Context: an optimization exercise on an open-source flow, tuned for small area, a short achievable clock period and few clock cycles. The choices shown serve that exercise and are no tape-out recipe.
Where RTL was checked, it was by simulation tests only, not by an equivalence proof against the original.
The series may have gaps, and a smaller design here may also do less where the tests do not look.
No functional check of the RTL was part of runs 1, 2, 7 to 9, 20 and 21.

Figure 1. Placement by cell class (run 1).
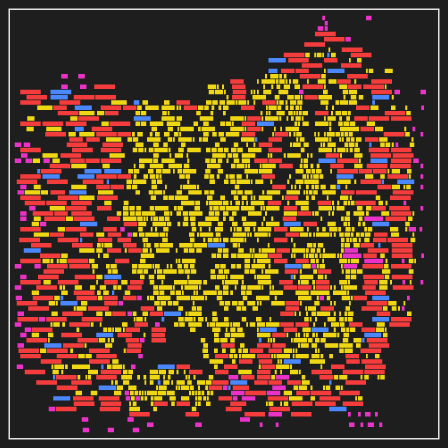
Figure 2. Signal routing as the flow saved it (run 1).
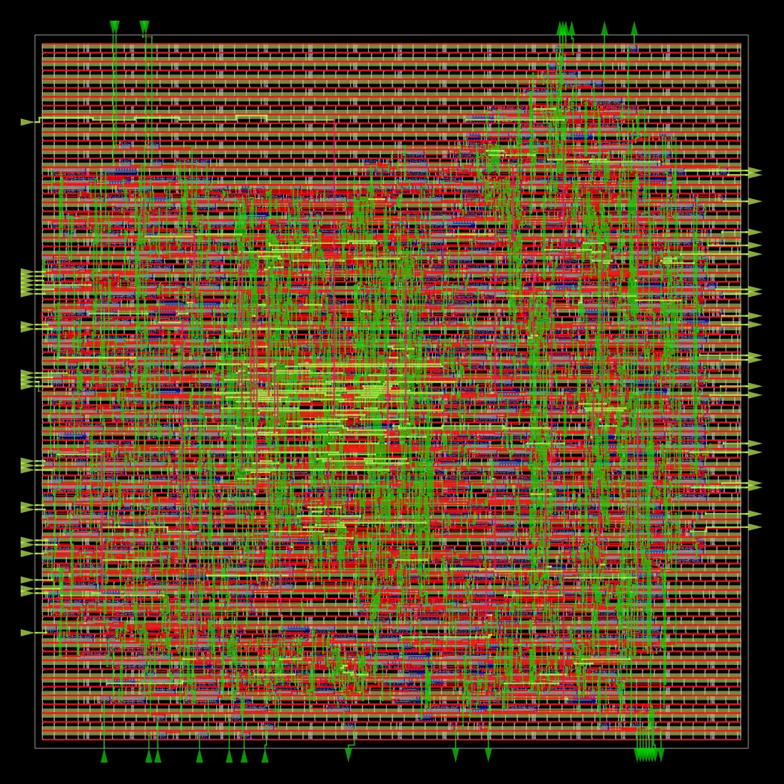
Figure 3. Cells by drive strength (run 1).
The bar under the picture is 50 µm long.
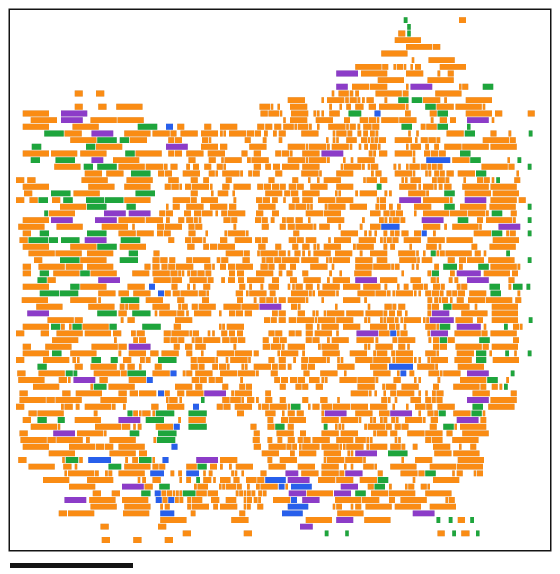
$ cat flow/flow/run.sh
#!/bin/bash
set -euo pipefail
bash standard.sh SETUP_SLACK_MARGIN=6.3 finish > make_finish.log 2>&1
$ cat flow/standard.sh
#!/bin/bash
# synth_recipe.tcl (not shown) runs the flow's synth.tcl, then flattens the netlist and writes it again
# the make line also repeats each setting of config.mk as NAME=value (left out here)
make -C /OpenROAD-flow-scripts/flow DESIGN_CONFIG=/design/flow/config.mk WORK_HOME=/design/flow/orfs CLKGATE_MAP_FILE= SYNTH_SCRIPT=/design/flow/synth_recipe.tcl "${@:-finish}"
$ cat flow/config.mk
export PLATFORM = sky130hd
export DESIGN_NAME = CONVCOR
export DESIGN_NICKNAME = CONVCOR
export VERILOG_FILES = /design/flow/design.v
export SDC_FILE = /design/flow/constraint.sdc
export NUM_CORES = 4
export LEC_CHECK = 0
export CAP_MARGIN = 20
export CORE_MARGIN = 2
export CORE_UTILIZATION = 40
export SLEW_MARGIN = 20
$ cat flow/constraint.sdc
create_clock -name core_clock -period 10.0 [get_ports {clk}]
set_input_delay 2.0000 -clock core_clock [delete_from_list [all_inputs] [get_ports {clk}]]
set_output_delay 2.0000 -clock core_clock [all_outputs]
set_load 0.01 [all_outputs]
$ cat flow/design.v
module CONVCOR(
  input             clk,
  input             rst_n,
  input             in_valid,
  input      [15:0] in_a,
  input      [15:0] in_b,
  input             in_mode,
  output            out_valid,
  output     [35:0] out
);
reg  [3:0]  cnt;           
reg         mode;
reg  [15:0] a0, a1, a2, b0, b1, b2;
reg  [15:0] x;             
reg  [3:0]  yr_one, yr_two, yr_neg, yi_one, yi_two, yi_neg;
reg  [1:0]  np, nq;
reg  [17:0] ps_ra, ps_rb, ps_ia, ps_ib;
reg  [35:0] acc, r, q;
reg         uacc;          
reg         ld_r, ld_q;
reg         ov, o_r, o_q, o_a, o_s;
wire        idle    = (cnt == 4'd0);
wire        start   = idle & in_valid;
wire        mode_nx = start ? in_mode : mode;
wire        swp     = idle ? in_mode : mode;
wire [15:0] a_in    = swp ? {in_a[7:0], in_a[15:8]} : in_a;
reg  [3:0]  cnt_nx;
always @(*) begin
  if (!rst_n)                                          cnt_nx = 4'd0;
  else if (idle)                                       cnt_nx = in_valid ? 4'd2 : 4'd0;
  else if ((mode && cnt == 4'd6) || (!mode && cnt == 4'd12)) cnt_nx = 4'd0;
  else                                                 cnt_nx = cnt + 4'd1;
end
reg [1:0] xs, ys;
reg       uacc_nx, ld_r_nx, ld_q_nx, ov_nx, o_r_nx, o_q_nx, o_a_nx, o_s_nx;
always @(*) begin
  xs = 2'd3; ys = 2'd3;
  uacc_nx = 1'b0; ld_r_nx = 1'b0; ld_q_nx = 1'b0;
  ov_nx = 1'b0; o_r_nx = 1'b0; o_q_nx = 1'b0; o_a_nx = 1'b0; o_s_nx = 1'b0;
  if (mode) begin
    case (cnt)
      4'd3: uacc_nx = 1'b1;
      4'd4: uacc_nx = 1'b1;
      4'd5: begin ov_nx = 1'b1; o_s_nx = 1'b1; end
      default: ;
    endcase
  end else begin
    case (cnt)
      4'd2:  begin xs = 2'd0;              ld_r_nx = 1'b1; end
      4'd3:  begin xs = 2'd1; ys = 2'd0; end
      4'd4:  begin xs = 2'd1; ys = 2'd1; uacc_nx = 1'b1; ld_q_nx = 1'b1; end
      4'd5:  begin xs = 2'd0; ys = 2'd2; end
      4'd6:  begin xs = 2'd2; ys = 2'd0; uacc_nx = 1'b1; end
      4'd7:  begin xs = 2'd1; ys = 2'd2; uacc_nx = 1'b1; ld_r_nx = 1'b1; ov_nx = 1'b1; o_r_nx = 1'b1; end
      4'd8:  begin xs = 2'd2; ys = 2'd1;                                ov_nx = 1'b1; o_q_nx = 1'b1; end
      4'd9:  begin xs = 2'd2; ys = 2'd2; uacc_nx = 1'b1; ld_q_nx = 1'b1; ov_nx = 1'b1; o_r_nx = 1'b1; end
      4'd10: begin                                                      ov_nx = 1'b1; o_q_nx = 1'b1; end
      4'd11: begin                                                      ov_nx = 1'b1; o_a_nx = 1'b1; end
      default: ;
    endcase
  end
  if (!rst_n) begin
    uacc_nx = 1'b0; ld_r_nx = 1'b0; ld_q_nx = 1'b0;
    ov_nx = 1'b0; o_r_nx = 1'b0; o_q_nx = 1'b0; o_a_nx = 1'b0; o_s_nx = 1'b0;
  end
end
always @(posedge clk) begin
  cnt  <= cnt_nx;
  mode <= mode_nx;
  uacc <= uacc_nx; ld_r <= ld_r_nx; ld_q <= ld_q_nx;
  ov  <= ov_nx; o_r <= o_r_nx; o_q <= o_q_nx; o_a <= o_a_nx; o_s <= o_s_nx;
end
always @(posedge clk) begin
  if (idle)            begin a0 <= a_in; b0 <= in_b; end
  if (cnt == 4'd2)     begin a1 <= a_in; b1 <= in_b; end
  if (cnt == 4'd3)     begin a2 <= a_in; b2 <= in_b; end
end
wire [15:0] x_nx = (xs == 2'd0) ? a0 : (xs == 2'd1) ? a1 : (xs == 2'd2) ? a2 : a_in;
wire [15:0] y_nx = (ys == 2'd0) ? b0 : (ys == 2'd1) ? b1 : (ys == 2'd2) ? b2 : in_b;
function [11:0] booth;   
  input [7:0] v;
  integer k;
  reg b2, b1, b0;
  begin
    for (k = 0; k < 4; k = k + 1) begin
      b2 = v[2*k+1]; b1 = v[2*k]; b0 = (k == 0) ? 1'b0 : v[2*k-1];
      booth[k]     = b1 ^ b0;
      booth[4+k]   = (b2 & ~b1 & ~b0) | (~b2 & b1 & b0);
      booth[8+k]   = b2;
    end
  end
endfunction
wire [11:0] eyr = booth(y_nx[15:8]);
wire [11:0] eyi = booth(y_nx[7:0]);
always @(posedge clk) begin
  x <= x_nx;
  {yr_neg, yr_two, yr_one} <= eyr;
  {yi_neg, yi_two, yi_one} <= eyi;
  np <= {eyr[11] & ~eyi[11], eyr[11] ^ ~eyi[11]};
  nq <= {eyr[11] & eyi[11],  eyr[11] ^ eyi[11]};
end
wire [17:0] ra, rb, ia, ib;
ptree u_pt (.xr(x[15:8]), .xi(x[7:0]),
            .yr_one(yr_one), .yr_two(yr_two), .yr_neg(yr_neg),
            .yi_one(yi_one), .yi_two(yi_two), .yi_neg(yi_neg),
            .np(np), .nq(nq), .ra(ra), .rb(rb), .ia(ia), .ib(ib));
always @(posedge clk) begin
  ps_ra <= ra; ps_rb <= rb; ps_ia <= ia; ps_ib <= ib;
end
wire [35:0] accg = {36{uacc}} & acc;
wire [17:0] gr = accg[35:18], gi = accg[17:0];
wire [17:0] sr_s = ps_ra ^ ps_rb ^ gr;
wire [17:0] sr_c = (ps_ra & ps_rb) | (ps_ra & gr) | (ps_rb & gr);
wire [17:0] si_s = ps_ia ^ ps_ib ^ gi;
wire [17:0] si_c = (ps_ia & ps_ib) | (ps_ia & gi) | (ps_ib & gi);
wire [17:0] sr = sr_s + {sr_c[16:0], 1'b0};
wire [17:0] si = si_s + {si_c[16:0], 1'b0};
wire [35:0] sum = {sr, si};
always @(posedge clk) begin
  acc <= sum;
  if (ld_r) r <= sum;
  if (ld_q) q <= sum;
end
assign out_valid = ov;
assign out = ({36{o_r}} & r) | ({36{o_q}} & q) | ({36{o_a}} & acc) |
             ({36{o_s}} & {acc[17:0], acc[35:18]});
endmodule
module ptree(
  input  [7:0] xr, input [7:0] xi,
  input  [3:0] yr_one, input [3:0] yr_two, input [3:0] yr_neg,
  input  [3:0] yi_one, input [3:0] yi_two, input [3:0] yi_neg,
  input  [1:0] np, input [1:0] nq,
  output [17:0] ra, output [17:0] rb, output [17:0] ia, output [17:0] ib
);
  wire r_w1 = (yr_one[0] & xr[0]) ^ yr_neg[0];
  wire r_w2 = ((yr_one[0] & xr[1]) | (yr_two[0] & xr[0])) ^ yr_neg[0];
  wire r_w3 = ((yr_one[0] & xr[2]) | (yr_two[0] & xr[1])) ^ yr_neg[0];
  wire r_w4 = ((yr_one[0] & xr[3]) | (yr_two[0] & xr[2])) ^ yr_neg[0];
  wire r_w5 = ((yr_one[0] & xr[4]) | (yr_two[0] & xr[3])) ^ yr_neg[0];
  wire r_w6 = ((yr_one[0] & xr[5]) | (yr_two[0] & xr[4])) ^ yr_neg[0];
  wire r_w7 = ((yr_one[0] & xr[6]) | (yr_two[0] & xr[5])) ^ yr_neg[0];
  wire r_w8 = ((yr_one[0] & xr[7]) | (yr_two[0] & xr[6])) ^ yr_neg[0];
  wire r_w9 = ((yr_one[0] & xr[7]) | (yr_two[0] & xr[7])) ^ yr_neg[0];
  wire r_w10 = ~r_w9;
  wire r_w11 = (yr_one[1] & xr[0]) ^ yr_neg[1];
  wire r_w12 = ((yr_one[1] & xr[1]) | (yr_two[1] & xr[0])) ^ yr_neg[1];
  wire r_w13 = ((yr_one[1] & xr[2]) | (yr_two[1] & xr[1])) ^ yr_neg[1];
  wire r_w14 = ((yr_one[1] & xr[3]) | (yr_two[1] & xr[2])) ^ yr_neg[1];
  wire r_w15 = ((yr_one[1] & xr[4]) | (yr_two[1] & xr[3])) ^ yr_neg[1];
  wire r_w16 = ((yr_one[1] & xr[5]) | (yr_two[1] & xr[4])) ^ yr_neg[1];
  wire r_w17 = ((yr_one[1] & xr[6]) | (yr_two[1] & xr[5])) ^ yr_neg[1];
  wire r_w18 = ((yr_one[1] & xr[7]) | (yr_two[1] & xr[6])) ^ yr_neg[1];
  wire r_w19 = ((yr_one[1] & xr[7]) | (yr_two[1] & xr[7])) ^ yr_neg[1];
  wire r_w20 = ~r_w19;
  wire r_w21 = (yr_one[2] & xr[0]) ^ yr_neg[2];
  wire r_w22 = ((yr_one[2] & xr[1]) | (yr_two[2] & xr[0])) ^ yr_neg[2];
  wire r_w23 = ((yr_one[2] & xr[2]) | (yr_two[2] & xr[1])) ^ yr_neg[2];
  wire r_w24 = ((yr_one[2] & xr[3]) | (yr_two[2] & xr[2])) ^ yr_neg[2];
  wire r_w25 = ((yr_one[2] & xr[4]) | (yr_two[2] & xr[3])) ^ yr_neg[2];
  wire r_w26 = ((yr_one[2] & xr[5]) | (yr_two[2] & xr[4])) ^ yr_neg[2];
  wire r_w27 = ((yr_one[2] & xr[6]) | (yr_two[2] & xr[5])) ^ yr_neg[2];
  wire r_w28 = ((yr_one[2] & xr[7]) | (yr_two[2] & xr[6])) ^ yr_neg[2];
  wire r_w29 = ((yr_one[2] & xr[7]) | (yr_two[2] & xr[7])) ^ yr_neg[2];
  wire r_w30 = ~r_w29;
  wire r_w31 = (yr_one[3] & xr[0]) ^ yr_neg[3];
  wire r_w32 = ((yr_one[3] & xr[1]) | (yr_two[3] & xr[0])) ^ yr_neg[3];
  wire r_w33 = ((yr_one[3] & xr[2]) | (yr_two[3] & xr[1])) ^ yr_neg[3];
  wire r_w34 = ((yr_one[3] & xr[3]) | (yr_two[3] & xr[2])) ^ yr_neg[3];
  wire r_w35 = ((yr_one[3] & xr[4]) | (yr_two[3] & xr[3])) ^ yr_neg[3];
  wire r_w36 = ((yr_one[3] & xr[5]) | (yr_two[3] & xr[4])) ^ yr_neg[3];
  wire r_w37 = ((yr_one[3] & xr[6]) | (yr_two[3] & xr[5])) ^ yr_neg[3];
  wire r_w38 = ((yr_one[3] & xr[7]) | (yr_two[3] & xr[6])) ^ yr_neg[3];
  wire r_w39 = ((yr_one[3] & xr[7]) | (yr_two[3] & xr[7])) ^ yr_neg[3];
  wire r_w40 = ~r_w39;
  wire r_w41 = (yi_one[0] & xi[0]) ^ ~yi_neg[0];
  wire r_w42 = ((yi_one[0] & xi[1]) | (yi_two[0] & xi[0])) ^ ~yi_neg[0];
  wire r_w43 = ((yi_one[0] & xi[2]) | (yi_two[0] & xi[1])) ^ ~yi_neg[0];
  wire r_w44 = ((yi_one[0] & xi[3]) | (yi_two[0] & xi[2])) ^ ~yi_neg[0];
  wire r_w45 = ((yi_one[0] & xi[4]) | (yi_two[0] & xi[3])) ^ ~yi_neg[0];
  wire r_w46 = ((yi_one[0] & xi[5]) | (yi_two[0] & xi[4])) ^ ~yi_neg[0];
  wire r_w47 = ((yi_one[0] & xi[6]) | (yi_two[0] & xi[5])) ^ ~yi_neg[0];
  wire r_w48 = ((yi_one[0] & xi[7]) | (yi_two[0] & xi[6])) ^ ~yi_neg[0];
  wire r_w49 = ((yi_one[0] & xi[7]) | (yi_two[0] & xi[7])) ^ ~yi_neg[0];
  wire r_w50 = ~r_w49;
  wire r_w51 = (yi_one[1] & xi[0]) ^ ~yi_neg[1];
  wire r_w52 = ((yi_one[1] & xi[1]) | (yi_two[1] & xi[0])) ^ ~yi_neg[1];
  wire r_w53 = ((yi_one[1] & xi[2]) | (yi_two[1] & xi[1])) ^ ~yi_neg[1];
  wire r_w54 = ((yi_one[1] & xi[3]) | (yi_two[1] & xi[2])) ^ ~yi_neg[1];
  wire r_w55 = ((yi_one[1] & xi[4]) | (yi_two[1] & xi[3])) ^ ~yi_neg[1];
  wire r_w56 = ((yi_one[1] & xi[5]) | (yi_two[1] & xi[4])) ^ ~yi_neg[1];
  wire r_w57 = ((yi_one[1] & xi[6]) | (yi_two[1] & xi[5])) ^ ~yi_neg[1];
  wire r_w58 = ((yi_one[1] & xi[7]) | (yi_two[1] & xi[6])) ^ ~yi_neg[1];
  wire r_w59 = ((yi_one[1] & xi[7]) | (yi_two[1] & xi[7])) ^ ~yi_neg[1];
  wire r_w60 = ~r_w59;
  wire r_w61 = (yi_one[2] & xi[0]) ^ ~yi_neg[2];
  wire r_w62 = ((yi_one[2] & xi[1]) | (yi_two[2] & xi[0])) ^ ~yi_neg[2];
  wire r_w63 = ((yi_one[2] & xi[2]) | (yi_two[2] & xi[1])) ^ ~yi_neg[2];
  wire r_w64 = ((yi_one[2] & xi[3]) | (yi_two[2] & xi[2])) ^ ~yi_neg[2];
  wire r_w65 = ((yi_one[2] & xi[4]) | (yi_two[2] & xi[3])) ^ ~yi_neg[2];
  wire r_w66 = ((yi_one[2] & xi[5]) | (yi_two[2] & xi[4])) ^ ~yi_neg[2];
  wire r_w67 = ((yi_one[2] & xi[6]) | (yi_two[2] & xi[5])) ^ ~yi_neg[2];
  wire r_w68 = ((yi_one[2] & xi[7]) | (yi_two[2] & xi[6])) ^ ~yi_neg[2];
  wire r_w69 = ((yi_one[2] & xi[7]) | (yi_two[2] & xi[7])) ^ ~yi_neg[2];
  wire r_w70 = ~r_w69;
  wire r_w71 = (yi_one[3] & xi[0]) ^ ~yi_neg[3];
  wire r_w72 = ((yi_one[3] & xi[1]) | (yi_two[3] & xi[0])) ^ ~yi_neg[3];
  wire r_w73 = ((yi_one[3] & xi[2]) | (yi_two[3] & xi[1])) ^ ~yi_neg[3];
  wire r_w74 = ((yi_one[3] & xi[3]) | (yi_two[3] & xi[2])) ^ ~yi_neg[3];
  wire r_w75 = ((yi_one[3] & xi[4]) | (yi_two[3] & xi[3])) ^ ~yi_neg[3];
  wire r_w76 = ((yi_one[3] & xi[5]) | (yi_two[3] & xi[4])) ^ ~yi_neg[3];
  wire r_w77 = ((yi_one[3] & xi[6]) | (yi_two[3] & xi[5])) ^ ~yi_neg[3];
  wire r_w78 = ((yi_one[3] & xi[7]) | (yi_two[3] & xi[6])) ^ ~yi_neg[3];
  wire r_w79 = ((yi_one[3] & xi[7]) | (yi_two[3] & xi[7])) ^ ~yi_neg[3];
  wire r_w80 = ~r_w79;
  wire r_w81 = r_w5 ^ r_w13 ^ r_w21;
  wire r_w82 = (r_w5 & r_w13) | (r_w5 & r_w21) | (r_w13 & r_w21);
  wire r_w83 = r_w6 ^ r_w14;
  wire r_w84 = r_w6 & r_w14;
  wire r_w85 = r_w7 ^ r_w15 ^ r_w23;
  wire r_w86 = (r_w7 & r_w15) | (r_w7 & r_w23) | (r_w15 & r_w23);
  wire r_w87 = r_w31 ^ r_w47 ^ r_w55;
  wire r_w88 = (r_w31 & r_w47) | (r_w31 & r_w55) | (r_w47 & r_w55);
  wire r_w89 = r_w8 ^ r_w16 ^ r_w24;
  wire r_w90 = (r_w8 & r_w16) | (r_w8 & r_w24) | (r_w16 & r_w24);
  wire r_w91 = r_w32 ^ r_w48 ^ r_w56;
  wire r_w92 = (r_w32 & r_w48) | (r_w32 & r_w56) | (r_w48 & r_w56);
  wire r_w93 = r_w64 ^ r_w72;
  wire r_w94 = r_w64 & r_w72;
  wire r_w95 = r_w10 ^ r_w17 ^ r_w25;
  wire r_w96 = (r_w10 & r_w17) | (r_w10 & r_w25) | (r_w17 & r_w25);
  wire r_w97 = r_w33 ^ r_w50 ^ r_w57;
  wire r_w98 = (r_w33 & r_w50) | (r_w33 & r_w57) | (r_w50 & r_w57);
  wire r_w99 = r_w65 ^ r_w73;
  wire r_w100 = r_w65 & r_w73;
  wire r_w101 = r_w18 ^ r_w26 ^ r_w34;
  wire r_w102 = (r_w18 & r_w26) | (r_w18 & r_w34) | (r_w26 & r_w34);
  wire r_w103 = r_w58 ^ r_w66 ^ r_w74;
  wire r_w104 = (r_w58 & r_w66) | (r_w58 & r_w74) | (r_w66 & r_w74);
  wire r_w105 = r_w20 ^ r_w27 ^ r_w35;
  wire r_w106 = (r_w20 & r_w27) | (r_w20 & r_w35) | (r_w27 & r_w35);
  wire r_w107 = r_w60 ^ r_w67;
  wire r_w108 = r_w60 & r_w67;
  wire r_w109 = r_w3 ^ r_w11 ^ yr_neg[1];
  wire r_w110 = (r_w3 & r_w11) | (r_w3 & yr_neg[1]) | (r_w11 & yr_neg[1]);
  wire r_w111 = r_w4 ^ r_w12;
  wire r_w112 = r_w4 & r_w12;
  wire r_w113 = yr_neg[2] ^ r_w45 ^ r_w53;
  wire r_w114 = (yr_neg[2] & r_w45) | (yr_neg[2] & r_w53) | (r_w45 & r_w53);
  wire r_w115 = r_w61 ^ ~yi_neg[2];
  wire r_w116 = r_w61 & ~yi_neg[2];
  wire r_w117 = r_w22 ^ r_w46 ^ r_w54;
  wire r_w118 = (r_w22 & r_w46) | (r_w22 & r_w54) | (r_w46 & r_w54);
  wire r_w119 = r_w62 ^ r_w83 ^ r_w82;
  wire r_w120 = (r_w62 & r_w83) | (r_w62 & r_w82) | (r_w83 & r_w82);
  wire r_w121 = r_w63 ^ r_w71 ^ np[0];
  wire r_w122 = (r_w63 & r_w71) | (r_w63 & np[0]) | (r_w71 & np[0]);
  wire r_w123 = r_w85 ^ r_w87 ^ r_w84;
  wire r_w124 = (r_w85 & r_w87) | (r_w85 & r_w84) | (r_w87 & r_w84);
  wire r_w125 = np[1] ^ r_w89 ^ r_w91;
  wire r_w126 = (np[1] & r_w89) | (np[1] & r_w91) | (r_w89 & r_w91);
  wire r_w127 = r_w93 ^ r_w86 ^ r_w88;
  wire r_w128 = (r_w93 & r_w86) | (r_w93 & r_w88) | (r_w86 & r_w88);
  wire r_w129 = r_w95 ^ r_w97 ^ r_w99;
  wire r_w130 = (r_w95 & r_w97) | (r_w95 & r_w99) | (r_w97 & r_w99);
  wire r_w131 = r_w90 ^ r_w92 ^ r_w94;
  wire r_w132 = (r_w90 & r_w92) | (r_w90 & r_w94) | (r_w92 & r_w94);
  wire r_w133 = 1'b1 ^ r_w101 ^ r_w103;
  wire r_w134 = (1'b1 & r_w101) | (1'b1 & r_w103) | (r_w101 & r_w103);
  wire r_w135 = r_w96 ^ r_w98 ^ r_w100;
  wire r_w136 = (r_w96 & r_w98) | (r_w96 & r_w100) | (r_w98 & r_w100);
  wire r_w137 = r_w75 ^ 1'b1 ^ r_w105;
  wire r_w138 = (r_w75 & 1'b1) | (r_w75 & r_w105) | (1'b1 & r_w105);
  wire r_w139 = r_w107 ^ r_w102 ^ r_w104;
  wire r_w140 = (r_w107 & r_w102) | (r_w107 & r_w104) | (r_w102 & r_w104);
  wire r_w141 = r_w28 ^ r_w36 ^ r_w68;
  wire r_w142 = (r_w28 & r_w36) | (r_w28 & r_w68) | (r_w36 & r_w68);
  wire r_w143 = r_w76 ^ r_w106 ^ r_w108;
  wire r_w144 = (r_w76 & r_w106) | (r_w76 & r_w108) | (r_w106 & r_w108);
  wire r_w145 = r_w30 ^ r_w37 ^ r_w70;
  wire r_w146 = (r_w30 & r_w37) | (r_w30 & r_w70) | (r_w37 & r_w70);
  wire r_w147 = r_w77 ^ 1'b1;
  wire r_w148 = r_w77 & 1'b1;
  wire r_w149 = r_w1 ^ yr_neg[0];
  wire r_w150 = r_w1 & yr_neg[0];
  wire r_w151 = r_w43 ^ r_w51;
  wire r_w152 = r_w43 & r_w51;
  wire r_w153 = r_w44 ^ r_w52 ^ r_w111;
  wire r_w154 = (r_w44 & r_w52) | (r_w44 & r_w111) | (r_w52 & r_w111);
  wire r_w155 = r_w81 ^ r_w113 ^ r_w115;
  wire r_w156 = (r_w81 & r_w113) | (r_w81 & r_w115) | (r_w113 & r_w115);
  wire r_w157 = r_w117 ^ r_w119 ^ r_w114;
  wire r_w158 = (r_w117 & r_w119) | (r_w117 & r_w114) | (r_w119 & r_w114);
  wire r_w159 = r_w121 ^ r_w123 ^ r_w118;
  wire r_w160 = (r_w121 & r_w123) | (r_w121 & r_w118) | (r_w123 & r_w118);
  wire r_w161 = r_w125 ^ r_w127 ^ r_w122;
  wire r_w162 = (r_w125 & r_w127) | (r_w125 & r_w122) | (r_w127 & r_w122);
  wire r_w163 = r_w129 ^ r_w131 ^ r_w126;
  wire r_w164 = (r_w129 & r_w131) | (r_w129 & r_w126) | (r_w131 & r_w126);
  wire r_w165 = r_w133 ^ r_w135 ^ r_w130;
  wire r_w166 = (r_w133 & r_w135) | (r_w133 & r_w130) | (r_w135 & r_w130);
  wire r_w167 = r_w137 ^ r_w139 ^ r_w134;
  wire r_w168 = (r_w137 & r_w139) | (r_w137 & r_w134) | (r_w139 & r_w134);
  wire r_w169 = r_w141 ^ r_w143 ^ r_w138;
  wire r_w170 = (r_w141 & r_w143) | (r_w141 & r_w138) | (r_w143 & r_w138);
  wire r_w171 = r_w145 ^ r_w147 ^ r_w142;
  wire r_w172 = (r_w145 & r_w147) | (r_w145 & r_w142) | (r_w147 & r_w142);
  wire r_w173 = r_w38 ^ r_w78 ^ r_w146;
  wire r_w174 = (r_w38 & r_w78) | (r_w38 & r_w146) | (r_w78 & r_w146);
  wire r_w175 = r_w40 ^ r_w80;
  wire r_w176 = r_w40 & r_w80;
  wire r_w177 = r_w41 ^ ~yi_neg[0];
  wire r_w178 = r_w41 & ~yi_neg[0];
  wire r_w179 = r_w2 ^ r_w42 ^ r_w150;
  wire r_w180 = (r_w2 & r_w42) | (r_w2 & r_w150) | (r_w42 & r_w150);
  wire r_w181 = ~yi_neg[1] ^ r_w109 ^ r_w151;
  wire r_w182 = (~yi_neg[1] & r_w109) | (~yi_neg[1] & r_w151) | (r_w109 & r_w151);
  wire r_w183 = r_w110 ^ r_w153 ^ r_w152;
  wire r_w184 = (r_w110 & r_w153) | (r_w110 & r_w152) | (r_w153 & r_w152);
  wire r_w185 = r_w112 ^ r_w155 ^ r_w154;
  wire r_w186 = (r_w112 & r_w155) | (r_w112 & r_w154) | (r_w155 & r_w154);
  wire r_w187 = r_w116 ^ r_w157 ^ r_w156;
  wire r_w188 = (r_w116 & r_w157) | (r_w116 & r_w156) | (r_w157 & r_w156);
  wire r_w189 = r_w120 ^ r_w159 ^ r_w158;
  wire r_w190 = (r_w120 & r_w159) | (r_w120 & r_w158) | (r_w159 & r_w158);
  wire r_w191 = r_w124 ^ r_w161 ^ r_w160;
  wire r_w192 = (r_w124 & r_w161) | (r_w124 & r_w160) | (r_w161 & r_w160);
  wire r_w193 = r_w128 ^ r_w163 ^ r_w162;
  wire r_w194 = (r_w128 & r_w163) | (r_w128 & r_w162) | (r_w163 & r_w162);
  wire r_w195 = r_w132 ^ r_w165 ^ r_w164;
  wire r_w196 = (r_w132 & r_w165) | (r_w132 & r_w164) | (r_w165 & r_w164);
  wire r_w197 = r_w136 ^ r_w167 ^ r_w166;
  wire r_w198 = (r_w136 & r_w167) | (r_w136 & r_w166) | (r_w167 & r_w166);
  wire r_w199 = r_w140 ^ r_w169 ^ r_w168;
  wire r_w200 = (r_w140 & r_w169) | (r_w140 & r_w168) | (r_w169 & r_w168);
  wire r_w201 = r_w144 ^ r_w171 ^ r_w170;
  wire r_w202 = (r_w144 & r_w171) | (r_w144 & r_w170) | (r_w171 & r_w170);
  wire r_w203 = r_w148 ^ r_w173 ^ r_w172;
  wire r_w204 = (r_w148 & r_w173) | (r_w148 & r_w172) | (r_w173 & r_w172);
  wire r_w205 = 1'b1 ^ r_w175 ^ r_w174;
  wire r_w206 = (1'b1 & r_w175) | (1'b1 & r_w174) | (r_w175 & r_w174);
  assign ra = {1'b1, 1'b1, r_w176, r_w205, r_w203, r_w201, r_w199, r_w197, r_w195, r_w193, r_w191, r_w189, r_w187, r_w185, r_w183, r_w181, r_w179, r_w149};
  assign rb = {1'b0, 1'b0, r_w206, r_w204, r_w202, r_w200, r_w198, r_w196, r_w194, r_w192, r_w190, r_w188, r_w186, r_w184, r_w182, r_w180, r_w178, r_w177};
  wire i_w207 = (yi_one[0] & xr[0]) ^ yi_neg[0];
  wire i_w208 = ((yi_one[0] & xr[1]) | (yi_two[0] & xr[0])) ^ yi_neg[0];
  wire i_w209 = ((yi_one[0] & xr[2]) | (yi_two[0] & xr[1])) ^ yi_neg[0];
  wire i_w210 = ((yi_one[0] & xr[3]) | (yi_two[0] & xr[2])) ^ yi_neg[0];
  wire i_w211 = ((yi_one[0] & xr[4]) | (yi_two[0] & xr[3])) ^ yi_neg[0];
  wire i_w212 = ((yi_one[0] & xr[5]) | (yi_two[0] & xr[4])) ^ yi_neg[0];
  wire i_w213 = ((yi_one[0] & xr[6]) | (yi_two[0] & xr[5])) ^ yi_neg[0];
  wire i_w214 = ((yi_one[0] & xr[7]) | (yi_two[0] & xr[6])) ^ yi_neg[0];
  wire i_w215 = ((yi_one[0] & xr[7]) | (yi_two[0] & xr[7])) ^ yi_neg[0];
  wire i_w216 = ~i_w215;
  wire i_w217 = (yi_one[1] & xr[0]) ^ yi_neg[1];
  wire i_w218 = ((yi_one[1] & xr[1]) | (yi_two[1] & xr[0])) ^ yi_neg[1];
  wire i_w219 = ((yi_one[1] & xr[2]) | (yi_two[1] & xr[1])) ^ yi_neg[1];
  wire i_w220 = ((yi_one[1] & xr[3]) | (yi_two[1] & xr[2])) ^ yi_neg[1];
  wire i_w221 = ((yi_one[1] & xr[4]) | (yi_two[1] & xr[3])) ^ yi_neg[1];
  wire i_w222 = ((yi_one[1] & xr[5]) | (yi_two[1] & xr[4])) ^ yi_neg[1];
  wire i_w223 = ((yi_one[1] & xr[6]) | (yi_two[1] & xr[5])) ^ yi_neg[1];
  wire i_w224 = ((yi_one[1] & xr[7]) | (yi_two[1] & xr[6])) ^ yi_neg[1];
  wire i_w225 = ((yi_one[1] & xr[7]) | (yi_two[1] & xr[7])) ^ yi_neg[1];
  wire i_w226 = ~i_w225;
  wire i_w227 = (yi_one[2] & xr[0]) ^ yi_neg[2];
  wire i_w228 = ((yi_one[2] & xr[1]) | (yi_two[2] & xr[0])) ^ yi_neg[2];
  wire i_w229 = ((yi_one[2] & xr[2]) | (yi_two[2] & xr[1])) ^ yi_neg[2];
  wire i_w230 = ((yi_one[2] & xr[3]) | (yi_two[2] & xr[2])) ^ yi_neg[2];
  wire i_w231 = ((yi_one[2] & xr[4]) | (yi_two[2] & xr[3])) ^ yi_neg[2];
  wire i_w232 = ((yi_one[2] & xr[5]) | (yi_two[2] & xr[4])) ^ yi_neg[2];
  wire i_w233 = ((yi_one[2] & xr[6]) | (yi_two[2] & xr[5])) ^ yi_neg[2];
  wire i_w234 = ((yi_one[2] & xr[7]) | (yi_two[2] & xr[6])) ^ yi_neg[2];
  wire i_w235 = ((yi_one[2] & xr[7]) | (yi_two[2] & xr[7])) ^ yi_neg[2];
  wire i_w236 = ~i_w235;
  wire i_w237 = (yi_one[3] & xr[0]) ^ yi_neg[3];
  wire i_w238 = ((yi_one[3] & xr[1]) | (yi_two[3] & xr[0])) ^ yi_neg[3];
  wire i_w239 = ((yi_one[3] & xr[2]) | (yi_two[3] & xr[1])) ^ yi_neg[3];
  wire i_w240 = ((yi_one[3] & xr[3]) | (yi_two[3] & xr[2])) ^ yi_neg[3];
  wire i_w241 = ((yi_one[3] & xr[4]) | (yi_two[3] & xr[3])) ^ yi_neg[3];
  wire i_w242 = ((yi_one[3] & xr[5]) | (yi_two[3] & xr[4])) ^ yi_neg[3];
  wire i_w243 = ((yi_one[3] & xr[6]) | (yi_two[3] & xr[5])) ^ yi_neg[3];
  wire i_w244 = ((yi_one[3] & xr[7]) | (yi_two[3] & xr[6])) ^ yi_neg[3];
  wire i_w245 = ((yi_one[3] & xr[7]) | (yi_two[3] & xr[7])) ^ yi_neg[3];
  wire i_w246 = ~i_w245;
  wire i_w247 = (yr_one[0] & xi[0]) ^ yr_neg[0];
  wire i_w248 = ((yr_one[0] & xi[1]) | (yr_two[0] & xi[0])) ^ yr_neg[0];
  wire i_w249 = ((yr_one[0] & xi[2]) | (yr_two[0] & xi[1])) ^ yr_neg[0];
  wire i_w250 = ((yr_one[0] & xi[3]) | (yr_two[0] & xi[2])) ^ yr_neg[0];
  wire i_w251 = ((yr_one[0] & xi[4]) | (yr_two[0] & xi[3])) ^ yr_neg[0];
  wire i_w252 = ((yr_one[0] & xi[5]) | (yr_two[0] & xi[4])) ^ yr_neg[0];
  wire i_w253 = ((yr_one[0] & xi[6]) | (yr_two[0] & xi[5])) ^ yr_neg[0];
  wire i_w254 = ((yr_one[0] & xi[7]) | (yr_two[0] & xi[6])) ^ yr_neg[0];
  wire i_w255 = ((yr_one[0] & xi[7]) | (yr_two[0] & xi[7])) ^ yr_neg[0];
  wire i_w256 = ~i_w255;
  wire i_w257 = (yr_one[1] & xi[0]) ^ yr_neg[1];
  wire i_w258 = ((yr_one[1] & xi[1]) | (yr_two[1] & xi[0])) ^ yr_neg[1];
  wire i_w259 = ((yr_one[1] & xi[2]) | (yr_two[1] & xi[1])) ^ yr_neg[1];
  wire i_w260 = ((yr_one[1] & xi[3]) | (yr_two[1] & xi[2])) ^ yr_neg[1];
  wire i_w261 = ((yr_one[1] & xi[4]) | (yr_two[1] & xi[3])) ^ yr_neg[1];
  wire i_w262 = ((yr_one[1] & xi[5]) | (yr_two[1] & xi[4])) ^ yr_neg[1];
  wire i_w263 = ((yr_one[1] & xi[6]) | (yr_two[1] & xi[5])) ^ yr_neg[1];
  wire i_w264 = ((yr_one[1] & xi[7]) | (yr_two[1] & xi[6])) ^ yr_neg[1];
  wire i_w265 = ((yr_one[1] & xi[7]) | (yr_two[1] & xi[7])) ^ yr_neg[1];
  wire i_w266 = ~i_w265;
  wire i_w267 = (yr_one[2] & xi[0]) ^ yr_neg[2];
  wire i_w268 = ((yr_one[2] & xi[1]) | (yr_two[2] & xi[0])) ^ yr_neg[2];
  wire i_w269 = ((yr_one[2] & xi[2]) | (yr_two[2] & xi[1])) ^ yr_neg[2];
  wire i_w270 = ((yr_one[2] & xi[3]) | (yr_two[2] & xi[2])) ^ yr_neg[2];
  wire i_w271 = ((yr_one[2] & xi[4]) | (yr_two[2] & xi[3])) ^ yr_neg[2];
  wire i_w272 = ((yr_one[2] & xi[5]) | (yr_two[2] & xi[4])) ^ yr_neg[2];
  wire i_w273 = ((yr_one[2] & xi[6]) | (yr_two[2] & xi[5])) ^ yr_neg[2];
  wire i_w274 = ((yr_one[2] & xi[7]) | (yr_two[2] & xi[6])) ^ yr_neg[2];
  wire i_w275 = ((yr_one[2] & xi[7]) | (yr_two[2] & xi[7])) ^ yr_neg[2];
  wire i_w276 = ~i_w275;
  wire i_w277 = (yr_one[3] & xi[0]) ^ yr_neg[3];
  wire i_w278 = ((yr_one[3] & xi[1]) | (yr_two[3] & xi[0])) ^ yr_neg[3];
  wire i_w279 = ((yr_one[3] & xi[2]) | (yr_two[3] & xi[1])) ^ yr_neg[3];
  wire i_w280 = ((yr_one[3] & xi[3]) | (yr_two[3] & xi[2])) ^ yr_neg[3];
  wire i_w281 = ((yr_one[3] & xi[4]) | (yr_two[3] & xi[3])) ^ yr_neg[3];
  wire i_w282 = ((yr_one[3] & xi[5]) | (yr_two[3] & xi[4])) ^ yr_neg[3];
  wire i_w283 = ((yr_one[3] & xi[6]) | (yr_two[3] & xi[5])) ^ yr_neg[3];
  wire i_w284 = ((yr_one[3] & xi[7]) | (yr_two[3] & xi[6])) ^ yr_neg[3];
  wire i_w285 = ((yr_one[3] & xi[7]) | (yr_two[3] & xi[7])) ^ yr_neg[3];
  wire i_w286 = ~i_w285;
  wire i_w287 = i_w211 ^ i_w219 ^ i_w227;
  wire i_w288 = (i_w211 & i_w219) | (i_w211 & i_w227) | (i_w219 & i_w227);
  wire i_w289 = i_w212 ^ i_w220;
  wire i_w290 = i_w212 & i_w220;
  wire i_w291 = i_w213 ^ i_w221 ^ i_w229;
  wire i_w292 = (i_w213 & i_w221) | (i_w213 & i_w229) | (i_w221 & i_w229);
  wire i_w293 = i_w237 ^ i_w253 ^ i_w261;
  wire i_w294 = (i_w237 & i_w253) | (i_w237 & i_w261) | (i_w253 & i_w261);
  wire i_w295 = i_w214 ^ i_w222 ^ i_w230;
  wire i_w296 = (i_w214 & i_w222) | (i_w214 & i_w230) | (i_w222 & i_w230);
  wire i_w297 = i_w238 ^ i_w254 ^ i_w262;
  wire i_w298 = (i_w238 & i_w254) | (i_w238 & i_w262) | (i_w254 & i_w262);
  wire i_w299 = i_w270 ^ i_w278;
  wire i_w300 = i_w270 & i_w278;
  wire i_w301 = i_w216 ^ i_w223 ^ i_w231;
  wire i_w302 = (i_w216 & i_w223) | (i_w216 & i_w231) | (i_w223 & i_w231);
  wire i_w303 = i_w239 ^ i_w256 ^ i_w263;
  wire i_w304 = (i_w239 & i_w256) | (i_w239 & i_w263) | (i_w256 & i_w263);
  wire i_w305 = i_w271 ^ i_w279;
  wire i_w306 = i_w271 & i_w279;
  wire i_w307 = i_w224 ^ i_w232 ^ i_w240;
  wire i_w308 = (i_w224 & i_w232) | (i_w224 & i_w240) | (i_w232 & i_w240);
  wire i_w309 = i_w264 ^ i_w272 ^ i_w280;
  wire i_w310 = (i_w264 & i_w272) | (i_w264 & i_w280) | (i_w272 & i_w280);
  wire i_w311 = i_w226 ^ i_w233 ^ i_w241;
  wire i_w312 = (i_w226 & i_w233) | (i_w226 & i_w241) | (i_w233 & i_w241);
  wire i_w313 = i_w266 ^ i_w273;
  wire i_w314 = i_w266 & i_w273;
  wire i_w315 = i_w209 ^ i_w217 ^ yi_neg[1];
  wire i_w316 = (i_w209 & i_w217) | (i_w209 & yi_neg[1]) | (i_w217 & yi_neg[1]);
  wire i_w317 = i_w210 ^ i_w218;
  wire i_w318 = i_w210 & i_w218;
  wire i_w319 = yi_neg[2] ^ i_w251 ^ i_w259;
  wire i_w320 = (yi_neg[2] & i_w251) | (yi_neg[2] & i_w259) | (i_w251 & i_w259);
  wire i_w321 = i_w267 ^ yr_neg[2];
  wire i_w322 = i_w267 & yr_neg[2];
  wire i_w323 = i_w228 ^ i_w252 ^ i_w260;
  wire i_w324 = (i_w228 & i_w252) | (i_w228 & i_w260) | (i_w252 & i_w260);
  wire i_w325 = i_w268 ^ i_w289 ^ i_w288;
  wire i_w326 = (i_w268 & i_w289) | (i_w268 & i_w288) | (i_w289 & i_w288);
  wire i_w327 = i_w269 ^ i_w277 ^ nq[0];
  wire i_w328 = (i_w269 & i_w277) | (i_w269 & nq[0]) | (i_w277 & nq[0]);
  wire i_w329 = i_w291 ^ i_w293 ^ i_w290;
  wire i_w330 = (i_w291 & i_w293) | (i_w291 & i_w290) | (i_w293 & i_w290);
  wire i_w331 = nq[1] ^ i_w295 ^ i_w297;
  wire i_w332 = (nq[1] & i_w295) | (nq[1] & i_w297) | (i_w295 & i_w297);
  wire i_w333 = i_w299 ^ i_w292 ^ i_w294;
  wire i_w334 = (i_w299 & i_w292) | (i_w299 & i_w294) | (i_w292 & i_w294);
  wire i_w335 = i_w301 ^ i_w303 ^ i_w305;
  wire i_w336 = (i_w301 & i_w303) | (i_w301 & i_w305) | (i_w303 & i_w305);
  wire i_w337 = i_w296 ^ i_w298 ^ i_w300;
  wire i_w338 = (i_w296 & i_w298) | (i_w296 & i_w300) | (i_w298 & i_w300);
  wire i_w339 = 1'b1 ^ i_w307 ^ i_w309;
  wire i_w340 = (1'b1 & i_w307) | (1'b1 & i_w309) | (i_w307 & i_w309);
  wire i_w341 = i_w302 ^ i_w304 ^ i_w306;
  wire i_w342 = (i_w302 & i_w304) | (i_w302 & i_w306) | (i_w304 & i_w306);
  wire i_w343 = i_w281 ^ 1'b1 ^ i_w311;
  wire i_w344 = (i_w281 & 1'b1) | (i_w281 & i_w311) | (1'b1 & i_w311);
  wire i_w345 = i_w313 ^ i_w308 ^ i_w310;
  wire i_w346 = (i_w313 & i_w308) | (i_w313 & i_w310) | (i_w308 & i_w310);
  wire i_w347 = i_w234 ^ i_w242 ^ i_w274;
  wire i_w348 = (i_w234 & i_w242) | (i_w234 & i_w274) | (i_w242 & i_w274);
  wire i_w349 = i_w282 ^ i_w312 ^ i_w314;
  wire i_w350 = (i_w282 & i_w312) | (i_w282 & i_w314) | (i_w312 & i_w314);
  wire i_w351 = i_w236 ^ i_w243 ^ i_w276;
  wire i_w352 = (i_w236 & i_w243) | (i_w236 & i_w276) | (i_w243 & i_w276);
  wire i_w353 = i_w283 ^ 1'b1;
  wire i_w354 = i_w283 & 1'b1;
  wire i_w355 = i_w207 ^ yi_neg[0];
  wire i_w356 = i_w207 & yi_neg[0];
  wire i_w357 = i_w249 ^ i_w257;
  wire i_w358 = i_w249 & i_w257;
  wire i_w359 = i_w250 ^ i_w258 ^ i_w317;
  wire i_w360 = (i_w250 & i_w258) | (i_w250 & i_w317) | (i_w258 & i_w317);
  wire i_w361 = i_w287 ^ i_w319 ^ i_w321;
  wire i_w362 = (i_w287 & i_w319) | (i_w287 & i_w321) | (i_w319 & i_w321);
  wire i_w363 = i_w323 ^ i_w325 ^ i_w320;
  wire i_w364 = (i_w323 & i_w325) | (i_w323 & i_w320) | (i_w325 & i_w320);
  wire i_w365 = i_w327 ^ i_w329 ^ i_w324;
  wire i_w366 = (i_w327 & i_w329) | (i_w327 & i_w324) | (i_w329 & i_w324);
  wire i_w367 = i_w331 ^ i_w333 ^ i_w328;
  wire i_w368 = (i_w331 & i_w333) | (i_w331 & i_w328) | (i_w333 & i_w328);
  wire i_w369 = i_w335 ^ i_w337 ^ i_w332;
  wire i_w370 = (i_w335 & i_w337) | (i_w335 & i_w332) | (i_w337 & i_w332);
  wire i_w371 = i_w339 ^ i_w341 ^ i_w336;
  wire i_w372 = (i_w339 & i_w341) | (i_w339 & i_w336) | (i_w341 & i_w336);
  wire i_w373 = i_w343 ^ i_w345 ^ i_w340;
  wire i_w374 = (i_w343 & i_w345) | (i_w343 & i_w340) | (i_w345 & i_w340);
  wire i_w375 = i_w347 ^ i_w349 ^ i_w344;
  wire i_w376 = (i_w347 & i_w349) | (i_w347 & i_w344) | (i_w349 & i_w344);
  wire i_w377 = i_w351 ^ i_w353 ^ i_w348;
  wire i_w378 = (i_w351 & i_w353) | (i_w351 & i_w348) | (i_w353 & i_w348);
  wire i_w379 = i_w244 ^ i_w284 ^ i_w352;
  wire i_w380 = (i_w244 & i_w284) | (i_w244 & i_w352) | (i_w284 & i_w352);
  wire i_w381 = i_w246 ^ i_w286;
  wire i_w382 = i_w246 & i_w286;
  wire i_w383 = i_w247 ^ yr_neg[0];
  wire i_w384 = i_w247 & yr_neg[0];
  wire i_w385 = i_w208 ^ i_w248 ^ i_w356;
  wire i_w386 = (i_w208 & i_w248) | (i_w208 & i_w356) | (i_w248 & i_w356);
  wire i_w387 = yr_neg[1] ^ i_w315 ^ i_w357;
  wire i_w388 = (yr_neg[1] & i_w315) | (yr_neg[1] & i_w357) | (i_w315 & i_w357);
  wire i_w389 = i_w316 ^ i_w359 ^ i_w358;
  wire i_w390 = (i_w316 & i_w359) | (i_w316 & i_w358) | (i_w359 & i_w358);
  wire i_w391 = i_w318 ^ i_w361 ^ i_w360;
  wire i_w392 = (i_w318 & i_w361) | (i_w318 & i_w360) | (i_w361 & i_w360);
  wire i_w393 = i_w322 ^ i_w363 ^ i_w362;
  wire i_w394 = (i_w322 & i_w363) | (i_w322 & i_w362) | (i_w363 & i_w362);
  wire i_w395 = i_w326 ^ i_w365 ^ i_w364;
  wire i_w396 = (i_w326 & i_w365) | (i_w326 & i_w364) | (i_w365 & i_w364);
  wire i_w397 = i_w330 ^ i_w367 ^ i_w366;
  wire i_w398 = (i_w330 & i_w367) | (i_w330 & i_w366) | (i_w367 & i_w366);
  wire i_w399 = i_w334 ^ i_w369 ^ i_w368;
  wire i_w400 = (i_w334 & i_w369) | (i_w334 & i_w368) | (i_w369 & i_w368);
  wire i_w401 = i_w338 ^ i_w371 ^ i_w370;
  wire i_w402 = (i_w338 & i_w371) | (i_w338 & i_w370) | (i_w371 & i_w370);
  wire i_w403 = i_w342 ^ i_w373 ^ i_w372;
  wire i_w404 = (i_w342 & i_w373) | (i_w342 & i_w372) | (i_w373 & i_w372);
  wire i_w405 = i_w346 ^ i_w375 ^ i_w374;
  wire i_w406 = (i_w346 & i_w375) | (i_w346 & i_w374) | (i_w375 & i_w374);
  wire i_w407 = i_w350 ^ i_w377 ^ i_w376;
  wire i_w408 = (i_w350 & i_w377) | (i_w350 & i_w376) | (i_w377 & i_w376);
  wire i_w409 = i_w354 ^ i_w379 ^ i_w378;
  wire i_w410 = (i_w354 & i_w379) | (i_w354 & i_w378) | (i_w379 & i_w378);
  wire i_w411 = 1'b1 ^ i_w381 ^ i_w380;
  wire i_w412 = (1'b1 & i_w381) | (1'b1 & i_w380) | (i_w381 & i_w380);
  assign ia = {1'b1, 1'b1, i_w382, i_w411, i_w409, i_w407, i_w405, i_w403, i_w401, i_w399, i_w397, i_w395, i_w393, i_w391, i_w389, i_w387, i_w385, i_w355};
  assign ib = {1'b0, 1'b0, i_w412, i_w410, i_w408, i_w406, i_w404, i_w402, i_w400, i_w398, i_w396, i_w394, i_w392, i_w390, i_w388, i_w386, i_w384, i_w383};
endmodule
==> flow_metrics.py, run 1 <==
metrics = {
    "routing": {
        "ant_nets": 0,
        "wl_um": 44100,
        "routed-via-count": 12200,
    },
    "yosys": {
        "post_synth_and_or_nand_nor_area_fraction": 0.0567,
        "synth_compound_area_frac": 0.123,
        "synthMuxAreaShare": 0.0507,
        "synth_seq_cells": 325,
        "synth_xor_area_frac": 0.0786,
        "yosysTopAreaCell": "edfxtp_1",
        "synthAdderAreaFrac": 0.181,
        "synth_top_area_share": 0.271,
        "synth_area_um2": 18700,
        "ys_seq_area_frac": 0.438,
        "syn-num-nets": 1874,
    },
    "clock_tree": {
        "clkLatencyLatePin_ns": 0.54,
        "post_cts_buffers": 6,
        "cts_buffers": 36,
        "cts-htree-levels": 2,
        "hold_buffers": 0,
    },
    "global_route": {
        "grt_max_degree": 37,
    },
    "floorplan": {
        "initial_core_util": 0.404,
        "die_height_um": 220,
        "num_io_pins": 73,
        "core_area_um2": 46400,
        "die_w_um": 220,
        "dieArea_um2": 48600,
    },
    "worst_setup_path": {
        "cpPeakStageDelay_ns": 0.39,
        "reg2reg_from": "x[7]",
        "cp-startpoint": "o_a",
        "cp.arrival_ns": 1.67,
        "cp-endpoint": "out[19]",
        "critPathKind": "flip-flop to output port",
        "ff2ff_path_depth": 9,
        "end_kind": "output port",
        "start_kind": "flip-flop",
        "r2r_slack_ns": 6.41,
        "timing.rr.end": "ps_ia[7]",
    },
    "outcome": {
        "status": "no timing/DRC/antenna violations",
    },
    "placement": {
        "post-place-cells": 2228,
        "io_buffers": 72,
        "gp_congestion": 0.869,
    },
    "cells_and_area": {
        "final_util": 0.462,
        "synthToLayoutAreaGrowth_pct": 14.4,
        "fillers": 4212,
    },
    "min_path": {
        "hold_depth": 1,
        "holdCritPathClass": "flip-flop to flip-flop",
    },
    "sta": {
        "setup_ws_ns": 6.33,
        "rsz0062_at_grt": "no",
        "drv_slew": 0,
        "setup_violations": 0,
    },
    "job": {
        "maxCapViolCount": 0,
    },
}
Back to the opening pictures, Figure 1:
legend:
  magenta:
    class: other buffers and delay cells
    cells: 102
  red:
    class: flip-flops
    cells: 325
  blue:
    class: clock drivers and dummy loads
    cells: 63
  yellow:
    class: all other logic
    cells: 1207

Back to the opening pictures, Figure 2:
routed length per placed instance: 19.1 µm
routed wl met2: 20300 µm
wl on met1: 20200 µm
met3 routed WL: 2400 µm

Back to the opening pictures, Figure 3:
legend:
  orange:
    size: drive 1 or less
    cells: 1470
    share: 87%
  green:
    size: drive 2
    cells: 143
    share: 8.4%
  purple:
    size: drive 6 and up
    cells: 54
    share: 3.2%
  blue:
    size: drive 3 to 4
    cells: 30
    share: 1.8%

==> run 1: cells in the final DEF (no fill, tap or decap), types with 17 or more instances in the layout <==
cell type,instances
edfxtp_1,169
clkbuf_16,38
mux2i_1,27
xnor2_1,88
inv_1,236
nand2_1,98
clkdlybuf4s50_1,36
xor2_1,80
nor2_1,28
a22oi_1,155
buf_2,23
fa_1,129
a21oi_1,23
o21ai_0,27
nor3_1,18
buf_4,17
dfxtp_1,136
ha_1,63
mux2_2,27
a22oi_2,29
==> run 1: worst max-delay path, delay by kind of cell (launching register included) <==
| family | cells | cell delay, ns |
|---|---|---|
| compound gates | 1 | 0.19 |
| flops | 1 | 0.39 |
| buf+inv | 3 | 0.45 |
| simple gates | 1 | 0.10 |
==> run 1: metal layers <==
metal | GRT usage | up-vias | share of wire
met5 | 0 | - | 0
met4 | 0.0676 | 0 | 0.026
met3 | 0.0282 | 89 | 0.054
met2 | 0.297 | 356 | 0.46
met1 | 0.257 | 6055 | 0.46
li1 | - | 5670 | -
==> run 1: final cells by class <==
type | count | area (µm²) | area share
Timing Repair Buffer | 102 | 982 | 0.0459
Tap cell | 607 | 759 | 0.0355
Clock inverter | 10 | 78.8 | 0.00368
Multi-Input combinational cell | 970 | 9450 | 0.441
Sequential cell | 325 | 8230 | 0.384
Clock buffer | 53 | 1030 | 0.0480
Inverter | 237 | 890 | 0.0415
==> run 1: state kept, by name (all words and copies together), names as in the netlist, 16 cells and up <==
| signal | count |
|---|---|
| acc | 36 |
| ps_ia | 16 |
| a2 | 16 |
| ps_ib | 16 |
| x | 16 |
| b0 | 16 |
| q | 36 |
| ps_ra | 16 |
| a1 | 16 |
| r | 36 |
| ps_rb | 16 |
| b1 | 16 |
| a0 | 16 |
| b2 | 16 |
==> run 1: synth_stat cells (25+ instances only) <==
master and number:
nor2_1 28, o21ai_0 28, a22oi_1 184, inv_1 236
nand2_1 98, xor2_1 80, a21oi_1 25, ha_1 63
mux2_2 27, xnor2_1 88, dfxtp_1 156, edfxtp_1 169
clkbuf_1 92, fa_1 130, mux2i_1 27
==> run 1: metrics by stage <==
step                cell area (µm²)
finish                        21400
global placement              19900
detailed placement            19900
floorplan                     18700
CTS                           21300
global route                  21400
==> run 1 -> run 2 <==
==> flow/flow/run.sh (replaced) <==
#!/bin/bash
set -euo pipefail
bash standard.sh SETUP_SLACK_MARGIN=6.0 finish > make_finish.log 2>&1
==> run 2 against run 1 <==
Net effect:
- clock skew is 0.0024 ns higher
- critical path depth is 1 lower
- highest routed layer unchanged
- critical path type unchanged
==> flow_metrics.py, run 2 <==
metrics = {
    "yosys": {
        "synth_top_area_share": 0.271,
        "synth_area_um2": 18700,
        "yosysMostFrequentCell": "inv_1",
        "yosysTopAreaCell": "edfxtp_1",
        "synth_common_cells": "inv_1 (236), a22oi_1 (184), edfxtp_1 (169)",
    },
    "floorplan": {
        "initial_core_util": 0.404,
        "die_height_um": 220,
        "num_io_pins": 73,
    },
    "clock_tree": {
        "clkLatencyLatePin_ns": 0.56,
        "hold_buffers": 0,
    },
    "worst_setup_path": {
        "cpPeakStageDelay_ns": 0.51,
        "end_kind": "output port",
        "critPathKind": "flip-flop to output port",
    },
    "min_path": {
        "holdCritPathClass": "flip-flop to flip-flop",
    },
    "placement": {
        "post-place-cells": 2227,
    },
    "cells_and_area": {
        "regArea_um2": 8210,
        "fillers": 4243,
        "multiInputGateArea_um2": 9250,
        "reg_top3": "acc (36), q (36), r (36)",
    },
    "sta": {
        "drv_slew": 0,
        "rsz0062_at_grt": "yes",
    },
    "job": {
        "maxCapViolCount": 0,
    },
    "routing": {
        "ant_nets": 0,
        "wl_per_cell_um": 19.2,
    },
    "outcome": {
        "status": "no timing/DRC/antenna violations",
    },
    "global_route": {
        "grt_max_degree": 37,
    },
}
[run 2: cell type report]
type / instances / area share
multi-input cells: 970 / 0.432
flip-flops and latches: 325 / 0.384
clock buffers: 46 / 0.0478
repair buffers: 94 / 0.0467
inverters: 237 / 0.0416
well taps: 607 / 0.0355
clock inverters: 20 / 0.0121
[run 2: final timing paths]
kind / from / end / slack (ns) / depth (start not counted)
worst max-delay path: o_a / out[19] / 6.08 / 4
worst min-delay path: a1[15] / x[15] / 0.52 / 1
worst max register to register: uacc / q[35] / 6.12 / 12
worst min register to register: a1[15] / x[15] / 0.52 / 1
[run 2: layer usage]
| layer | part of all wire | up-vias | GRT usage |
|---|---|---|---|
| met5 | 0 | - | 0 |
| met4 | 0.025 | 0 | 0.0577 |
| met3 | 0.066 | 78 | 0.0318 |
| met2 | 0.46 | 387 | 0.293 |
| met1 | 0.45 | 5919 | 0.251 |
| li1 | - | 5654 | - |
[run 2: worst max-delay path: cells and delay by family (launching register included)]
| kind | cells | cell delay [ns] |
|---|---|---|
| AOI/OAI and AO/OA | 1 | 0.21 |
| buffers and inverters | 2 | 0.67 |
| DFF | 1 | 0.38 |
| and+or+nand+nor | 1 | 0.12 |
[run 2: repair_timing]
item,4_1_cts,5_1_grt
endpoints found under the setup margin,51,44
setup buffers,4,0
gates cloned,0,2
pin swaps,0,0
gates resized for setup,13,16
[run 2: stage by stage]
step	instance area, µm²	util
6_report	21400	0.462
5_1_grt	21400	0.462
4_1_cts	21300	0.459
3_5_place_dp	19900	0.429
3_3_place_gp	19900	0.429
2_1_floorplan	18700	-
[run 2: cells by family after synthesis]
| group | after synthesis | share of synthesized area |
|---|---|---|
| adder cells (fa/ha/maj) | 193 | 0.181 |
| flip-flops | 325 | 0.438 |
| buffers and inverters | 350 | 0.0719 |
| AND/OR/NAND/NOR | 223 | 0.0567 |
| multiplexers | 71 | 0.0507 |
| AO/OA/AOI/OAI | 315 | 0.123 |
| XOR/XNOR | 168 | 0.0786 |
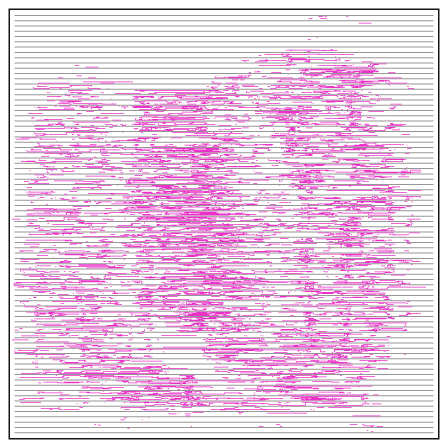
Figure 4: run 2, metal 1.
Supply wires on this layer in gray.
longest straight run: 46.0 µm
share of all routed wire: 45%
Via Count: 12.0k
met1 Usage GRT: 0.251

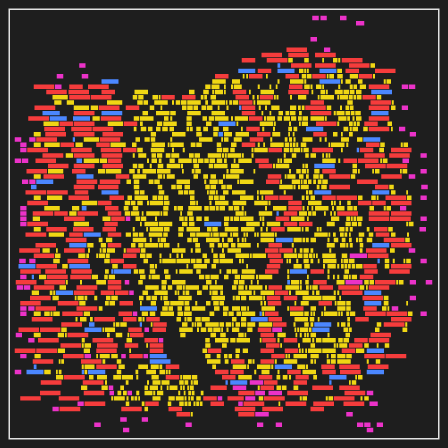
Figure 5: run 2, placement by cell class.
legend:
  yellow:
    class: all other logic
    cells: 1207
  magenta:
    class: other buffers and delay cells
    cells: 94
  blue:
    class: clock drivers and dummy loads
    cells: 66
  red:
    class: flip-flops
    cells: 325

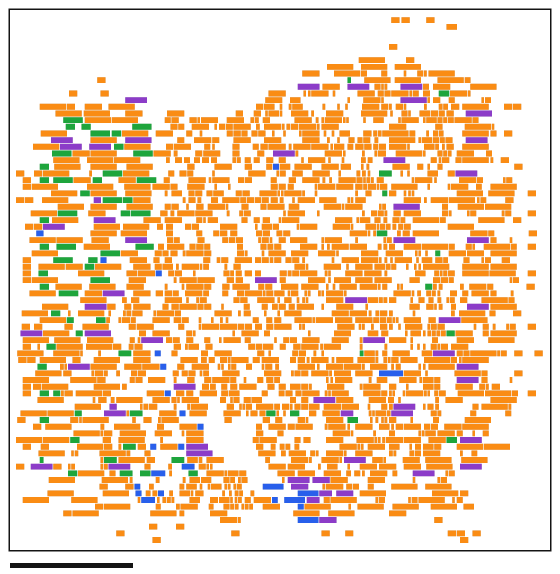
Figure 6: run 2, cells by drive strength.
The bar under the picture is 50 µm long.
legend:
  purple:
    size: drive 6 and up
    cells: 57
    share: 3.4%
  blue:
    size: drive 3 to 4
    cells: 24
    share: 1.4%
  orange:
    size: drive 1 or less
    cells: 1544
    share: 91%
  green:
    size: drive 2
    cells: 67
    share: 4.0%
area delta synth->final: 14.2%
Final Cell Area: 21400 µm²
Non-clk bufs: 94

==> run 2 -> run 3 <==
--- a/flow/design.v
+++ b/flow/design.v
@@ -11,4 +11,4 @@
 reg  [3:0]  cnt;           
-reg         mode;
-reg  [15:0] a0, a1, a2, b0, b1, b2;
+reg         mode;          
+reg  [15:0] ra0, ra1, ra2, rb0, rb1, rb2;   
 reg  [15:0] x;             
@@ -17,6 +17,6 @@
 reg  [17:0] ps_ra, ps_rb, ps_ia, ps_ib;
-reg  [35:0] acc, r, q;
+reg  [35:0] acc, q, o;
 reg         uacc;          
-reg         ld_r, ld_q;
-reg         ov, o_r, o_q, o_a, o_s;
+reg         ld_q, o_sum, o_q;
+reg         ov;
 wire        idle    = (cnt == 4'd0);
@@ -24,4 +24,3 @@
 wire        mode_nx = start ? in_mode : mode;
-wire        swp     = idle ? in_mode : mode;
-wire [15:0] a_in    = swp ? {in_a[7:0], in_a[15:8]} : in_a;
+wire        cj      = idle ? in_mode : mode;
 reg  [3:0]  cnt_nx;
@@ -34,7 +33,6 @@
 reg [1:0] xs, ys;
-reg       uacc_nx, ld_r_nx, ld_q_nx, ov_nx, o_r_nx, o_q_nx, o_a_nx, o_s_nx;
+reg       uacc_nx, ld_q_nx, o_sum_nx, o_q_nx, ov_nx;
 always @(*) begin
   xs = 2'd3; ys = 2'd3;
-  uacc_nx = 1'b0; ld_r_nx = 1'b0; ld_q_nx = 1'b0;
-  ov_nx = 1'b0; o_r_nx = 1'b0; o_q_nx = 1'b0; o_a_nx = 1'b0; o_s_nx = 1'b0;
+  uacc_nx = 1'b0; ld_q_nx = 1'b0; o_sum_nx = 1'b0; o_q_nx = 1'b0; ov_nx = 1'b0;
   if (mode) begin
@@ -42,4 +40,4 @@
       4'd3: uacc_nx = 1'b1;
-      4'd4: uacc_nx = 1'b1;
-      4'd5: begin ov_nx = 1'b1; o_s_nx = 1'b1; end
+      4'd4: begin uacc_nx = 1'b1; o_sum_nx = 1'b1; end
+      4'd5: ov_nx = 1'b1;
       default: ;
@@ -48,12 +46,12 @@
     case (cnt)
-      4'd2:  begin xs = 2'd0;              ld_r_nx = 1'b1; end
-      4'd3:  begin xs = 2'd1; ys = 2'd0; end
+      4'd2:  begin xs = 2'd0;             o_sum_nx = 1'b1; end
+      4'd3:  begin xs = 2'd0; ys = 2'd1; end
       4'd4:  begin xs = 2'd1; ys = 2'd1; uacc_nx = 1'b1; ld_q_nx = 1'b1; end
-      4'd5:  begin xs = 2'd0; ys = 2'd2; end
-      4'd6:  begin xs = 2'd2; ys = 2'd0; uacc_nx = 1'b1; end
-      4'd7:  begin xs = 2'd1; ys = 2'd2; uacc_nx = 1'b1; ld_r_nx = 1'b1; ov_nx = 1'b1; o_r_nx = 1'b1; end
-      4'd8:  begin xs = 2'd2; ys = 2'd1;                                ov_nx = 1'b1; o_q_nx = 1'b1; end
-      4'd9:  begin xs = 2'd2; ys = 2'd2; uacc_nx = 1'b1; ld_q_nx = 1'b1; ov_nx = 1'b1; o_r_nx = 1'b1; end
-      4'd10: begin                                                      ov_nx = 1'b1; o_q_nx = 1'b1; end
-      4'd11: begin                                                      ov_nx = 1'b1; o_a_nx = 1'b1; end
+      4'd5:  begin xs = 2'd0; ys = 2'd1; end
+      4'd6:  begin xs = 2'd2; ys = 2'd1; uacc_nx = 1'b1; end
+      4'd7:  begin xs = 2'd1; ys = 2'd0; uacc_nx = 1'b1; ld_q_nx = 1'b1; o_q_nx = 1'b1; ov_nx = 1'b1; end
+      4'd8:  begin xs = 2'd1; ys = 2'd2;                                  o_q_nx = 1'b1; ov_nx = 1'b1; end
+      4'd9:  begin xs = 2'd2; ys = 2'd2; uacc_nx = 1'b1; o_sum_nx = 1'b1;                 ov_nx = 1'b1; end
+      4'd10: begin                                         o_sum_nx = 1'b1;                 ov_nx = 1'b1; end
+      4'd11: begin                                                                          ov_nx = 1'b1; end
       default: ;
@@ -62,4 +60,3 @@
   if (!rst_n) begin
-    uacc_nx = 1'b0; ld_r_nx = 1'b0; ld_q_nx = 1'b0;
-    ov_nx = 1'b0; o_r_nx = 1'b0; o_q_nx = 1'b0; o_a_nx = 1'b0; o_s_nx = 1'b0;
+    uacc_nx = 1'b0; ld_q_nx = 1'b0; o_sum_nx = 1'b0; o_q_nx = 1'b0; ov_nx = 1'b0;
   end
@@ -69,14 +66,15 @@
   mode <= mode_nx;
-  uacc <= uacc_nx; ld_r <= ld_r_nx; ld_q <= ld_q_nx;
-  ov  <= ov_nx; o_r <= o_r_nx; o_q <= o_q_nx; o_a <= o_a_nx; o_s <= o_s_nx;
+  uacc <= uacc_nx; ld_q <= ld_q_nx; o_sum <= o_sum_nx; o_q <= o_q_nx;
+  ov   <= ov_nx;
 end
+wire ld_ring = (cnt <= 4'd3);
 always @(posedge clk) begin
-  if (idle)            begin a0 <= a_in; b0 <= in_b; end
-  if (cnt == 4'd2)     begin a1 <= a_in; b1 <= in_b; end
-  if (cnt == 4'd3)     begin a2 <= a_in; b2 <= in_b; end
+  ra0 <= ld_ring ? in_a : ra2;  ra1 <= ra0;  ra2 <= ra1;
+  rb0 <= ld_ring ? in_b : rb2;  rb1 <= rb0;  rb2 <= rb1;
 end
-wire [15:0] x_nx = (xs == 2'd0) ? a0 : (xs == 2'd1) ? a1 : (xs == 2'd2) ? a2 : a_in;
-wire [15:0] y_nx = (ys == 2'd0) ? b0 : (ys == 2'd1) ? b1 : (ys == 2'd2) ? b2 : in_b;
+wire [15:0] x_nx = (xs == 2'd0) ? ra0 : (xs == 2'd1) ? ra1 : (xs == 2'd2) ? ra2 : in_a;
+wire [15:0] y_nx = (ys == 2'd0) ? rb0 : (ys == 2'd1) ? rb1 : (ys == 2'd2) ? rb2 : in_b;
 function [11:0] booth;   
   input [7:0] v;
+  input       ng;
   integer k;
@@ -88,3 +86,3 @@
       booth[4+k]   = (b2 & ~b1 & ~b0) | (~b2 & b1 & b0);
-      booth[8+k]   = b2;
+      booth[8+k]   = b2 ^ ng;
     end
@@ -92,4 +90,4 @@
 endfunction
-wire [11:0] eyr = booth(y_nx[15:8]);
-wire [11:0] eyi = booth(y_nx[7:0]);
+wire [11:0] eyr = booth(y_nx[15:8], 1'b0);
+wire [11:0] eyi = booth(y_nx[7:0], cj);
 always @(posedge clk) begin
@@ -120,8 +118,8 @@
   acc <= sum;
-  if (ld_r) r <= sum;
   if (ld_q) q <= sum;
+  if (o_sum)    o <= sum;
+  else if (o_q) o <= q;
 end
 assign out_valid = ov;
-assign out = ({36{o_r}} & r) | ({36{o_q}} & q) | ({36{o_a}} & acc) |
-             ({36{o_s}} & {acc[17:0], acc[35:18]});
+assign out = {36{ov}} & o;
 endmodule
==> flow/flow/run.sh (replaced) <==
#!/bin/bash
set -euo pipefail
bash standard.sh SETUP_SLACK_MARGIN=6.3 finish > make_finish.log 2>&1
==> run 3 against run 2 <==
Net effect:
- critical path depth down 2
- die area down 5.9%
- register-to-register slack gained 0.32 ns
- via count decreased by 8.0%
- synthesized cell count down 4.1%
- clock skew down 0.010 ns
- sequential share of layout area decreased by 2.5 points
- highest routed layer unchanged
- sequential cell count fell by 3
- fmax increased by 8.3%
- critical endpoint is now out_valid
==> flow_metrics.py, run 3 <==
metrics = {
    "clock_tree": {
        "cts_buffers": 36,
        "clkLatencyLatePin_ns": 0.54,
        "cts-htree-levels": 2,
    },
    "job": {
        "maxCapViolCount": 0,
    },
    "worst_setup_path": {
        "cp.arrival_ns": 1.62,
        "critPathKind": "flip-flop to output port",
        "start_kind": "flip-flop",
        "worst_ep_required_time_ns": 8.00,
        "cpPeakStageDelay_ns": 0.54,
        "reg2reg_from": "yr_one[2]",
    },
    "sta": {
        "drv_slew": 0,
        "rsz0062_at_grt": "yes",
        "setup_violations": 0,
        "final.setup.tns_ns": 0,
        "setup_ws_ns": 6.38,
        "slew_headroom": 0.311,
    },
    "yosys": {
        "syn-num-nets": 1806,
        "synth_edf_count": 73,
        "yosysTopAreaCell": "dfxtp_1",
        "synth_seq_cells": 322,
        "synth_top_area_share": 0.283,
        "synth_common_cells": "dfxtp_1 (249), inv_1 (222), fa_1 (130)",
        "ys.warnings.count": 1,
        "synth_area_um2": 17600,
        "ys_types": 59,
        "ys_seq_area_frac": 0.408,
        "yosysMostFrequentCell": "dfxtp_1",
    },
    "cells_and_area": {
        "synthToLayoutAreaGrowth_pct": 13.8,
        "final_common_cell": "dfxtp_1",
        "antennaDiodeCount": 0,
        "reg_top3": "acc (36), o (36), q (36)",
        "mostFrequentLayoutCells": "dfxtp_1 (244), inv_1 (222), fa_1 (130), a22oi_1 (112), xnor2_1 (95)",
    },
    "floorplan": {
        "core_area_um2": 43300,
        "num_io_pins": 73,
        "initial_core_util": 0.407,
        "die_w_um": 214,
    },
    "outcome": {
        "status": "no timing/DRC/antenna violations",
    },
    "global_route": {
        "grt_pass1_wl_um": 60300,
        "grt_max_degree": 39,
    },
    "routing": {
        "drc": 0,
        "wl_per_cell_um": 16.9,
        "ant_nets": 0,
    },
    "min_path": {
        "hold_depth": 0,
        "hp-start": "rb1[2]",
        "holdCritPathClass": "flip-flop to flip-flop",
    },
    "placement": {
        "io_buffers": 72,
        "gp_congestion": 0.835,
    },
}
Testbench counts for the RTL of run 3, summed over its fixed seeds: cycles 21,468.
-- run 3: changes by cell type in the layout (fill, tap and decap cells not counted), moves of 34 or more --
| cell | delta |
|---|---|
| clkdlybuf4s50_1 | -34 |
| a22oi_1 | -69 |
| edfxtp_1 | -96 |
| dlygate4sd2_1 | +36 |
| mux2_2 | +37 |
| and2_1 | +35 |
| dfxtp_1 | +93 |
-- run 3: kinds of logic (layout without fill, tap and decap cells) --
logic type / count (synthesis) / count (layout) / synth area share
compound gates: 250 / 250 / 0.0978
mux: 99 / 99 / 0.0840
flops: 322 / 322 / 0.408
simple gates: 218 / 218 / 0.0613
xor+xnor: 175 / 175 / 0.0871
buf+inv: 322 / 374 / 0.0702
fa+ha+maj: 192 / 192 / 0.192
-- run 3: per-stage QoR --
stage	instance area (µm²)	cells	hold WS [ns]	utilization
finish	20000	2215	0.342	0.463
floorplan	17600	1578	0.323	-
global placement	18800	2149	0.329	0.434
CTS	20000	2214	0.343	0.462
global route	20000	2215	0.351	0.463
detailed placement	18800	2149	0.332	0.434
-- run 3: path summary, 6_finish.rpt --
| path | slack [ns] | endpoint |
|---|---|---|
| min reg2reg | 0.34 | rb2[2] |
| max reg2reg | 6.44 | ps_ra[7] |
| max | 6.38 | out_valid |
| min | 0.34 | rb2[2] |
-- run 3: worst max-delay path, delay by kind of cell (launching register included) --
kind | cells | cell delay [ns]
buffers and inverters | 2 | 0.69
DFF | 1 | 0.40
-- run 3: area by class of cell --
type                       instances  area [µm²]
tap                              585         732
timing repair buffer              88         863
multi-input combinational        934        9210
clock buffer                      50        1040
sequential                       322        7190
fill                            3965       23200
clock inverter                    12         150
inverter                         224         843
-- run 3: metal layers --
layer  vias to the layer above  wire, µm  track usage
met5                         -         0            0
met4                         0      1150       0.0659
met3                        74      2110       0.0275
met2                       313     17000        0.273
met1                      5427     17200        0.228
li1                       5256         -            -
-- run 3: timing repair --
| item | 4_1_cts | 5_1_grt |
|---|---|---|
| setup endpoints to repair | 41 | 10 |
| pin swaps | 0 | 1 |
| gates cloned | 0 | 1 |
| hold buffers | 0 | 0 |
| gates resized for setup | 44 | 6 |
| setup buffers | 3 | 0 |
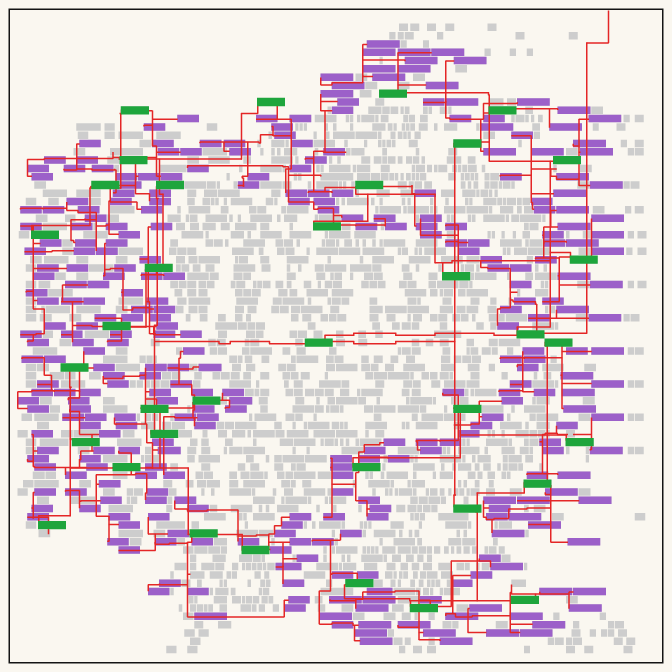
Figure 7: run 3, clock distribution.
legend:
  red:
    item: clock wires
    length: 4180 µm
  purple:
    item: flip-flops
    count: 322
  green:
    item: cells driving clock nets
    count: 36
flops lie: spread over the die
routed clock nets: 37

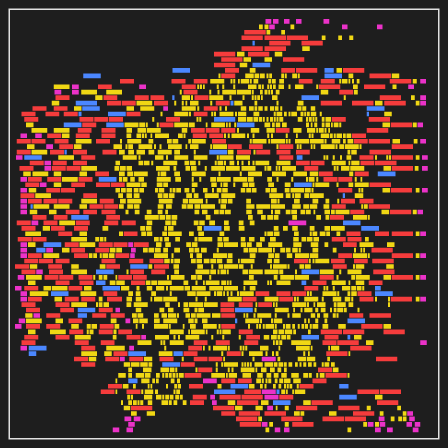
Figure 8: run 3, placement by cell class.
legend:
  red:
    class: flip-flops
    cells: 322
  blue:
    class: clock drivers and dummy loads
    cells: 62
  magenta:
    class: other buffers and delay cells
    cells: 88
  yellow:
    class: all other logic
    cells: 1158
sequential cell area share: 0.359
Final Cell Area: 20000 µm²

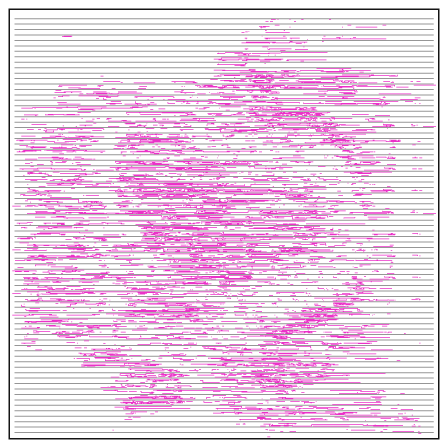
Figure 9: run 3, metal 1.
Supply wires on this layer in gray.
share of all routed wire: 46%
nets with wire on the layer: 1720
longest straight run: 52.0 µm
wire length on this layer: 17200 µm
DRT Wirelength: 37400 µm
met1 Usage GRT: 0.228
Via Count: 11.1k

==> run 3 -> run 4 <==
==> flow/flow/run.sh (replaced) <==
#!/bin/bash
set -euo pipefail
bash standard.sh SETUP_SLACK_MARGIN=6.6 finish > make_finish.log 2>&1
==> run 4 against run 3 <==
Net effect:
- synthesized cell count unchanged
- setup slack improved by 0.072 ns
- hold slack improved by 0.0012 ns
- register-to-register slack improved by 0.14 ns
- die area unchanged
- synthesized area unchanged
- clock-buffer cell count decreased by 1
- clock skew decreased by 0.0090 ns
- highest routed layer unchanged
==> flow_metrics.py, run 4 <==
metrics = {
    "floorplan": {
        "die_w_um": 214,
        "core_area_um2": 43300,
        "die_height_um": 214,
        "initial_core_util": 0.407,
        "dieArea_um2": 45700,
    },
    "global_route": {
        "grt_pass1_wl_um": 62400,
        "grt_max_degree": 39,
    },
    "cells_and_area": {
        "regArea_um2": 7230,
        "synthToLayoutAreaGrowth_pct": 15.5,
        "final_common_cell": "inv_1",
        "mostFrequentLayoutCells": "inv_1 (221), dfxtp_1 (216), fa_1 (127), a22oi_1 (112), xnor2_1 (94)",
        "fillers": 3991,
    },
    "min_path": {
        "holdCritPathClass": "flip-flop to flip-flop",
    },
    "yosys": {
        "syn-num-nets": 1806,
        "synth_edf_count": 73,
        "synth_area_um2": 17600,
        "ys_types": 59,
        "ys_seq_area_frac": 0.408,
        "synth_common_cells": "dfxtp_1 (249), inv_1 (222), fa_1 (130)",
        "yosysMostFrequentCell": "dfxtp_1",
        "synth_top_area_share": 0.283,
        "yosysTopAreaCell": "dfxtp_1",
        "synth_area_leaders": "dfxtp_1 (28%), fa_1 (15%), edfxtp_1 (12%)",
        "synth_seq_cells": 322,
    },
    "sta": {
        "rsz0062_at_grt": "yes",
        "drv_slew": 0,
        "setup_violations": 0,
        "final.setup.tns_ns": 0,
        "slew_headroom": 0.280,
    },
    "worst_setup_path": {
        "cp.arrival_ns": 1.55,
        "worst_ep_required_time_ns": 8.00,
        "end_kind": "output port",
        "r2r_slack_ns": 6.58,
        "cpPeakStageDelay_ns": 0.38,
    },
    "placement": {
        "io_buffers": 72,
        "gp_congestion": 0.829,
    },
    "job": {
        "maxCapViolCount": 0,
    },
    "outcome": {
        "status": "no timing/DRC/antenna violations",
    },
    "routing": {
        "ant_nets": 0,
        "drc": 0,
    },
    "clock_tree": {
        "cts.clk_slew.worst_paths_ns": 0.06,
        "cts-htree-levels": 2,
        "clkLatencyLatePin_ns": 0.53,
    },
}
## run 4: timing repair
| item | CTS | global route |
|---|---|---|
| gates resized for setup | 117 | 94 |
| hold buffers | 0 | 0 |
| setup buffers | 9 | 12 |
| endpoints found under the setup margin | 90 | 79 |
| endpoints found under the hold margin | 0 | 0 |
| cloned | 2 | 4 |
| pin swaps | 10 | 9 |
## run 4: cell type report
class,count,area share
inverter,224,0.0415
sequential,322,0.355
multi-input combinational,934,0.460
timing repair buffer,112,0.0509
clock inverter,15,0.00671
clock buffer,49,0.0497
tap,585,0.0360
## run 4: critical path: cells and delay by family, from the launching register on
family,cells,cell delay (ns)
flip-flops,1,0.38
AND/OR/NAND/NOR,1,0.13
buffers and inverters,4,0.50
## run 4: worst paths after layout
check	from	to	cells past startpoint
worst min-delay path	rb0[15]	rb1[15]	0
worst min register to register	rb0[15]	rb1[15]	0
worst max register to register	uacc	o[17]	12
worst max-delay path	ov	out[17]	5
## run 4: logic make-up after synthesis
family / synth area share
compound gates: 0.0978
xor+xnor: 0.0871
flops: 0.408
buf+inv: 0.0702
mux: 0.0840
fa+ha+maj: 0.192
simple gates: 0.0613
## run 4: routing by layer
metal  vias to the layer above  GRT usage  wire, µm
met5                         -          0         0
met4                         0     0.0623      1060
met2                       261      0.278     17900
li1                       5305          -         -
met3                        69     0.0256      1810
met1                      5589      0.243     18400
## run 4: metrics by stage
step                      worst slack [ns]   util  instances  area, µm²  hold slack, ns
after floorplan                       6.58      -       1578      17600           0.323
after global placement                6.18  0.434       2150      18800           0.328
after detailed placement              6.10  0.434       2150      18800           0.332
after CTS                             6.41  0.466       2225      20100           0.346
after global routing                  6.41  0.470       2241      20300           0.353
final                                 6.45  0.470       2241      20300           0.343
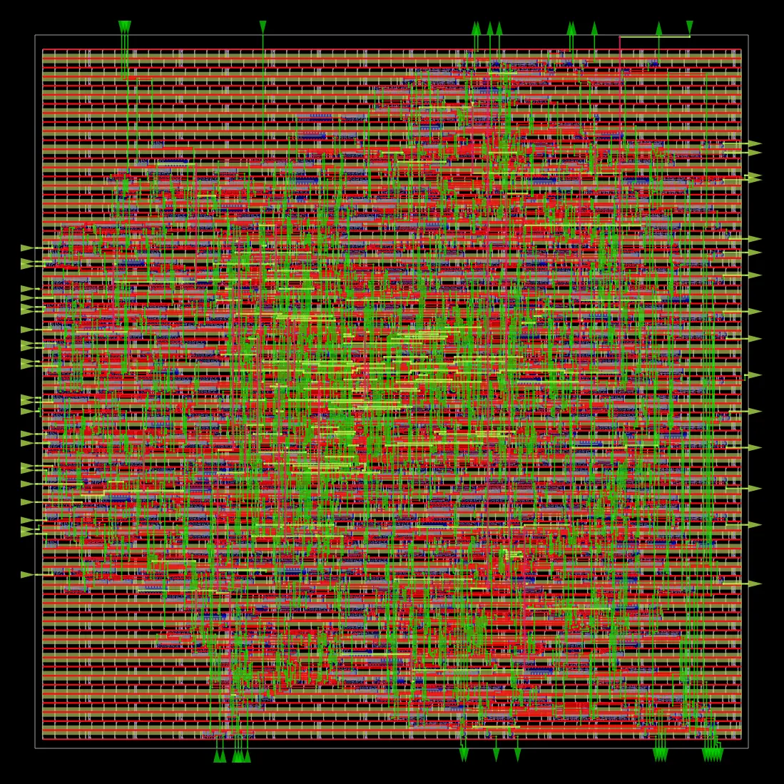
Figure 10: run 4, signal routing as the flow saved it.
routed length per placed instance: 17.5 µm
Via Count: 11.2k

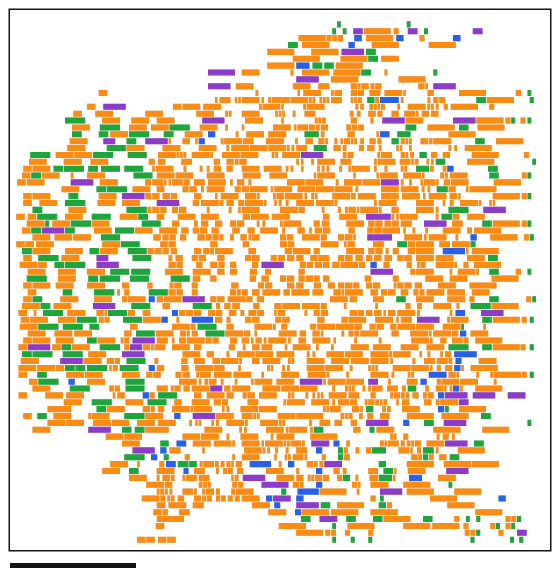
Figure 11: run 4, cells by drive strength.
The bar under the picture is 50 µm long.
legend:
  purple:
    size: drive 6 and up
    cells: 60
    share: 3.6%
  blue:
    size: drive 3 to 4
    cells: 50
    share: 3.0%
  green:
    size: drive 2
    cells: 193
    share: 12%
  orange:
    size: drive 1 or less
    cells: 1353
    share: 82%

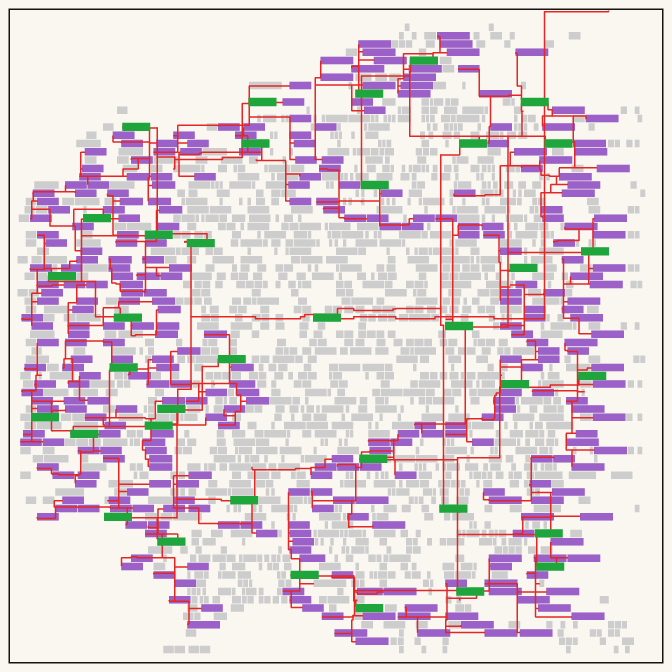
Figure 12: run 4, clock distribution.
legend:
  red:
    item: clock wires
    length: 4080 µm
  green:
    item: cells driving clock nets
    count: 36
  purple:
    item: flip-flops
    count: 322
routed clock nets: 37

==> run 4 -> run 5 <==
--- a/flow/config.mk
+++ b/flow/config.mk
@@ -9,3 +9,3 @@
 export CORE_MARGIN = 2
-export CORE_UTILIZATION = 40
+export CORE_UTILIZATION = 60
 export SLEW_MARGIN = 20
==> run 5 against run 4 <==
Net effect:
- global-route usage rose by 7.0 points
- setup slack improved by 0.039 ns
- first-iteration DRC count rose by 59%
- wire length fell by 6.5%
- synthesized area did not move
- utilization rose by 24 points
- design area rose by 0.21%
- sequential cell count did not move
- critical path depth did not move
- critical path type unchanged
- largest cell class unchanged
==> flow_metrics.py, run 5 <==
metrics = {
    "outcome": {
        "status": "no timing/DRC/antenna violations",
    },
    "floorplan": {
        "initial_core_util": 0.612,
        "die_w_um": 175,
        "core_area_um2": 28800,
    },
    "yosys": {
        "yosysMostFrequentCell": "dfxtp_1",
        "ys_types": 59,
        "synth_top_area_share": 0.283,
        "ys.warnings.count": 1,
        "ys_seq_area_frac": 0.408,
        "synth_common_cells": "dfxtp_1 (249), inv_1 (222), fa_1 (130)",
        "synth_area_leaders": "dfxtp_1 (28%), fa_1 (15%), edfxtp_1 (12%)",
        "syn-num-nets": 1806,
        "yosysTopAreaCell": "dfxtp_1",
        "synth_seq_cells": 322,
    },
    "routing": {
        "drc": 0,
    },
    "clock_tree": {
        "cts-htree-levels": 2,
        "cts.clk_slew.worst_paths_ns": 0.06,
    },
    "min_path": {
        "min_to": "rb1[13]",
        "hp-start": "rb0[13]",
        "holdCritPathClass": "flip-flop to flip-flop",
        "hold_depth": 0,
    },
    "cells_and_area": {
        "final_common_cell": "inv_1",
        "reg_top3": "acc (36), o (36), q (36)",
        "synthToLayoutAreaGrowth_pct": 15.8,
        "fillers": 2148,
        "antennaDiodeCount": 0,
        "regArea_um2": 7230,
    },
    "placement": {
        "pre_cts_ws_ns": 6.17,
        "gp_congestion": 0.835,
        "io_buffers": 72,
        "dpl_cell_area_um2": 18500,
    },
    "sta": {
        "drv_slew": 0,
        "setup_ws_ns": 6.49,
        "final.setup.tns_ns": 0,
        "setup_violations": 0,
        "rsz0062_at_grt": "yes",
        "slew_headroom": 0.357,
    },
    "worst_setup_path": {
        "critPathKind": "flip-flop to output port",
        "reg2reg_from": "uacc",
        "r2r_slack_ns": 6.60,
        "cp.arrival_ns": 1.51,
        "worst_ep_required_time_ns": 8.00,
        "end_kind": "output port",
        "timing.rr.end": "o[15]",
    },
    "global_route": {
        "grt_max_degree": 39,
    },
    "job": {
        "maxCapViolCount": 0,
    },
}
-- run 5: cell counts after synthesis --
Identical to the previous run, type by type.
-- run 5: area by class of cell --
type	count	area share
multi-input combinational	934	0.462
sequential	322	0.355
timing repair buffer	113	0.0596
clock buffer	47	0.0507
inverter	224	0.0414
tap	384	0.0236
clock inverter	14	0.00749
-- run 5: worst max-delay path: stages (launching register included) --
cell and delay (ns):
dfxtp_4 0.36, buf_12 0.14, buf_8 0.12, buf_16 0.13, and2_4 0.13, buf_6 0.11
-- run 5: per-layer routing --
layer | track usage | vias up | part of all wire
met5 | 0 | - | 0
met4 | 0.0653 | 0 | 0.019
met3 | 0.0435 | 59 | 0.066
met2 | 0.400 | 374 | 0.47
met1 | 0.339 | 5551 | 0.44
li1 | - | 5315 | -
-- run 5: worst max path at each step --
stage,slack [ns],depth (start not counted),endpoint,startpoint
after floorplan,6.58,13,o[15],uacc
after global placement,6.26,12,o[15],uacc
after detailed placement,6.17,2,out[30],ov
after CTS,6.41,4,out[30],ov
after global routing,6.45,5,out[27],ov
final,6.49,5,out[35],ov
-- run 5: kinds of logic (layout without fill, tap and decap cells) --
kind of cell,after synthesis,count (layout),share of synthesized area
adders and majority gates,192,192,0.192
DFF,322,322,0.408
and+or+nand+nor,218,218,0.0613
buffers and inverters,322,398,0.0702
muxes,99,99,0.0840
AOI/OAI and AO/OA,250,250,0.0978
xor gates and xnor gates,175,175,0.0871
-- run 5: stage by stage --
stage	hold WS, ns	utilization	cells
5_1_grt	0.345	0.708	2038
3_3_place_gp	0.326	0.643	1948
6_report	0.342	0.708	2038
3_5_place_dp	0.332	0.643	1948
2_1_floorplan	0.323	-	1578
4_1_cts	0.345	0.697	2029
-- run 5: timing repair --
action                                 in CTS  in global routing
setup buffers                              15                  9
endpoints found under the hold margin       0                  0
setup endpoints to repair                  81                 71
hold buffers                                0                  0
gates resized for setup                   206                 87
pin swaps                                  10                  8
cloned                                      5                  0
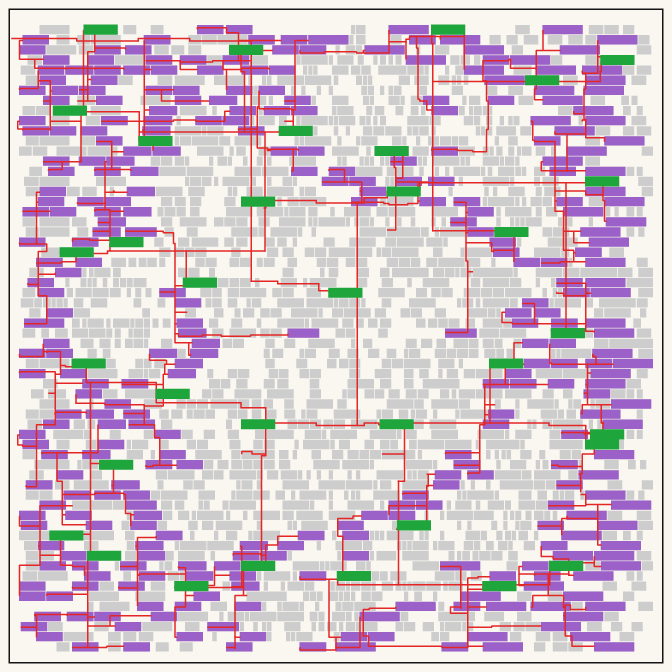
Figure 13: run 5, clock distribution.
legend:
  red:
    item: clock wires
    length: 3710 µm
  purple:
    item: flip-flops
    count: 322
  green:
    item: cells driving clock nets
    count: 34
routed clock nets: 35
flops lie: spread over the die

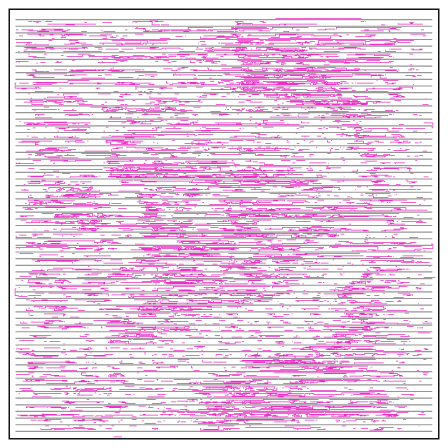
Figure 14: run 5, metal 1.
Supply wires on this layer in gray.
share of all routed wire: 44%
nets with wire on the layer: 1709
longest straight run: 65.3 µm
main direction: horizontal
met1 Usage GRT: 0.339
DRT Wirelength: 36600 µm
Via Count: 11.3k

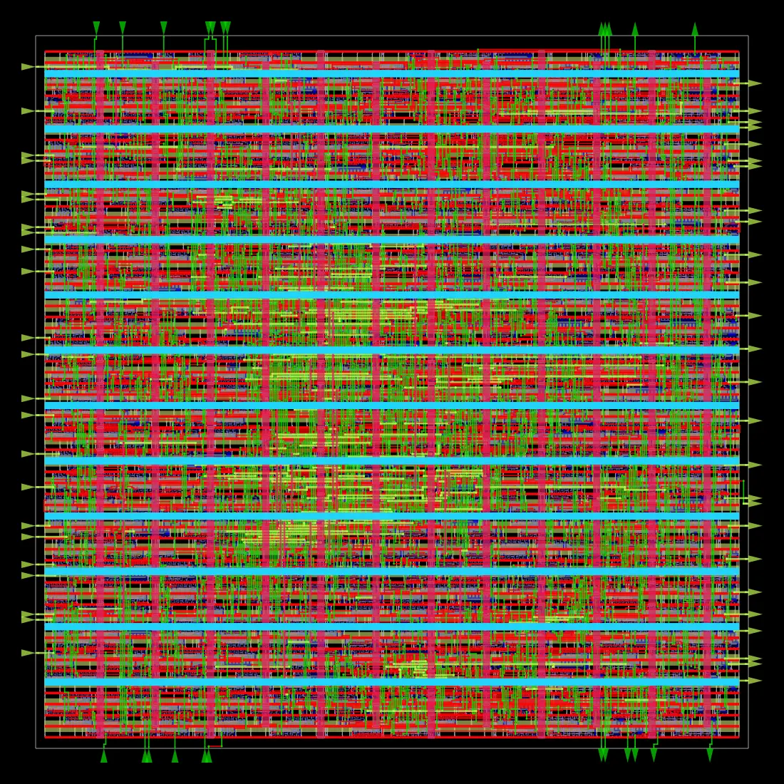
Figure 15: run 5, the whole layout, all layers.
Final Non-Filler Cells: 2038
Die H: 175 µm
final core occ: 0.708
Final Cell Area: 20400 µm²
die area: 30700 µm²

==> run 5 -> run 6 <==
==> flow/flow/run.sh (replaced) <==
#!/bin/bash
set -euo pipefail
bash standard.sh SETUP_SLACK_MARGIN=6.6 "BUFFER_PORTS_ARGS=-buffer_cell sky130_fd_sc_hd__buf_2" finish > make_finish.log 2>&1
--- a/flow/config.mk
+++ b/flow/config.mk
@@ -9,3 +9,3 @@
 export CORE_MARGIN = 2
-export CORE_UTILIZATION = 60
+export CORE_UTILIZATION = 40
 export SLEW_MARGIN = 20
==> run 6 against run 5 <==
Net effect:
- clock skew down 0.0039 ns
- fmax up 2.6%
- synthesized area unchanged
==> flow_metrics.py, run 6 <==
metrics = {
    "floorplan": {
        "core_area_um2": 43300,
        "die_w_um": 214,
        "dieArea_um2": 45700,
    },
    "routing": {
        "routed-via-count": 11100,
        "vias_per_cell": 5.03,
        "ant_nets": 0,
    },
    "clock_tree": {
        "cts.clk_slew.worst_paths_ns": 0.06,
        "cts-htree-levels": 2,
    },
    "outcome": {
        "status": "no timing/DRC/antenna violations",
    },
    "placement": {
        "pre_cts_ws_ns": 6.24,
        "io_buffers": 72,
        "gp_congestion": 0.820,
    },
    "yosys": {
        "syn-num-nets": 1806,
        "synth_top_area_share": 0.283,
        "ys_seq_area_frac": 0.408,
        "synth_edf_count": 73,
        "ys.warnings.count": 1,
        "synth_area_um2": 17600,
        "yosysTopAreaCell": "dfxtp_1",
        "synth_area_leaders": "dfxtp_1 (28%), fa_1 (15%), edfxtp_1 (12%)",
        "yosysMostFrequentCell": "dfxtp_1",
        "ys_types": 59,
    },
    "cells_and_area": {
        "final_common_cell": "inv_1",
        "multiInputGateArea_um2": 9320,
        "reg_top3": "acc (36), o (36), q (36)",
        "fillers": 3960,
        "antennaDiodeCount": 0,
        "mostFrequentLayoutCells": "inv_1 (221), dfxtp_1 (209), fa_1 (127), a22oi_1 (112), xnor2_1 (95)",
        "regArea_um2": 7230,
    },
    "worst_setup_path": {
        "crit_buf_inv": 2,
        "cp-startpoint": "uacc",
        "critPathKind": "flip-flop to flip-flop",
        "reg2reg_from": "uacc",
        "end_kind": "flip-flop",
        "cp-endpoint": "o[15]",
        "ff2ff_path_depth": 12,
        "worst_ep_required_time_ns": 10.28,
        "worstSetupPathDepth": 12,
        "cp.arrival_ns": 3.70,
        "cpPeakStageDelay_ns": 0.49,
        "start_kind": "flip-flop",
        "timing.rr.end": "o[15]",
    },
    "sta": {
        "setup_ws_ns": 6.58,
        "rsz0062_at_grt": "yes",
        "drv_slew": 0,
        "final.setup.tns_ns": 0,
        "setup_violations": 0,
        "slew_headroom": 0.317,
    },
    "global_route": {
        "grt_pass1_wl_um": 62200,
        "grt_max_degree": 39,
    },
    "job": {
        "maxCapViolCount": 0,
    },
    "min_path": {
        "holdCritPathClass": "flip-flop to flip-flop",
    },
}
run 6: cell counts after synthesis:
Identical to the previous run, type by type.
run 6: cell type report:
cell class	instances	area share
multi-input combinational	934	0.466
sequential	322	0.361
clock buffer	48	0.0529
inverter	224	0.0421
tap	585	0.0366
timing repair buffer	89	0.0289
clock inverter	16	0.0125
run 6: cell families (layout without fill, tap and decap cells):
kind of cell    after synthesis  after routing  synth area share
flops                       322            322             0.408
buf+inv                     322            377            0.0702
compound gates              250            250            0.0978
simple gates                218            218            0.0613
fa+ha+maj                   192            192             0.192
xor+xnor                    175            175            0.0871
mux                          99             99            0.0840
run 6: metal layers:
metal	vias up	part of all wire	track usage	wire, µm
met3	54	0.060	0.0275	2280
li1	5270	-	-	-
met4	0	0.025	0.0630	952
met2	336	0.46	0.277	17400
met5	-	0	0	0
met1	5489	0.46	0.245	17400
run 6: worst min path at each step:
stage	slack (ns)	endpoint	start	cells after the start
final	0.34	rb1[15]	rb0[15]	0
after global routing	0.35	rb1[15]	rb0[15]	0
after CTS	0.34	rb1[15]	rb0[15]	0
after detailed placement	0.33	rb2[9]	rb1[9]	0
after global placement	0.33	rb1[5]	rb0[5]	0
after floorplan	0.32	rb2[15]	rb1[15]	0
run 6: metrics by stage:
| step | hold WS, ns | std cells | cell area [µm²] | util |
|---|---|---|---|---|
| 2_1_floorplan | 0.323 | 1578 | 17600 | - |
| 3_3_place_gp | 0.329 | 2143 | 18400 | 0.424 |
| 3_5_place_dp | 0.334 | 2143 | 18400 | 0.424 |
| 4_1_cts | 0.340 | 2215 | 19900 | 0.460 |
| 5_1_grt | 0.346 | 2218 | 20000 | 0.463 |
| 6_report | 0.338 | 2218 | 20000 | 0.463 |
run 6: repair_timing:
item / CTS / global route
resized for setup: 50 / 28
cloned: 1 / 1
setup buffers: 7 / 2
endpoints found under the setup margin: 93 / 68
hold buffers: 0 / 0
pin swaps: 8 / 5
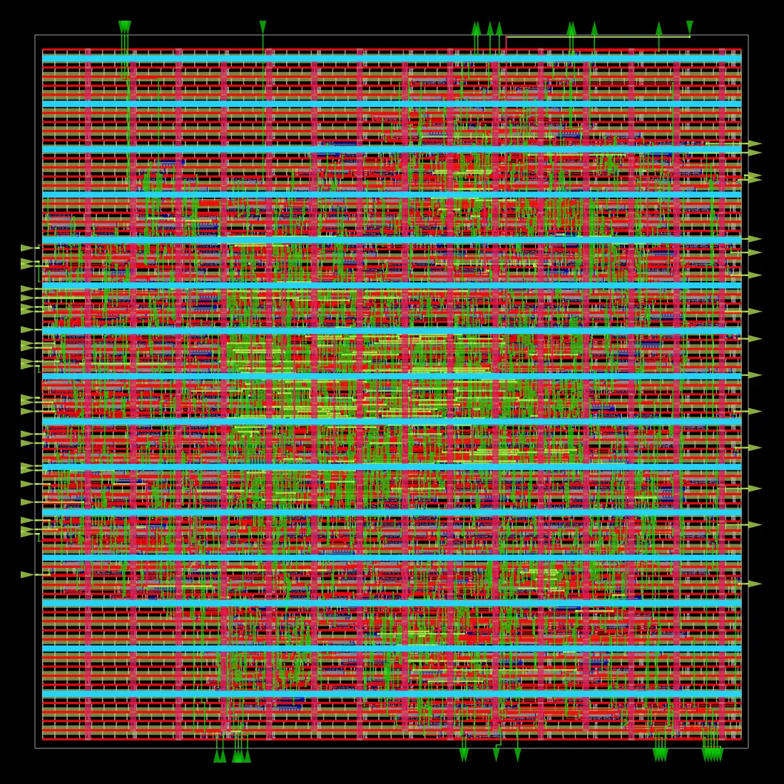
Figure 16: run 6, the whole layout, all layers.
Die H: 214 µm
# IOs: 73
final core occ: 0.463

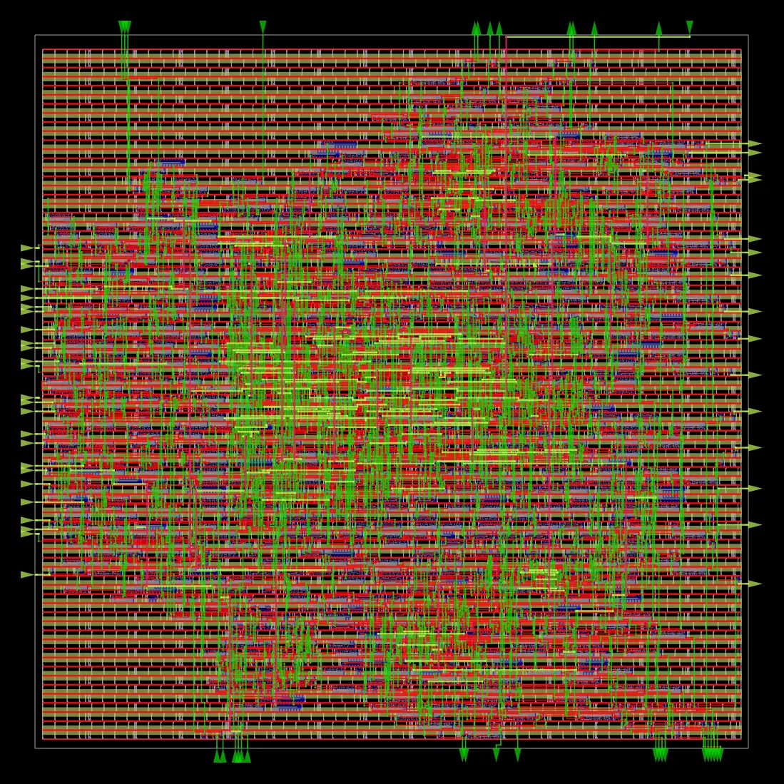
Figure 17: run 6, signal routing as the flow saved it.
DRT Wirelength: 38000 µm
routed wl met2: 17400 µm
Top Layer Used: met4
GRT Util Overall: 0.175
met3 routed WL: 2280 µm

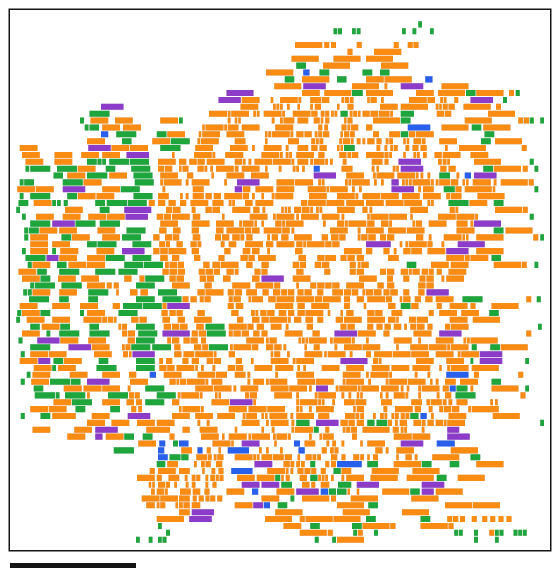
Figure 18: run 6, cells by drive strength.
The bar under the picture is 50 µm long.
legend:
  orange:
    size: drive 1 or less
    cells: 1311
    share: 80%
  green:
    size: drive 2
    cells: 238
    share: 15%
  blue:
    size: drive 3 to 4
    cells: 24
    share: 1.5%
  purple:
    size: drive 6 and up
    cells: 60
    share: 3.7%
Final Cell Area: 20000 µm²
area delta synth->final: 13.7%

==> run 6 -> run 7 <==
--- a/flow/design.v
+++ b/flow/design.v
@@ -18,3 +18,2 @@
 reg  [35:0] acc, q, o;
-reg         uacc;          
 reg         ld_q, o_sum, o_q;
@@ -66,3 +65,3 @@
   mode <= mode_nx;
-  uacc <= uacc_nx; ld_q <= ld_q_nx; o_sum <= o_sum_nx; o_q <= o_q_nx;
+  ld_q <= ld_q_nx; o_sum <= o_sum_nx; o_q <= o_q_nx;
   ov   <= ov_nx;
@@ -107,4 +106,3 @@
 end
-wire [35:0] accg = {36{uacc}} & acc;
-wire [17:0] gr = accg[35:18], gi = accg[17:0];
+wire [17:0] gr = acc[35:18], gi = acc[17:0];
 wire [17:0] sr_s = ps_ra ^ ps_rb ^ gr;
@@ -117,3 +115,3 @@
 always @(posedge clk) begin
-  acc <= sum;
+  acc <= {36{uacc_nx}} & sum;    
   if (ld_q) q <= sum;
==> run 7 against run 6 <==
Net effect:
- synthesized cell count rose by 0.82%
- non-clock buffer count fell by 2
- highest routed layer is now met5
- still clean
- wire length barely moved
- final cell count rose by 0.36%
- utilization fell by 0.48 points
- critical path depth fell by 9
- critical path type is now flip-flop to output port
==> flow_metrics.py, run 7 <==
metrics = {
    "outcome": {
        "status": "no timing/DRC/antenna violations",
    },
    "clock_tree": {
        "cts_buffers": 38,
        "clkLatencyLatePin_ns": 0.56,
        "cts.clk_slew.worst_paths_ns": 0.07,
        "hold_buffers": 0,
    },
    "routing": {
        "wl_per_cell_um": 17.1,
        "ant_nets": 0,
        "wl_um": 38000,
        "vias_per_cell": 5.14,
        "drc": 0,
    },
    "job": {
        "maxCapViolCount": 0,
    },
    "yosys": {
        "synth_area_um2": 17600,
        "ys_seq_area_frac": 0.406,
        "yosysMostFrequentCell": "dfxtp_1",
        "ys.warnings.count": 1,
        "synth_top_area_share": 0.282,
        "synth_area_leaders": "dfxtp_1 (28%), fa_1 (15%), edfxtp_1 (12%)",
        "yosysTopAreaCell": "dfxtp_1",
        "ys_types": 64,
        "synth_edf_count": 73,
        "syn-num-nets": 1819,
    },
    "sta": {
        "setup_violations": 0,
        "final.setup.tns_ns": 0,
        "worst_hold_slack_ns": 0.332,
        "setup_ws_ns": 6.62,
        "rsz0062_at_grt": "yes",
    },
    "placement": {
        "post-place-cells": 2151,
        "pre_cts_ws_ns": 6.36,
        "dpl_cell_area_um2": 18400,
    },
    "global_route": {
        "globalRouteTotalUtil": 0.167,
        "grt_max_degree": 46,
    },
    "worst_setup_path": {
        "cp.arrival_ns": 1.38,
        "worst_ep_required_time_ns": 8.00,
        "cpPeakStageDelay_ns": 0.37,
        "reg2reg_from": "yi_one[2]",
        "end_kind": "output port",
    },
    "cells_and_area": {
        "final_common_cell": "dfxtp_1",
        "mostFrequentLayoutCells": "dfxtp_1 (209), inv_1 (147), fa_1 (129), a22oi_1 (112), xnor2_1 (86)",
    },
    "floorplan": {
        "num_io_pins": 73,
        "core_area_um2": 43300,
        "initial_core_util": 0.407,
    },
    "min_path": {
        "min_to": "ra2[9]",
        "holdCritPathClass": "flip-flop to flip-flop",
        "hold_depth": 0,
    },
}
[run 7: kinds of logic (layout without fill, tap and decap cells)]
kind of cell | after synthesis | in the layout | synth area share
buffers and inverters | 255 | 305 | 0.0563
flip-flops | 321 | 321 | 0.406
AND/OR/NAND/NOR | 235 | 235 | 0.0689
adder cells (fa/ha/maj) | 192 | 192 | 0.192
XOR/XNOR | 171 | 171 | 0.0854
multiplexers | 133 | 133 | 0.0807
AO/OA/AOI/OAI | 284 | 284 | 0.111
[run 7: worst max path at each step]
stage / to / slack (ns) / cells after the start
final: out[34] / 6.62 / 3
after global routing: o[35] / 6.54 / 10
after CTS: out[34] / 6.60 / 3
after detailed placement: ps_ia[8] / 6.36 / 7
after global placement: ps_ia[8] / 6.44 / 7
after floorplan: ps_ra[8] / 6.67 / 9
[run 7: per-layer routing]
metal	up-vias	track usage	part of all wire	wire length, µm
li1	5404	-	-	-
met1	5649	0.229	0.46	17600
met2	325	0.265	0.45	17000
met3	71	0.0301	0.059	2240
met4	2	0.0625	0.029	1110
met5	-	0	0.00042	16
[run 7: stage by stage]
| stage | util |
|---|---|
| 2_1_floorplan | - |
| 3_3_place_gp | 0.425 |
| 3_5_place_dp | 0.425 |
| 4_1_cts | 0.456 |
| 5_1_grt | 0.458 |
| 6_report | 0.458 |
[run 7: cell type report]
class | count | area (µm²)
repair buffers | 87 | 531
clock buffers | 49 | 1030
fillers | 3981 | 23500
multi-input cells | 1015 | 9530
well taps | 585 | 732
inverters | 148 | 556
flip-flops and latches | 321 | 7210
clock inverters | 21 | 223
[run 7: critical path: cells and delay by family, from the launching register on]
family                 cells  cell delay, ns
buffers and inverters      2            0.29
flip-flops                 1            0.37
AND/OR/NAND/NOR            1            0.16
[run 7: repair_timing]
item,CTS,global route
endpoints found under the setup margin,64,57
pin swaps,0,2
cloned,0,0
setup buffers,3,1
resized for setup,36,16
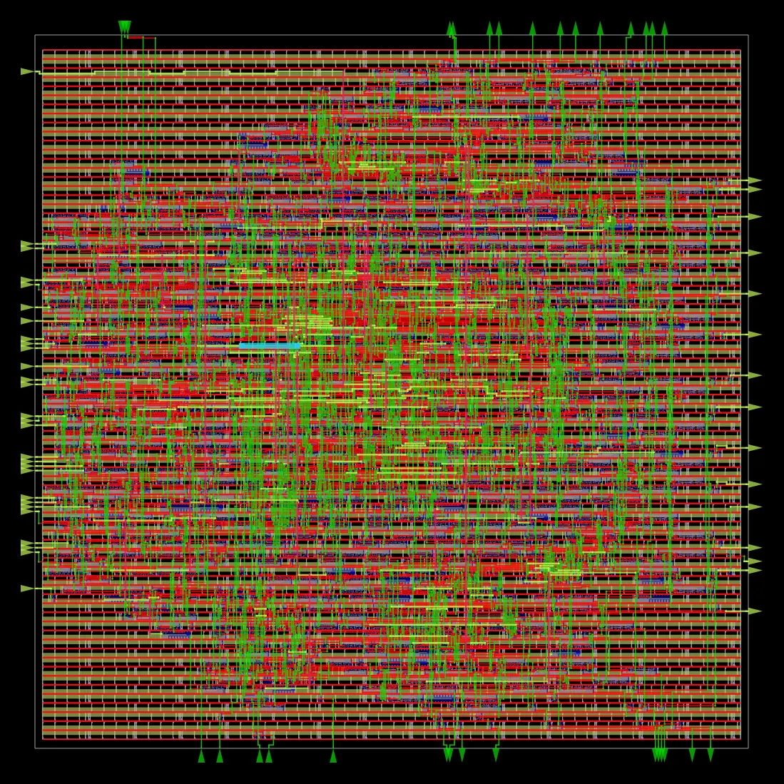
Figure 19: run 7, signal routing as the flow saved it.
Top Layer Used: met5
Via Count: 11.5k

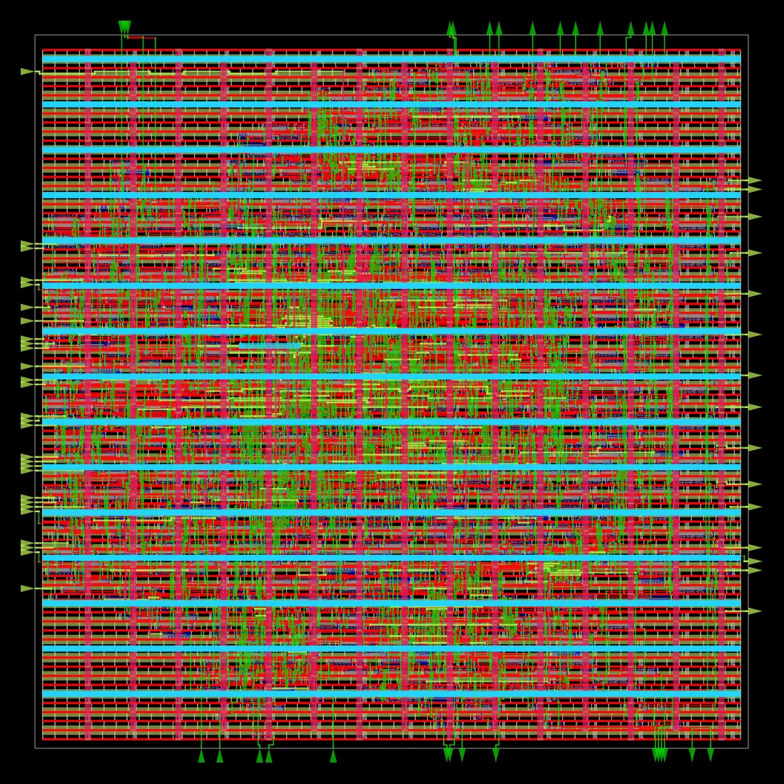
Figure 20: run 7, the whole layout, all layers.
Final Cell Area: 19800 µm²
final core occ: 0.458
Final Non-Filler Cells: 2226
Die H: 214 µm

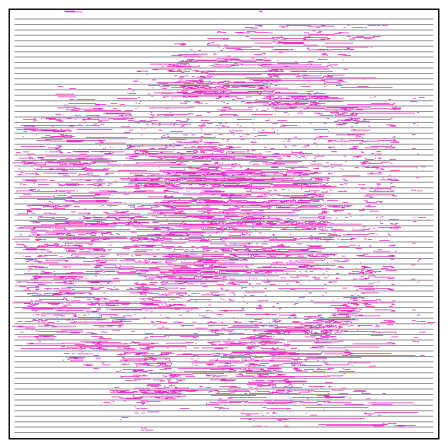
Figure 21: run 7, metal 1.
Supply wires on this layer in gray.
wire length on this layer: 17600 µm
main direction: horizontal
nets with wire on the layer: 1680
longest straight run: 62.1 µm

==> run 7 -> run 8 <==
==> flow/flow/run.sh (replaced) <==
#!/bin/bash
set -euo pipefail
bash standard.sh SETUP_SLACK_MARGIN=6.6 finish > make_finish.log 2>&1
==> run 8 against run 7 <==
Net effect:
- clock skew is 0.014 ns lower
- setup slack worse by 0.063 ns
- first-iteration DRC count is 4.5% higher
- fmax is 1.8% lower
- critical path depth stayed put
- die area stayed put
- synthesized area stayed put
- critical endpoint is now out[24]
- largest cell class unchanged
==> flow_metrics.py, run 8 <==
metrics = {
    "cells_and_area": {
        "fillers": 4012,
        "final_common_cell": "dfxtp_1",
        "regArea_um2": 7210,
        "multiInputGateArea_um2": 9550,
        "antennaDiodeCount": 0,
        "stdcell_count": 2222,
        "synthToLayoutAreaGrowth_pct": 14.2,
        "reg_top3": "acc (36), o (36), q (36)",
    },
    "floorplan": {
        "dieArea_um2": 45800,
        "initial_core_util": 0.407,
        "num_io_pins": 73,
        "die_height_um": 214,
    },
    "min_path": {
        "hp-start": "ra1[9]",
        "holdCritPathClass": "flip-flop to flip-flop",
        "hold_depth": 0,
    },
    "worst_setup_path": {
        "end_kind": "output port",
        "start_kind": "flip-flop",
        "timing.rr.end": "ps_ra[8]",
        "r2r_slack_ns": 6.74,
        "ff2ff_path_depth": 8,
        "critPathKind": "flip-flop to output port",
        "cp.arrival_ns": 1.44,
    },
    "yosys": {
        "synth_area_um2": 17600,
        "synth_top_area_share": 0.282,
        "synth_common_cells": "dfxtp_1 (248), inv_1 (147), fa_1 (130)",
        "ys_seq_area_frac": 0.406,
        "yosysMostFrequentCell": "dfxtp_1",
        "syn-num-nets": 1819,
        "synth_seq_cells": 321,
        "ys.warnings.count": 1,
        "ys_types": 64,
        "synth_edf_count": 73,
    },
    "clock_tree": {
        "cts_buffers": 37,
        "cts-htree-levels": 2,
    },
    "job": {
        "maxCapViolCount": 0,
    },
    "outcome": {
        "status": "no timing/DRC/antenna violations",
    },
    "sta": {
        "final.setup.tns_ns": 0,
        "slew_headroom": 0.302,
        "setup_violations": 0,
        "rsz0062_at_grt": "yes",
        "drv_slew": 0,
    },
    "placement": {
        "io_buffers": 72,
        "post-place-cells": 2152,
        "gp_congestion": 0.810,
    },
    "routing": {
        "wl_um": 38500,
        "vias_per_cell": 5.13,
        "wl_per_cell_um": 17.3,
        "drc": 0,
        "routed-via-count": 11400,
    },
    "global_route": {
        "grt_pass1_wl_um": 62700,
        "grt_max_degree": 46,
    },
}
run 8: through the flow:
stage	cell area (µm²)	worst slack [ns]	utilization	hold WS (ns)
after floorplan	17600	6.67	-	0.326
after global placement	18700	6.16	0.433	0.332
after detailed placement	18700	6.07	0.433	0.335
after CTS	20100	6.47	0.465	0.348
after global routing	20100	6.48	0.465	0.357
final	20100	6.56	0.465	0.347
run 8: worst max-delay path by stage:
stage / from / end / slack, ns / cells past startpoint
finish: ov / out[24] / 6.56 / 3
global route: ov / out[24] / 6.48 / 3
floorplan: yr_neg[1] / ps_ra[8] / 6.67 / 9
CTS: ov / out[25] / 6.47 / 3
global placement: ov / out[30] / 6.16 / 2
detailed placement: ov / out[34] / 6.07 / 2
run 8: area by class of cell:
type                    count  area share
well taps                 585      0.0364
clock inverters            11     0.00609
multi-input cells        1015       0.474
clock buffers              55      0.0560
repair buffers             87      0.0414
inverters                 148      0.0276
flip-flops and latches    321       0.358
run 8: logic make-up (layout without fill, tap and decap cells):
family | Yosys count | after routing | synth area share
multiplexers | 133 | 133 | 0.0807
adder cells (fa/ha/maj) | 192 | 192 | 0.192
buffers and inverters | 255 | 301 | 0.0563
AO/OA/AOI/OAI | 284 | 284 | 0.111
XOR/XNOR | 171 | 171 | 0.0854
flip-flops | 321 | 321 | 0.406
AND/OR/NAND/NOR | 235 | 235 | 0.0689
run 8: worst max-delay path: stages, from the launching register on:
cell and delay (ns):
dfxtp_4 0.39, buf_12 0.15, and2_1 0.12, clkdlybuf4s15_1 0.23
run 8: layer usage:
layer,vias to the layer above,GRT usage,routed length (µm)
li1,5389,-,-
met1,5617,0.229,17900
met2,316,0.272,17500
met3,77,0.0307,2040
met4,0,0.0669,1170
met5,-,0,0
run 8: timing repair:
| action | 4_1_cts | 5_1_grt |
|---|---|---|
| buffers inserted | 3 | 0 |
| endpoints found under the setup margin | 69 | 64 |
| pin swaps | 0 | 2 |
| resized for setup | 117 | 36 |
| hold endpoints to repair | 0 | 0 |
| hold buffers | 0 | 0 |
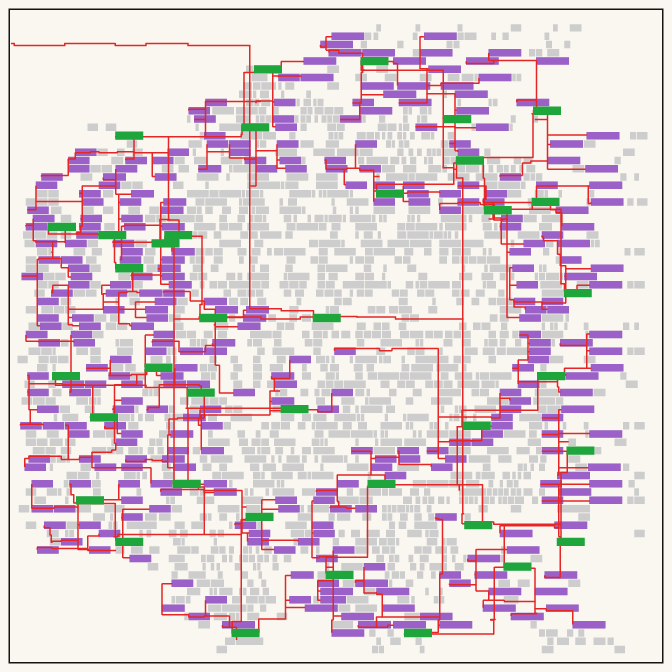
Figure 22: run 8, clock distribution.
legend:
  red:
    item: clock wires
    length: 4360 µm
  purple:
    item: flip-flops
    count: 321
  green:
    item: cells driving clock nets
    count: 37
routed clock nets: 38
flops lie: spread over the die

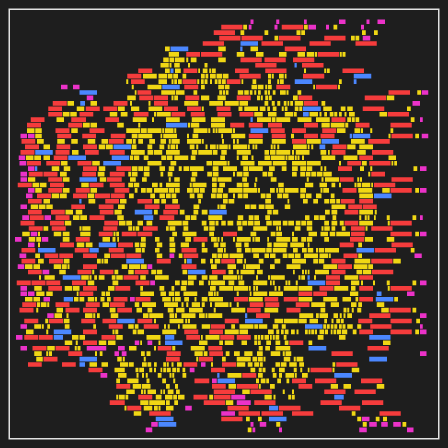
Figure 23: run 8, placement by cell class.
legend:
  blue:
    class: clock drivers and dummy loads
    cells: 66
  yellow:
    class: all other logic
    cells: 1163
  magenta:
    class: other buffers and delay cells
    cells: 87
  red:
    class: flip-flops
    cells: 321
Final Cell Area: 20100 µm²
# rows: 76
core region area: 43300 µm²
sequential cell area share: 0.358
final core occ: 0.465

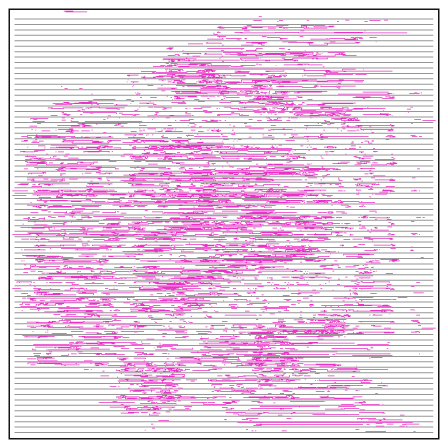
Figure 24: run 8, metal 1.
Supply wires on this layer in gray.
nets with wire on the layer: 1665
main direction: horizontal
wire length on this layer: 17900 µm
share of all routed wire: 46%

==> run 8 -> run 9 <==
==> flow/flow/run.sh (replaced) <==
#!/bin/bash
set -euo pipefail
bash standard.sh SETUP_SLACK_MARGIN=6.8 "BUFFER_PORTS_ARGS=-buffer_cell sky130_fd_sc_hd__buf_2" finish > make_finish.log 2>&1
==> run 9 against run 8 <==
Net effect:
- synthesized area is the same
- wire length shrank 0.23%
- sequential share of layout area grew 0.59 points
- die area is the same
- sequential cell count is the same
- largest cell class unchanged
- highest routed layer unchanged
==> flow_metrics.py, run 9 <==
metrics = {
    "floorplan": {
        "die_w_um": 214,
        "core_area_um2": 43300,
        "row_count": 76,
        "num_io_pins": 73,
        "initial_core_util": 0.407,
        "dieArea_um2": 45800,
        "die_height_um": 214,
    },
    "placement": {
        "gp_congestion": 0.808,
        "pre_cts_ws_ns": 6.34,
        "io_buffers": 72,
    },
    "sta": {
        "slew_headroom": 0.323,
        "setup_violations": 0,
        "drv_slew": 0,
        "fin_skew_ns": 0.0219,
        "final.setup.tns_ns": 0,
    },
    "worst_setup_path": {
        "start_kind": "flip-flop",
        "cp-startpoint": "ov",
        "worst_ep_required_time_ns": 8.00,
        "end_kind": "output port",
        "reg2reg_from": "yr_one[1]",
        "critPathKind": "flip-flop to output port",
    },
    "outcome": {
        "status": "no timing/DRC/antenna violations",
    },
    "yosys": {
        "ys.warnings.count": 1,
        "synth_xor_area_frac": 0.0854,
        "synth_area_um2": 17600,
        "yosysTopAreaCell": "dfxtp_1",
        "synth_top_family_by_area": "adder cells",
        "synth_edf_count": 73,
        "yosysMostFrequentCell": "dfxtp_1",
        "synthMuxAreaShare": 0.0807,
        "synth_compound_area_frac": 0.111,
        "ys_seq_area_frac": 0.406,
        "synth_seq_cells": 321,
        "synthAdderAreaFrac": 0.192,
        "synth_common_cells": "dfxtp_1 (248), inv_1 (147), fa_1 (130)",
        "syn-num-nets": 1819,
    },
    "min_path": {
        "hp-start": "rb0[13]",
        "holdCritPathClass": "flip-flop to flip-flop",
    },
    "cells_and_area": {
        "final_common_cell": "dfxtp_1",
        "final_util": 0.464,
        "antennaDiodeCount": 0,
        "reg_top3": "acc (36), o (36), q (36)",
        "synthToLayoutAreaGrowth_pct": 13.8,
    },
    "routing": {
        "ant_nets": 0,
        "drc": 0,
        "dr.pass1.iters": 6,
        "drtIter0Drc": 663,
    },
    "job": {
        "maxCapViolCount": 0,
    },
    "global_route": {
        "grt_max_degree": 46,
        "grt_pass1_wl_um": 62800,
        "met2_usage": 0.264,
        "grt-busiest-layer": "met2",
    },
    "clock_tree": {
        "hold_buffers": 0,
        "cts_buffers": 37,
        "clkLatencyLatePin_ns": 0.54,
        "cts-htree-levels": 2,
        "cts.clk_slew.worst_paths_ns": 0.06,
    },
}
-- run 9: cell counts after synthesis --
No cell type changed its count.
-- run 9: worst max-delay path, cell delays in order (launching register included) --
cell and delay, ns:
dfxtp_4 0.40, buf_12 0.15, and2_1 0.12, buf_2 0.12
-- run 9: final timing paths --
path | cells after the start | to | slack [ns]
worst min-delay path | 0 | rb1[13] | 0.34
worst max register to register | 8 | ps_ra[8] | 6.90
worst max-delay path | 3 | out[32] | 6.65
worst min register to register | 0 | rb1[13] | 0.34
-- run 9: cells by family after synthesis --
logic type               after synthesis
AO/OA/AOI/OAI                        284
XOR/XNOR                             171
adder cells (fa/ha/maj)              192
buffers and inverters                255
flip-flops                           321
multiplexers                         133
AND/OR/NAND/NOR                      235
-- run 9: final cells by class --
cell class	instances	area [µm²]
Fill cell	4009	23200
Multi-Input combinational cell	1015	9590
Sequential cell	321	7300
Clock buffer	49	1080
Tap cell	585	732
Timing Repair Buffer	99	681
Inverter	148	556
Clock inverter	16	119
-- run 9: timing repair --
item                                    4_1_cts  5_1_grt
pin swaps                                     4        7
setup buffers                                 5       13
endpoints found under the setup margin       81       70
gates resized for setup                      79       40
-- run 9: routing by layer --
layer / up-vias / part of all wire
met2: 318 / 0.45
met4: 0 / 0.030
met1: 5573 / 0.46
met3: 64 / 0.062
met5: - / 0
li1: 5406 / -
-- run 9: per-stage QoR --
stage / hold slack [ns] / instances
6_report: 0.345 / 2233
3_3_place_gp: 0.332 / 2149
3_5_place_dp: 0.331 / 2149
4_1_cts: 0.346 / 2219
2_1_floorplan: 0.326 / 1591
5_1_grt: 0.349 / 2233
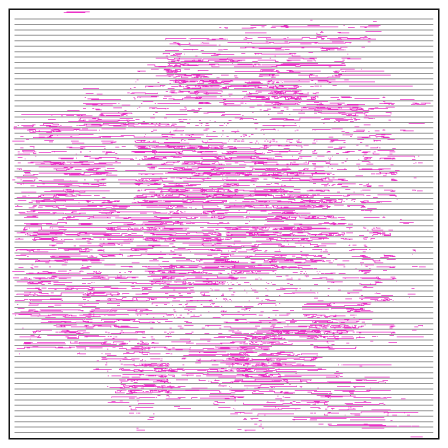
Figure 25: run 9, metal 1.
Supply wires on this layer in gray.
main direction: horizontal
share of all routed wire: 46%
longest straight run: 65.8 µm
wire length on this layer: 17600 µm
nets with wire on the layer: 1690
DRT Wirelength: 38500 µm
Via Count: 11.4k
met1 Usage GRT: 0.237

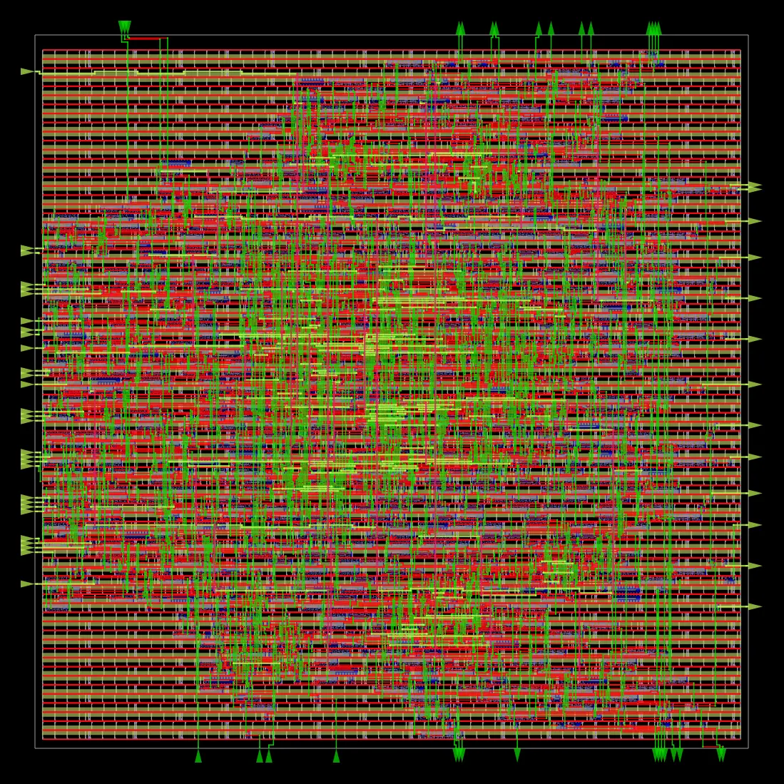
Figure 26: run 9, signal routing as the flow saved it.
Top Layer Used: met4
GRT Util Overall: 0.171
routed length per placed instance: 17.2 µm
met3 routed WL: 2390 µm
wl on met1: 17600 µm

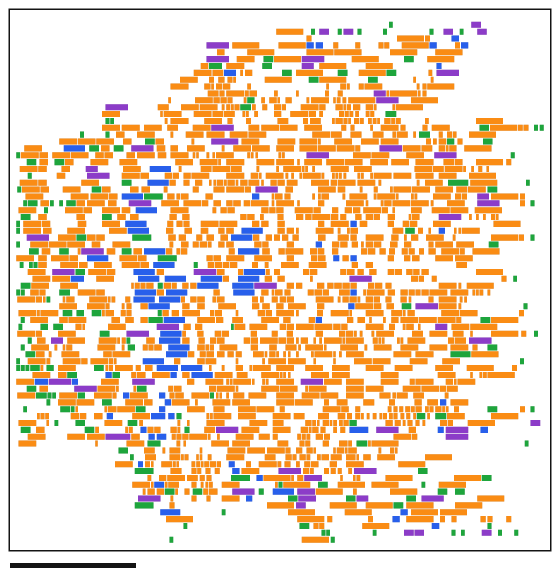
Figure 27: run 9, cells by drive strength.
The bar under the picture is 50 µm long.
legend:
  blue:
    size: drive 3 to 4
    cells: 82
    share: 5.0%
  orange:
    size: drive 1 or less
    cells: 1336
    share: 81%
  purple:
    size: drive 6 and up
    cells: 61
    share: 3.7%
  green:
    size: drive 2
    cells: 169
    share: 10%
Non-clk bufs: 99
setup ws final: 6.65 ns

==> run 9 -> run 10 <==
--- a/flow/design.v
+++ b/flow/design.v
@@ -19,3 +19,3 @@
 reg         ld_q, o_sum, o_q;
-reg         ov;
+reg         ov, ovn;       
 wire        idle    = (cnt == 4'd0);
@@ -67,2 +67,3 @@
   ov   <= ov_nx;
+  ovn  <= ~ov_nx;
 end
@@ -121,3 +122,3 @@
 assign out_valid = ov;
-assign out = {36{ov}} & o;
+assign out = {~({18{ovn}} | ~o[35:18]), {18{ov}} & o[17:0]};
 endmodule
==> run 10 against run 9 <==
Net effect:
- register-to-register slack better by 0.03 ns
- first-iteration DRC count is 12% higher
- sequential cell count rose by 1
- largest cell class unchanged
- synthesized area shrank 1.9%
- wire length down 4.3%
- utilization fell by 0.88 points
- still clean
==> flow_metrics.py, run 10 <==
metrics = {
    "outcome": {
        "status": "no timing/DRC/antenna violations",
    },
    "floorplan": {
        "initial_core_util": 0.403,
        "core_area_um2": 42900,
        "dieArea_um2": 44900,
        "die_w_um": 212,
        "num_io_pins": 73,
        "row_count": 76,
    },
    "global_route": {
        "grt_max_degree": 45,
        "globalRouteTotalUtil": 0.169,
    },
    "clock_tree": {
        "cts.clk_slew.worst_paths_ns": 0.06,
        "cts-htree-levels": 2,
        "cts_buffers": 36,
        "clkLatencyLatePin_ns": 0.55,
        "hold_buffers": 0,
    },
    "min_path": {
        "hold_depth": 0,
    },
    "worst_setup_path": {
        "start_kind": "flip-flop",
        "path_cells": "and2_1, buf_2",
        "end_kind": "output port",
        "critPathSlowestCell": "dfxtp_4",
    },
    "sta": {
        "rsz0062_at_grt": "yes",
        "fin_skew_ns": 0.0138,
        "setup_violations": 0,
    },
    "yosys": {
        "synth_seq_cells": 322,
        "yosysMostFrequentCell": "dfxtp_1",
        "syn-num-nets": 1716,
        "ys.warnings.count": 1,
        "synth_area_leaders": "dfxtp_1 (29%), fa_1 (15%), edfxtp_1 (13%)",
        "synth_common_cells": "dfxtp_1 (249), inv_1 (144), fa_1 (130)",
    },
    "cells_and_area": {
        "regArea_um2": 7320,
        "reg_top3": "acc (36), o (36), q (36)",
        "mostFrequentLayoutCells": "dfxtp_1 (207), inv_1 (144), fa_1 (130), a22oi_1 (112), xnor2_1 (91)",
        "stdcell_count": 2126,
        "design_area_um2": 19500,
        "synthToLayoutAreaGrowth_pct": 12.8,
        "final_util": 0.455,
    },
    "routing": {
        "drc": 0,
        "ant_nets": 0,
    },
    "placement": {
        "post-place-cells": 2054,
        "pre_cts_ws_ns": 6.42,
    },
}
Testbench counts for the RTL of run 10, summed over its fixed seeds: cycles 21,468.
==> run 10: changes by cell type in the layout (fill, tap and decap cells not counted), sizes merged, moves of 7 or more <==
cell   delta
nor2b     +9
mux4     +32
o21ai     -7
mux2i    -68
buf       -9
and2     -21
nor2     -15
a21o      -8
==> run 10: cells by family after synthesis <==
logic type | synth area share
AND/OR/NAND/NOR | 0.0601
buffers and inverters | 0.0542
flip-flops | 0.415
adder cells (fa/ha/maj) | 0.196
AO/OA/AOI/OAI | 0.101
multiplexers | 0.0830
XOR/XNOR | 0.0906
==> run 10: area by class of cell <==
cell class / count / area share
multi-input combinational: 923 / 0.473
inverter: 145 / 0.0279
sequential: 322 / 0.375
clock inverter: 15 / 0.00975
tap: 585 / 0.0375
clock buffer: 46 / 0.0512
timing repair buffer: 90 / 0.0254
==> run 10: final timing paths <==
check,start,endpoint,slack [ns]
worst min register to register,rb1[2],rb2[2],0.34
worst max-delay path,ov,out[15],6.75
worst max register to register,ps_ra[1],o[35],6.93
worst min-delay path,rb1[2],rb2[2],0.34
==> run 10: routing by layer <==
metal / GRT usage / share of wire
met5: 0 / 0
met4: 0.0503 / 0.024
met3: 0.0387 / 0.066
met2: 0.259 / 0.45
met1: 0.238 / 0.46
==> run 10: what timing repair did <==
action,in CTS,in global routing
gates resized for setup,45,40
setup endpoints to repair,68,67
pin swaps,0,2
buffers inserted,0,11
cloned,0,0
==> run 10: worst max-delay path: cells and delay by family, from the launching register on <==
| family | cells | cell delay (ns) |
|---|---|---|
| buffers and inverters | 1 | 0.12 |
| AND/OR/NAND/NOR | 1 | 0.14 |
| flip-flops | 1 | 0.43 |
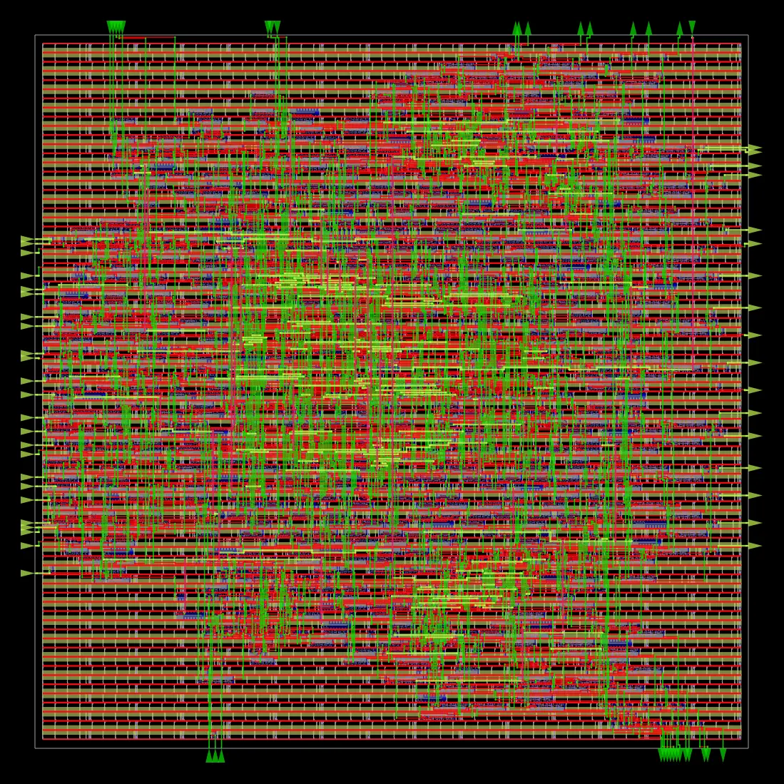
Figure 28: run 10, signal routing as the flow saved it.
routed length per placed instance: 17.3 µm
Via Count: 10.9k
routed wl met2: 16600 µm

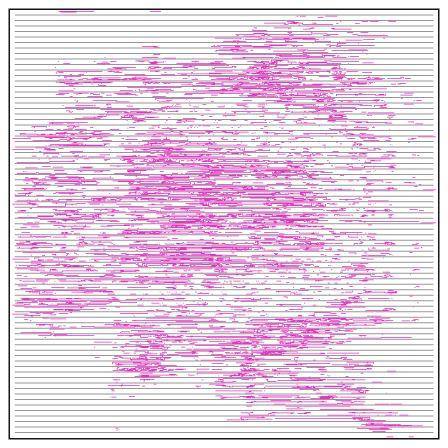
Figure 29: run 10, metal 1.
Supply wires on this layer in gray.
wire length on this layer: 16900 µm
share of all routed wire: 46%
nets with wire on the layer: 1600
DRT Wirelength: 36800 µm
met1 Usage GRT: 0.238

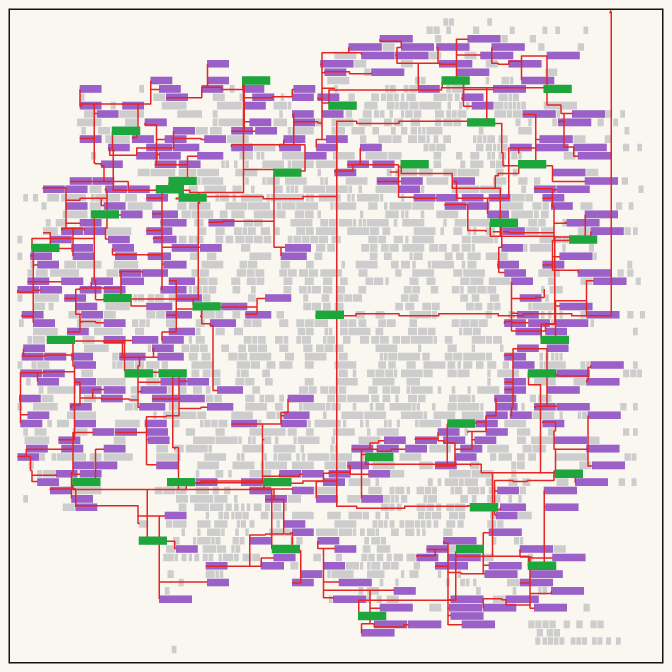
Figure 30: run 10, clock distribution.
legend:
  green:
    item: cells driving clock nets
    count: 36
  red:
    item: clock wires
    length: 4160 µm
  purple:
    item: flip-flops
    count: 322
flops lie: spread over the die
routed clock nets: 37

==> run 10 -> run 11 <==
--- a/flow/config.mk
+++ b/flow/config.mk
@@ -10,2 +10,4 @@
 export CORE_UTILIZATION = 40
+export CTS_CLUSTER_DIAMETER = 70
+export CTS_CLUSTER_SIZE = 30
 export SLEW_MARGIN = 20
==> run 11 against run 10 <==
Net effect:
- highest routed layer unchanged
- sequential cell count unchanged
- wire length decreased by 1.2%
- clock-buffer cell count decreased by 23
- non-clock buffer count increased by 9
- setup slack got worse by 0.0079 ns
- still clean on timing, DRC and antenna
- critical path type unchanged
- global-route usage decreased by 0.40 points
==> flow_metrics.py, run 11 <==
metrics = {
    "outcome": {
        "status": "no timing/DRC/antenna violations",
    },
    "yosys": {
        "synth_top_area_share": 0.288,
        "synth_common_cells": "dfxtp_1 (249), inv_1 (144), fa_1 (130)",
        "synth_xor_area_frac": 0.0906,
        "yosysTopAreaCell": "dfxtp_1",
        "synth_top_family_by_area": "adder cells",
        "ys.warnings.count": 1,
        "syn-num-nets": 1716,
        "synthAdderAreaFrac": 0.196,
        "yosysMostFrequentCell": "dfxtp_1",
        "synth_compound_area_frac": 0.101,
        "synth_area_leaders": "dfxtp_1 (29%), fa_1 (15%), edfxtp_1 (13%)",
        "synth_edf_count": 73,
        "ys_seq_area_frac": 0.415,
        "ys_types": 57,
    },
    "routing": {
        "wl_um": 36400,
        "drtIter0Drc": 889,
        "vias_per_cell": 5.09,
        "drc": 0,
        "routed-via-count": 10800,
    },
    "floorplan": {
        "num_io_pins": 73,
        "die_w_um": 212,
        "initial_core_util": 0.403,
        "die_height_um": 212,
        "core_area_um2": 42900,
    },
    "clock_tree": {
        "cts-htree-levels": 1,
        "clkLatencyLatePin_ns": 0.55,
        "cts.clk_slew.worst_paths_ns": 0.10,
    },
    "worst_setup_path": {
        "crit_buf_inv": 1,
        "critPathSlowestCell": "dfxtp_4",
        "cp.arrival_ns": 1.26,
        "end_kind": "output port",
        "start_kind": "flip-flop",
        "path_delay_family": "flip-flops",
        "critPathKind": "flip-flop to output port",
        "cpPeakStageDelay_ns": 0.42,
    },
    "sta": {
        "setup_violations": 0,
        "fin_skew_ns": 0.0319,
        "final.setup.tns_ns": 0,
        "rsz0062_at_grt": "yes",
    },
    "cells_and_area": {
        "final_common_cell": "dfxtp_1",
        "reg_top3": "acc (36), o (36), q (36)",
        "antennaDiodeCount": 0,
    },
    "job": {
        "maxCapViolCount": 0,
    },
    "placement": {
        "io_buffers": 72,
    },
    "min_path": {
        "holdCritPathClass": "flip-flop to flip-flop",
    },
}
[run 11: metal layers]
metal  GRT usage  wire, µm  up-vias
met2       0.257     16600      324
met5           0         0        -
met1       0.240     17000     5311
met4      0.0437       742        0
met3      0.0250      2060       60
li1            -         -     5075
[run 11: final timing paths]
kind,slack [ns],cells after the start,start,end
max reg2reg,6.90,8,x[14],ps_ra[10]
max,6.74,2,ovn,out[26]
min reg2reg,0.35,0,ra0[10],ra1[10]
min,0.35,0,ra0[10],ra1[10]
[run 11: timing repair]
action                                  in CTS  in global routing
setup buffers                                0                 20
pin swaps                                    0                  2
hold endpoints to repair                     0                  0
hold buffers                                 0                  0
endpoints found under the setup margin      68                 69
gates cloned                                 0                  0
gates resized for setup                     47                 40
[run 11: stage by stage]
stage,cell area (µm²),setup WS (ns),utilization,std cells
after global routing,19200,6.65,0.449,2115
after detailed placement,18100,6.42,0.421,2054
after floorplan,17300,6.81,-,1487
final,19200,6.74,0.449,2115
after global placement,18100,6.46,0.421,2054
after CTS,19000,6.68,0.443,2095
[run 11: area by class of cell]
type	count	area, µm²
repair buffers	99	563
clock inverters	18	275
inverters	145	544
multi-input cells	923	9230
well taps	585	732
flip-flops and latches	322	7320
clock buffers	23	576
fillers	3974	23600
[run 11: kinds of logic (layout without fill, tap and decap cells)]
kind of cell               Yosys count  after routing
and+or+nand+nor                    199            199
muxes                               93             93
DFF                                322            322
xor gates and xnor gates           179            179
AOI/OAI and AO/OA                  259            259
adders and majority gates          193            193
buffers and inverters              242            285
[run 11: worst reg2reg max path, cell delays in order, from the launching register on]
cell and delay (ns):
dfxtp_4 0.47, clkbuf_4 0.25, a22oi_1 0.10, xor2_1 0.18
fa_1 0.47, fa_1 0.50, fa_1 0.51, inv_1 0.05
fa_1 0.44
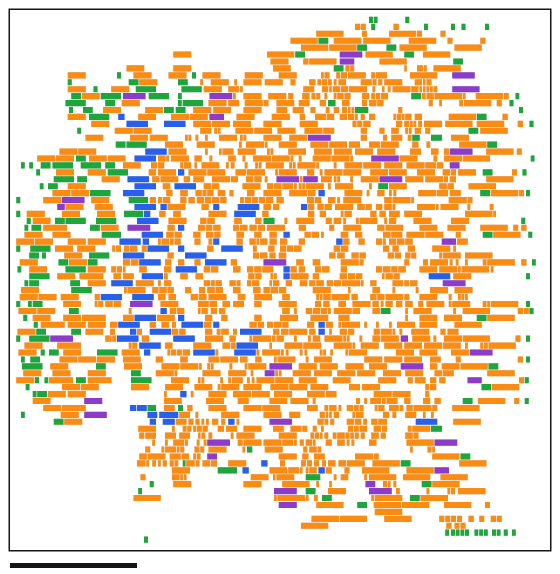
Figure 31: run 11, cells by drive strength.
The bar under the picture is 50 µm long.
legend:
  green:
    size: drive 2
    cells: 170
    share: 11%
  purple:
    size: drive 6 and up
    cells: 39
    share: 2.5%
  blue:
    size: drive 3 to 4
    cells: 71
    share: 4.6%
  orange:
    size: drive 1 or less
    cells: 1250
    share: 82%
area delta synth->final: 11.3%
Final Cell Area: 19200 µm²
setup ws final: 6.74 ns

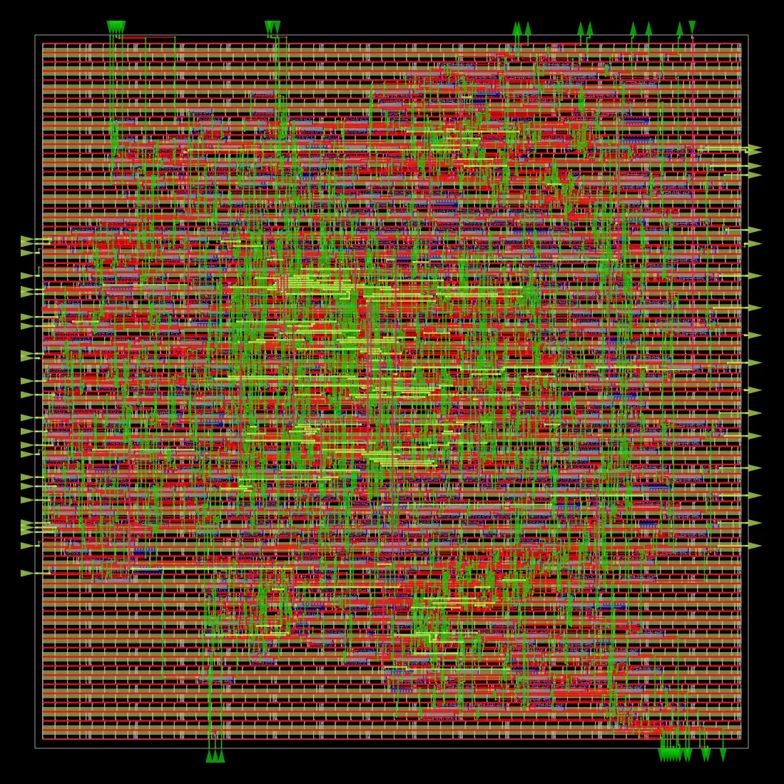
Figure 32: run 11, signal routing as the flow saved it.
routed length per placed instance: 17.2 µm
routed wl met2: 16600 µm
GRT Util Overall: 0.165

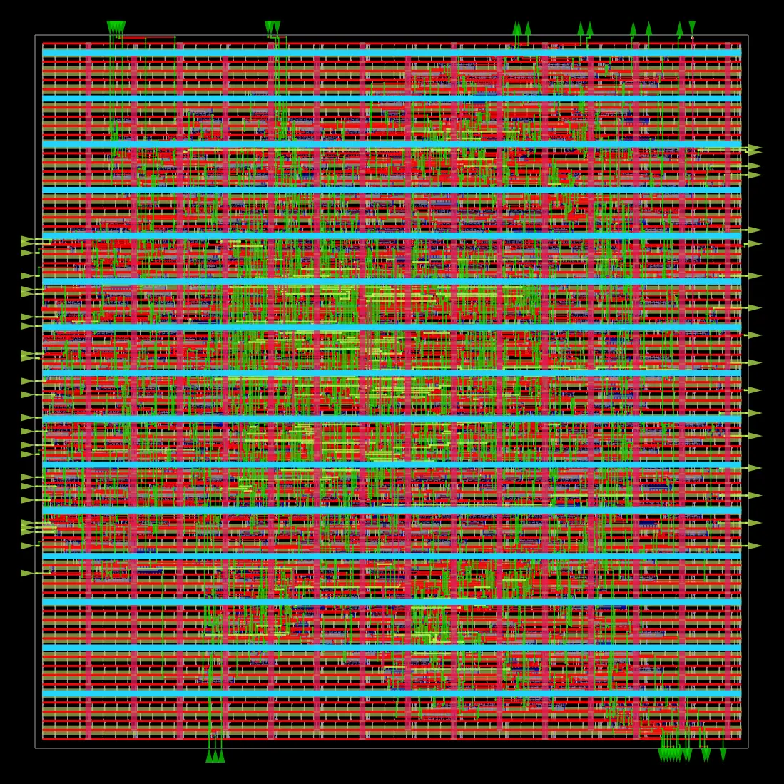
Figure 33: run 11, the whole layout, all layers.
final core occ: 0.449
die area: 44900 µm²

==> run 11 -> run 12 <==
--- a/flow/config.mk
+++ b/flow/config.mk
@@ -10,4 +10,4 @@
 export CORE_UTILIZATION = 40
-export CTS_CLUSTER_DIAMETER = 70
-export CTS_CLUSTER_SIZE = 30
+export CTS_CLUSTER_DIAMETER = 60
+export CTS_CLUSTER_SIZE = 20
 export SLEW_MARGIN = 20
==> run 12 against run 11 <==
Net effect:
- hold slack got worse by 0.0080 ns
- wire length about the same
- sequential cell count did not move
- utilization up 0.32 points
- die area unchanged
- register-to-register slack improved by 0.02 ns
- final cell count rose by 0.52%
- setup slack worse by 0.029 ns
- sequential share of layout area decreased by 0.28 points
- synthesized area stayed put
- via count barely moved
- critical path type unchanged
- critical endpoint is now out[15]
- largest cell class unchanged
==> flow_metrics.py, run 12 <==
metrics = {
    "sta": {
        "setup_violations": 0,
        "drv_slew": 0,
    },
    "floorplan": {
        "initial_core_util": 0.403,
        "row_count": 76,
        "dieArea_um2": 44900,
        "die_w_um": 212,
    },
    "cells_and_area": {
        "final_util": 0.452,
        "antennaDiodeCount": 0,
        "design_area_um2": 19400,
        "stdcell_count": 2126,
    },
    "routing": {
        "wl_um": 36300,
        "dr.pass1.iters": 6,
        "routed-via-count": 10800,
        "drc": 0,
        "ant_nets": 0,
    },
    "yosys": {
        "synthAdderAreaFrac": 0.196,
        "synth_top_area_share": 0.288,
        "ys_seq_area_frac": 0.415,
        "synth_area_leaders": "dfxtp_1 (29%), fa_1 (15%), edfxtp_1 (13%)",
        "synth_common_cells": "dfxtp_1 (249), inv_1 (144), fa_1 (130)",
        "synth_edf_count": 73,
    },
    "worst_setup_path": {
        "cp.arrival_ns": 1.29,
        "end_kind": "output port",
        "cp-startpoint": "ov",
    },
    "placement": {
        "pre_cts_ws_ns": 6.42,
        "gp_congestion": 0.816,
    },
    "outcome": {
        "status": "no timing/DRC/antenna violations",
    },
}
==> run 12: final timing paths <==
kind                            slack [ns]       to  cells after the start
worst min register to register        0.34   rb2[8]                      0
worst min-delay path                  0.34   rb2[8]                      0
worst max register to register        6.92    o[35]                      9
worst max-delay path                  6.71  out[15]                      2
==> run 12: stage by stage <==
step	hold WS [ns]
floorplan	0.323
global placement	0.328
detailed placement	0.332
CTS	0.336
global route	0.343
finish	0.340
==> run 12: cell type report <==
cell class              instances  area share
clock buffers                  31      0.0389
inverters                     145      0.0281
clock inverters                23      0.0133
multi-input cells             923       0.476
repair buffers                 97      0.0283
flip-flops and latches        322       0.378
well taps                     585      0.0378
==> run 12: what timing repair did <==
action / CTS / global route
endpoints found under the setup margin: 69 / 69
gates cloned: 0 / 0
pin swaps: 0 / 2
gates resized for setup: 45 / 40
hold buffers: 0 / 0
setup buffers: 0 / 18
==> run 12: logic make-up (layout without fill, tap and decap cells) <==
logic type      count (synthesis)  count (layout)
buf+inv                       242             296
flops                         322             322
simple gates                  199             199
xor+xnor                      179             179
compound gates                259             259
mux                            93              93
fa+ha+maj                     193             193
==> run 12: worst max-delay path: stages (launching register included) <==
cell and delay [ns]:
dfxtp_4 0.43, and2_1 0.14, buf_2 0.12
==> run 12: metal layers <==
| metal | part of all wire | track usage | vias to the layer above |
|---|---|---|---|
| met5 | 0 | 0 | - |
| met4 | 0.021 | 0.0452 | 0 |
| met3 | 0.060 | 0.0304 | 53 |
| met2 | 0.45 | 0.255 | 317 |
| met1 | 0.47 | 0.238 | 5316 |
| li1 | - | - | 5092 |
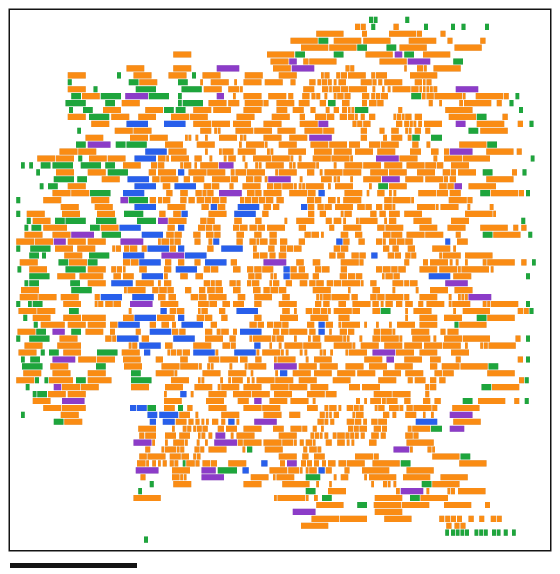
Figure 34: run 12, cells by drive strength.
The bar under the picture is 50 µm long.
legend:
  blue:
    size: drive 3 to 4
    cells: 68
    share: 4.4%
  green:
    size: drive 2
    cells: 172
    share: 11%
  orange:
    size: drive 1 or less
    cells: 1251
    share: 81%
  purple:
    size: drive 6 and up
    cells: 50
    share: 3.2%

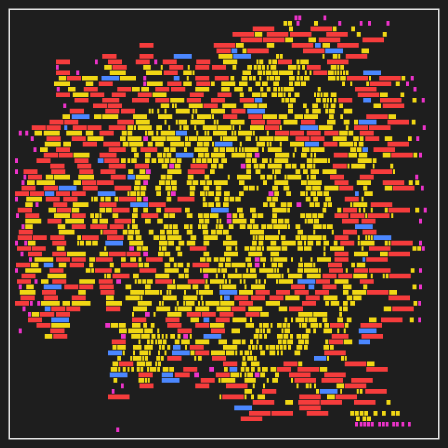
Figure 35: run 12, placement by cell class.
legend:
  magenta:
    class: other buffers and delay cells
    cells: 97
  red:
    class: flip-flops
    cells: 322
  yellow:
    class: all other logic
    cells: 1068
  blue:
    class: clock drivers and dummy loads
    cells: 54

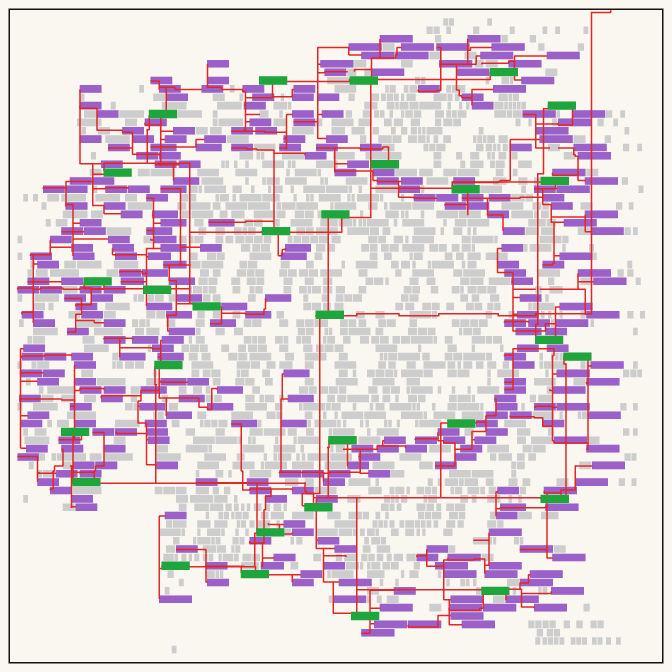
Figure 36: run 12, clock distribution.
legend:
  green:
    item: cells driving clock nets
    count: 29
  purple:
    item: flip-flops
    count: 322
  red:
    item: clock wires
    length: 3910 µm
flops lie: spread over the die
clk_skew: 0.0162 ns
clock latency at the later pin of the worst-skew pair: 0.58 ns

==> run 12 -> run 13 <==
--- a/flow/config.mk
+++ b/flow/config.mk
@@ -10,4 +10,5 @@
 export CORE_UTILIZATION = 40
-export CTS_CLUSTER_DIAMETER = 60
-export CTS_CLUSTER_SIZE = 20
+export CTS_CLUSTER_DIAMETER = 80
+export CTS_CLUSTER_SIZE = 24
+export PLACE_DENSITY = 0.75
 export SLEW_MARGIN = 20
==> run 13 against run 12 <==
Net effect:
- critical path depth increased by 1
- utilization decreased by 1.1 points
- design area decreased by 2.5%
- register-to-register slack about the same
- non-clock buffer count decreased by 11
- critical path type unchanged
- critical endpoint is now out[16]
==> flow_metrics.py, run 13 <==
metrics = {
    "routing": {
        "vias_per_cell": 5.15,
        "wl_per_cell_um": 17.2,
        "dr.pass1.iters": 6,
        "drtIter0Drc": 839,
        "drc": 0,
    },
    "global_route": {
        "grt_util_met1": 0.221,
        "grt_pass1_wl_um": 58100,
        "globalRouteTotalUtil": 0.161,
        "grt_max_degree": 45,
        "grt-busiest-layer": "met2",
        "met2_usage": 0.261,
    },
    "floorplan": {
        "core_area_um2": 42900,
        "dieArea_um2": 44900,
        "row_count": 76,
        "num_io_pins": 73,
    },
    "worst_setup_path": {
        "worst_ep_required_time_ns": 8.00,
        "critPathKind": "flip-flop to output port",
        "critPathSlowestCell": "dfxtp_4",
        "path_delay_family": "flip-flops",
        "path_cells": "buf_12, and2_1, buf_2",
        "start_kind": "flip-flop",
    },
    "yosys": {
        "synth_area_leaders": "dfxtp_1 (29%), fa_1 (15%), edfxtp_1 (13%)",
        "synth_area_um2": 17300,
        "ys_seq_area_frac": 0.415,
        "synth_common_cells": "dfxtp_1 (249), inv_1 (144), fa_1 (130)",
    },
    "clock_tree": {
        "clkLatencyLatePin_ns": 0.53,
        "cts.clk_slew.worst_paths_ns": 0.09,
        "cts_buffers": 18,
    },
    "cells_and_area": {
        "synthToLayoutAreaGrowth_pct": 9.24,
        "fillers": 3923,
        "final_common_cell": "dfxtp_1",
        "mostFrequentLayoutCells": "dfxtp_1 (208), inv_1 (144), fa_1 (130), a22oi_1 (111), xnor2_1 (92)",
        "antennaDiodeCount": 0,
    },
    "placement": {
        "dpl_cell_area_um2": 18100,
        "pre_cts_ws_ns": 6.41,
    },
    "min_path": {
        "holdCritPathClass": "flip-flop to flip-flop",
    },
    "outcome": {
        "status": "no timing/DRC/antenna violations",
    },
    "sta": {
        "drv_slew": 0,
        "slew_headroom": 0.321,
        "fin_skew_ns": 0.0231,
        "setup_violations": 0,
        "rsz0062_at_grt": "yes",
    },
    "job": {
        "maxCapViolCount": 0,
    },
}
## run 13: cell counts after synthesis
No cell type changed its count.
## run 13: layer usage
| metal | vias to the layer above | share of wire | routed length [µm] |
|---|---|---|---|
| li1 | 5032 | - | - |
| met1 | 5319 | 0.44 | 16000 |
| met2 | 359 | 0.47 | 16800 |
| met3 | 57 | 0.064 | 2310 |
| met4 | 0 | 0.025 | 884 |
| met5 | - | 0 | 0 |
## run 13: worst paths after layout
path,from,to,slack (ns),depth (start not counted)
max,ov,out[16],6.68,3
min,ra1[8],ra2[8],0.33,0
max reg2reg,x[9],ps_ra[7],6.93,9
min reg2reg,ra1[8],ra2[8],0.33,0
## run 13: worst register-to-register path, stage by stage, from the launching register on
cell and delay, ns:
dfxtp_4 0.48, a22oi_1 0.13, xor2_1 0.17, fa_1 0.55, inv_1 0.05, fa_1 0.48, inv_1 0.06, fa_1 0.53
inv_1 0.05, fa_1 0.45
## run 13: layout make-up
cell class / instances / area (µm²) / share of cell area
sequential: 322 / 7320 / 0.387
timing repair buffer: 86 / 494 / 0.0262
inverter: 145 / 544 / 0.0288
clock buffer: 25 / 518 / 0.0274
tap: 585 / 732 / 0.0387
multi-input combinational: 923 / 9240 / 0.489
clock inverter: 4 / 56.3 / 0.00298
## run 13: through the flow
stage,hold WS (ns)
finish,0.326
global route,0.328
CTS,0.324
detailed placement,0.331
global placement,0.328
floorplan,0.323
## run 13: cells by family after synthesis
family	Yosys count	synth area share
adders and majority gates	193	0.196
muxes	93	0.0830
xor gates and xnor gates	179	0.0906
DFF	322	0.415
AOI/OAI and AO/OA	259	0.101
and+or+nand+nor	199	0.0601
buffers and inverters	242	0.0542
## run 13: repair_timing
action	CTS	global route
pin swaps	0	1
resized for setup	50	38
endpoints found under the hold margin	0	0
buffers inserted	0	8
setup endpoints to repair	69	60
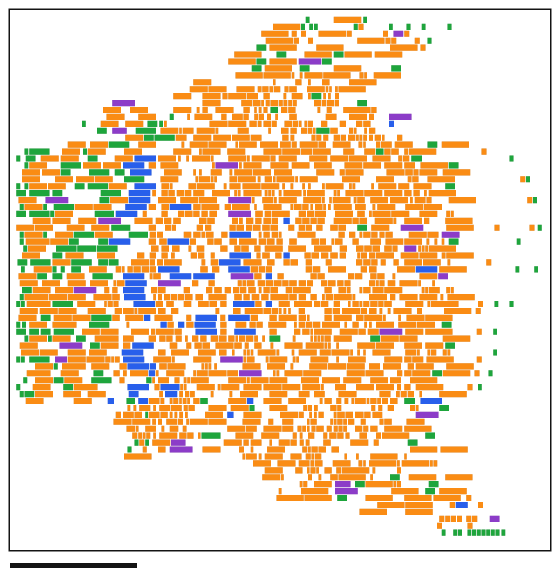
Figure 37: run 13, cells by drive strength.
The bar under the picture is 50 µm long.
legend:
  green:
    size: drive 2
    cells: 169
    share: 11%
  purple:
    size: drive 6 and up
    cells: 28
    share: 1.9%
  orange:
    size: drive 1 or less
    cells: 1254
    share: 83%
  blue:
    size: drive 3 to 4
    cells: 54
    share: 3.6%
Final Cell Area: 18900 µm²
setup ws final: 6.68 ns

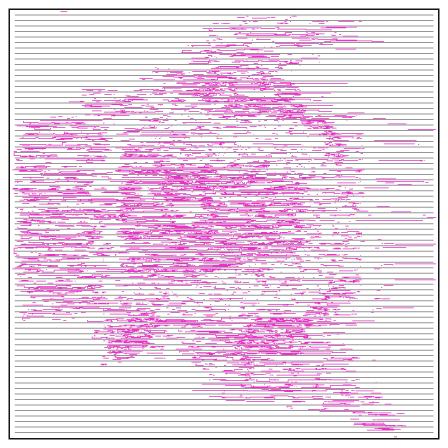
Figure 38: run 13, metal 1.
Supply wires on this layer in gray.
longest straight run: 90.2 µm
nets with wire on the layer: 1600
wire length on this layer: 16000 µm
share of all routed wire: 44%
main direction: horizontal

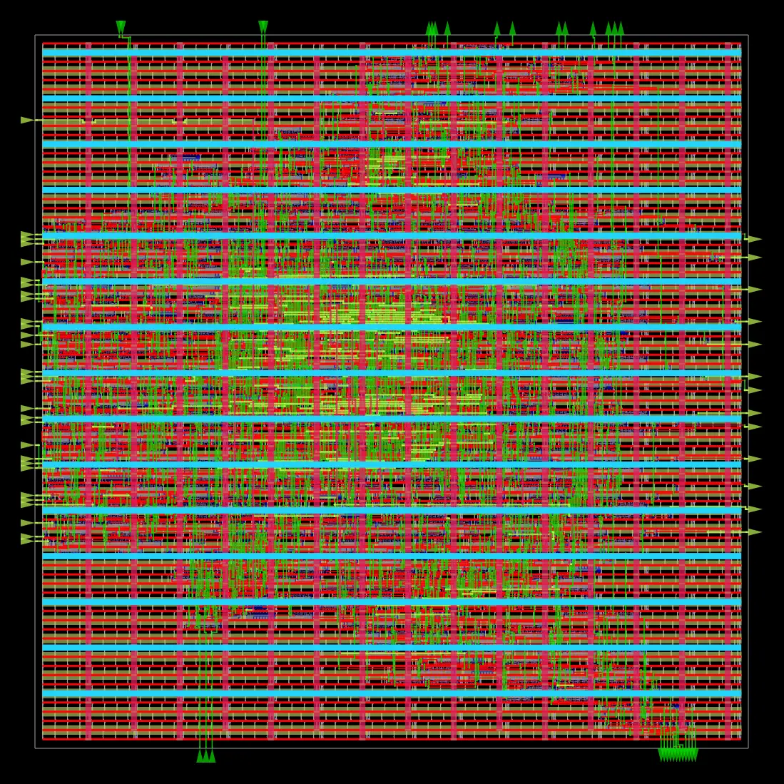
Figure 39: run 13, the whole layout, all layers.
Final Non-Filler Cells: 2090
DRT Wirelength: 36000 µm
final core occ: 0.441
die width: 212 µm

==> run 13 -> run 14 <==
--- a/flow/config.mk
+++ b/flow/config.mk
@@ -12,3 +12,2 @@
 export CTS_CLUSTER_SIZE = 24
-export PLACE_DENSITY = 0.75
 export SLEW_MARGIN = 20
==> run 14 against run 13 <==
Net effect:
- clock-buffer cell count down 1
- synthesized cell count unchanged
- critical path depth shrank 1
- synthesized area unchanged
- die area is the same
- design area rose by 0.81%
- critical endpoint is now out[26]
==> flow_metrics.py, run 14 <==
metrics = {
    "min_path": {
        "hold_depth": 0,
        "holdCritPathClass": "flip-flop to flip-flop",
    },
    "sta": {
        "slew_headroom": 0.345,
        "fin_skew_ns": 0.0243,
        "final.setup.tns_ns": 0,
        "rsz0062_at_grt": "yes",
    },
    "clock_tree": {
        "hold_buffers": 0,
        "cts_buffers": 21,
        "cts.clk_slew.worst_paths_ns": 0.09,
    },
    "yosys": {
        "ys_types": 57,
        "synth_area_um2": 17300,
        "ys.warnings.count": 1,
        "yosysTopAreaCell": "dfxtp_1",
        "ys_seq_area_frac": 0.415,
        "synth_area_leaders": "dfxtp_1 (29%), fa_1 (15%), edfxtp_1 (13%)",
        "yosysMostFrequentCell": "dfxtp_1",
        "syn-num-nets": 1716,
        "synth_seq_cells": 322,
    },
    "routing": {
        "drc": 0,
        "routed-via-count": 10700,
        "vias_per_cell": 5.09,
        "dr.max_layer_used": "met4",
        "dr.pass1.iters": 5,
        "drtIter0Drc": 806,
        "wl_per_cell_um": 17.1,
    },
    "worst_setup_path": {
        "end_kind": "output port",
        "worst_ep_required_time_ns": 8.00,
        "ff2ff_path_depth": 7,
        "critPathKind": "flip-flop to output port",
        "start_kind": "flip-flop",
    },
    "cells_and_area": {
        "multiInputGateArea_um2": 9230,
        "reg_top3": "acc (36), o (36), q (36)",
        "final_common_cell": "dfxtp_1",
    },
    "job": {
        "maxCapViolCount": 0,
    },
    "global_route": {
        "globalRouteTotalUtil": 0.165,
        "grt_pass1_wl_um": 58700,
    },
    "floorplan": {
        "num_io_pins": 73,
        "initial_core_util": 0.403,
    },
    "outcome": {
        "status": "no timing/DRC/antenna violations",
    },
    "placement": {
        "io_buffers": 72,
    },
}
==> run 14: cell counts after synthesis <==
Identical to the previous run, type by type.
==> run 14: timing repair <==
item / in CTS / in global routing
gates resized for setup: 45 / 39
endpoints found under the setup margin: 69 / 69
gates cloned: 0 / 0
buffers inserted: 0 / 16
pin swaps: 0 / 2
==> run 14: cells by family after synthesis <==
family                   Yosys count  synth area share
flip-flops                       322             0.415
AND/OR/NAND/NOR                  199            0.0601
multiplexers                      93            0.0830
buffers and inverters            242            0.0542
adder cells (fa/ha/maj)          193             0.196
XOR/XNOR                         179            0.0906
AO/OA/AOI/OAI                    259             0.101
==> run 14: metrics by stage <==
stage	worst slack (ns)	utilization	hold slack [ns]	instance area [µm²]
3_3_place_gp	6.46	0.421	0.328	18100
4_1_cts	6.70	0.439	0.340	18800
2_1_floorplan	6.81	-	0.323	17300
6_report	6.76	0.444	0.338	19100
5_1_grt	6.66	0.444	0.342	19100
3_5_place_dp	6.42	0.421	0.332	18100
==> run 14: worst paths after layout <==
kind         startpoint  endpoint  slack [ns]
max reg2reg        x[3]  ps_ia[6]        6.91
min reg2reg      rb1[8]    rb2[8]        0.34
max                 ovn   out[26]        6.76
min              rb1[8]    rb2[8]        0.34
==> run 14: final cells by class <==
type | count | area share
Sequential cell | 322 | 0.384
Multi-Input combinational cell | 923 | 0.484
Clock inverter | 11 | 0.00670
Tap cell | 585 | 0.0384
Timing Repair Buffer | 95 | 0.0280
Clock buffer | 24 | 0.0298
Inverter | 145 | 0.0286
==> run 14: layer usage <==
layer,vias up,GRT usage
li1,5056,-
met1,5314,0.237
met2,297,0.257
met3,43,0.0261
met4,0,0.0442
met5,-,0
==> run 14: critical path, stage by stage, from the launching register on <==
cell,delay [ns]
dfxtp_4,0.42
nor2b_1,0.14
buf_2,0.15
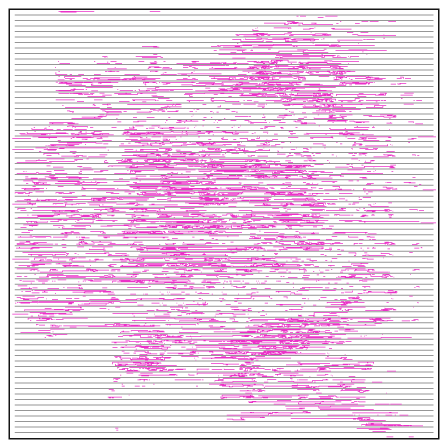
Figure 40: run 14, metal 1.
Supply wires on this layer in gray.
wire length on this layer: 16800 µm
longest straight run: 58.4 µm
main direction: horizontal
share of all routed wire: 47%

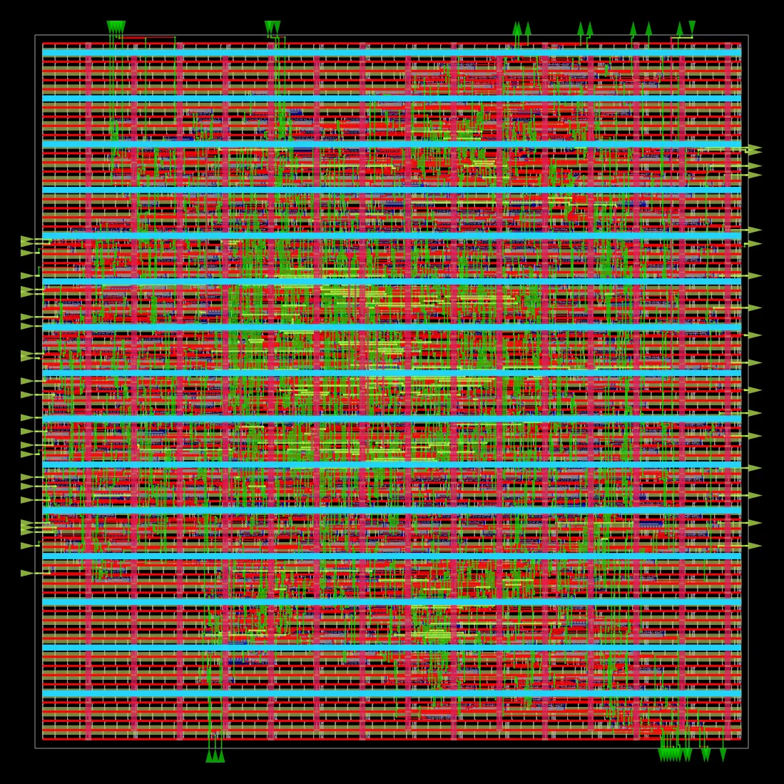
Figure 41: run 14, the whole layout, all layers.
Final Cell Area: 19100 µm²
Die H: 212 µm
Final Non-Filler Cells: 2105
final core occ: 0.444
DRT Wirelength: 36000 µm

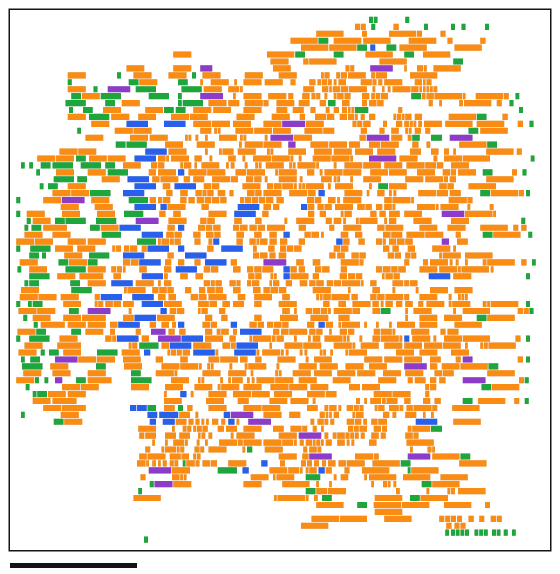
Figure 42: run 14, cells by drive strength.
The bar under the picture is 50 µm long.
legend:
  purple:
    size: drive 6 and up
    cells: 30
    share: 2.0%
  orange:
    size: drive 1 or less
    cells: 1252
    share: 82%
  blue:
    size: drive 3 to 4
    cells: 66
    share: 4.3%
  green:
    size: drive 2
    cells: 172
    share: 11%
Non-clk bufs: 95
setup ws final: 6.76 ns
area delta synth->final: 10.1%

==> run 14 -> run 15 <==
--- a/flow/config.mk
+++ b/flow/config.mk
@@ -9,3 +9,3 @@
 export CORE_MARGIN = 2
-export CORE_UTILIZATION = 40
+export CORE_UTILIZATION = 65
 export CTS_CLUSTER_DIAMETER = 80
==> run 15 against run 14 <==
Net effect:
- still clean on timing, DRC and antenna
- sequential cell count is the same
- register-to-register slack lost 0.03 ns
- global-route usage rose by 8.4 points
- hold slack better by 0.0053 ns
- setup slack gained 0.0046 ns
- clock-buffer cell count unchanged
- wire length fell by 5.3%
- critical path depth unchanged
- critical endpoint is now out[8]
- largest cell class unchanged
- highest routed layer unchanged
==> flow_metrics.py, run 15 <==
metrics = {
    "placement": {
        "io_buffers": 72,
        "gp_congestion": 0.885,
    },
    "cells_and_area": {
        "mostFrequentLayoutCells": "dfxtp_1 (209), inv_1 (144), fa_1 (130), a22oi_1 (112), xnor2_1 (91)",
        "synthToLayoutAreaGrowth_pct": 6.47,
        "antennaDiodeCount": 0,
        "final_common_cell": "dfxtp_1",
        "reg_top3": "acc (36), o (36), q (36)",
    },
    "yosys": {
        "synth_area_per_cell_um2": 11.6,
        "yosysMostFrequentCell": "dfxtp_1",
        "synth_area_leaders": "dfxtp_1 (29%), fa_1 (15%), edfxtp_1 (13%)",
        "syn-num-nets": 1716,
        "synth_area_um2": 17300,
        "yosysTopAreaCell": "dfxtp_1",
        "ys_seq_area_frac": 0.415,
        "synth_seq_cells": 322,
        "ys_types": 57,
        "synth_common_cells": "dfxtp_1 (249), inv_1 (144), fa_1 (130)",
        "synth_edf_count": 73,
        "ys.warnings.count": 1,
    },
    "sta": {
        "fin_skew_ns": 0.0166,
        "rsz0062_at_grt": "yes",
        "slew_headroom": 0.387,
        "setup_violations": 0,
        "drv_slew": 0,
        "final.setup.tns_ns": 0,
    },
    "clock_tree": {
        "clkLatencyLatePin_ns": 0.52,
        "cts.clk_slew.worst_paths_ns": 0.09,
        "cts_buffers": 17,
        "cts-htree-levels": 1,
        "clock_path_buffers": 3,
    },
    "global_route": {
        "grt_max_degree": 45,
        "grt_pass1_wl_um": 56100,
        "globalRouteTotalUtil": 0.249,
    },
    "routing": {
        "vias_per_cell": 5.84,
        "ant_nets": 0,
        "wl_per_cell_um": 18.6,
        "drtIter0Drc": 1206,
        "dr.pass1.iters": 17,
    },
    "worst_setup_path": {
        "end_kind": "output port",
        "critPathKind": "flip-flop to output port",
        "start_kind": "flip-flop",
        "cp.arrival_ns": 1.24,
    },
    "floorplan": {
        "die_height_um": 167,
        "die_w_um": 167,
        "dieArea_um2": 27900,
        "initial_core_util": 0.662,
        "num_io_pins": 73,
    },
    "outcome": {
        "status": "no timing/DRC/antenna violations",
    },
    "job": {
        "maxCapViolCount": 0,
    },
    "min_path": {
        "holdCritPathClass": "flip-flop to flip-flop",
    },
}
run 15: cell counts after synthesis:
No cell type changed its count.
run 15: worst paths after layout:
kind,startpoint,to,slack (ns),cells after the start
hold reg to reg,rb1[3],rb2[3],0.34,0
setup reg to reg,yr_neg[2],ps_ra[8],6.88,7
hold / removal,rb1[3],rb2[3],0.34,0
setup / recovery,ov,out[8],6.76,2
run 15: cells by family after synthesis:
logic type      count (synthesis)  share of synthesized area
xor+xnor                      179                     0.0906
buf+inv                       242                     0.0542
compound gates                259                      0.101
mux                            93                     0.0830
simple gates                  199                     0.0601
fa+ha+maj                     193                      0.196
flops                         322                      0.415
run 15: cell type report:
| class | count | area (µm²) | share of cell area |
|---|---|---|---|
| clock inverters | 2 | 11.3 | 0.000611 |
| flip-flops and latches | 322 | 7310 | 0.397 |
| multi-input cells | 923 | 9230 | 0.501 |
| clock buffers | 24 | 482 | 0.0262 |
| inverters | 145 | 544 | 0.0295 |
| well taps | 335 | 419 | 0.0228 |
| repair buffers | 81 | 428 | 0.0232 |
run 15: per-stage QoR:
stage | area (µm²) | cells | hold WS, ns | worst slack, ns
final | 18400 | 1832 | 0.343 | 6.76
after global routing | 18400 | 1832 | 0.353 | 6.66
after CTS | 18300 | 1831 | 0.347 | 6.72
after detailed placement | 17800 | 1805 | 0.331 | 6.44
after global placement | 17800 | 1805 | 0.326 | 6.48
after floorplan | 17300 | 1487 | 0.323 | 6.81
run 15: metal layers:
layer / global-route usage / vias to the layer above / wire length (µm)
met5: 0 / - / 0
met4: 0.0635 / 0 / 743
met3: 0.0303 / 55 / 2160
met2: 0.403 / 394 / 15800
met1: 0.361 / 5238 / 15300
li1: - / 5015 / -
run 15: timing repair:
item                                    CTS  global route
hold buffers                              0             0
endpoints found under the setup margin   69            63
gates resized for setup                  44            36
buffers inserted                          0             1
pin swaps                                 0             1
run 15: worst max-delay path: stages (launching register included):
cell     delay (ns)
dfxtp_4        0.44
and2_1         0.15
buf_2          0.13
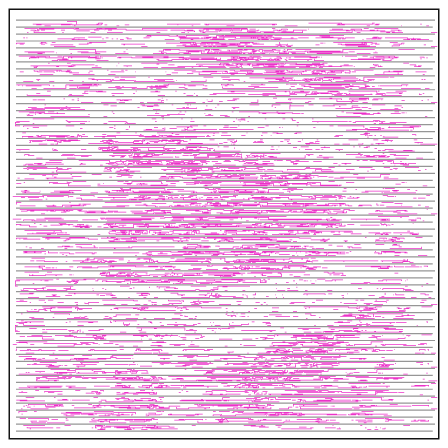
Figure 43: run 15, metal 1.
Supply wires on this layer in gray.
main direction: horizontal
nets with wire on the layer: 1554
longest straight run: 56.6 µm
wire length on this layer: 15300 µm
share of all routed wire: 45%
Via Count: 10.7k
met1 Usage GRT: 0.361
DRT Wirelength: 34100 µm

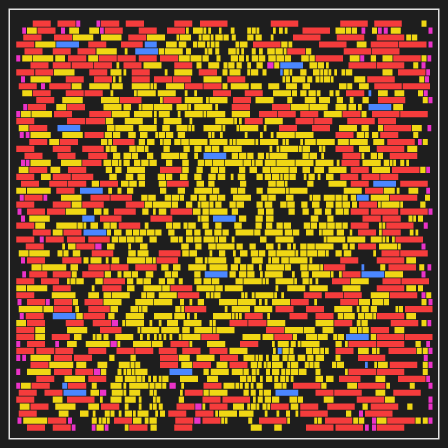
Figure 44: run 15, placement by cell class.
legend:
  magenta:
    class: other buffers and delay cells
    cells: 81
  yellow:
    class: all other logic
    cells: 1068
  red:
    class: flip-flops
    cells: 322
  blue:
    class: clock drivers and dummy loads
    cells: 26
core region area: 26100 µm²
# rows: 59
final core occ: 0.705
sequential cell area share: 0.397

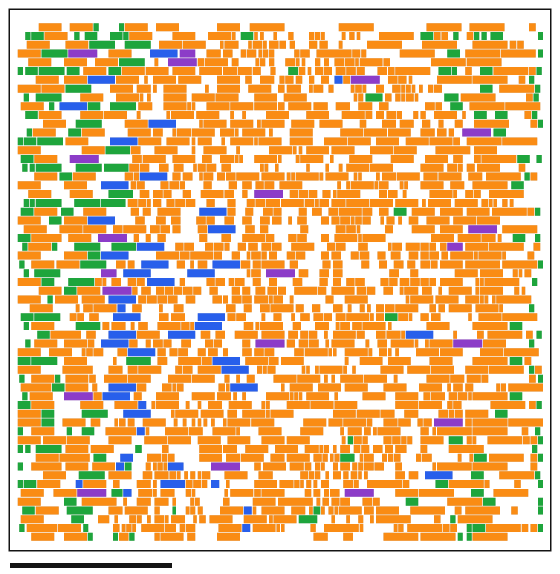
Figure 45: run 15, cells by drive strength.
The bar under the picture is 50 µm long.
legend:
  orange:
    size: drive 1 or less
    cells: 1257
    share: 84%
  blue:
    size: drive 3 to 4
    cells: 46
    share: 3.1%
  purple:
    size: drive 6 and up
    cells: 20
    share: 1.3%
  green:
    size: drive 2
    cells: 174
    share: 12%

==> run 15 -> run 16 <==
--- a/flow/config.mk
+++ b/flow/config.mk
@@ -9,3 +9,3 @@
 export CORE_MARGIN = 2
-export CORE_UTILIZATION = 65
+export CORE_UTILIZATION = 55
 export CTS_CLUSTER_DIAMETER = 80
==> run 16 against run 15 <==
Net effect:
- critical path type unchanged
- critical endpoint is now out[13]
- first-iteration DRC count fell by 31%
- non-clock buffer count up 1
- wire length up 1.6%
- global-route usage decreased by 3.1 points
- clock-buffer cell count did not move
- still clean on timing, DRC and antenna
==> flow_metrics.py, run 16 <==
metrics = {
    "floorplan": {
        "num_io_pins": 73,
        "initial_core_util": 0.563,
        "dieArea_um2": 32900,
        "die_height_um": 181,
    },
    "min_path": {
        "min_to": "rb2[9]",
        "hold_depth": 0,
        "hp-start": "rb1[9]",
    },
    "clock_tree": {
        "clkLatencyLatePin_ns": 0.52,
        "cts_buffers": 17,
        "cts.clk_slew.worst_paths_ns": 0.09,
    },
    "cells_and_area": {
        "multiInputGateArea_um2": 9230,
        "mostFrequentLayoutCells": "dfxtp_1 (209), inv_1 (144), fa_1 (130), a22oi_1 (112), xnor2_1 (92)",
        "reg_top3": "acc (36), o (36), q (36)",
        "antennaDiodeCount": 0,
        "regArea_um2": 7310,
        "final_common_cell": "dfxtp_1",
    },
    "yosys": {
        "synth_common_cells": "dfxtp_1 (249), inv_1 (144), fa_1 (130)",
        "yosysMostFrequentCell": "dfxtp_1",
        "yosysTopAreaCell": "dfxtp_1",
        "synth_area_per_cell_um2": 11.6,
        "synth_area_um2": 17300,
        "synth_area_leaders": "dfxtp_1 (29%), fa_1 (15%), edfxtp_1 (13%)",
        "ys_seq_area_frac": 0.415,
        "syn-num-nets": 1716,
        "ys_types": 57,
    },
    "global_route": {
        "met2_usage": 0.353,
        "grt_max_degree": 45,
        "globalRouteTotalUtil": 0.218,
        "grt_use_met3": 0.0355,
        "grt_pass1_wl_um": 57500,
        "grt-busiest-layer": "met2",
    },
    "worst_setup_path": {
        "start_kind": "flip-flop",
        "critPathKind": "flip-flop to output port",
        "cp-startpoint": "ov",
        "timing.rr.end": "ps_ia[7]",
        "end_kind": "output port",
        "ff2ff_path_depth": 8,
        "worst_ep_required_time_ns": 8.00,
        "critPathSlowestCell": "dfxtp_4",
    },
    "placement": {
        "io_buffers": 72,
        "gp_congestion": 0.833,
    },
    "routing": {
        "drtIter0Drc": 836,
        "drc": 0,
        "dr.pass1.iters": 5,
        "ant_nets": 0,
    },
    "outcome": {
        "status": "no timing/DRC/antenna violations",
    },
    "sta": {
        "worst_hold_slack_ns": 0.340,
        "drv_slew": 0,
        "fin_skew_ns": 0.0191,
        "final.setup.tns_ns": 0,
        "slew_headroom": 0.380,
        "setup_violations": 0,
    },
}
## run 16: cell counts after synthesis
Identical to the previous run, type by type.
## run 16: final cells by class
class                           count  area share
Tap cell                          396      0.0268
Clock inverter                      2    0.000744
Timing Repair Buffer               82      0.0235
Sequential cell                   322       0.395
Inverter                          145      0.0294
Multi-Input combinational cell    923       0.499
Clock buffer                       24      0.0256
## run 16: worst max-delay path: cells and delay by family (launching register included)
| family | cells | cell delay [ns] |
|---|---|---|
| flops | 1 | 0.44 |
| simple gates | 1 | 0.14 |
| buf+inv | 1 | 0.12 |
## run 16: kinds of logic (layout without fill, tap and decap cells)
logic type	after synthesis	in the layout	share of synthesized area
compound gates	259	259	0.101
xor+xnor	179	179	0.0906
fa+ha+maj	193	193	0.196
buf+inv	242	253	0.0542
flops	322	322	0.415
mux	93	93	0.0830
simple gates	199	199	0.0601
## run 16: per-layer routing
layer	vias to the layer above	wire (µm)	part of all wire
met1	5289	15700	0.45
met3	39	2320	0.067
li1	5007	-	-
met4	0	575	0.017
met5	-	0	0
met2	340	16000	0.46
## run 16: metrics by stage
step	worst slack [ns]	cell area, µm²	cells
2_1_floorplan	6.81	17300	1487
3_3_place_gp	6.45	17800	1867
3_5_place_dp	6.39	17800	1867
4_1_cts	6.73	18400	1893
5_1_grt	6.66	18500	1894
6_report	6.77	18500	1894
## run 16: worst max path at each step
stage	to	slack, ns	cells after the start
detailed placement	ps_ia[7]	6.39	7
floorplan	ps_ra[8]	6.81	10
CTS	out[13]	6.73	2
global route	out[13]	6.66	2
global placement	ps_ia[8]	6.45	7
finish	out[13]	6.77	2
## run 16: repair_timing
| item | 4_1_cts | 5_1_grt |
|---|---|---|
| endpoints found under the setup margin | 70 | 62 |
| hold buffers | 0 | 0 |
| resized for setup | 42 | 40 |
| setup buffers | 0 | 1 |
| pin swaps | 0 | 2 |
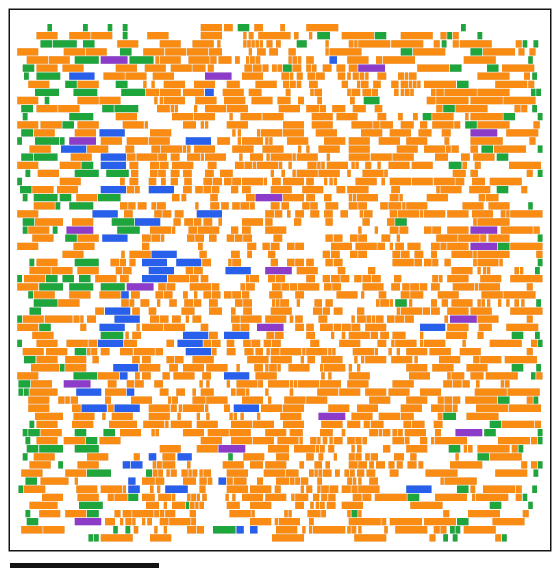
Figure 46: run 16, cells by drive strength.
The bar under the picture is 50 µm long.
legend:
  green:
    size: drive 2
    cells: 173
    share: 12%
  orange:
    size: drive 1 or less
    cells: 1258
    share: 84%
  purple:
    size: drive 6 and up
    cells: 18
    share: 1.2%
  blue:
    size: drive 3 to 4
    cells: 49
    share: 3.3%
area delta synth->final: 6.96%
Final Cell Area: 18500 µm²
Non-clk bufs: 82
setup ws final: 6.77 ns

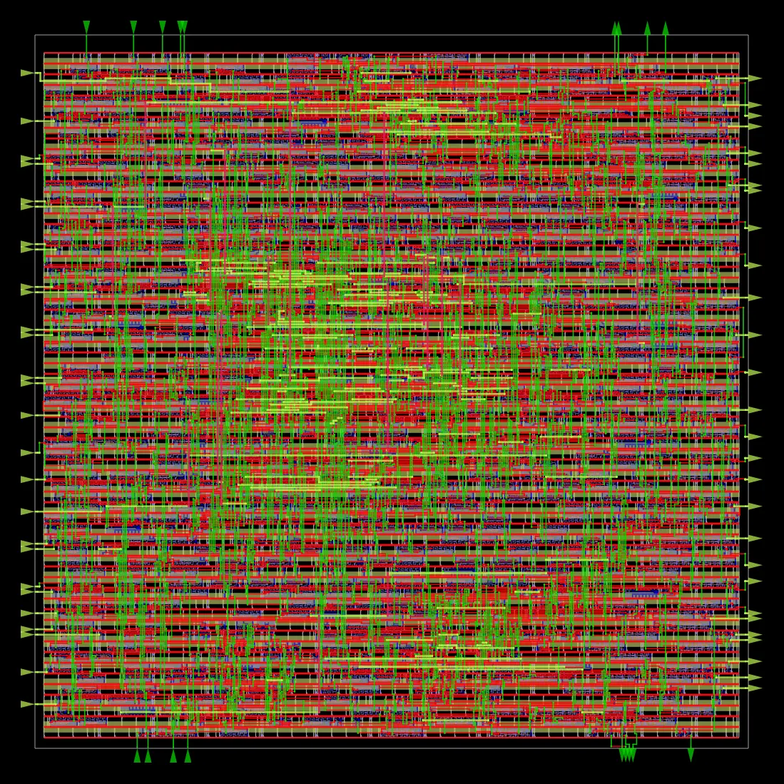
Figure 47: run 16, signal routing as the flow saved it.
routed length per placed instance: 18.3 µm
routed wl met2: 16000 µm
met3 routed WL: 2320 µm
Via Count: 10.7k

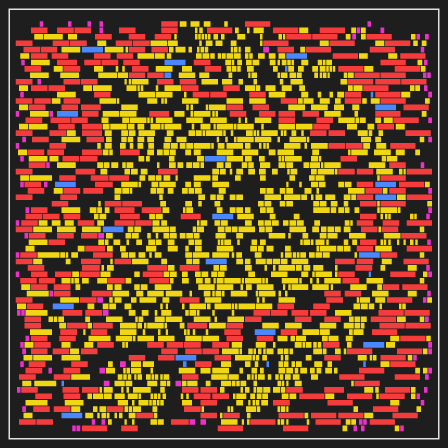
Figure 48: run 16, placement by cell class.
legend:
  magenta:
    class: other buffers and delay cells
    cells: 82
  blue:
    class: clock drivers and dummy loads
    cells: 26
  red:
    class: flip-flops
    cells: 322
  yellow:
    class: all other logic
    cells: 1068
# rows: 64
sequential cell area share: 0.395
core region area: 30700 µm²
final core occ: 0.602

==> run 16 -> run 17 <==
==> flow/flow/run.sh (replaced) <==
#!/bin/bash
set -euo pipefail
bash standard.sh SETUP_SLACK_MARGIN=6.6 "BUFFER_PORTS_ARGS=-buffer_cell sky130_fd_sc_hd__buf_2" finish > make_finish.log 2>&1
--- a/flow/config.mk
+++ b/flow/config.mk
@@ -9,5 +9,3 @@
 export CORE_MARGIN = 2
-export CORE_UTILIZATION = 55
-export CTS_CLUSTER_DIAMETER = 80
-export CTS_CLUSTER_SIZE = 24
+export CORE_UTILIZATION = 40
 export SLEW_MARGIN = 20
==> run 17 against run 16 <==
Net effect:
- final cell count increased by 12%
- via count grew 0.65%
- synthesized cell count unchanged
- setup slack got worse by 0.051 ns
- clock-buffer cell count grew 31
- global-route usage is 4.7 points lower
- non-clock buffer count shrank 3
- wire length up 5.2%
- synthesized area is the same
- largest cell class unchanged
==> flow_metrics.py, run 17 <==
metrics = {
    "worst_setup_path": {
        "cp.arrival_ns": 1.28,
        "end_kind": "output port",
        "timing.rr.end": "o[13]",
        "critPathSlowestCell": "dfxtp_4",
        "worst_ep_required_time_ns": 8.00,
        "critPathKind": "flip-flop to output port",
        "cpPeakStageDelay_ns": 0.44,
    },
    "floorplan": {
        "initial_core_util": 0.403,
        "num_io_pins": 73,
        "die_height_um": 212,
    },
    "yosys": {
        "synth_common_cells": "dfxtp_1 (249), inv_1 (144), fa_1 (130)",
        "synth_area_leaders": "dfxtp_1 (29%), fa_1 (15%), edfxtp_1 (13%)",
        "post_synth_and_or_nand_nor_area_fraction": 0.0601,
        "synth_seq_cells": 322,
        "synth_top_area_share": 0.288,
        "synth_edf_count": 73,
        "yosysTopAreaCell": "dfxtp_1",
        "synth_area_per_cell_um2": 11.6,
    },
    "min_path": {
        "min_to": "rb2[7]",
        "hp-start": "rb1[7]",
        "hold_depth": 0,
    },
    "outcome": {
        "status": "no timing/DRC/antenna violations",
    },
    "clock_tree": {
        "clock_path_buffers": 3,
        "hold_buffers": 0,
        "clkLatencyLatePin_ns": 0.55,
        "cts.clk_slew.worst_paths_ns": 0.06,
    },
    "sta": {
        "slew_headroom": 0.371,
        "drv_slew": 0,
        "setup_violations": 0,
    },
    "cells_and_area": {
        "regArea_um2": 7230,
        "mostFrequentLayoutCells": "dfxtp_1 (209), inv_1 (144), fa_1 (130), a22oi_1 (112), xnor2_1 (92)",
        "antennaDiodeCount": 0,
        "final_common_cell": "dfxtp_1",
        "reg_top3": "acc (36), o (36), q (36)",
    },
    "routing": {
        "dr.pass1.iters": 6,
        "routed-via-count": 10700,
    },
    "global_route": {
        "grt_max_degree": 45,
        "grt_pass1_wl_um": 59800,
    },
    "placement": {
        "io_buffers": 72,
    },
}
## run 17: cell types whose count changed in the layout (fill, tap and decap cells not counted), moves of 2 or more
cell	before	now
dfxtp_2	6	38
dfxtp_4	34	2
clkbuf_16	18	40
clkbuf_8	0	9
bufinv_16	0	5
buf_4	10	7
o21ai_0	35	37
## run 17: cells by family (layout without fill, tap and decap cells)
family          count (synthesis)  in the layout
compound gates                259            259
xor+xnor                      179            179
fa+ha+maj                     193            193
buf+inv                       242            290
simple gates                  199            199
mux                            93             93
flops                         322            322
## run 17: worst max-delay path by stage
| stage | startpoint | end | depth (start not counted) |
|---|---|---|---|
| floorplan | yr_neg[1] | ps_ra[8] | 9 |
| global placement | yi_neg[1] | ps_ia[8] | 7 |
| detailed placement | yi_neg[1] | ps_ia[8] | 7 |
| CTS | yr_two[1] | ps_ra[7] | 8 |
| global route | ov | out[7] | 2 |
| finish | ov | out[13] | 2 |
## run 17: through the flow
step,util,hold slack (ns),instances,worst slack (ns)
2_1_floorplan,-,0.323,1487,6.67
3_3_place_gp,0.421,0.327,2054,6.43
3_5_place_dp,0.421,0.331,2054,6.41
4_1_cts,0.453,0.343,2120,6.60
5_1_grt,0.454,0.348,2120,6.63
6_report,0.454,0.342,2120,6.72
## run 17: timing repair
action                                  CTS  global route
cloned                                    0             0
endpoints found under the setup margin   60            33
gates resized for setup                  28            15
## run 17: critical path: cells and delay by family (launching register included)
family                 cells  cell delay (ns)
AND/OR/NAND/NOR            1             0.16
buffers and inverters      1             0.13
flip-flops                 1             0.44
## run 17: routing by layer
metal | global-route usage | wire (µm)
met5 | 0 | 0
met3 | 0.0303 | 2060
met1 | 0.240 | 17100
met4 | 0.0566 | 907
met2 | 0.265 | 16400
## run 17: cell type report
cell class / count / area share
tap: 585 / 0.0376
timing repair buffer: 79 / 0.0212
clock buffer: 55 / 0.0589
clock inverter: 11 / 0.00996
multi-input combinational: 923 / 0.473
inverter: 145 / 0.0280
sequential: 322 / 0.371
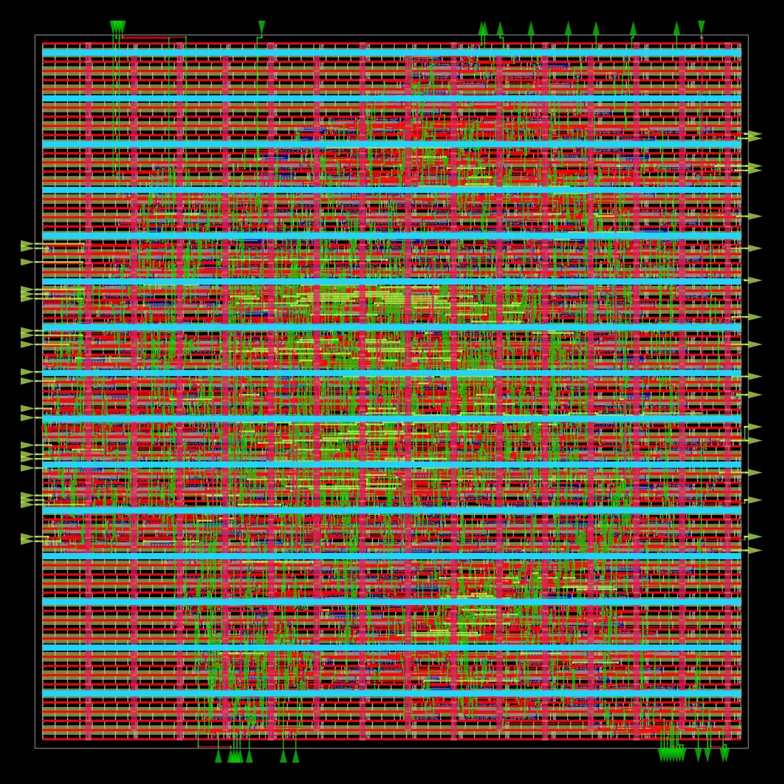
Figure 49: run 17, the whole layout, all layers.
DRT Wirelength: 36400 µm
# rows: 76
final core occ: 0.454
Final Non-Filler Cells: 2120

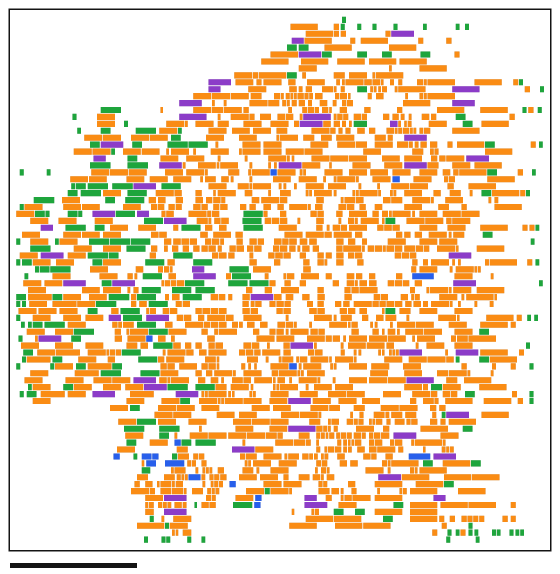
Figure 50: run 17, cells by drive strength.
The bar under the picture is 50 µm long.
legend:
  orange:
    size: drive 1 or less
    cells: 1263
    share: 82%
  blue:
    size: drive 3 to 4
    cells: 16
    share: 1.0%
  green:
    size: drive 2
    cells: 201
    share: 13%
  purple:
    size: drive 6 and up
    cells: 55
    share: 3.6%
Final Cell Area: 19500 µm²
area delta synth->final: 12.5%
Non-clk bufs: 79
setup ws final: 6.72 ns

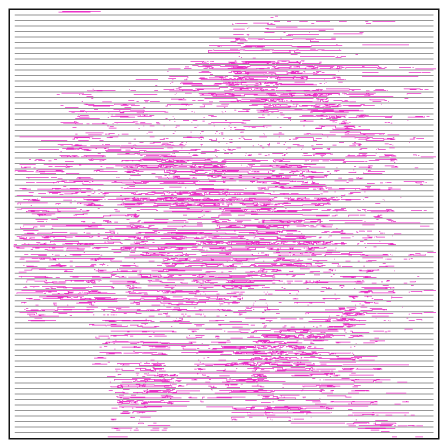
Figure 51: run 17, metal 1.
Supply wires on this layer in gray.
main direction: horizontal
share of all routed wire: 47%
nets with wire on the layer: 1592
longest straight run: 74.1 µm

==> run 17 -> run 18 <==
==> flow/flow/run.sh (replaced) <==
#!/bin/bash
set -euo pipefail
bash standard.sh SETUP_SLACK_MARGIN=7.2 "BUFFER_PORTS_ARGS=-buffer_cell sky130_fd_sc_hd__buf_2" finish > make_finish.log 2>&1
==> run 18 against run 17 <==
Net effect:
- still clean on timing, DRC and antenna
- register-to-register slack better by 0.20 ns
- hold slack about the same
- first-iteration DRC count up 28%
- sequential share of layout area down 3.7 points
- final cell count up 7.5%
- setup slack worse by 0.022 ns
==> flow_metrics.py, run 18 <==
metrics = {
    "clock_tree": {
        "clock_path_buffers": 3,
        "clkLatencyLatePin_ns": 0.53,
        "cts_buffers": 36,
        "cts-htree-levels": 2,
    },
    "floorplan": {
        "die_w_um": 212,
        "dieArea_um2": 44900,
        "num_io_pins": 73,
        "initial_core_util": 0.403,
        "row_count": 76,
    },
    "yosys": {
        "synth_area_um2": 17300,
        "ys_seq_area_frac": 0.415,
        "synth_top_area_share": 0.288,
        "synth_common_cells": "dfxtp_1 (249), inv_1 (144), fa_1 (130)",
        "synth_area_leaders": "dfxtp_1 (29%), fa_1 (15%), edfxtp_1 (13%)",
        "ys_types": 57,
        "ys.warnings.count": 1,
        "synth_seq_cells": 322,
        "yosysMostFrequentCell": "dfxtp_1",
        "synth_area_per_cell_um2": 11.6,
    },
    "routing": {
        "drc": 0,
        "wl_per_cell_um": 17.8,
        "ant_nets": 0,
        "dr.pass1.iters": 5,
    },
    "cells_and_area": {
        "reg_top3": "acc (36), o (36), q (36)",
        "fillers": 3721,
    },
    "worst_setup_path": {
        "start_kind": "flip-flop",
        "critPathKind": "flip-flop to output port",
        "worst_ep_required_time_ns": 8.00,
        "cpPeakStageDelay_ns": 0.35,
        "crit_buf_inv": 2,
        "path_delay_family": "flip-flops",
    },
    "global_route": {
        "globalRouteTotalUtil": 0.180,
        "grt_use_met3": 0.0378,
        "grt-busiest-layer": "met2",
    },
    "placement": {
        "post-place-cells": 2055,
        "gp_congestion": 0.816,
        "io_buffers": 72,
        "pre_cts_ws_ns": 6.39,
    },
    "sta": {
        "setup_ws_ns": 6.70,
        "slew_headroom": 0.343,
        "setup_violations": 0,
        "worst_hold_slack_ns": 0.342,
    },
    "job": {
        "maxCapViolCount": 0,
    },
    "outcome": {
        "status": "no timing/DRC/antenna violations",
    },
}
## run 18: cell type report
class                   instances  area [µm²]  area share
multi-input cells             924       10200       0.466
flip-flops and latches        322        7330       0.334
repair buffers                239        1920      0.0877
clock buffers                  45         996      0.0454
well taps                     585         732      0.0334
inverters                     145         544      0.0248
clock inverters                19         181     0.00827
## run 18: cells by family after synthesis
family | count (synthesis) | synth area share
buffers and inverters | 242 | 0.0542
AND/OR/NAND/NOR | 199 | 0.0601
adder cells (fa/ha/maj) | 193 | 0.196
multiplexers | 93 | 0.0830
XOR/XNOR | 179 | 0.0906
AO/OA/AOI/OAI | 259 | 0.101
flip-flops | 322 | 0.415
## run 18: routing by layer
metal | vias to the layer above | part of all wire
met2 | 362 | 0.47
met3 | 84 | 0.062
met4 | 2 | 0.025
li1 | 5378 | -
met5 | - | 0.00032
met1 | 5777 | 0.45
## run 18: worst paths after layout
path / slack, ns / depth (start not counted) / startpoint / to
setup / recovery: 6.70 / 3 / ov / out[16]
hold reg to reg: 0.34 / 0 / rb1[1] / rb2[1]
hold / removal: 0.34 / 0 / rb1[1] / rb2[1]
setup reg to reg: 6.98 / 9 / x[12] / ps_ra[7]
## run 18: what timing repair did
action / in CTS / in global routing
pin swaps: 90 / 71
endpoints found under the setup margin: 116 / 122
gates resized for setup: 205 / 112
setup buffers: 115 / 43
gates cloned: 1 / 1
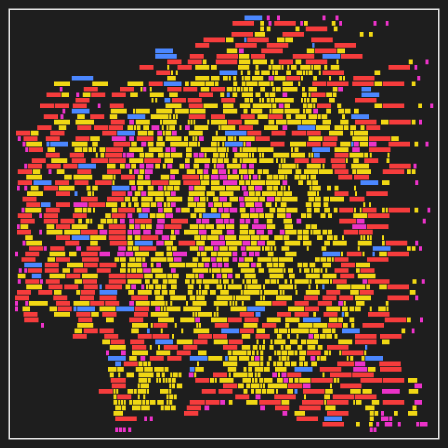
Figure 52: run 18, placement by cell class.
legend:
  red:
    class: flip-flops
    cells: 322
  yellow:
    class: all other logic
    cells: 1069
  blue:
    class: clock drivers and dummy loads
    cells: 64
  magenta:
    class: other buffers and delay cells
    cells: 239
final core occ: 0.511
sequential cell area share: 0.334
core region area: 42900 µm²
Final Cell Area: 21900 µm²

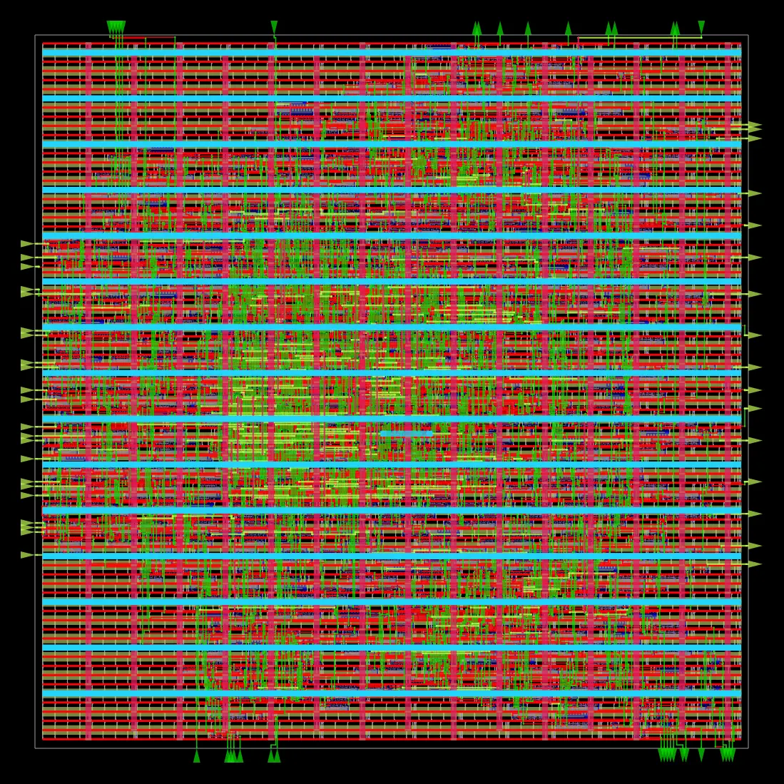
Figure 53: run 18, the whole layout, all layers.
DRT Wirelength: 40500 µm
Final Non-Filler Cells: 2279

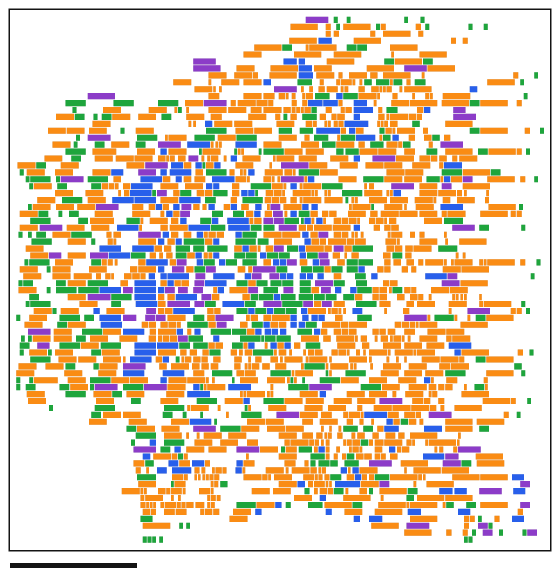
Figure 54: run 18, cells by drive strength.
The bar under the picture is 50 µm long.
legend:
  green:
    size: drive 2
    cells: 337
    share: 20%
  purple:
    size: drive 6 and up
    cells: 100
    share: 5.9%
  orange:
    size: drive 1 or less
    cells: 1059
    share: 63%
  blue:
    size: drive 3 to 4
    cells: 198
    share: 12%

==> run 18 -> run 19 <==
==> flow/flow/run.sh (replaced) <==
#!/bin/bash
set -euo pipefail
bash standard.sh SETUP_SLACK_MARGIN=6.9 "BUFFER_PORTS_ARGS=-buffer_cell sky130_fd_sc_hd__buf_2" finish > make_finish.log 2>&1
--- a/flow/config.mk
+++ b/flow/config.mk
@@ -9,3 +9,5 @@
 export CORE_MARGIN = 2
-export CORE_UTILIZATION = 40
+export CORE_UTILIZATION = 55
+export CTS_CLUSTER_DIAMETER = 80
+export CTS_CLUSTER_SIZE = 24
 export SLEW_MARGIN = 20
==> run 19 against run 18 <==
Net effect:
- global-route usage grew 4.0 points
- design area shrank 13%
- fmax grew 2.0%
- critical endpoint is now out[15]
- clock-buffer cell count shrank 22
- critical path depth shrank 1
- setup slack gained 0.064 ns
- sequential share of layout area grew 4.9 points
- utilization grew 11 points
- synthesized area is the same
- largest cell class unchanged
==> flow_metrics.py, run 19 <==
metrics = {
    "outcome": {
        "status": "no timing/DRC/antenna violations",
    },
    "cells_and_area": {
        "nClkBuffers": 23,
        "buffer_area_frac": 0.0482,
        "design.seq.count": 322,
        "regArea_um2": 7320,
        "stdcell_count": 1952,
        "fillers": 2525,
        "final_common_cell": "dfxtp_1",
    },
    "worst_setup_path": {
        "cp-startpoint": "ov",
        "ff2ff_path_depth": 10,
        "reg2reg_from": "x[12]",
        "worstSetupPathDepth": 2,
    },
    "routing": {
        "wl_per_cell_um": 18.6,
        "vias_per_cell": 5.61,
        "wl_um": 36200,
    },
    "yosys": {
        "synth_area_per_cell_um2": 11.6,
        "yosysMostFrequentCell": "dfxtp_1",
        "synth_edf_count": 73,
    },
    "global_route": {
        "grt_max_degree": 45,
    },
    "sta": {
        "rsz0062_at_grt": "yes",
        "final.setup.tns_ns": 0,
        "drv_slew": 0,
    },
    "job": {
        "maxCapViolCount": 0,
    },
    "floorplan": {
        "die_height_um": 181,
        "tapCellCount": 396,
    },
    "clock_tree": {
        "clock_path_buffers": 3,
    },
    "placement": {
        "gp_congestion": 0.821,
    },
}
run 19: changes by cell type in the layout (fill, tap and decap cells not counted), moves of 14 or more:
| cell | previous run | this run |
|---|---|---|
| xnor2_2 | 22 | 1 |
| inv_2 | 18 | 1 |
| buf_4 | 114 | 61 |
| inv_1 | 127 | 144 |
| fa_2 | 34 | 2 |
| xnor2_1 | 69 | 91 |
| ha_1 | 48 | 62 |
| a22oi_2 | 51 | 7 |
| a22oi_1 | 61 | 105 |
| fa_1 | 96 | 128 |
| clkbuf_16 | 38 | 18 |
| buf_6 | 45 | 3 |
run 19: kinds of logic (layout without fill, tap and decap cells):
group / count (synthesis) / in the layout
AOI/OAI and AO/OA: 259 / 259
xor gates and xnor gates: 179 / 179
adders and majority gates: 193 / 193
buffers and inverters: 242 / 311
DFF: 322 / 322
muxes: 93 / 93
and+or+nand+nor: 199 / 199
run 19: stage by stage:
| step | util | hold slack (ns) | area, µm² | worst slack, ns |
|---|---|---|---|---|
| 2_1_floorplan | - | 0.323 | 17400 | 6.91 |
| 3_3_place_gp | 0.580 | 0.327 | 17800 | 6.46 |
| 3_5_place_dp | 0.580 | 0.330 | 17800 | 6.37 |
| 4_1_cts | 0.601 | 0.350 | 18500 | 6.73 |
| 5_1_grt | 0.621 | 0.355 | 19100 | 6.68 |
| 6_report | 0.621 | 0.347 | 19100 | 6.76 |
run 19: how the worst min path moves through the flow:
stage | end | slack [ns] | cells after the start
final | rb2[3] | 0.35 | 0
after global routing | ra2[8] | 0.36 | 0
after CTS | ra1[0] | 0.35 | 0
after detailed placement | rb1[6] | 0.33 | 0
after global placement | ra1[15] | 0.33 | 0
after floorplan | ra1[15] | 0.32 | 0
run 19: per-layer routing:
layer / GRT usage / part of all wire
met3: 0.0206 / 0.056
met5: 0 / 0
met2: 0.355 / 0.47
met1: 0.322 / 0.45
met4: 0.0540 / 0.024
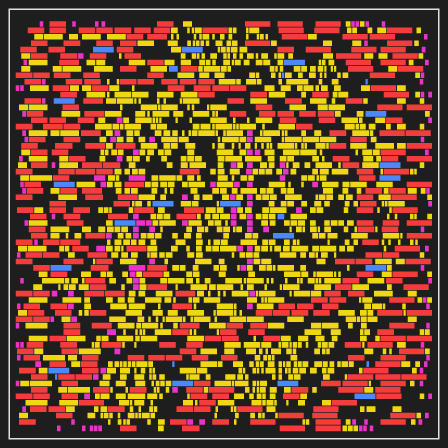
Figure 55: run 19, placement by cell class.
legend:
  blue:
    class: clock drivers and dummy loads
    cells: 25
  yellow:
    class: all other logic
    cells: 1068
  red:
    class: flip-flops
    cells: 322
  magenta:
    class: other buffers and delay cells
    cells: 141
Final Cell Area: 19100 µm²
sequential cell area share: 0.383
# rows: 64
core region area: 30700 µm²
final core occ: 0.621

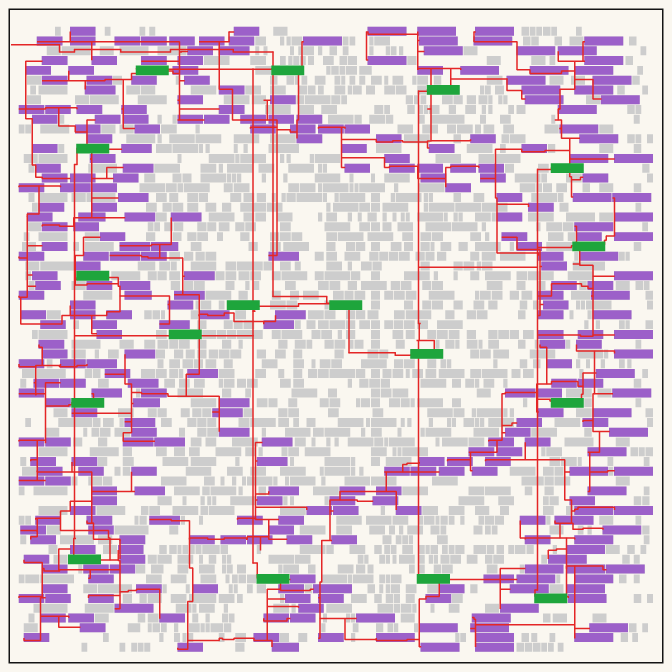
Figure 56: run 19, clock distribution.
legend:
  green:
    item: cells driving clock nets
    count: 17
  red:
    item: clock wires
    length: 3540 µm
  purple:
    item: flip-flops
    count: 322
routed clock nets: 18

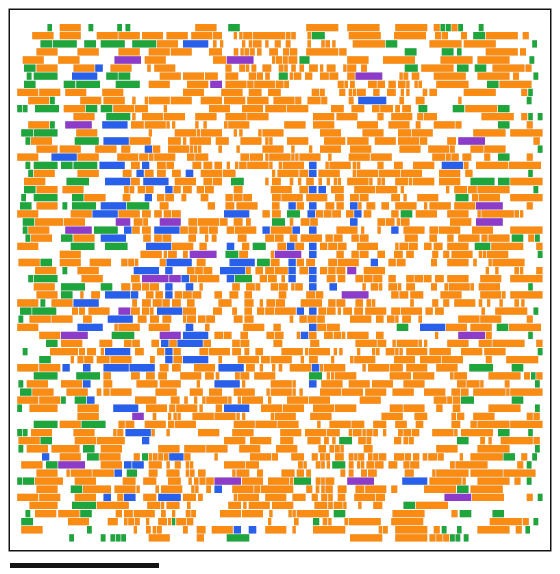
Figure 57: run 19, cells by drive strength.
The bar under the picture is 50 µm long.
legend:
  purple:
    size: drive 6 and up
    cells: 26
    share: 1.7%
  green:
    size: drive 2
    cells: 185
    share: 12%
  blue:
    size: drive 3 to 4
    cells: 105
    share: 6.7%
  orange:
    size: drive 1 or less
    cells: 1240
    share: 80%

==> run 19 -> run 20 <==
--- a/flow/design.v
+++ b/flow/design.v
@@ -20,2 +20,4 @@
 reg         ov, ovn;       
+reg         ov_pre;        
+reg         ovd, ovdn;     
 wire        idle    = (cnt == 4'd0);
@@ -62,2 +64,3 @@
 end
+wire ov_pre_nx = mode_nx ? (cnt_nx == 4'd5) : (cnt_nx >= 4'd7 && cnt_nx <= 4'd11);
 always @(posedge clk) begin
@@ -68,2 +71,5 @@
   ovn  <= ~ov_nx;
+  ov_pre <= ov_pre_nx;
+  ovd  <= ov_pre & rst_n;
+  ovdn <= ~(ov_pre & rst_n);
 end
@@ -122,3 +128,3 @@
 assign out_valid = ov;
-assign out = {~({18{ovn}} | ~o[35:18]), {18{ov}} & o[17:0]};
+assign out = {~({9{ovdn}} | ~o[35:27]), {9{ovd}} & o[26:18], ~({9{ovn}} | ~o[17:9]), {9{ov}} & o[8:0]};
 endmodule
==> flow/flow/run.sh (replaced) <==
#!/bin/bash
set -euo pipefail
bash standard.sh SETUP_SLACK_MARGIN=6.8 "BUFFER_PORTS_ARGS=-buffer_cell sky130_fd_sc_hd__buf_2" finish > make_finish.log 2>&1
--- a/flow/config.mk
+++ b/flow/config.mk
@@ -9,3 +9,3 @@
 export CORE_MARGIN = 2
-export CORE_UTILIZATION = 55
+export CORE_UTILIZATION = 40
 export CTS_CLUSTER_DIAMETER = 80
==> run 20 against run 19 <==
Net effect:
- still clean on timing, DRC and antenna
- wire length increased by 7.0%
- hold slack got worse by 0.0015 ns
- sequential share of layout area increased by 0.54 points
- design area increased by 1.7%
- highest routed layer unchanged
==> flow_metrics.py, run 20 <==
metrics = {
    "yosys": {
        "ys.warnings.count": 1,
        "synth_area_um2": 17700,
        "ys_types": 57,
        "yosysTopAreaCell": "dfxtp_1",
        "synth_top_area_share": 0.296,
        "ys_seq_area_frac": 0.418,
    },
    "global_route": {
        "grt_max_degree": 46,
    },
    "routing": {
        "drtIter0Drc": 705,
        "drc": 0,
    },
    "worst_setup_path": {
        "critPathKind": "flip-flop to output port",
        "r2r_slack_ns": 6.84,
        "cpPeakStageDelay_ns": 0.40,
    },
    "outcome": {
        "status": "no timing/DRC/antenna violations",
    },
    "clock_tree": {
        "clkLatencyLatePin_ns": 0.55,
        "cts.clk_slew.worst_paths_ns": 0.09,
        "cts-htree-levels": 1,
    },
    "job": {
        "maxCapViolCount": 0,
    },
    "sta": {
        "setup_violations": 0,
        "drv_slew": 0,
    },
    "floorplan": {
        "initial_core_util": 0.403,
    },
    "cells_and_area": {
        "fillers": 4217,
        "reg_top3": "acc (36), o (36), q (36)",
    },
}
-- run 20: cell count changes in the layout (fill, tap and decap cells not counted), sizes merged, moves of 6 or more --
cell | previous run | this run
buf | 138 | 91
o21ai | 41 | 80
nand2 | 49 | 84
mux2i | 2 | 36
mux4 | 32 | 0
a21oi | 42 | 73
nor2 | 38 | 67
dfxtp | 249 | 262
inv | 147 | 158
and3 | 5 | 11
-- run 20: kinds of logic after synthesis --
logic type,count (synthesis),share of synthesized area
multiplexers,99,0.0606
AND/OR/NAND/NOR,272,0.0745
buffers and inverters,257,0.0550
AO/OA/AOI/OAI,311,0.114
adder cells (fa/ha/maj),192,0.191
flip-flops,334,0.418
XOR/XNOR,176,0.0870
-- run 20: worst max-delay path by stage --
| stage | slack [ns] | from | endpoint |
|---|---|---|---|
| 2_1_floorplan | 6.81 | rst_n | flip-flop |
| 3_3_place_gp | 6.39 | rst_n | flip-flop |
| 3_5_place_dp | 6.34 | rst_n | flip-flop |
| 4_1_cts | 6.73 | ovdn | out[27] |
| 5_1_grt | 6.72 | o[19] | out[19] |
| 6_report | 6.77 | o[22] | out[22] |
-- run 20: critical path: cells and delay by family (launching register included) --
| family | cells | cell delay (ns) |
|---|---|---|
| DFF | 1 | 0.40 |
| and+or+nand+nor | 1 | 0.15 |
| buffers and inverters | 1 | 0.13 |
-- run 20: final cells by class --
class	count	area, µm²	area share
clock buffer	24	547	0.0282
clock inverter	10	87.6	0.00451
inverter	150	563	0.0290
multi-input combinational	1050	9410	0.485
sequential	334	7540	0.389
tap	592	741	0.0381
timing repair buffer	91	526	0.0271
-- run 20: timing repair --
action,CTS,global route
buffers inserted,2,4
resized for setup,58,41
pin swaps,5,9
endpoints found under the setup margin,71,68
-- run 20: per-stage QoR --
stage	area, µm²
2_1_floorplan	17800
3_5_place_dp	18500
3_3_place_gp	18500
6_report	19400
5_1_grt	19400
4_1_cts	19300
-- run 20: metal layers --
layer  vias to the layer above  routed length, µm  global-route usage  share of wire
met2                       308              17900               0.280           0.46
li1                       5458                  -                   -              -
met4                         0                872              0.0514          0.022
met1                      5652              17800               0.234           0.46
met3                        59               2150              0.0278          0.056
met5                         -                  0                   0              0
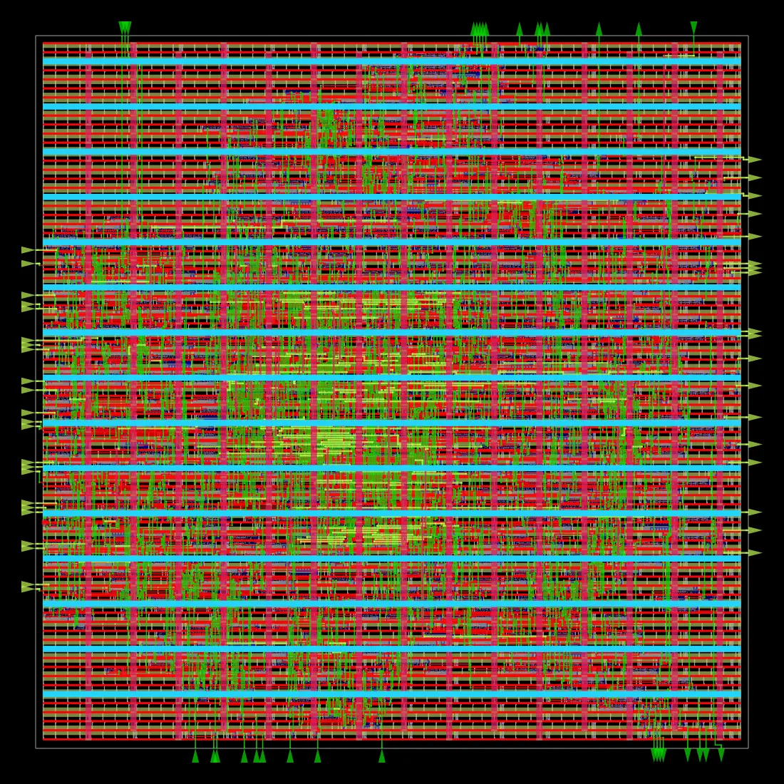
Figure 58: run 20, the whole layout, all layers.
Final Cell Area: 19400 µm²
die area: 46000 µm²
die width: 214 µm
Final Non-Filler Cells: 2251

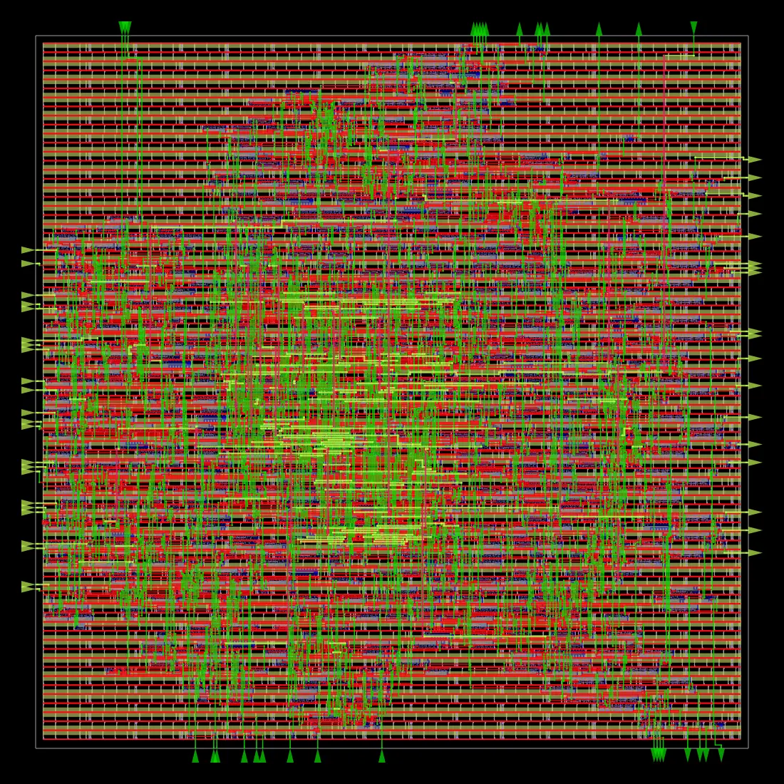
Figure 59: run 20, signal routing as the flow saved it.
DRT Wirelength: 38800 µm
Via Count: 11.5k
routed wl met2: 17900 µm
GRT Util Overall: 0.171

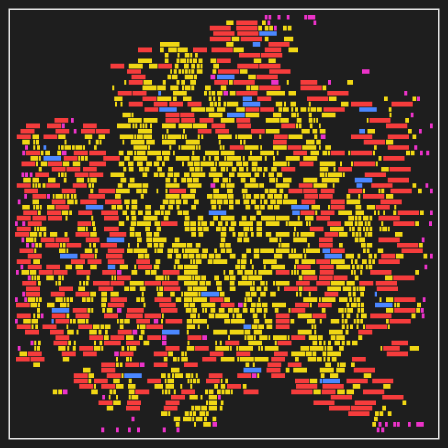
Figure 60: run 20, placement by cell class.
legend:
  blue:
    class: clock drivers and dummy loads
    cells: 34
  red:
    class: flip-flops
    cells: 334
  magenta:
    class: other buffers and delay cells
    cells: 91
  yellow:
    class: all other logic
    cells: 1200
# rows: 77
final core occ: 0.442

==> run 20 -> run 21 <==
--- a/flow/design.v
+++ b/flow/design.v
@@ -76,8 +76,10 @@
 wire ld_ring = (cnt <= 4'd3);
+wire [15:0] ra0_nx = ld_ring ? in_a : ra2;
+wire [15:0] rb0_nx = ld_ring ? in_b : rb2;
 always @(posedge clk) begin
-  ra0 <= ld_ring ? in_a : ra2;  ra1 <= ra0;  ra2 <= ra1;
-  rb0 <= ld_ring ? in_b : rb2;  rb1 <= rb0;  rb2 <= rb1;
+  ra0 <= ra0_nx;  ra1 <= ra0;  ra2 <= ra1;
+  rb0 <= rb0_nx;  rb1 <= rb0;  rb2 <= rb1;
 end
-wire [15:0] x_nx = (xs == 2'd0) ? ra0 : (xs == 2'd1) ? ra1 : (xs == 2'd2) ? ra2 : in_a;
-wire [15:0] y_nx = (ys == 2'd0) ? rb0 : (ys == 2'd1) ? rb1 : (ys == 2'd2) ? rb2 : in_b;
+wire [15:0] x_nx = (xs == 2'd0) ? ra0 : (xs == 2'd1) ? ra1 : ra0_nx;
+wire [15:0] y_nx = (ys == 2'd0) ? rb0 : (ys == 2'd1) ? rb1 : rb0_nx;
 function [11:0] booth;   
==> run 21 against run 20 <==
Net effect:
- synthesized area decreased by 1.4%
- first-iteration DRC count increased by 3.4%
- design area decreased by 0.88%
- sequential share of layout area increased by 0.44 points
- clock skew about the same
- global-route usage decreased by 0.35 points
- hold slack improved by 0.0058 ns
==> flow_metrics.py, run 21 <==
metrics = {
    "outcome": {
        "status": "no timing/DRC/antenna violations",
    },
    "floorplan": {
        "die_w_um": 213,
        "die_height_um": 213,
        "initial_core_util": 0.406,
        "dieArea_um2": 45400,
    },
    "yosys": {
        "synth_area_um2": 17500,
        "syn-num-nets": 1792,
        "synth_common_cells": "dfxtp_1 (262), inv_1 (157), fa_1 (130)",
        "synth_area_per_cell_um2": 11.2,
        "synthMuxAreaShare": 0.0626,
        "synth_xor_area_frac": 0.0887,
        "synth_area_leaders": "dfxtp_1 (30%), fa_1 (15%), edfxtp_1 (12%)",
        "synth_top_family_by_area": "adder cells",
        "synth_top_area_share": 0.300,
        "synth_seq_cells": 334,
    },
    "clock_tree": {
        "hold_buffers": 0,
        "cts_buffers": 21,
        "clkLatencyLatePin_ns": 0.54,
        "cts.clk_slew.worst_paths_ns": 0.09,
    },
    "worst_setup_path": {
        "critPathSlowestCell": "edfxtp_1",
        "cp.arrival_ns": 1.21,
        "worstSetupPathDepth": 2,
        "end_kind": "output port",
        "cpPeakStageDelay_ns": 0.38,
        "path_delay_family": "flip-flops",
        "worst_ep_required_time_ns": 8.00,
    },
    "routing": {
        "routed-via-count": 11000,
        "wl_per_cell_um": 17.1,
        "dr.pass1.iters": 5,
        "drc": 0,
    },
    "sta": {
        "final.setup.tns_ns": 0,
        "setup_violations": 0,
        "drv_slew": 0,
    },
    "global_route": {
        "grt_max_degree": 38,
        "grt_pass1_wl_um": 60000,
    },
    "placement": {
        "pre_cts_ws_ns": 6.26,
    },
    "job": {
        "maxCapViolCount": 0,
    },
    "cells_and_area": {
        "fillers": 4033,
    },
}
==> run 21: routing by layer <==
layer	wire length, µm	vias to the layer above	share of wire	GRT usage
met1	17000	5398	0.46	0.233
met4	1250	0	0.034	0.0523
li1	-	5219	-	-
met5	0	-	0	0
met3	1980	58	0.053	0.0215
met2	17000	299	0.46	0.273
==> run 21: metrics by stage <==
stage | instances | hold WS (ns)
2_1_floorplan | 1564 | 0.330
3_3_place_gp | 2132 | 0.334
3_5_place_dp | 2132 | 0.337
4_1_cts | 2166 | 0.355
5_1_grt | 2177 | 0.362
6_report | 2177 | 0.351
==> run 21: area by class of cell <==
type | count | area, µm² | area share
timing repair buffer | 91 | 518 | 0.0269
sequential | 334 | 7560 | 0.393
inverter | 158 | 593 | 0.0308
multi-input combinational | 976 | 9150 | 0.475
tap | 585 | 732 | 0.0380
clock inverter | 9 | 143 | 0.00741
clock buffer | 24 | 547 | 0.0284
==> run 21: repair_timing <==
item / CTS / global route
gates resized for setup: 52 / 49
setup buffers: 1 / 11
pin swaps: 2 / 4
setup endpoints to repair: 72 / 72
==> run 21: worst max path at each step <==
stage / startpoint / to / slack [ns]
finish: o[26] / out[26] / 6.79
CTS: ov / out[6] / 6.76
floorplan: x[10] / ps_ra[8] / 6.79
global route: ps_ra[1] / o[29] / 6.72
global placement: rst_n / flip-flop / 6.29
detailed placement: rst_n / flip-flop / 6.26
==> run 21: cell families (layout without fill, tap and decap cells) <==
logic type	after synthesis	after routing
flip-flops	334	334
AO/OA/AOI/OAI	271	271
buffers and inverters	254	282
AND/OR/NAND/NOR	235	235
adder cells (fa/ha/maj)	192	192
XOR/XNOR	176	176
multiplexers	102	102
==> run 21: worst register-to-register path: cells and delay by family, from the launching register on <==
family / cells / cell delay, ns
flops: 1 / 0.33
simple gates: 1 / 0.52
compound gates: 4 / 0.63
buf+inv: 1 / 0.16
xor+xnor: 1 / 0.17
fa+ha+maj: 3 / 1.05
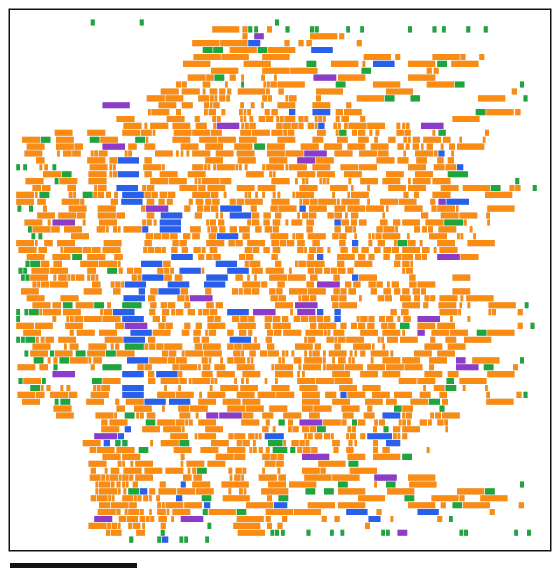
Figure 61: run 21, cells by drive strength.
The bar under the picture is 50 µm long.
legend:
  orange:
    size: drive 1 or less
    cells: 1340
    share: 84%
  purple:
    size: drive 6 and up
    cells: 32
    share: 2.0%
  green:
    size: drive 2
    cells: 148
    share: 9.3%
  blue:
    size: drive 3 to 4
    cells: 72
    share: 4.5%
setup ws final: 6.79 ns
area delta synth->final: 10.1%
Final Cell Area: 19200 µm²

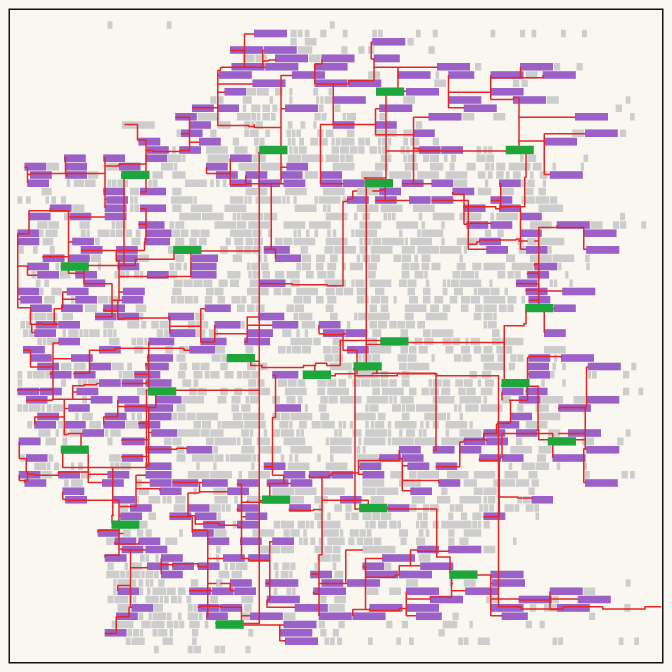
Figure 62: run 21, clock distribution.
legend:
  green:
    item: cells driving clock nets
    count: 21
  purple:
    item: flip-flops
    count: 334
  red:
    item: clock wires
    length: 3930 µm
routed clock nets: 22
flops lie: spread over the die

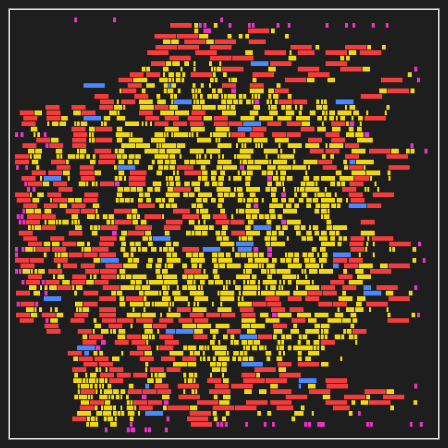
Figure 63: run 21, placement by cell class.
legend:
  magenta:
    class: other buffers and delay cells
    cells: 91
  red:
    class: flip-flops
    cells: 334
  blue:
    class: clock drivers and dummy loads
    cells: 33
  yellow:
    class: all other logic
    cells: 1134
# rows: 76
sequential cell area share: 0.393
core region area: 43100 µm²
final core occ: 0.447

==> run 21 -> run 22 <==
--- a/flow/design.v
+++ b/flow/design.v
@@ -20,4 +20,2 @@
 reg         ov, ovn;       
-reg         ov_pre;        
-reg         ovd, ovdn;     
 wire        idle    = (cnt == 4'd0);
@@ -26,41 +24,43 @@
 wire        cj      = idle ? in_mode : mode;
-reg  [3:0]  cnt_nx;
-always @(*) begin
-  if (!rst_n)                                          cnt_nx = 4'd0;
-  else if (idle)                                       cnt_nx = in_valid ? 4'd2 : 4'd0;
-  else if ((mode && cnt == 4'd6) || (!mode && cnt == 4'd12)) cnt_nx = 4'd0;
-  else                                                 cnt_nx = cnt + 4'd1;
-end
-reg [1:0] xs, ys;
-reg       uacc_nx, ld_q_nx, o_sum_nx, o_q_nx, ov_nx;
-always @(*) begin
-  xs = 2'd3; ys = 2'd3;
-  uacc_nx = 1'b0; ld_q_nx = 1'b0; o_sum_nx = 1'b0; o_q_nx = 1'b0; ov_nx = 1'b0;
-  if (mode) begin
-    case (cnt)
-      4'd3: uacc_nx = 1'b1;
-      4'd4: begin uacc_nx = 1'b1; o_sum_nx = 1'b1; end
-      4'd5: ov_nx = 1'b1;
-      default: ;
-    endcase
-  end else begin
-    case (cnt)
-      4'd2:  begin xs = 2'd0;             o_sum_nx = 1'b1; end
-      4'd3:  begin xs = 2'd0; ys = 2'd1; end
-      4'd4:  begin xs = 2'd1; ys = 2'd1; uacc_nx = 1'b1; ld_q_nx = 1'b1; end
-      4'd5:  begin xs = 2'd0; ys = 2'd1; end
-      4'd6:  begin xs = 2'd2; ys = 2'd1; uacc_nx = 1'b1; end
-      4'd7:  begin xs = 2'd1; ys = 2'd0; uacc_nx = 1'b1; ld_q_nx = 1'b1; o_q_nx = 1'b1; ov_nx = 1'b1; end
-      4'd8:  begin xs = 2'd1; ys = 2'd2;                                  o_q_nx = 1'b1; ov_nx = 1'b1; end
-      4'd9:  begin xs = 2'd2; ys = 2'd2; uacc_nx = 1'b1; o_sum_nx = 1'b1;                 ov_nx = 1'b1; end
-      4'd10: begin                                         o_sum_nx = 1'b1;                 ov_nx = 1'b1; end
-      4'd11: begin                                                                          ov_nx = 1'b1; end
-      default: ;
-    endcase
-  end
-  if (!rst_n) begin
-    uacc_nx = 1'b0; ld_q_nx = 1'b0; o_sum_nx = 1'b0; o_q_nx = 1'b0; ov_nx = 1'b0;
+wire [3:0]  cnt_nx  = !rst_n ? 4'd0 :
+                      idle   ? (in_valid ? 4'd2 : 4'd0) :
+                      ((mode && cnt == 4'd6) || (!mode && cnt == 4'd12)) ? 4'd0 :
+                      cnt + 4'd1;
+function [8:0] ctl;
+  input [3:0] c;
+  input       m;
+  begin
+    ctl = {2'd3, 2'd3, 5'b00000};
+    if (m) begin
+      case (c)
+        4'd3:  ctl = {2'd3, 2'd3, 5'b10000};
+        4'd4:  ctl = {2'd3, 2'd3, 5'b10100};
+        4'd5:  ctl = {2'd3, 2'd3, 5'b00001};
+        default: ;
+      endcase
+    end else begin
+      case (c)
+        4'd2:  ctl = {2'd0, 2'd3, 5'b00100};
+        4'd3:  ctl = {2'd0, 2'd1, 5'b00000};
+        4'd4:  ctl = {2'd1, 2'd1, 5'b11000};
+        4'd5:  ctl = {2'd0, 2'd1, 5'b00000};
+        4'd6:  ctl = {2'd2, 2'd1, 5'b10000};
+        4'd7:  ctl = {2'd1, 2'd0, 5'b11011};
+        4'd8:  ctl = {2'd1, 2'd2, 5'b00011};
+        4'd9:  ctl = {2'd2, 2'd2, 5'b10101};
+        4'd10: ctl = {2'd3, 2'd3, 5'b00101};
+        4'd11: ctl = {2'd3, 2'd3, 5'b00001};
+        default: ;
+      endcase
+    end
   end
-end
-wire ov_pre_nx = mode_nx ? (cnt_nx == 4'd5) : (cnt_nx >= 4'd7 && cnt_nx <= 4'd11);
+endfunction
+wire [8:0]  ctl_v    = ctl(cnt, mode);
+wire [1:0]  xs       = ctl_v[8:7];
+wire [1:0]  ys       = ctl_v[6:5];
+wire        uacc_nx  = rst_n & ctl_v[4];
+wire        ld_q_nx  = rst_n & ctl_v[3];
+wire        o_sum_nx = rst_n & ctl_v[2];
+wire        o_q_nx   = rst_n & ctl_v[1];
+wire        ov_nx    = rst_n & ctl_v[0];
 always @(posedge clk) begin
@@ -71,15 +71,10 @@
   ovn  <= ~ov_nx;
-  ov_pre <= ov_pre_nx;
-  ovd  <= ov_pre & rst_n;
-  ovdn <= ~(ov_pre & rst_n);
 end
 wire ld_ring = (cnt <= 4'd3);
-wire [15:0] ra0_nx = ld_ring ? in_a : ra2;
-wire [15:0] rb0_nx = ld_ring ? in_b : rb2;
 always @(posedge clk) begin
-  ra0 <= ra0_nx;  ra1 <= ra0;  ra2 <= ra1;
-  rb0 <= rb0_nx;  rb1 <= rb0;  rb2 <= rb1;
+  ra0 <= ld_ring ? in_a : ra2;  ra1 <= ra0;  ra2 <= ra1;
+  rb0 <= ld_ring ? in_b : rb2;  rb1 <= rb0;  rb2 <= rb1;
 end
-wire [15:0] x_nx = (xs == 2'd0) ? ra0 : (xs == 2'd1) ? ra1 : ra0_nx;
-wire [15:0] y_nx = (ys == 2'd0) ? rb0 : (ys == 2'd1) ? rb1 : rb0_nx;
+wire [15:0] x_nx = (xs == 2'd0) ? ra0 : (xs == 2'd1) ? ra1 : (xs == 2'd2) ? ra2 : in_a;
+wire [15:0] y_nx = (ys == 2'd0) ? rb0 : (ys == 2'd1) ? rb1 : (ys == 2'd2) ? rb2 : in_b;
 function [11:0] booth;   
@@ -130,3 +125,3 @@
 assign out_valid = ov;
-assign out = {~({9{ovdn}} | ~o[35:27]), {9{ovd}} & o[26:18], ~({9{ovn}} | ~o[17:9]), {9{ov}} & o[8:0]};
+assign out = {~({18{ovn}} | ~o[35:18]), {18{ov}} & o[17:0]};
 endmodule
--- a/flow/config.mk
+++ b/flow/config.mk
@@ -9,3 +9,3 @@
 export CORE_MARGIN = 2
-export CORE_UTILIZATION = 40
+export CORE_UTILIZATION = 65
 export CTS_CLUSTER_DIAMETER = 80
==> run 22 against run 21 <==
Net effect:
- synthesized area decreased by 0.98%
- fmax decreased by 2.2%
- utilization increased by 26 points
- register-to-register slack got worse by 0.06 ns
- design area decreased by 3.4%
- sequential share of layout area increased by 0.062 points
- critical path type unchanged
- still clean on timing, DRC and antenna
- clock-buffer cell count unchanged
- final cell count decreased by 15%
==> flow_metrics.py, run 22 <==
metrics = {
    "outcome": {
        "status": "no timing/DRC/antenna violations",
    },
    "min_path": {
        "hp-start": "rb0[1]",
    },
    "cells_and_area": {
        "mostFrequentLayoutCells": "dfxtp_1 (208), inv_1 (147), fa_1 (129), a22oi_1 (113), xnor2_1 (88)",
        "final_common_cell": "dfxtp_1",
        "reg_top3": "acc (36), o (36), q (36)",
        "synthToLayoutAreaGrowth_pct": 7.40,
        "fillers": 1898,
    },
    "worst_setup_path": {
        "cp-startpoint": "ov",
        "cp.arrival_ns": 1.28,
        "critPathKind": "flip-flop to output port",
        "start_kind": "flip-flop",
        "end_kind": "output port",
        "reg2reg_from": "ps_ia[1]",
        "worst_ep_required_time_ns": 8.00,
    },
    "floorplan": {
        "core_area_um2": 26100,
        "num_io_pins": 73,
        "initial_core_util": 0.662,
        "die_w_um": 167,
    },
    "yosys": {
        "ys_types": 63,
        "synth_area_leaders": "dfxtp_1 (29%), fa_1 (15%), edfxtp_1 (13%)",
        "synth_edf_count": 73,
        "synth_seq_cells": 322,
        "yosysTopAreaCell": "dfxtp_1",
        "synth_area_um2": 17300,
        "ys.warnings.count": 1,
        "syn-num-nets": 1716,
        "yosysMostFrequentCell": "dfxtp_1",
    },
    "clock_tree": {
        "cts.clk_slew.worst_paths_ns": 0.09,
        "cts-htree-levels": 1,
    },
    "routing": {
        "drc": 0,
        "dr.pass1.iters": 17,
        "vias_per_cell": 5.88,
        "ant_nets": 0,
    },
    "placement": {
        "gp_congestion": 0.859,
    },
    "job": {
        "maxCapViolCount": 0,
    },
    "sta": {
        "drv_slew": 0,
        "slew_headroom": 0.323,
        "final.setup.tns_ns": 0,
    },
    "global_route": {
        "grt_pass1_wl_um": 55500,
    },
}
Testbench counts for the RTL of run 22, summed over its fixed seeds: cycles 21,468.
-- run 22: cell count changes in the layout (fill, tap and decap cells not counted), sizes merged, moves of 6 or more --
cell    delta
mux2i     -41
mux4      +32
nand2     -17
inv       -14
dfxtp     -13
nor2      -13
o21ai     -12
a211oi     -8
nor2b      +8
nand2b     +7
a21oi      -6
xor2       -6
-- run 22: final timing paths --
path,end,slack (ns),cells after the start
max,out[13],6.72,3
min,rb1[1],0.35,0
max reg2reg,o[15],6.84,9
min reg2reg,rb1[1],0.35,0
-- run 22: cell families (layout without fill, tap and decap cells) --
group	after synthesis	in the layout	share of synthesized area
buffers and inverters	244	264	0.0547
AND/OR/NAND/NOR	213	213	0.0649
multiplexers	97	97	0.0846
XOR/XNOR	173	173	0.0880
adder cells (fa/ha/maj)	191	191	0.195
AO/OA/AOI/OAI	249	249	0.0984
flip-flops	322	322	0.415
-- run 22: layout make-up --
type / count / area [µm²] / area share
multi-input cells: 923 / 9250 / 0.498
flip-flops and latches: 322 / 7310 / 0.394
repair buffers: 89 / 574 / 0.0309
inverters: 148 / 556 / 0.0299
clock buffers: 24 / 452 / 0.0243
well taps: 335 / 419 / 0.0226
clock inverters: 3 / 18.8 / 0.00101
-- run 22: metrics by stage --
step	setup WS (ns)	hold WS [ns]	std cells	cell area, µm²
finish	6.72	0.346	1844	18600
detailed placement	6.44	0.331	1807	17700
floorplan	6.81	0.323	1489	17300
global placement	6.51	0.327	1807	17700
global route	6.68	0.346	1844	18600
CTS	6.72	0.348	1835	18300
-- run 22: worst max-delay path: cells and delay by family (launching register included) --
family / cells / cell delay [ns]
flops: 1 / 0.37
buf+inv: 2 / 0.27
simple gates: 1 / 0.13
-- run 22: timing repair --
action                                  CTS  global route
endpoints found under the setup margin   68            60
hold buffers                              0             0
resized for setup                        49            57
pin swaps                                 5             5
buffers inserted                          1             9
-- run 22: layer usage --
metal  share of wire  vias up  global-route usage
met3           0.074       58              0.0480
met4           0.019        0              0.0650
met5               0        -                   0
li1                -     5043                   -
met1            0.44     5355               0.345
met2            0.46      388               0.405
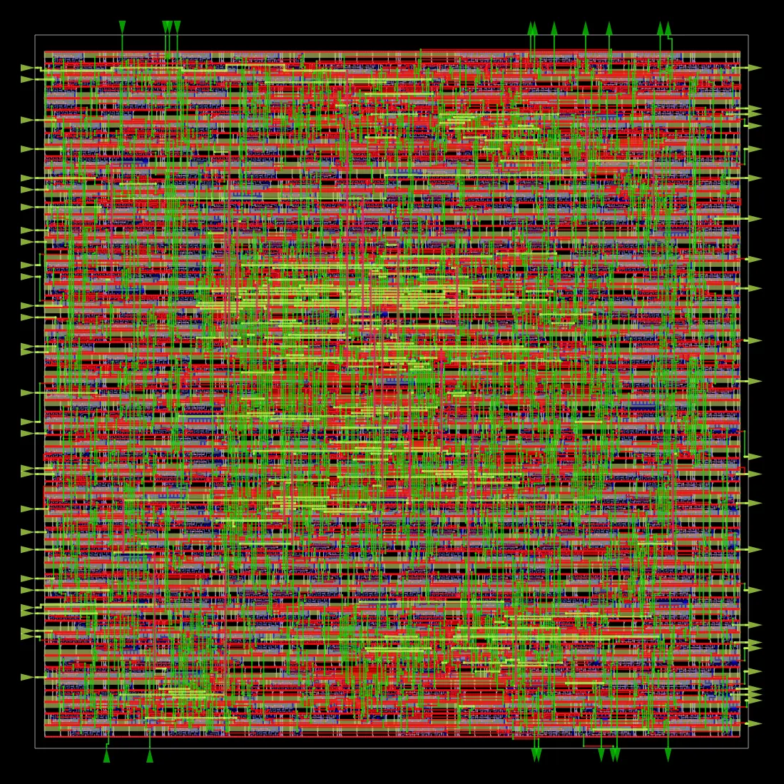
Figure 64: run 22, signal routing as the flow saved it.
DRT Wirelength: 34500 µm
met3 routed WL: 2550 µm
routed length per placed instance: 18.7 µm
GRT Util Overall: 0.248
Via Count: 10.8k

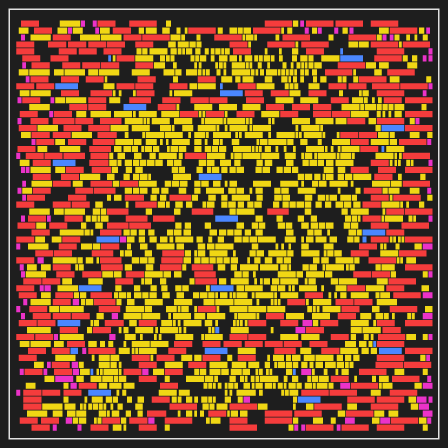
Figure 65: run 22, placement by cell class.
legend:
  red:
    class: flip-flops
    cells: 322
  magenta:
    class: other buffers and delay cells
    cells: 89
  yellow:
    class: all other logic
    cells: 1071
  blue:
    class: clock drivers and dummy loads
    cells: 27
Final Cell Area: 18600 µm²
# rows: 59
final core occ: 0.711

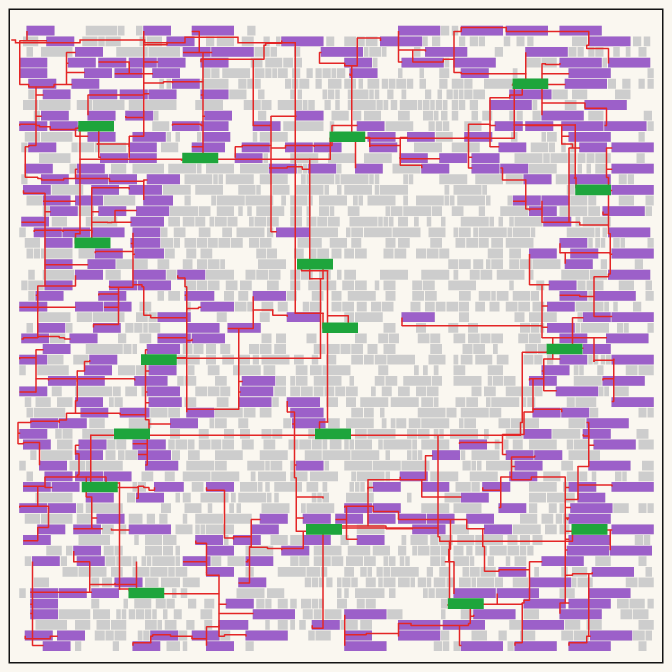
Figure 66: run 22, clock distribution.
legend:
  purple:
    item: flip-flops
    count: 322
  green:
    item: cells driving clock nets
    count: 17
  red:
    item: clock wires
    length: 3400 µm
routed clock nets: 18
clk_skew: 0.0157 ns
clock latency at the later pin of the worst-skew pair: 0.51 ns

==> run 22 -> run 23 <==
--- a/flow/config.mk
+++ b/flow/config.mk
@@ -9,3 +9,3 @@
 export CORE_MARGIN = 2
-export CORE_UTILIZATION = 65
+export CORE_UTILIZATION = 55
 export CTS_CLUSTER_DIAMETER = 80
==> run 23 against run 22 <==
Net effect:
- sequential cell count is the same
- global-route usage shrank 3.2 points
- sequential share of layout area shrank 0.23 points
- clock-buffer cell count grew 1
- synthesized cell count is the same
- via count shrank 1.5%
- final cell count grew 3.7%
- synthesized area is the same
- critical endpoint is now out[26]
- setup slack gained 0.029 ns
- design area grew 0.59%
- still clean
==> flow_metrics.py, run 23 <==
metrics = {
    "outcome": {
        "status": "no timing/DRC/antenna violations",
    },
    "yosys": {
        "synth_edf_count": 73,
        "yosysMostFrequentCell": "dfxtp_1",
        "yosysTopAreaCell": "dfxtp_1",
        "synth_common_cells": "dfxtp_1 (249), inv_1 (147), fa_1 (130)",
        "synth_area_leaders": "dfxtp_1 (29%), fa_1 (15%), edfxtp_1 (13%)",
        "synth_top_area_share": 0.288,
        "synth_area_per_cell_um2": 11.6,
        "ys_seq_area_frac": 0.415,
    },
    "global_route": {
        "grt_pass1_wl_um": 56900,
    },
    "sta": {
        "worst_hold_slack_ns": 0.340,
        "drv_slew": 0,
        "fin_skew_ns": 0.0238,
        "rsz0062_at_grt": "yes",
    },
    "worst_setup_path": {
        "timing.rr.end": "ps_ia[7]",
        "r2r_slack_ns": 6.89,
        "ff2ff_path_depth": 9,
        "worst_ep_required_time_ns": 8.00,
        "start_kind": "flip-flop",
        "reg2reg_from": "x[4]",
        "cp-startpoint": "ovn",
        "cp.arrival_ns": 1.25,
    },
    "routing": {
        "wl_per_cell_um": 18.2,
        "ant_nets": 0,
        "dr.pass1.iters": 5,
        "vias_per_cell": 5.58,
        "routed-via-count": 10700,
    },
    "placement": {
        "post-place-cells": 1869,
        "io_buffers": 72,
    },
    "cells_and_area": {
        "fillers": 2576,
        "synthToLayoutAreaGrowth_pct": 8.03,
        "multiInputGateArea_um2": 9250,
        "stdcell_count": 1913,
    },
    "clock_tree": {
        "clock_path_buffers": 3,
        "cts-htree-levels": 1,
        "clkLatencyLatePin_ns": 0.53,
        "cts_buffers": 18,
        "cts.clk_slew.worst_paths_ns": 0.10,
    },
    "min_path": {
        "holdCritPathClass": "flip-flop to flip-flop",
    },
    "job": {
        "maxCapViolCount": 0,
    },
    "floorplan": {
        "initial_core_util": 0.563,
    },
}
-- run 23: cell families (layout without fill, tap and decap cells) --
family | count (synthesis) | count (layout) | synth area share
compound gates | 249 | 249 | 0.0984
xor+xnor | 173 | 173 | 0.0880
fa+ha+maj | 191 | 191 | 0.195
buf+inv | 244 | 272 | 0.0547
flops | 322 | 322 | 0.415
mux | 97 | 97 | 0.0846
simple gates | 213 | 213 | 0.0649
-- run 23: per-layer routing --
layer,share of wire,GRT usage,up-vias
li1,-,-,5058
met1,0.47,0.316,5291
met2,0.46,0.346,296
met3,0.055,0.0278,35
met4,0.018,0.0485,0
met5,0,0,-
-- run 23: cell type report --
cell class,count,area share
Multi-Input combinational cell,923,0.495
Sequential cell,322,0.391
Inverter,148,0.0297
Timing Repair Buffer,94,0.0288
Clock buffer,25,0.0266
Tap cell,396,0.0265
Clock inverter,5,0.00241
-- run 23: per-stage QoR --
step                instance area [µm²]  setup WS [ns]
CTS                               18500           6.70
global route                      18700           6.67
finish                            18700           6.75
detailed placement                17800           6.38
global placement                  17800           6.46
floorplan                         17300           6.81
-- run 23: what timing repair did --
item,4_1_cts,5_1_grt
pin swaps,5,6
endpoints found under the setup margin,70,59
resized for setup,59,28
setup buffers,1,13
-- run 23: worst max-delay path, stage by stage, from the launching register on --
cell     delay (ns)
dfxtp_4        0.50
nor2b_1        0.08
buf_2          0.14
-- run 23: worst min path at each step --
stage / start / endpoint / slack (ns) / cells after the start
detailed placement: rb0[15] / rb1[15] / 0.33 / 0
floorplan: rb1[10] / rb2[10] / 0.32 / 0
global placement: rb1[6] / rb2[6] / 0.33 / 0
global route: rb1[10] / rb2[10] / 0.35 / 0
CTS: rb1[10] / rb2[10] / 0.34 / 0
finish: rb1[10] / rb2[10] / 0.34 / 0
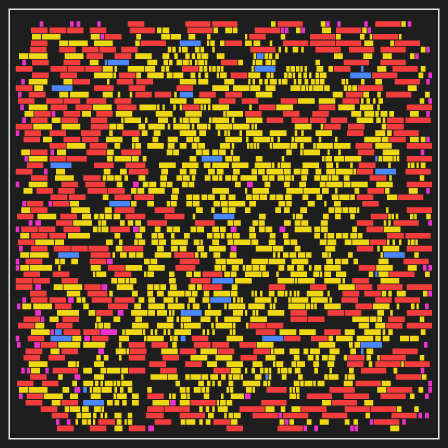
Figure 67: run 23, placement by cell class.
legend:
  magenta:
    class: other buffers and delay cells
    cells: 94
  blue:
    class: clock drivers and dummy loads
    cells: 30
  yellow:
    class: all other logic
    cells: 1071
  red:
    class: flip-flops
    cells: 322
# rows: 64
final core occ: 0.608
core region area: 30700 µm²
Final Cell Area: 18700 µm²
sequential cell area share: 0.391

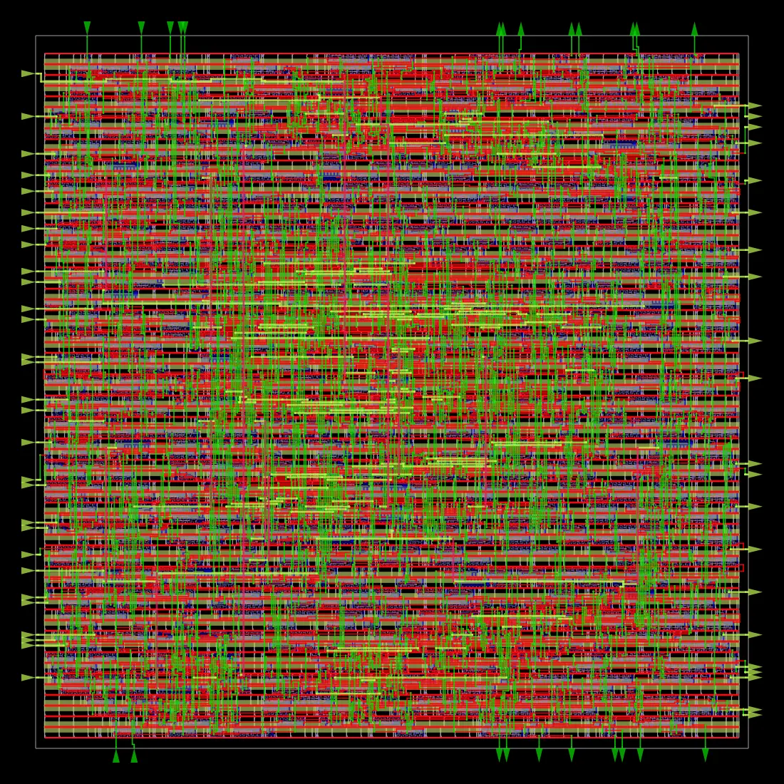
Figure 68: run 23, signal routing as the flow saved it.
routed wl met2: 15900 µm
wl on met1: 16400 µm
DRT Wirelength: 34800 µm

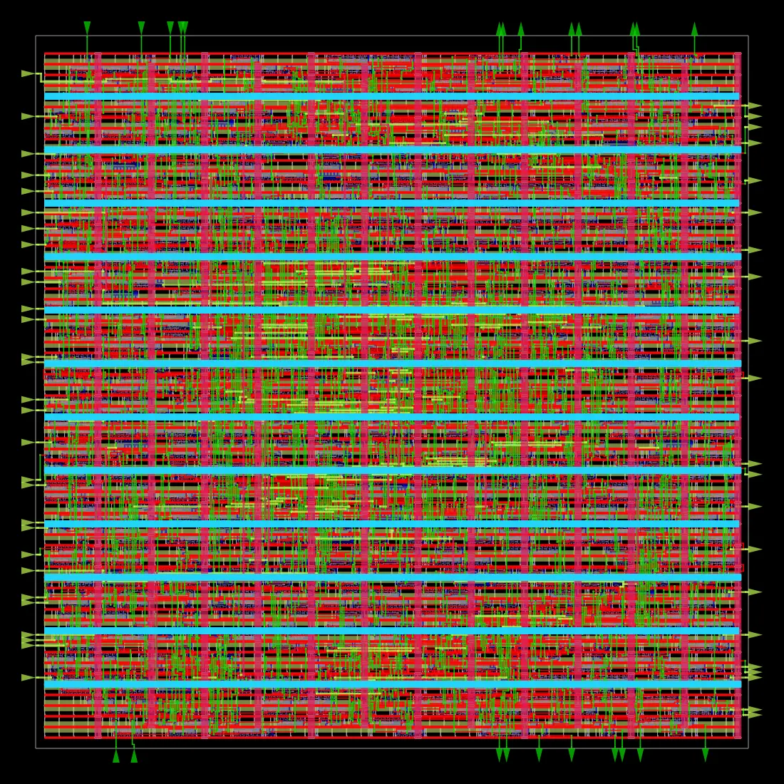
Figure 69: run 23, the whole layout, all layers.
Die H: 181 µm
die width: 181 µm


==> gallery <==
Metal 1.
Supply wires on this layer in gray.
(a)
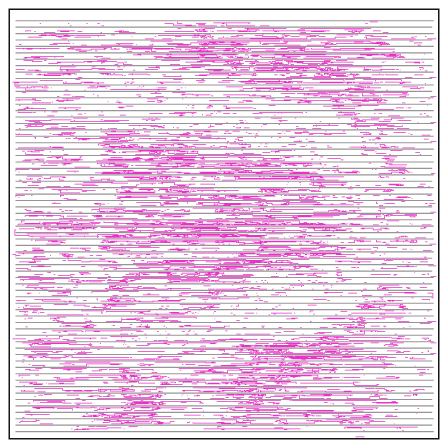
(b)
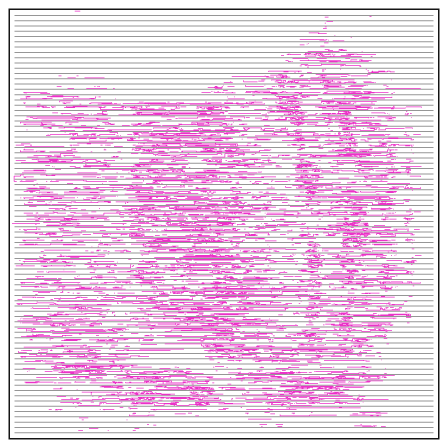
(c)
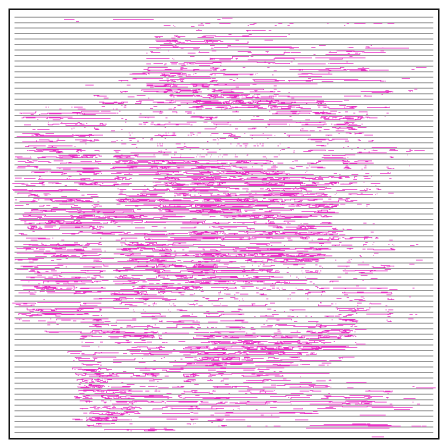
(d)
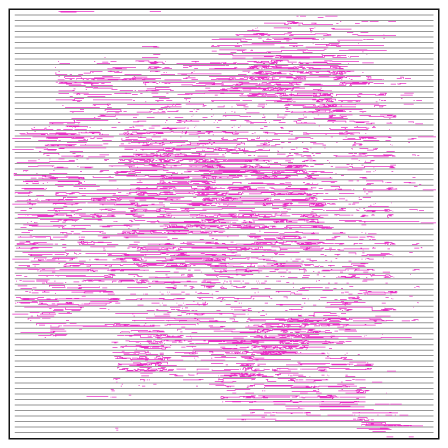
(e)
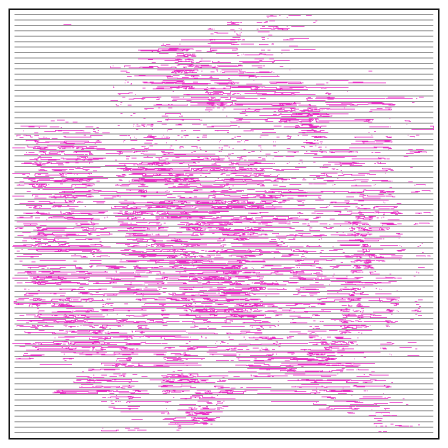
(f)
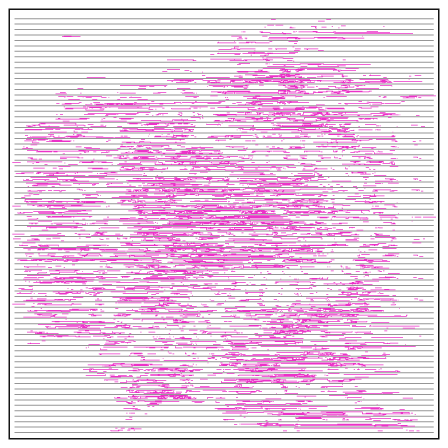
(b): run 1
(e): run 20
(a): run 16
(d): run 11
(f): run 4
(c): run 21

Key to (e):
longest straight run: 72.2 µm
nets with wire on the layer: 1712
share of all routed wire: 46%
wire length on this layer: 17800 µm


==> gallery <==
Metal 1.
Supply wires on this layer in gray.
Plate I
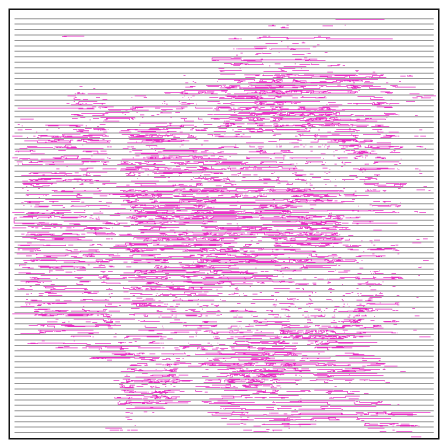
Plate II
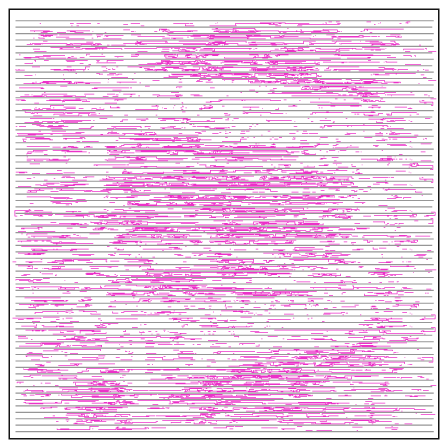
Plate III
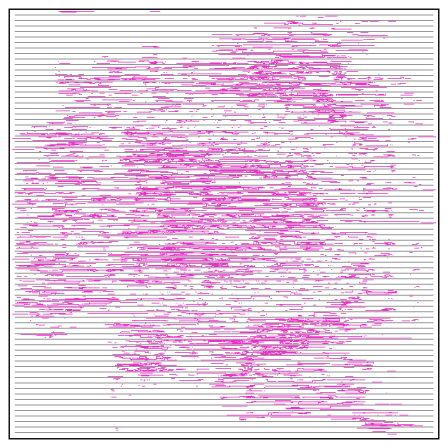
run 12 -> Plate III
run 23 -> Plate II
run 6 -> Plate I

Key to Plate I:
wire length on this layer: 17400 µm
share of all routed wire: 46%
main direction: horizontal
nets with wire on the layer: 1699

re-timing with driven ports:
The results above use ideal ports. As a check the final layouts listed here were re-extracted and re-timed, cells and wires unchanged. Step 1 assumes that a clkbuf_16 drives the clock port and a buf_2 every other input. Step 2 adds t to the input delays and takes it off the output delays; t is the mean of the earliest and latest rising clock arrival at the registers after step 1. Input paths then give back, and output paths get back, about the clock's delay inside the block. Slacks: ideal / step 1 / step 2; pairs: ideal / step 1.
run | t, ns | slack for setup (ns) | hold slack, ns | worst setup path at the end
run 1 | 0.583 | 6.332 / 6.280 / 5.883 | 0.552 / 0.552 / 0.552 | input to register
run 2 | 0.595 | 6.080 / 6.027 / 5.875 | 0.524 / 0.524 / 0.524 | input to register
run 3 | 0.580 | 6.380 / 6.324 / 6.358 | 0.342 / 0.342 / 0.342 | input to register
run 4 | 0.582 | 6.452 / 6.395 / 6.334 | 0.343 / 0.343 / 0.343 | input to register
run 5 | 0.549 | 6.490 / 6.441 / 6.361 | 0.342 / 0.342 / 0.342 | input to register
run 6 | 0.587 | 6.579 / 6.579 / 6.486 | 0.338 / 0.338 / 0.338 | input to register
run 7 | 0.594 | 6.622 / 6.569 / 6.656 | 0.332 / 0.332 / 0.332 | input to register
run 8 | 0.587 | 6.558 / 6.507 / 6.223 | 0.347 / 0.347 / 0.347 | input to register
run 9 | 0.587 | 6.652 / 6.599 / 6.642 | 0.345 / 0.345 / 0.345 | input to register
run 10 | 0.593 | 6.750 / 6.696 / 6.677 | 0.344 / 0.344 / 0.344 | input to register
run 11 | 0.590 | 6.742 / 6.688 / 6.678 | 0.347 / 0.347 / 0.347 | input to register
run 12 | 0.627 | 6.713 / 6.657 / 6.677 | 0.340 / 0.340 / 0.340 | input to register
run 13 | 0.563 | 6.685 / 6.634 / 6.690 | 0.326 / 0.326 / 0.326 | input to register
run 14 | 0.575 | 6.760 / 6.705 / 6.677 | 0.338 / 0.338 / 0.338 | input to register
run 15 | 0.559 | 6.765 / 6.714 / 6.593 | 0.343 / 0.343 / 0.343 | input to register
run 16 | 0.564 | 6.773 / 6.721 / 6.655 | 0.340 / 0.340 / 0.340 | input to register
run 17 | 0.601 | 6.722 / 6.665 / 6.599 | 0.342 / 0.342 / 0.342 | input to register
run 18 | 0.587 | 6.700 / 6.642 / 6.717 | 0.342 / 0.342 / 0.342 | input to register
run 19 | 0.568 | 6.765 / 6.714 / 6.581 | 0.347 / 0.347 / 0.347 | input to register
run 20 | 0.589 | 6.769 / 6.716 / 6.396 | 0.345 / 0.345 / 0.345 | input to register
run 21 | 0.583 | 6.793 / 6.737 / 6.377 | 0.351 / 0.351 / 0.351 | input to register
run 22 | 0.556 | 6.723 / 6.671 / 6.674 | 0.346 / 0.346 / 0.346 | input to register
run 23 | 0.568 | 6.752 / 6.701 / 6.603 | 0.340 / 0.340 / 0.340 | input to register
After both steps every run listed still meets setup and hold. For run 1, which loses most, drivers alone change the setup slack by -0.052 ns; drivers and shift together by -0.449 ns.
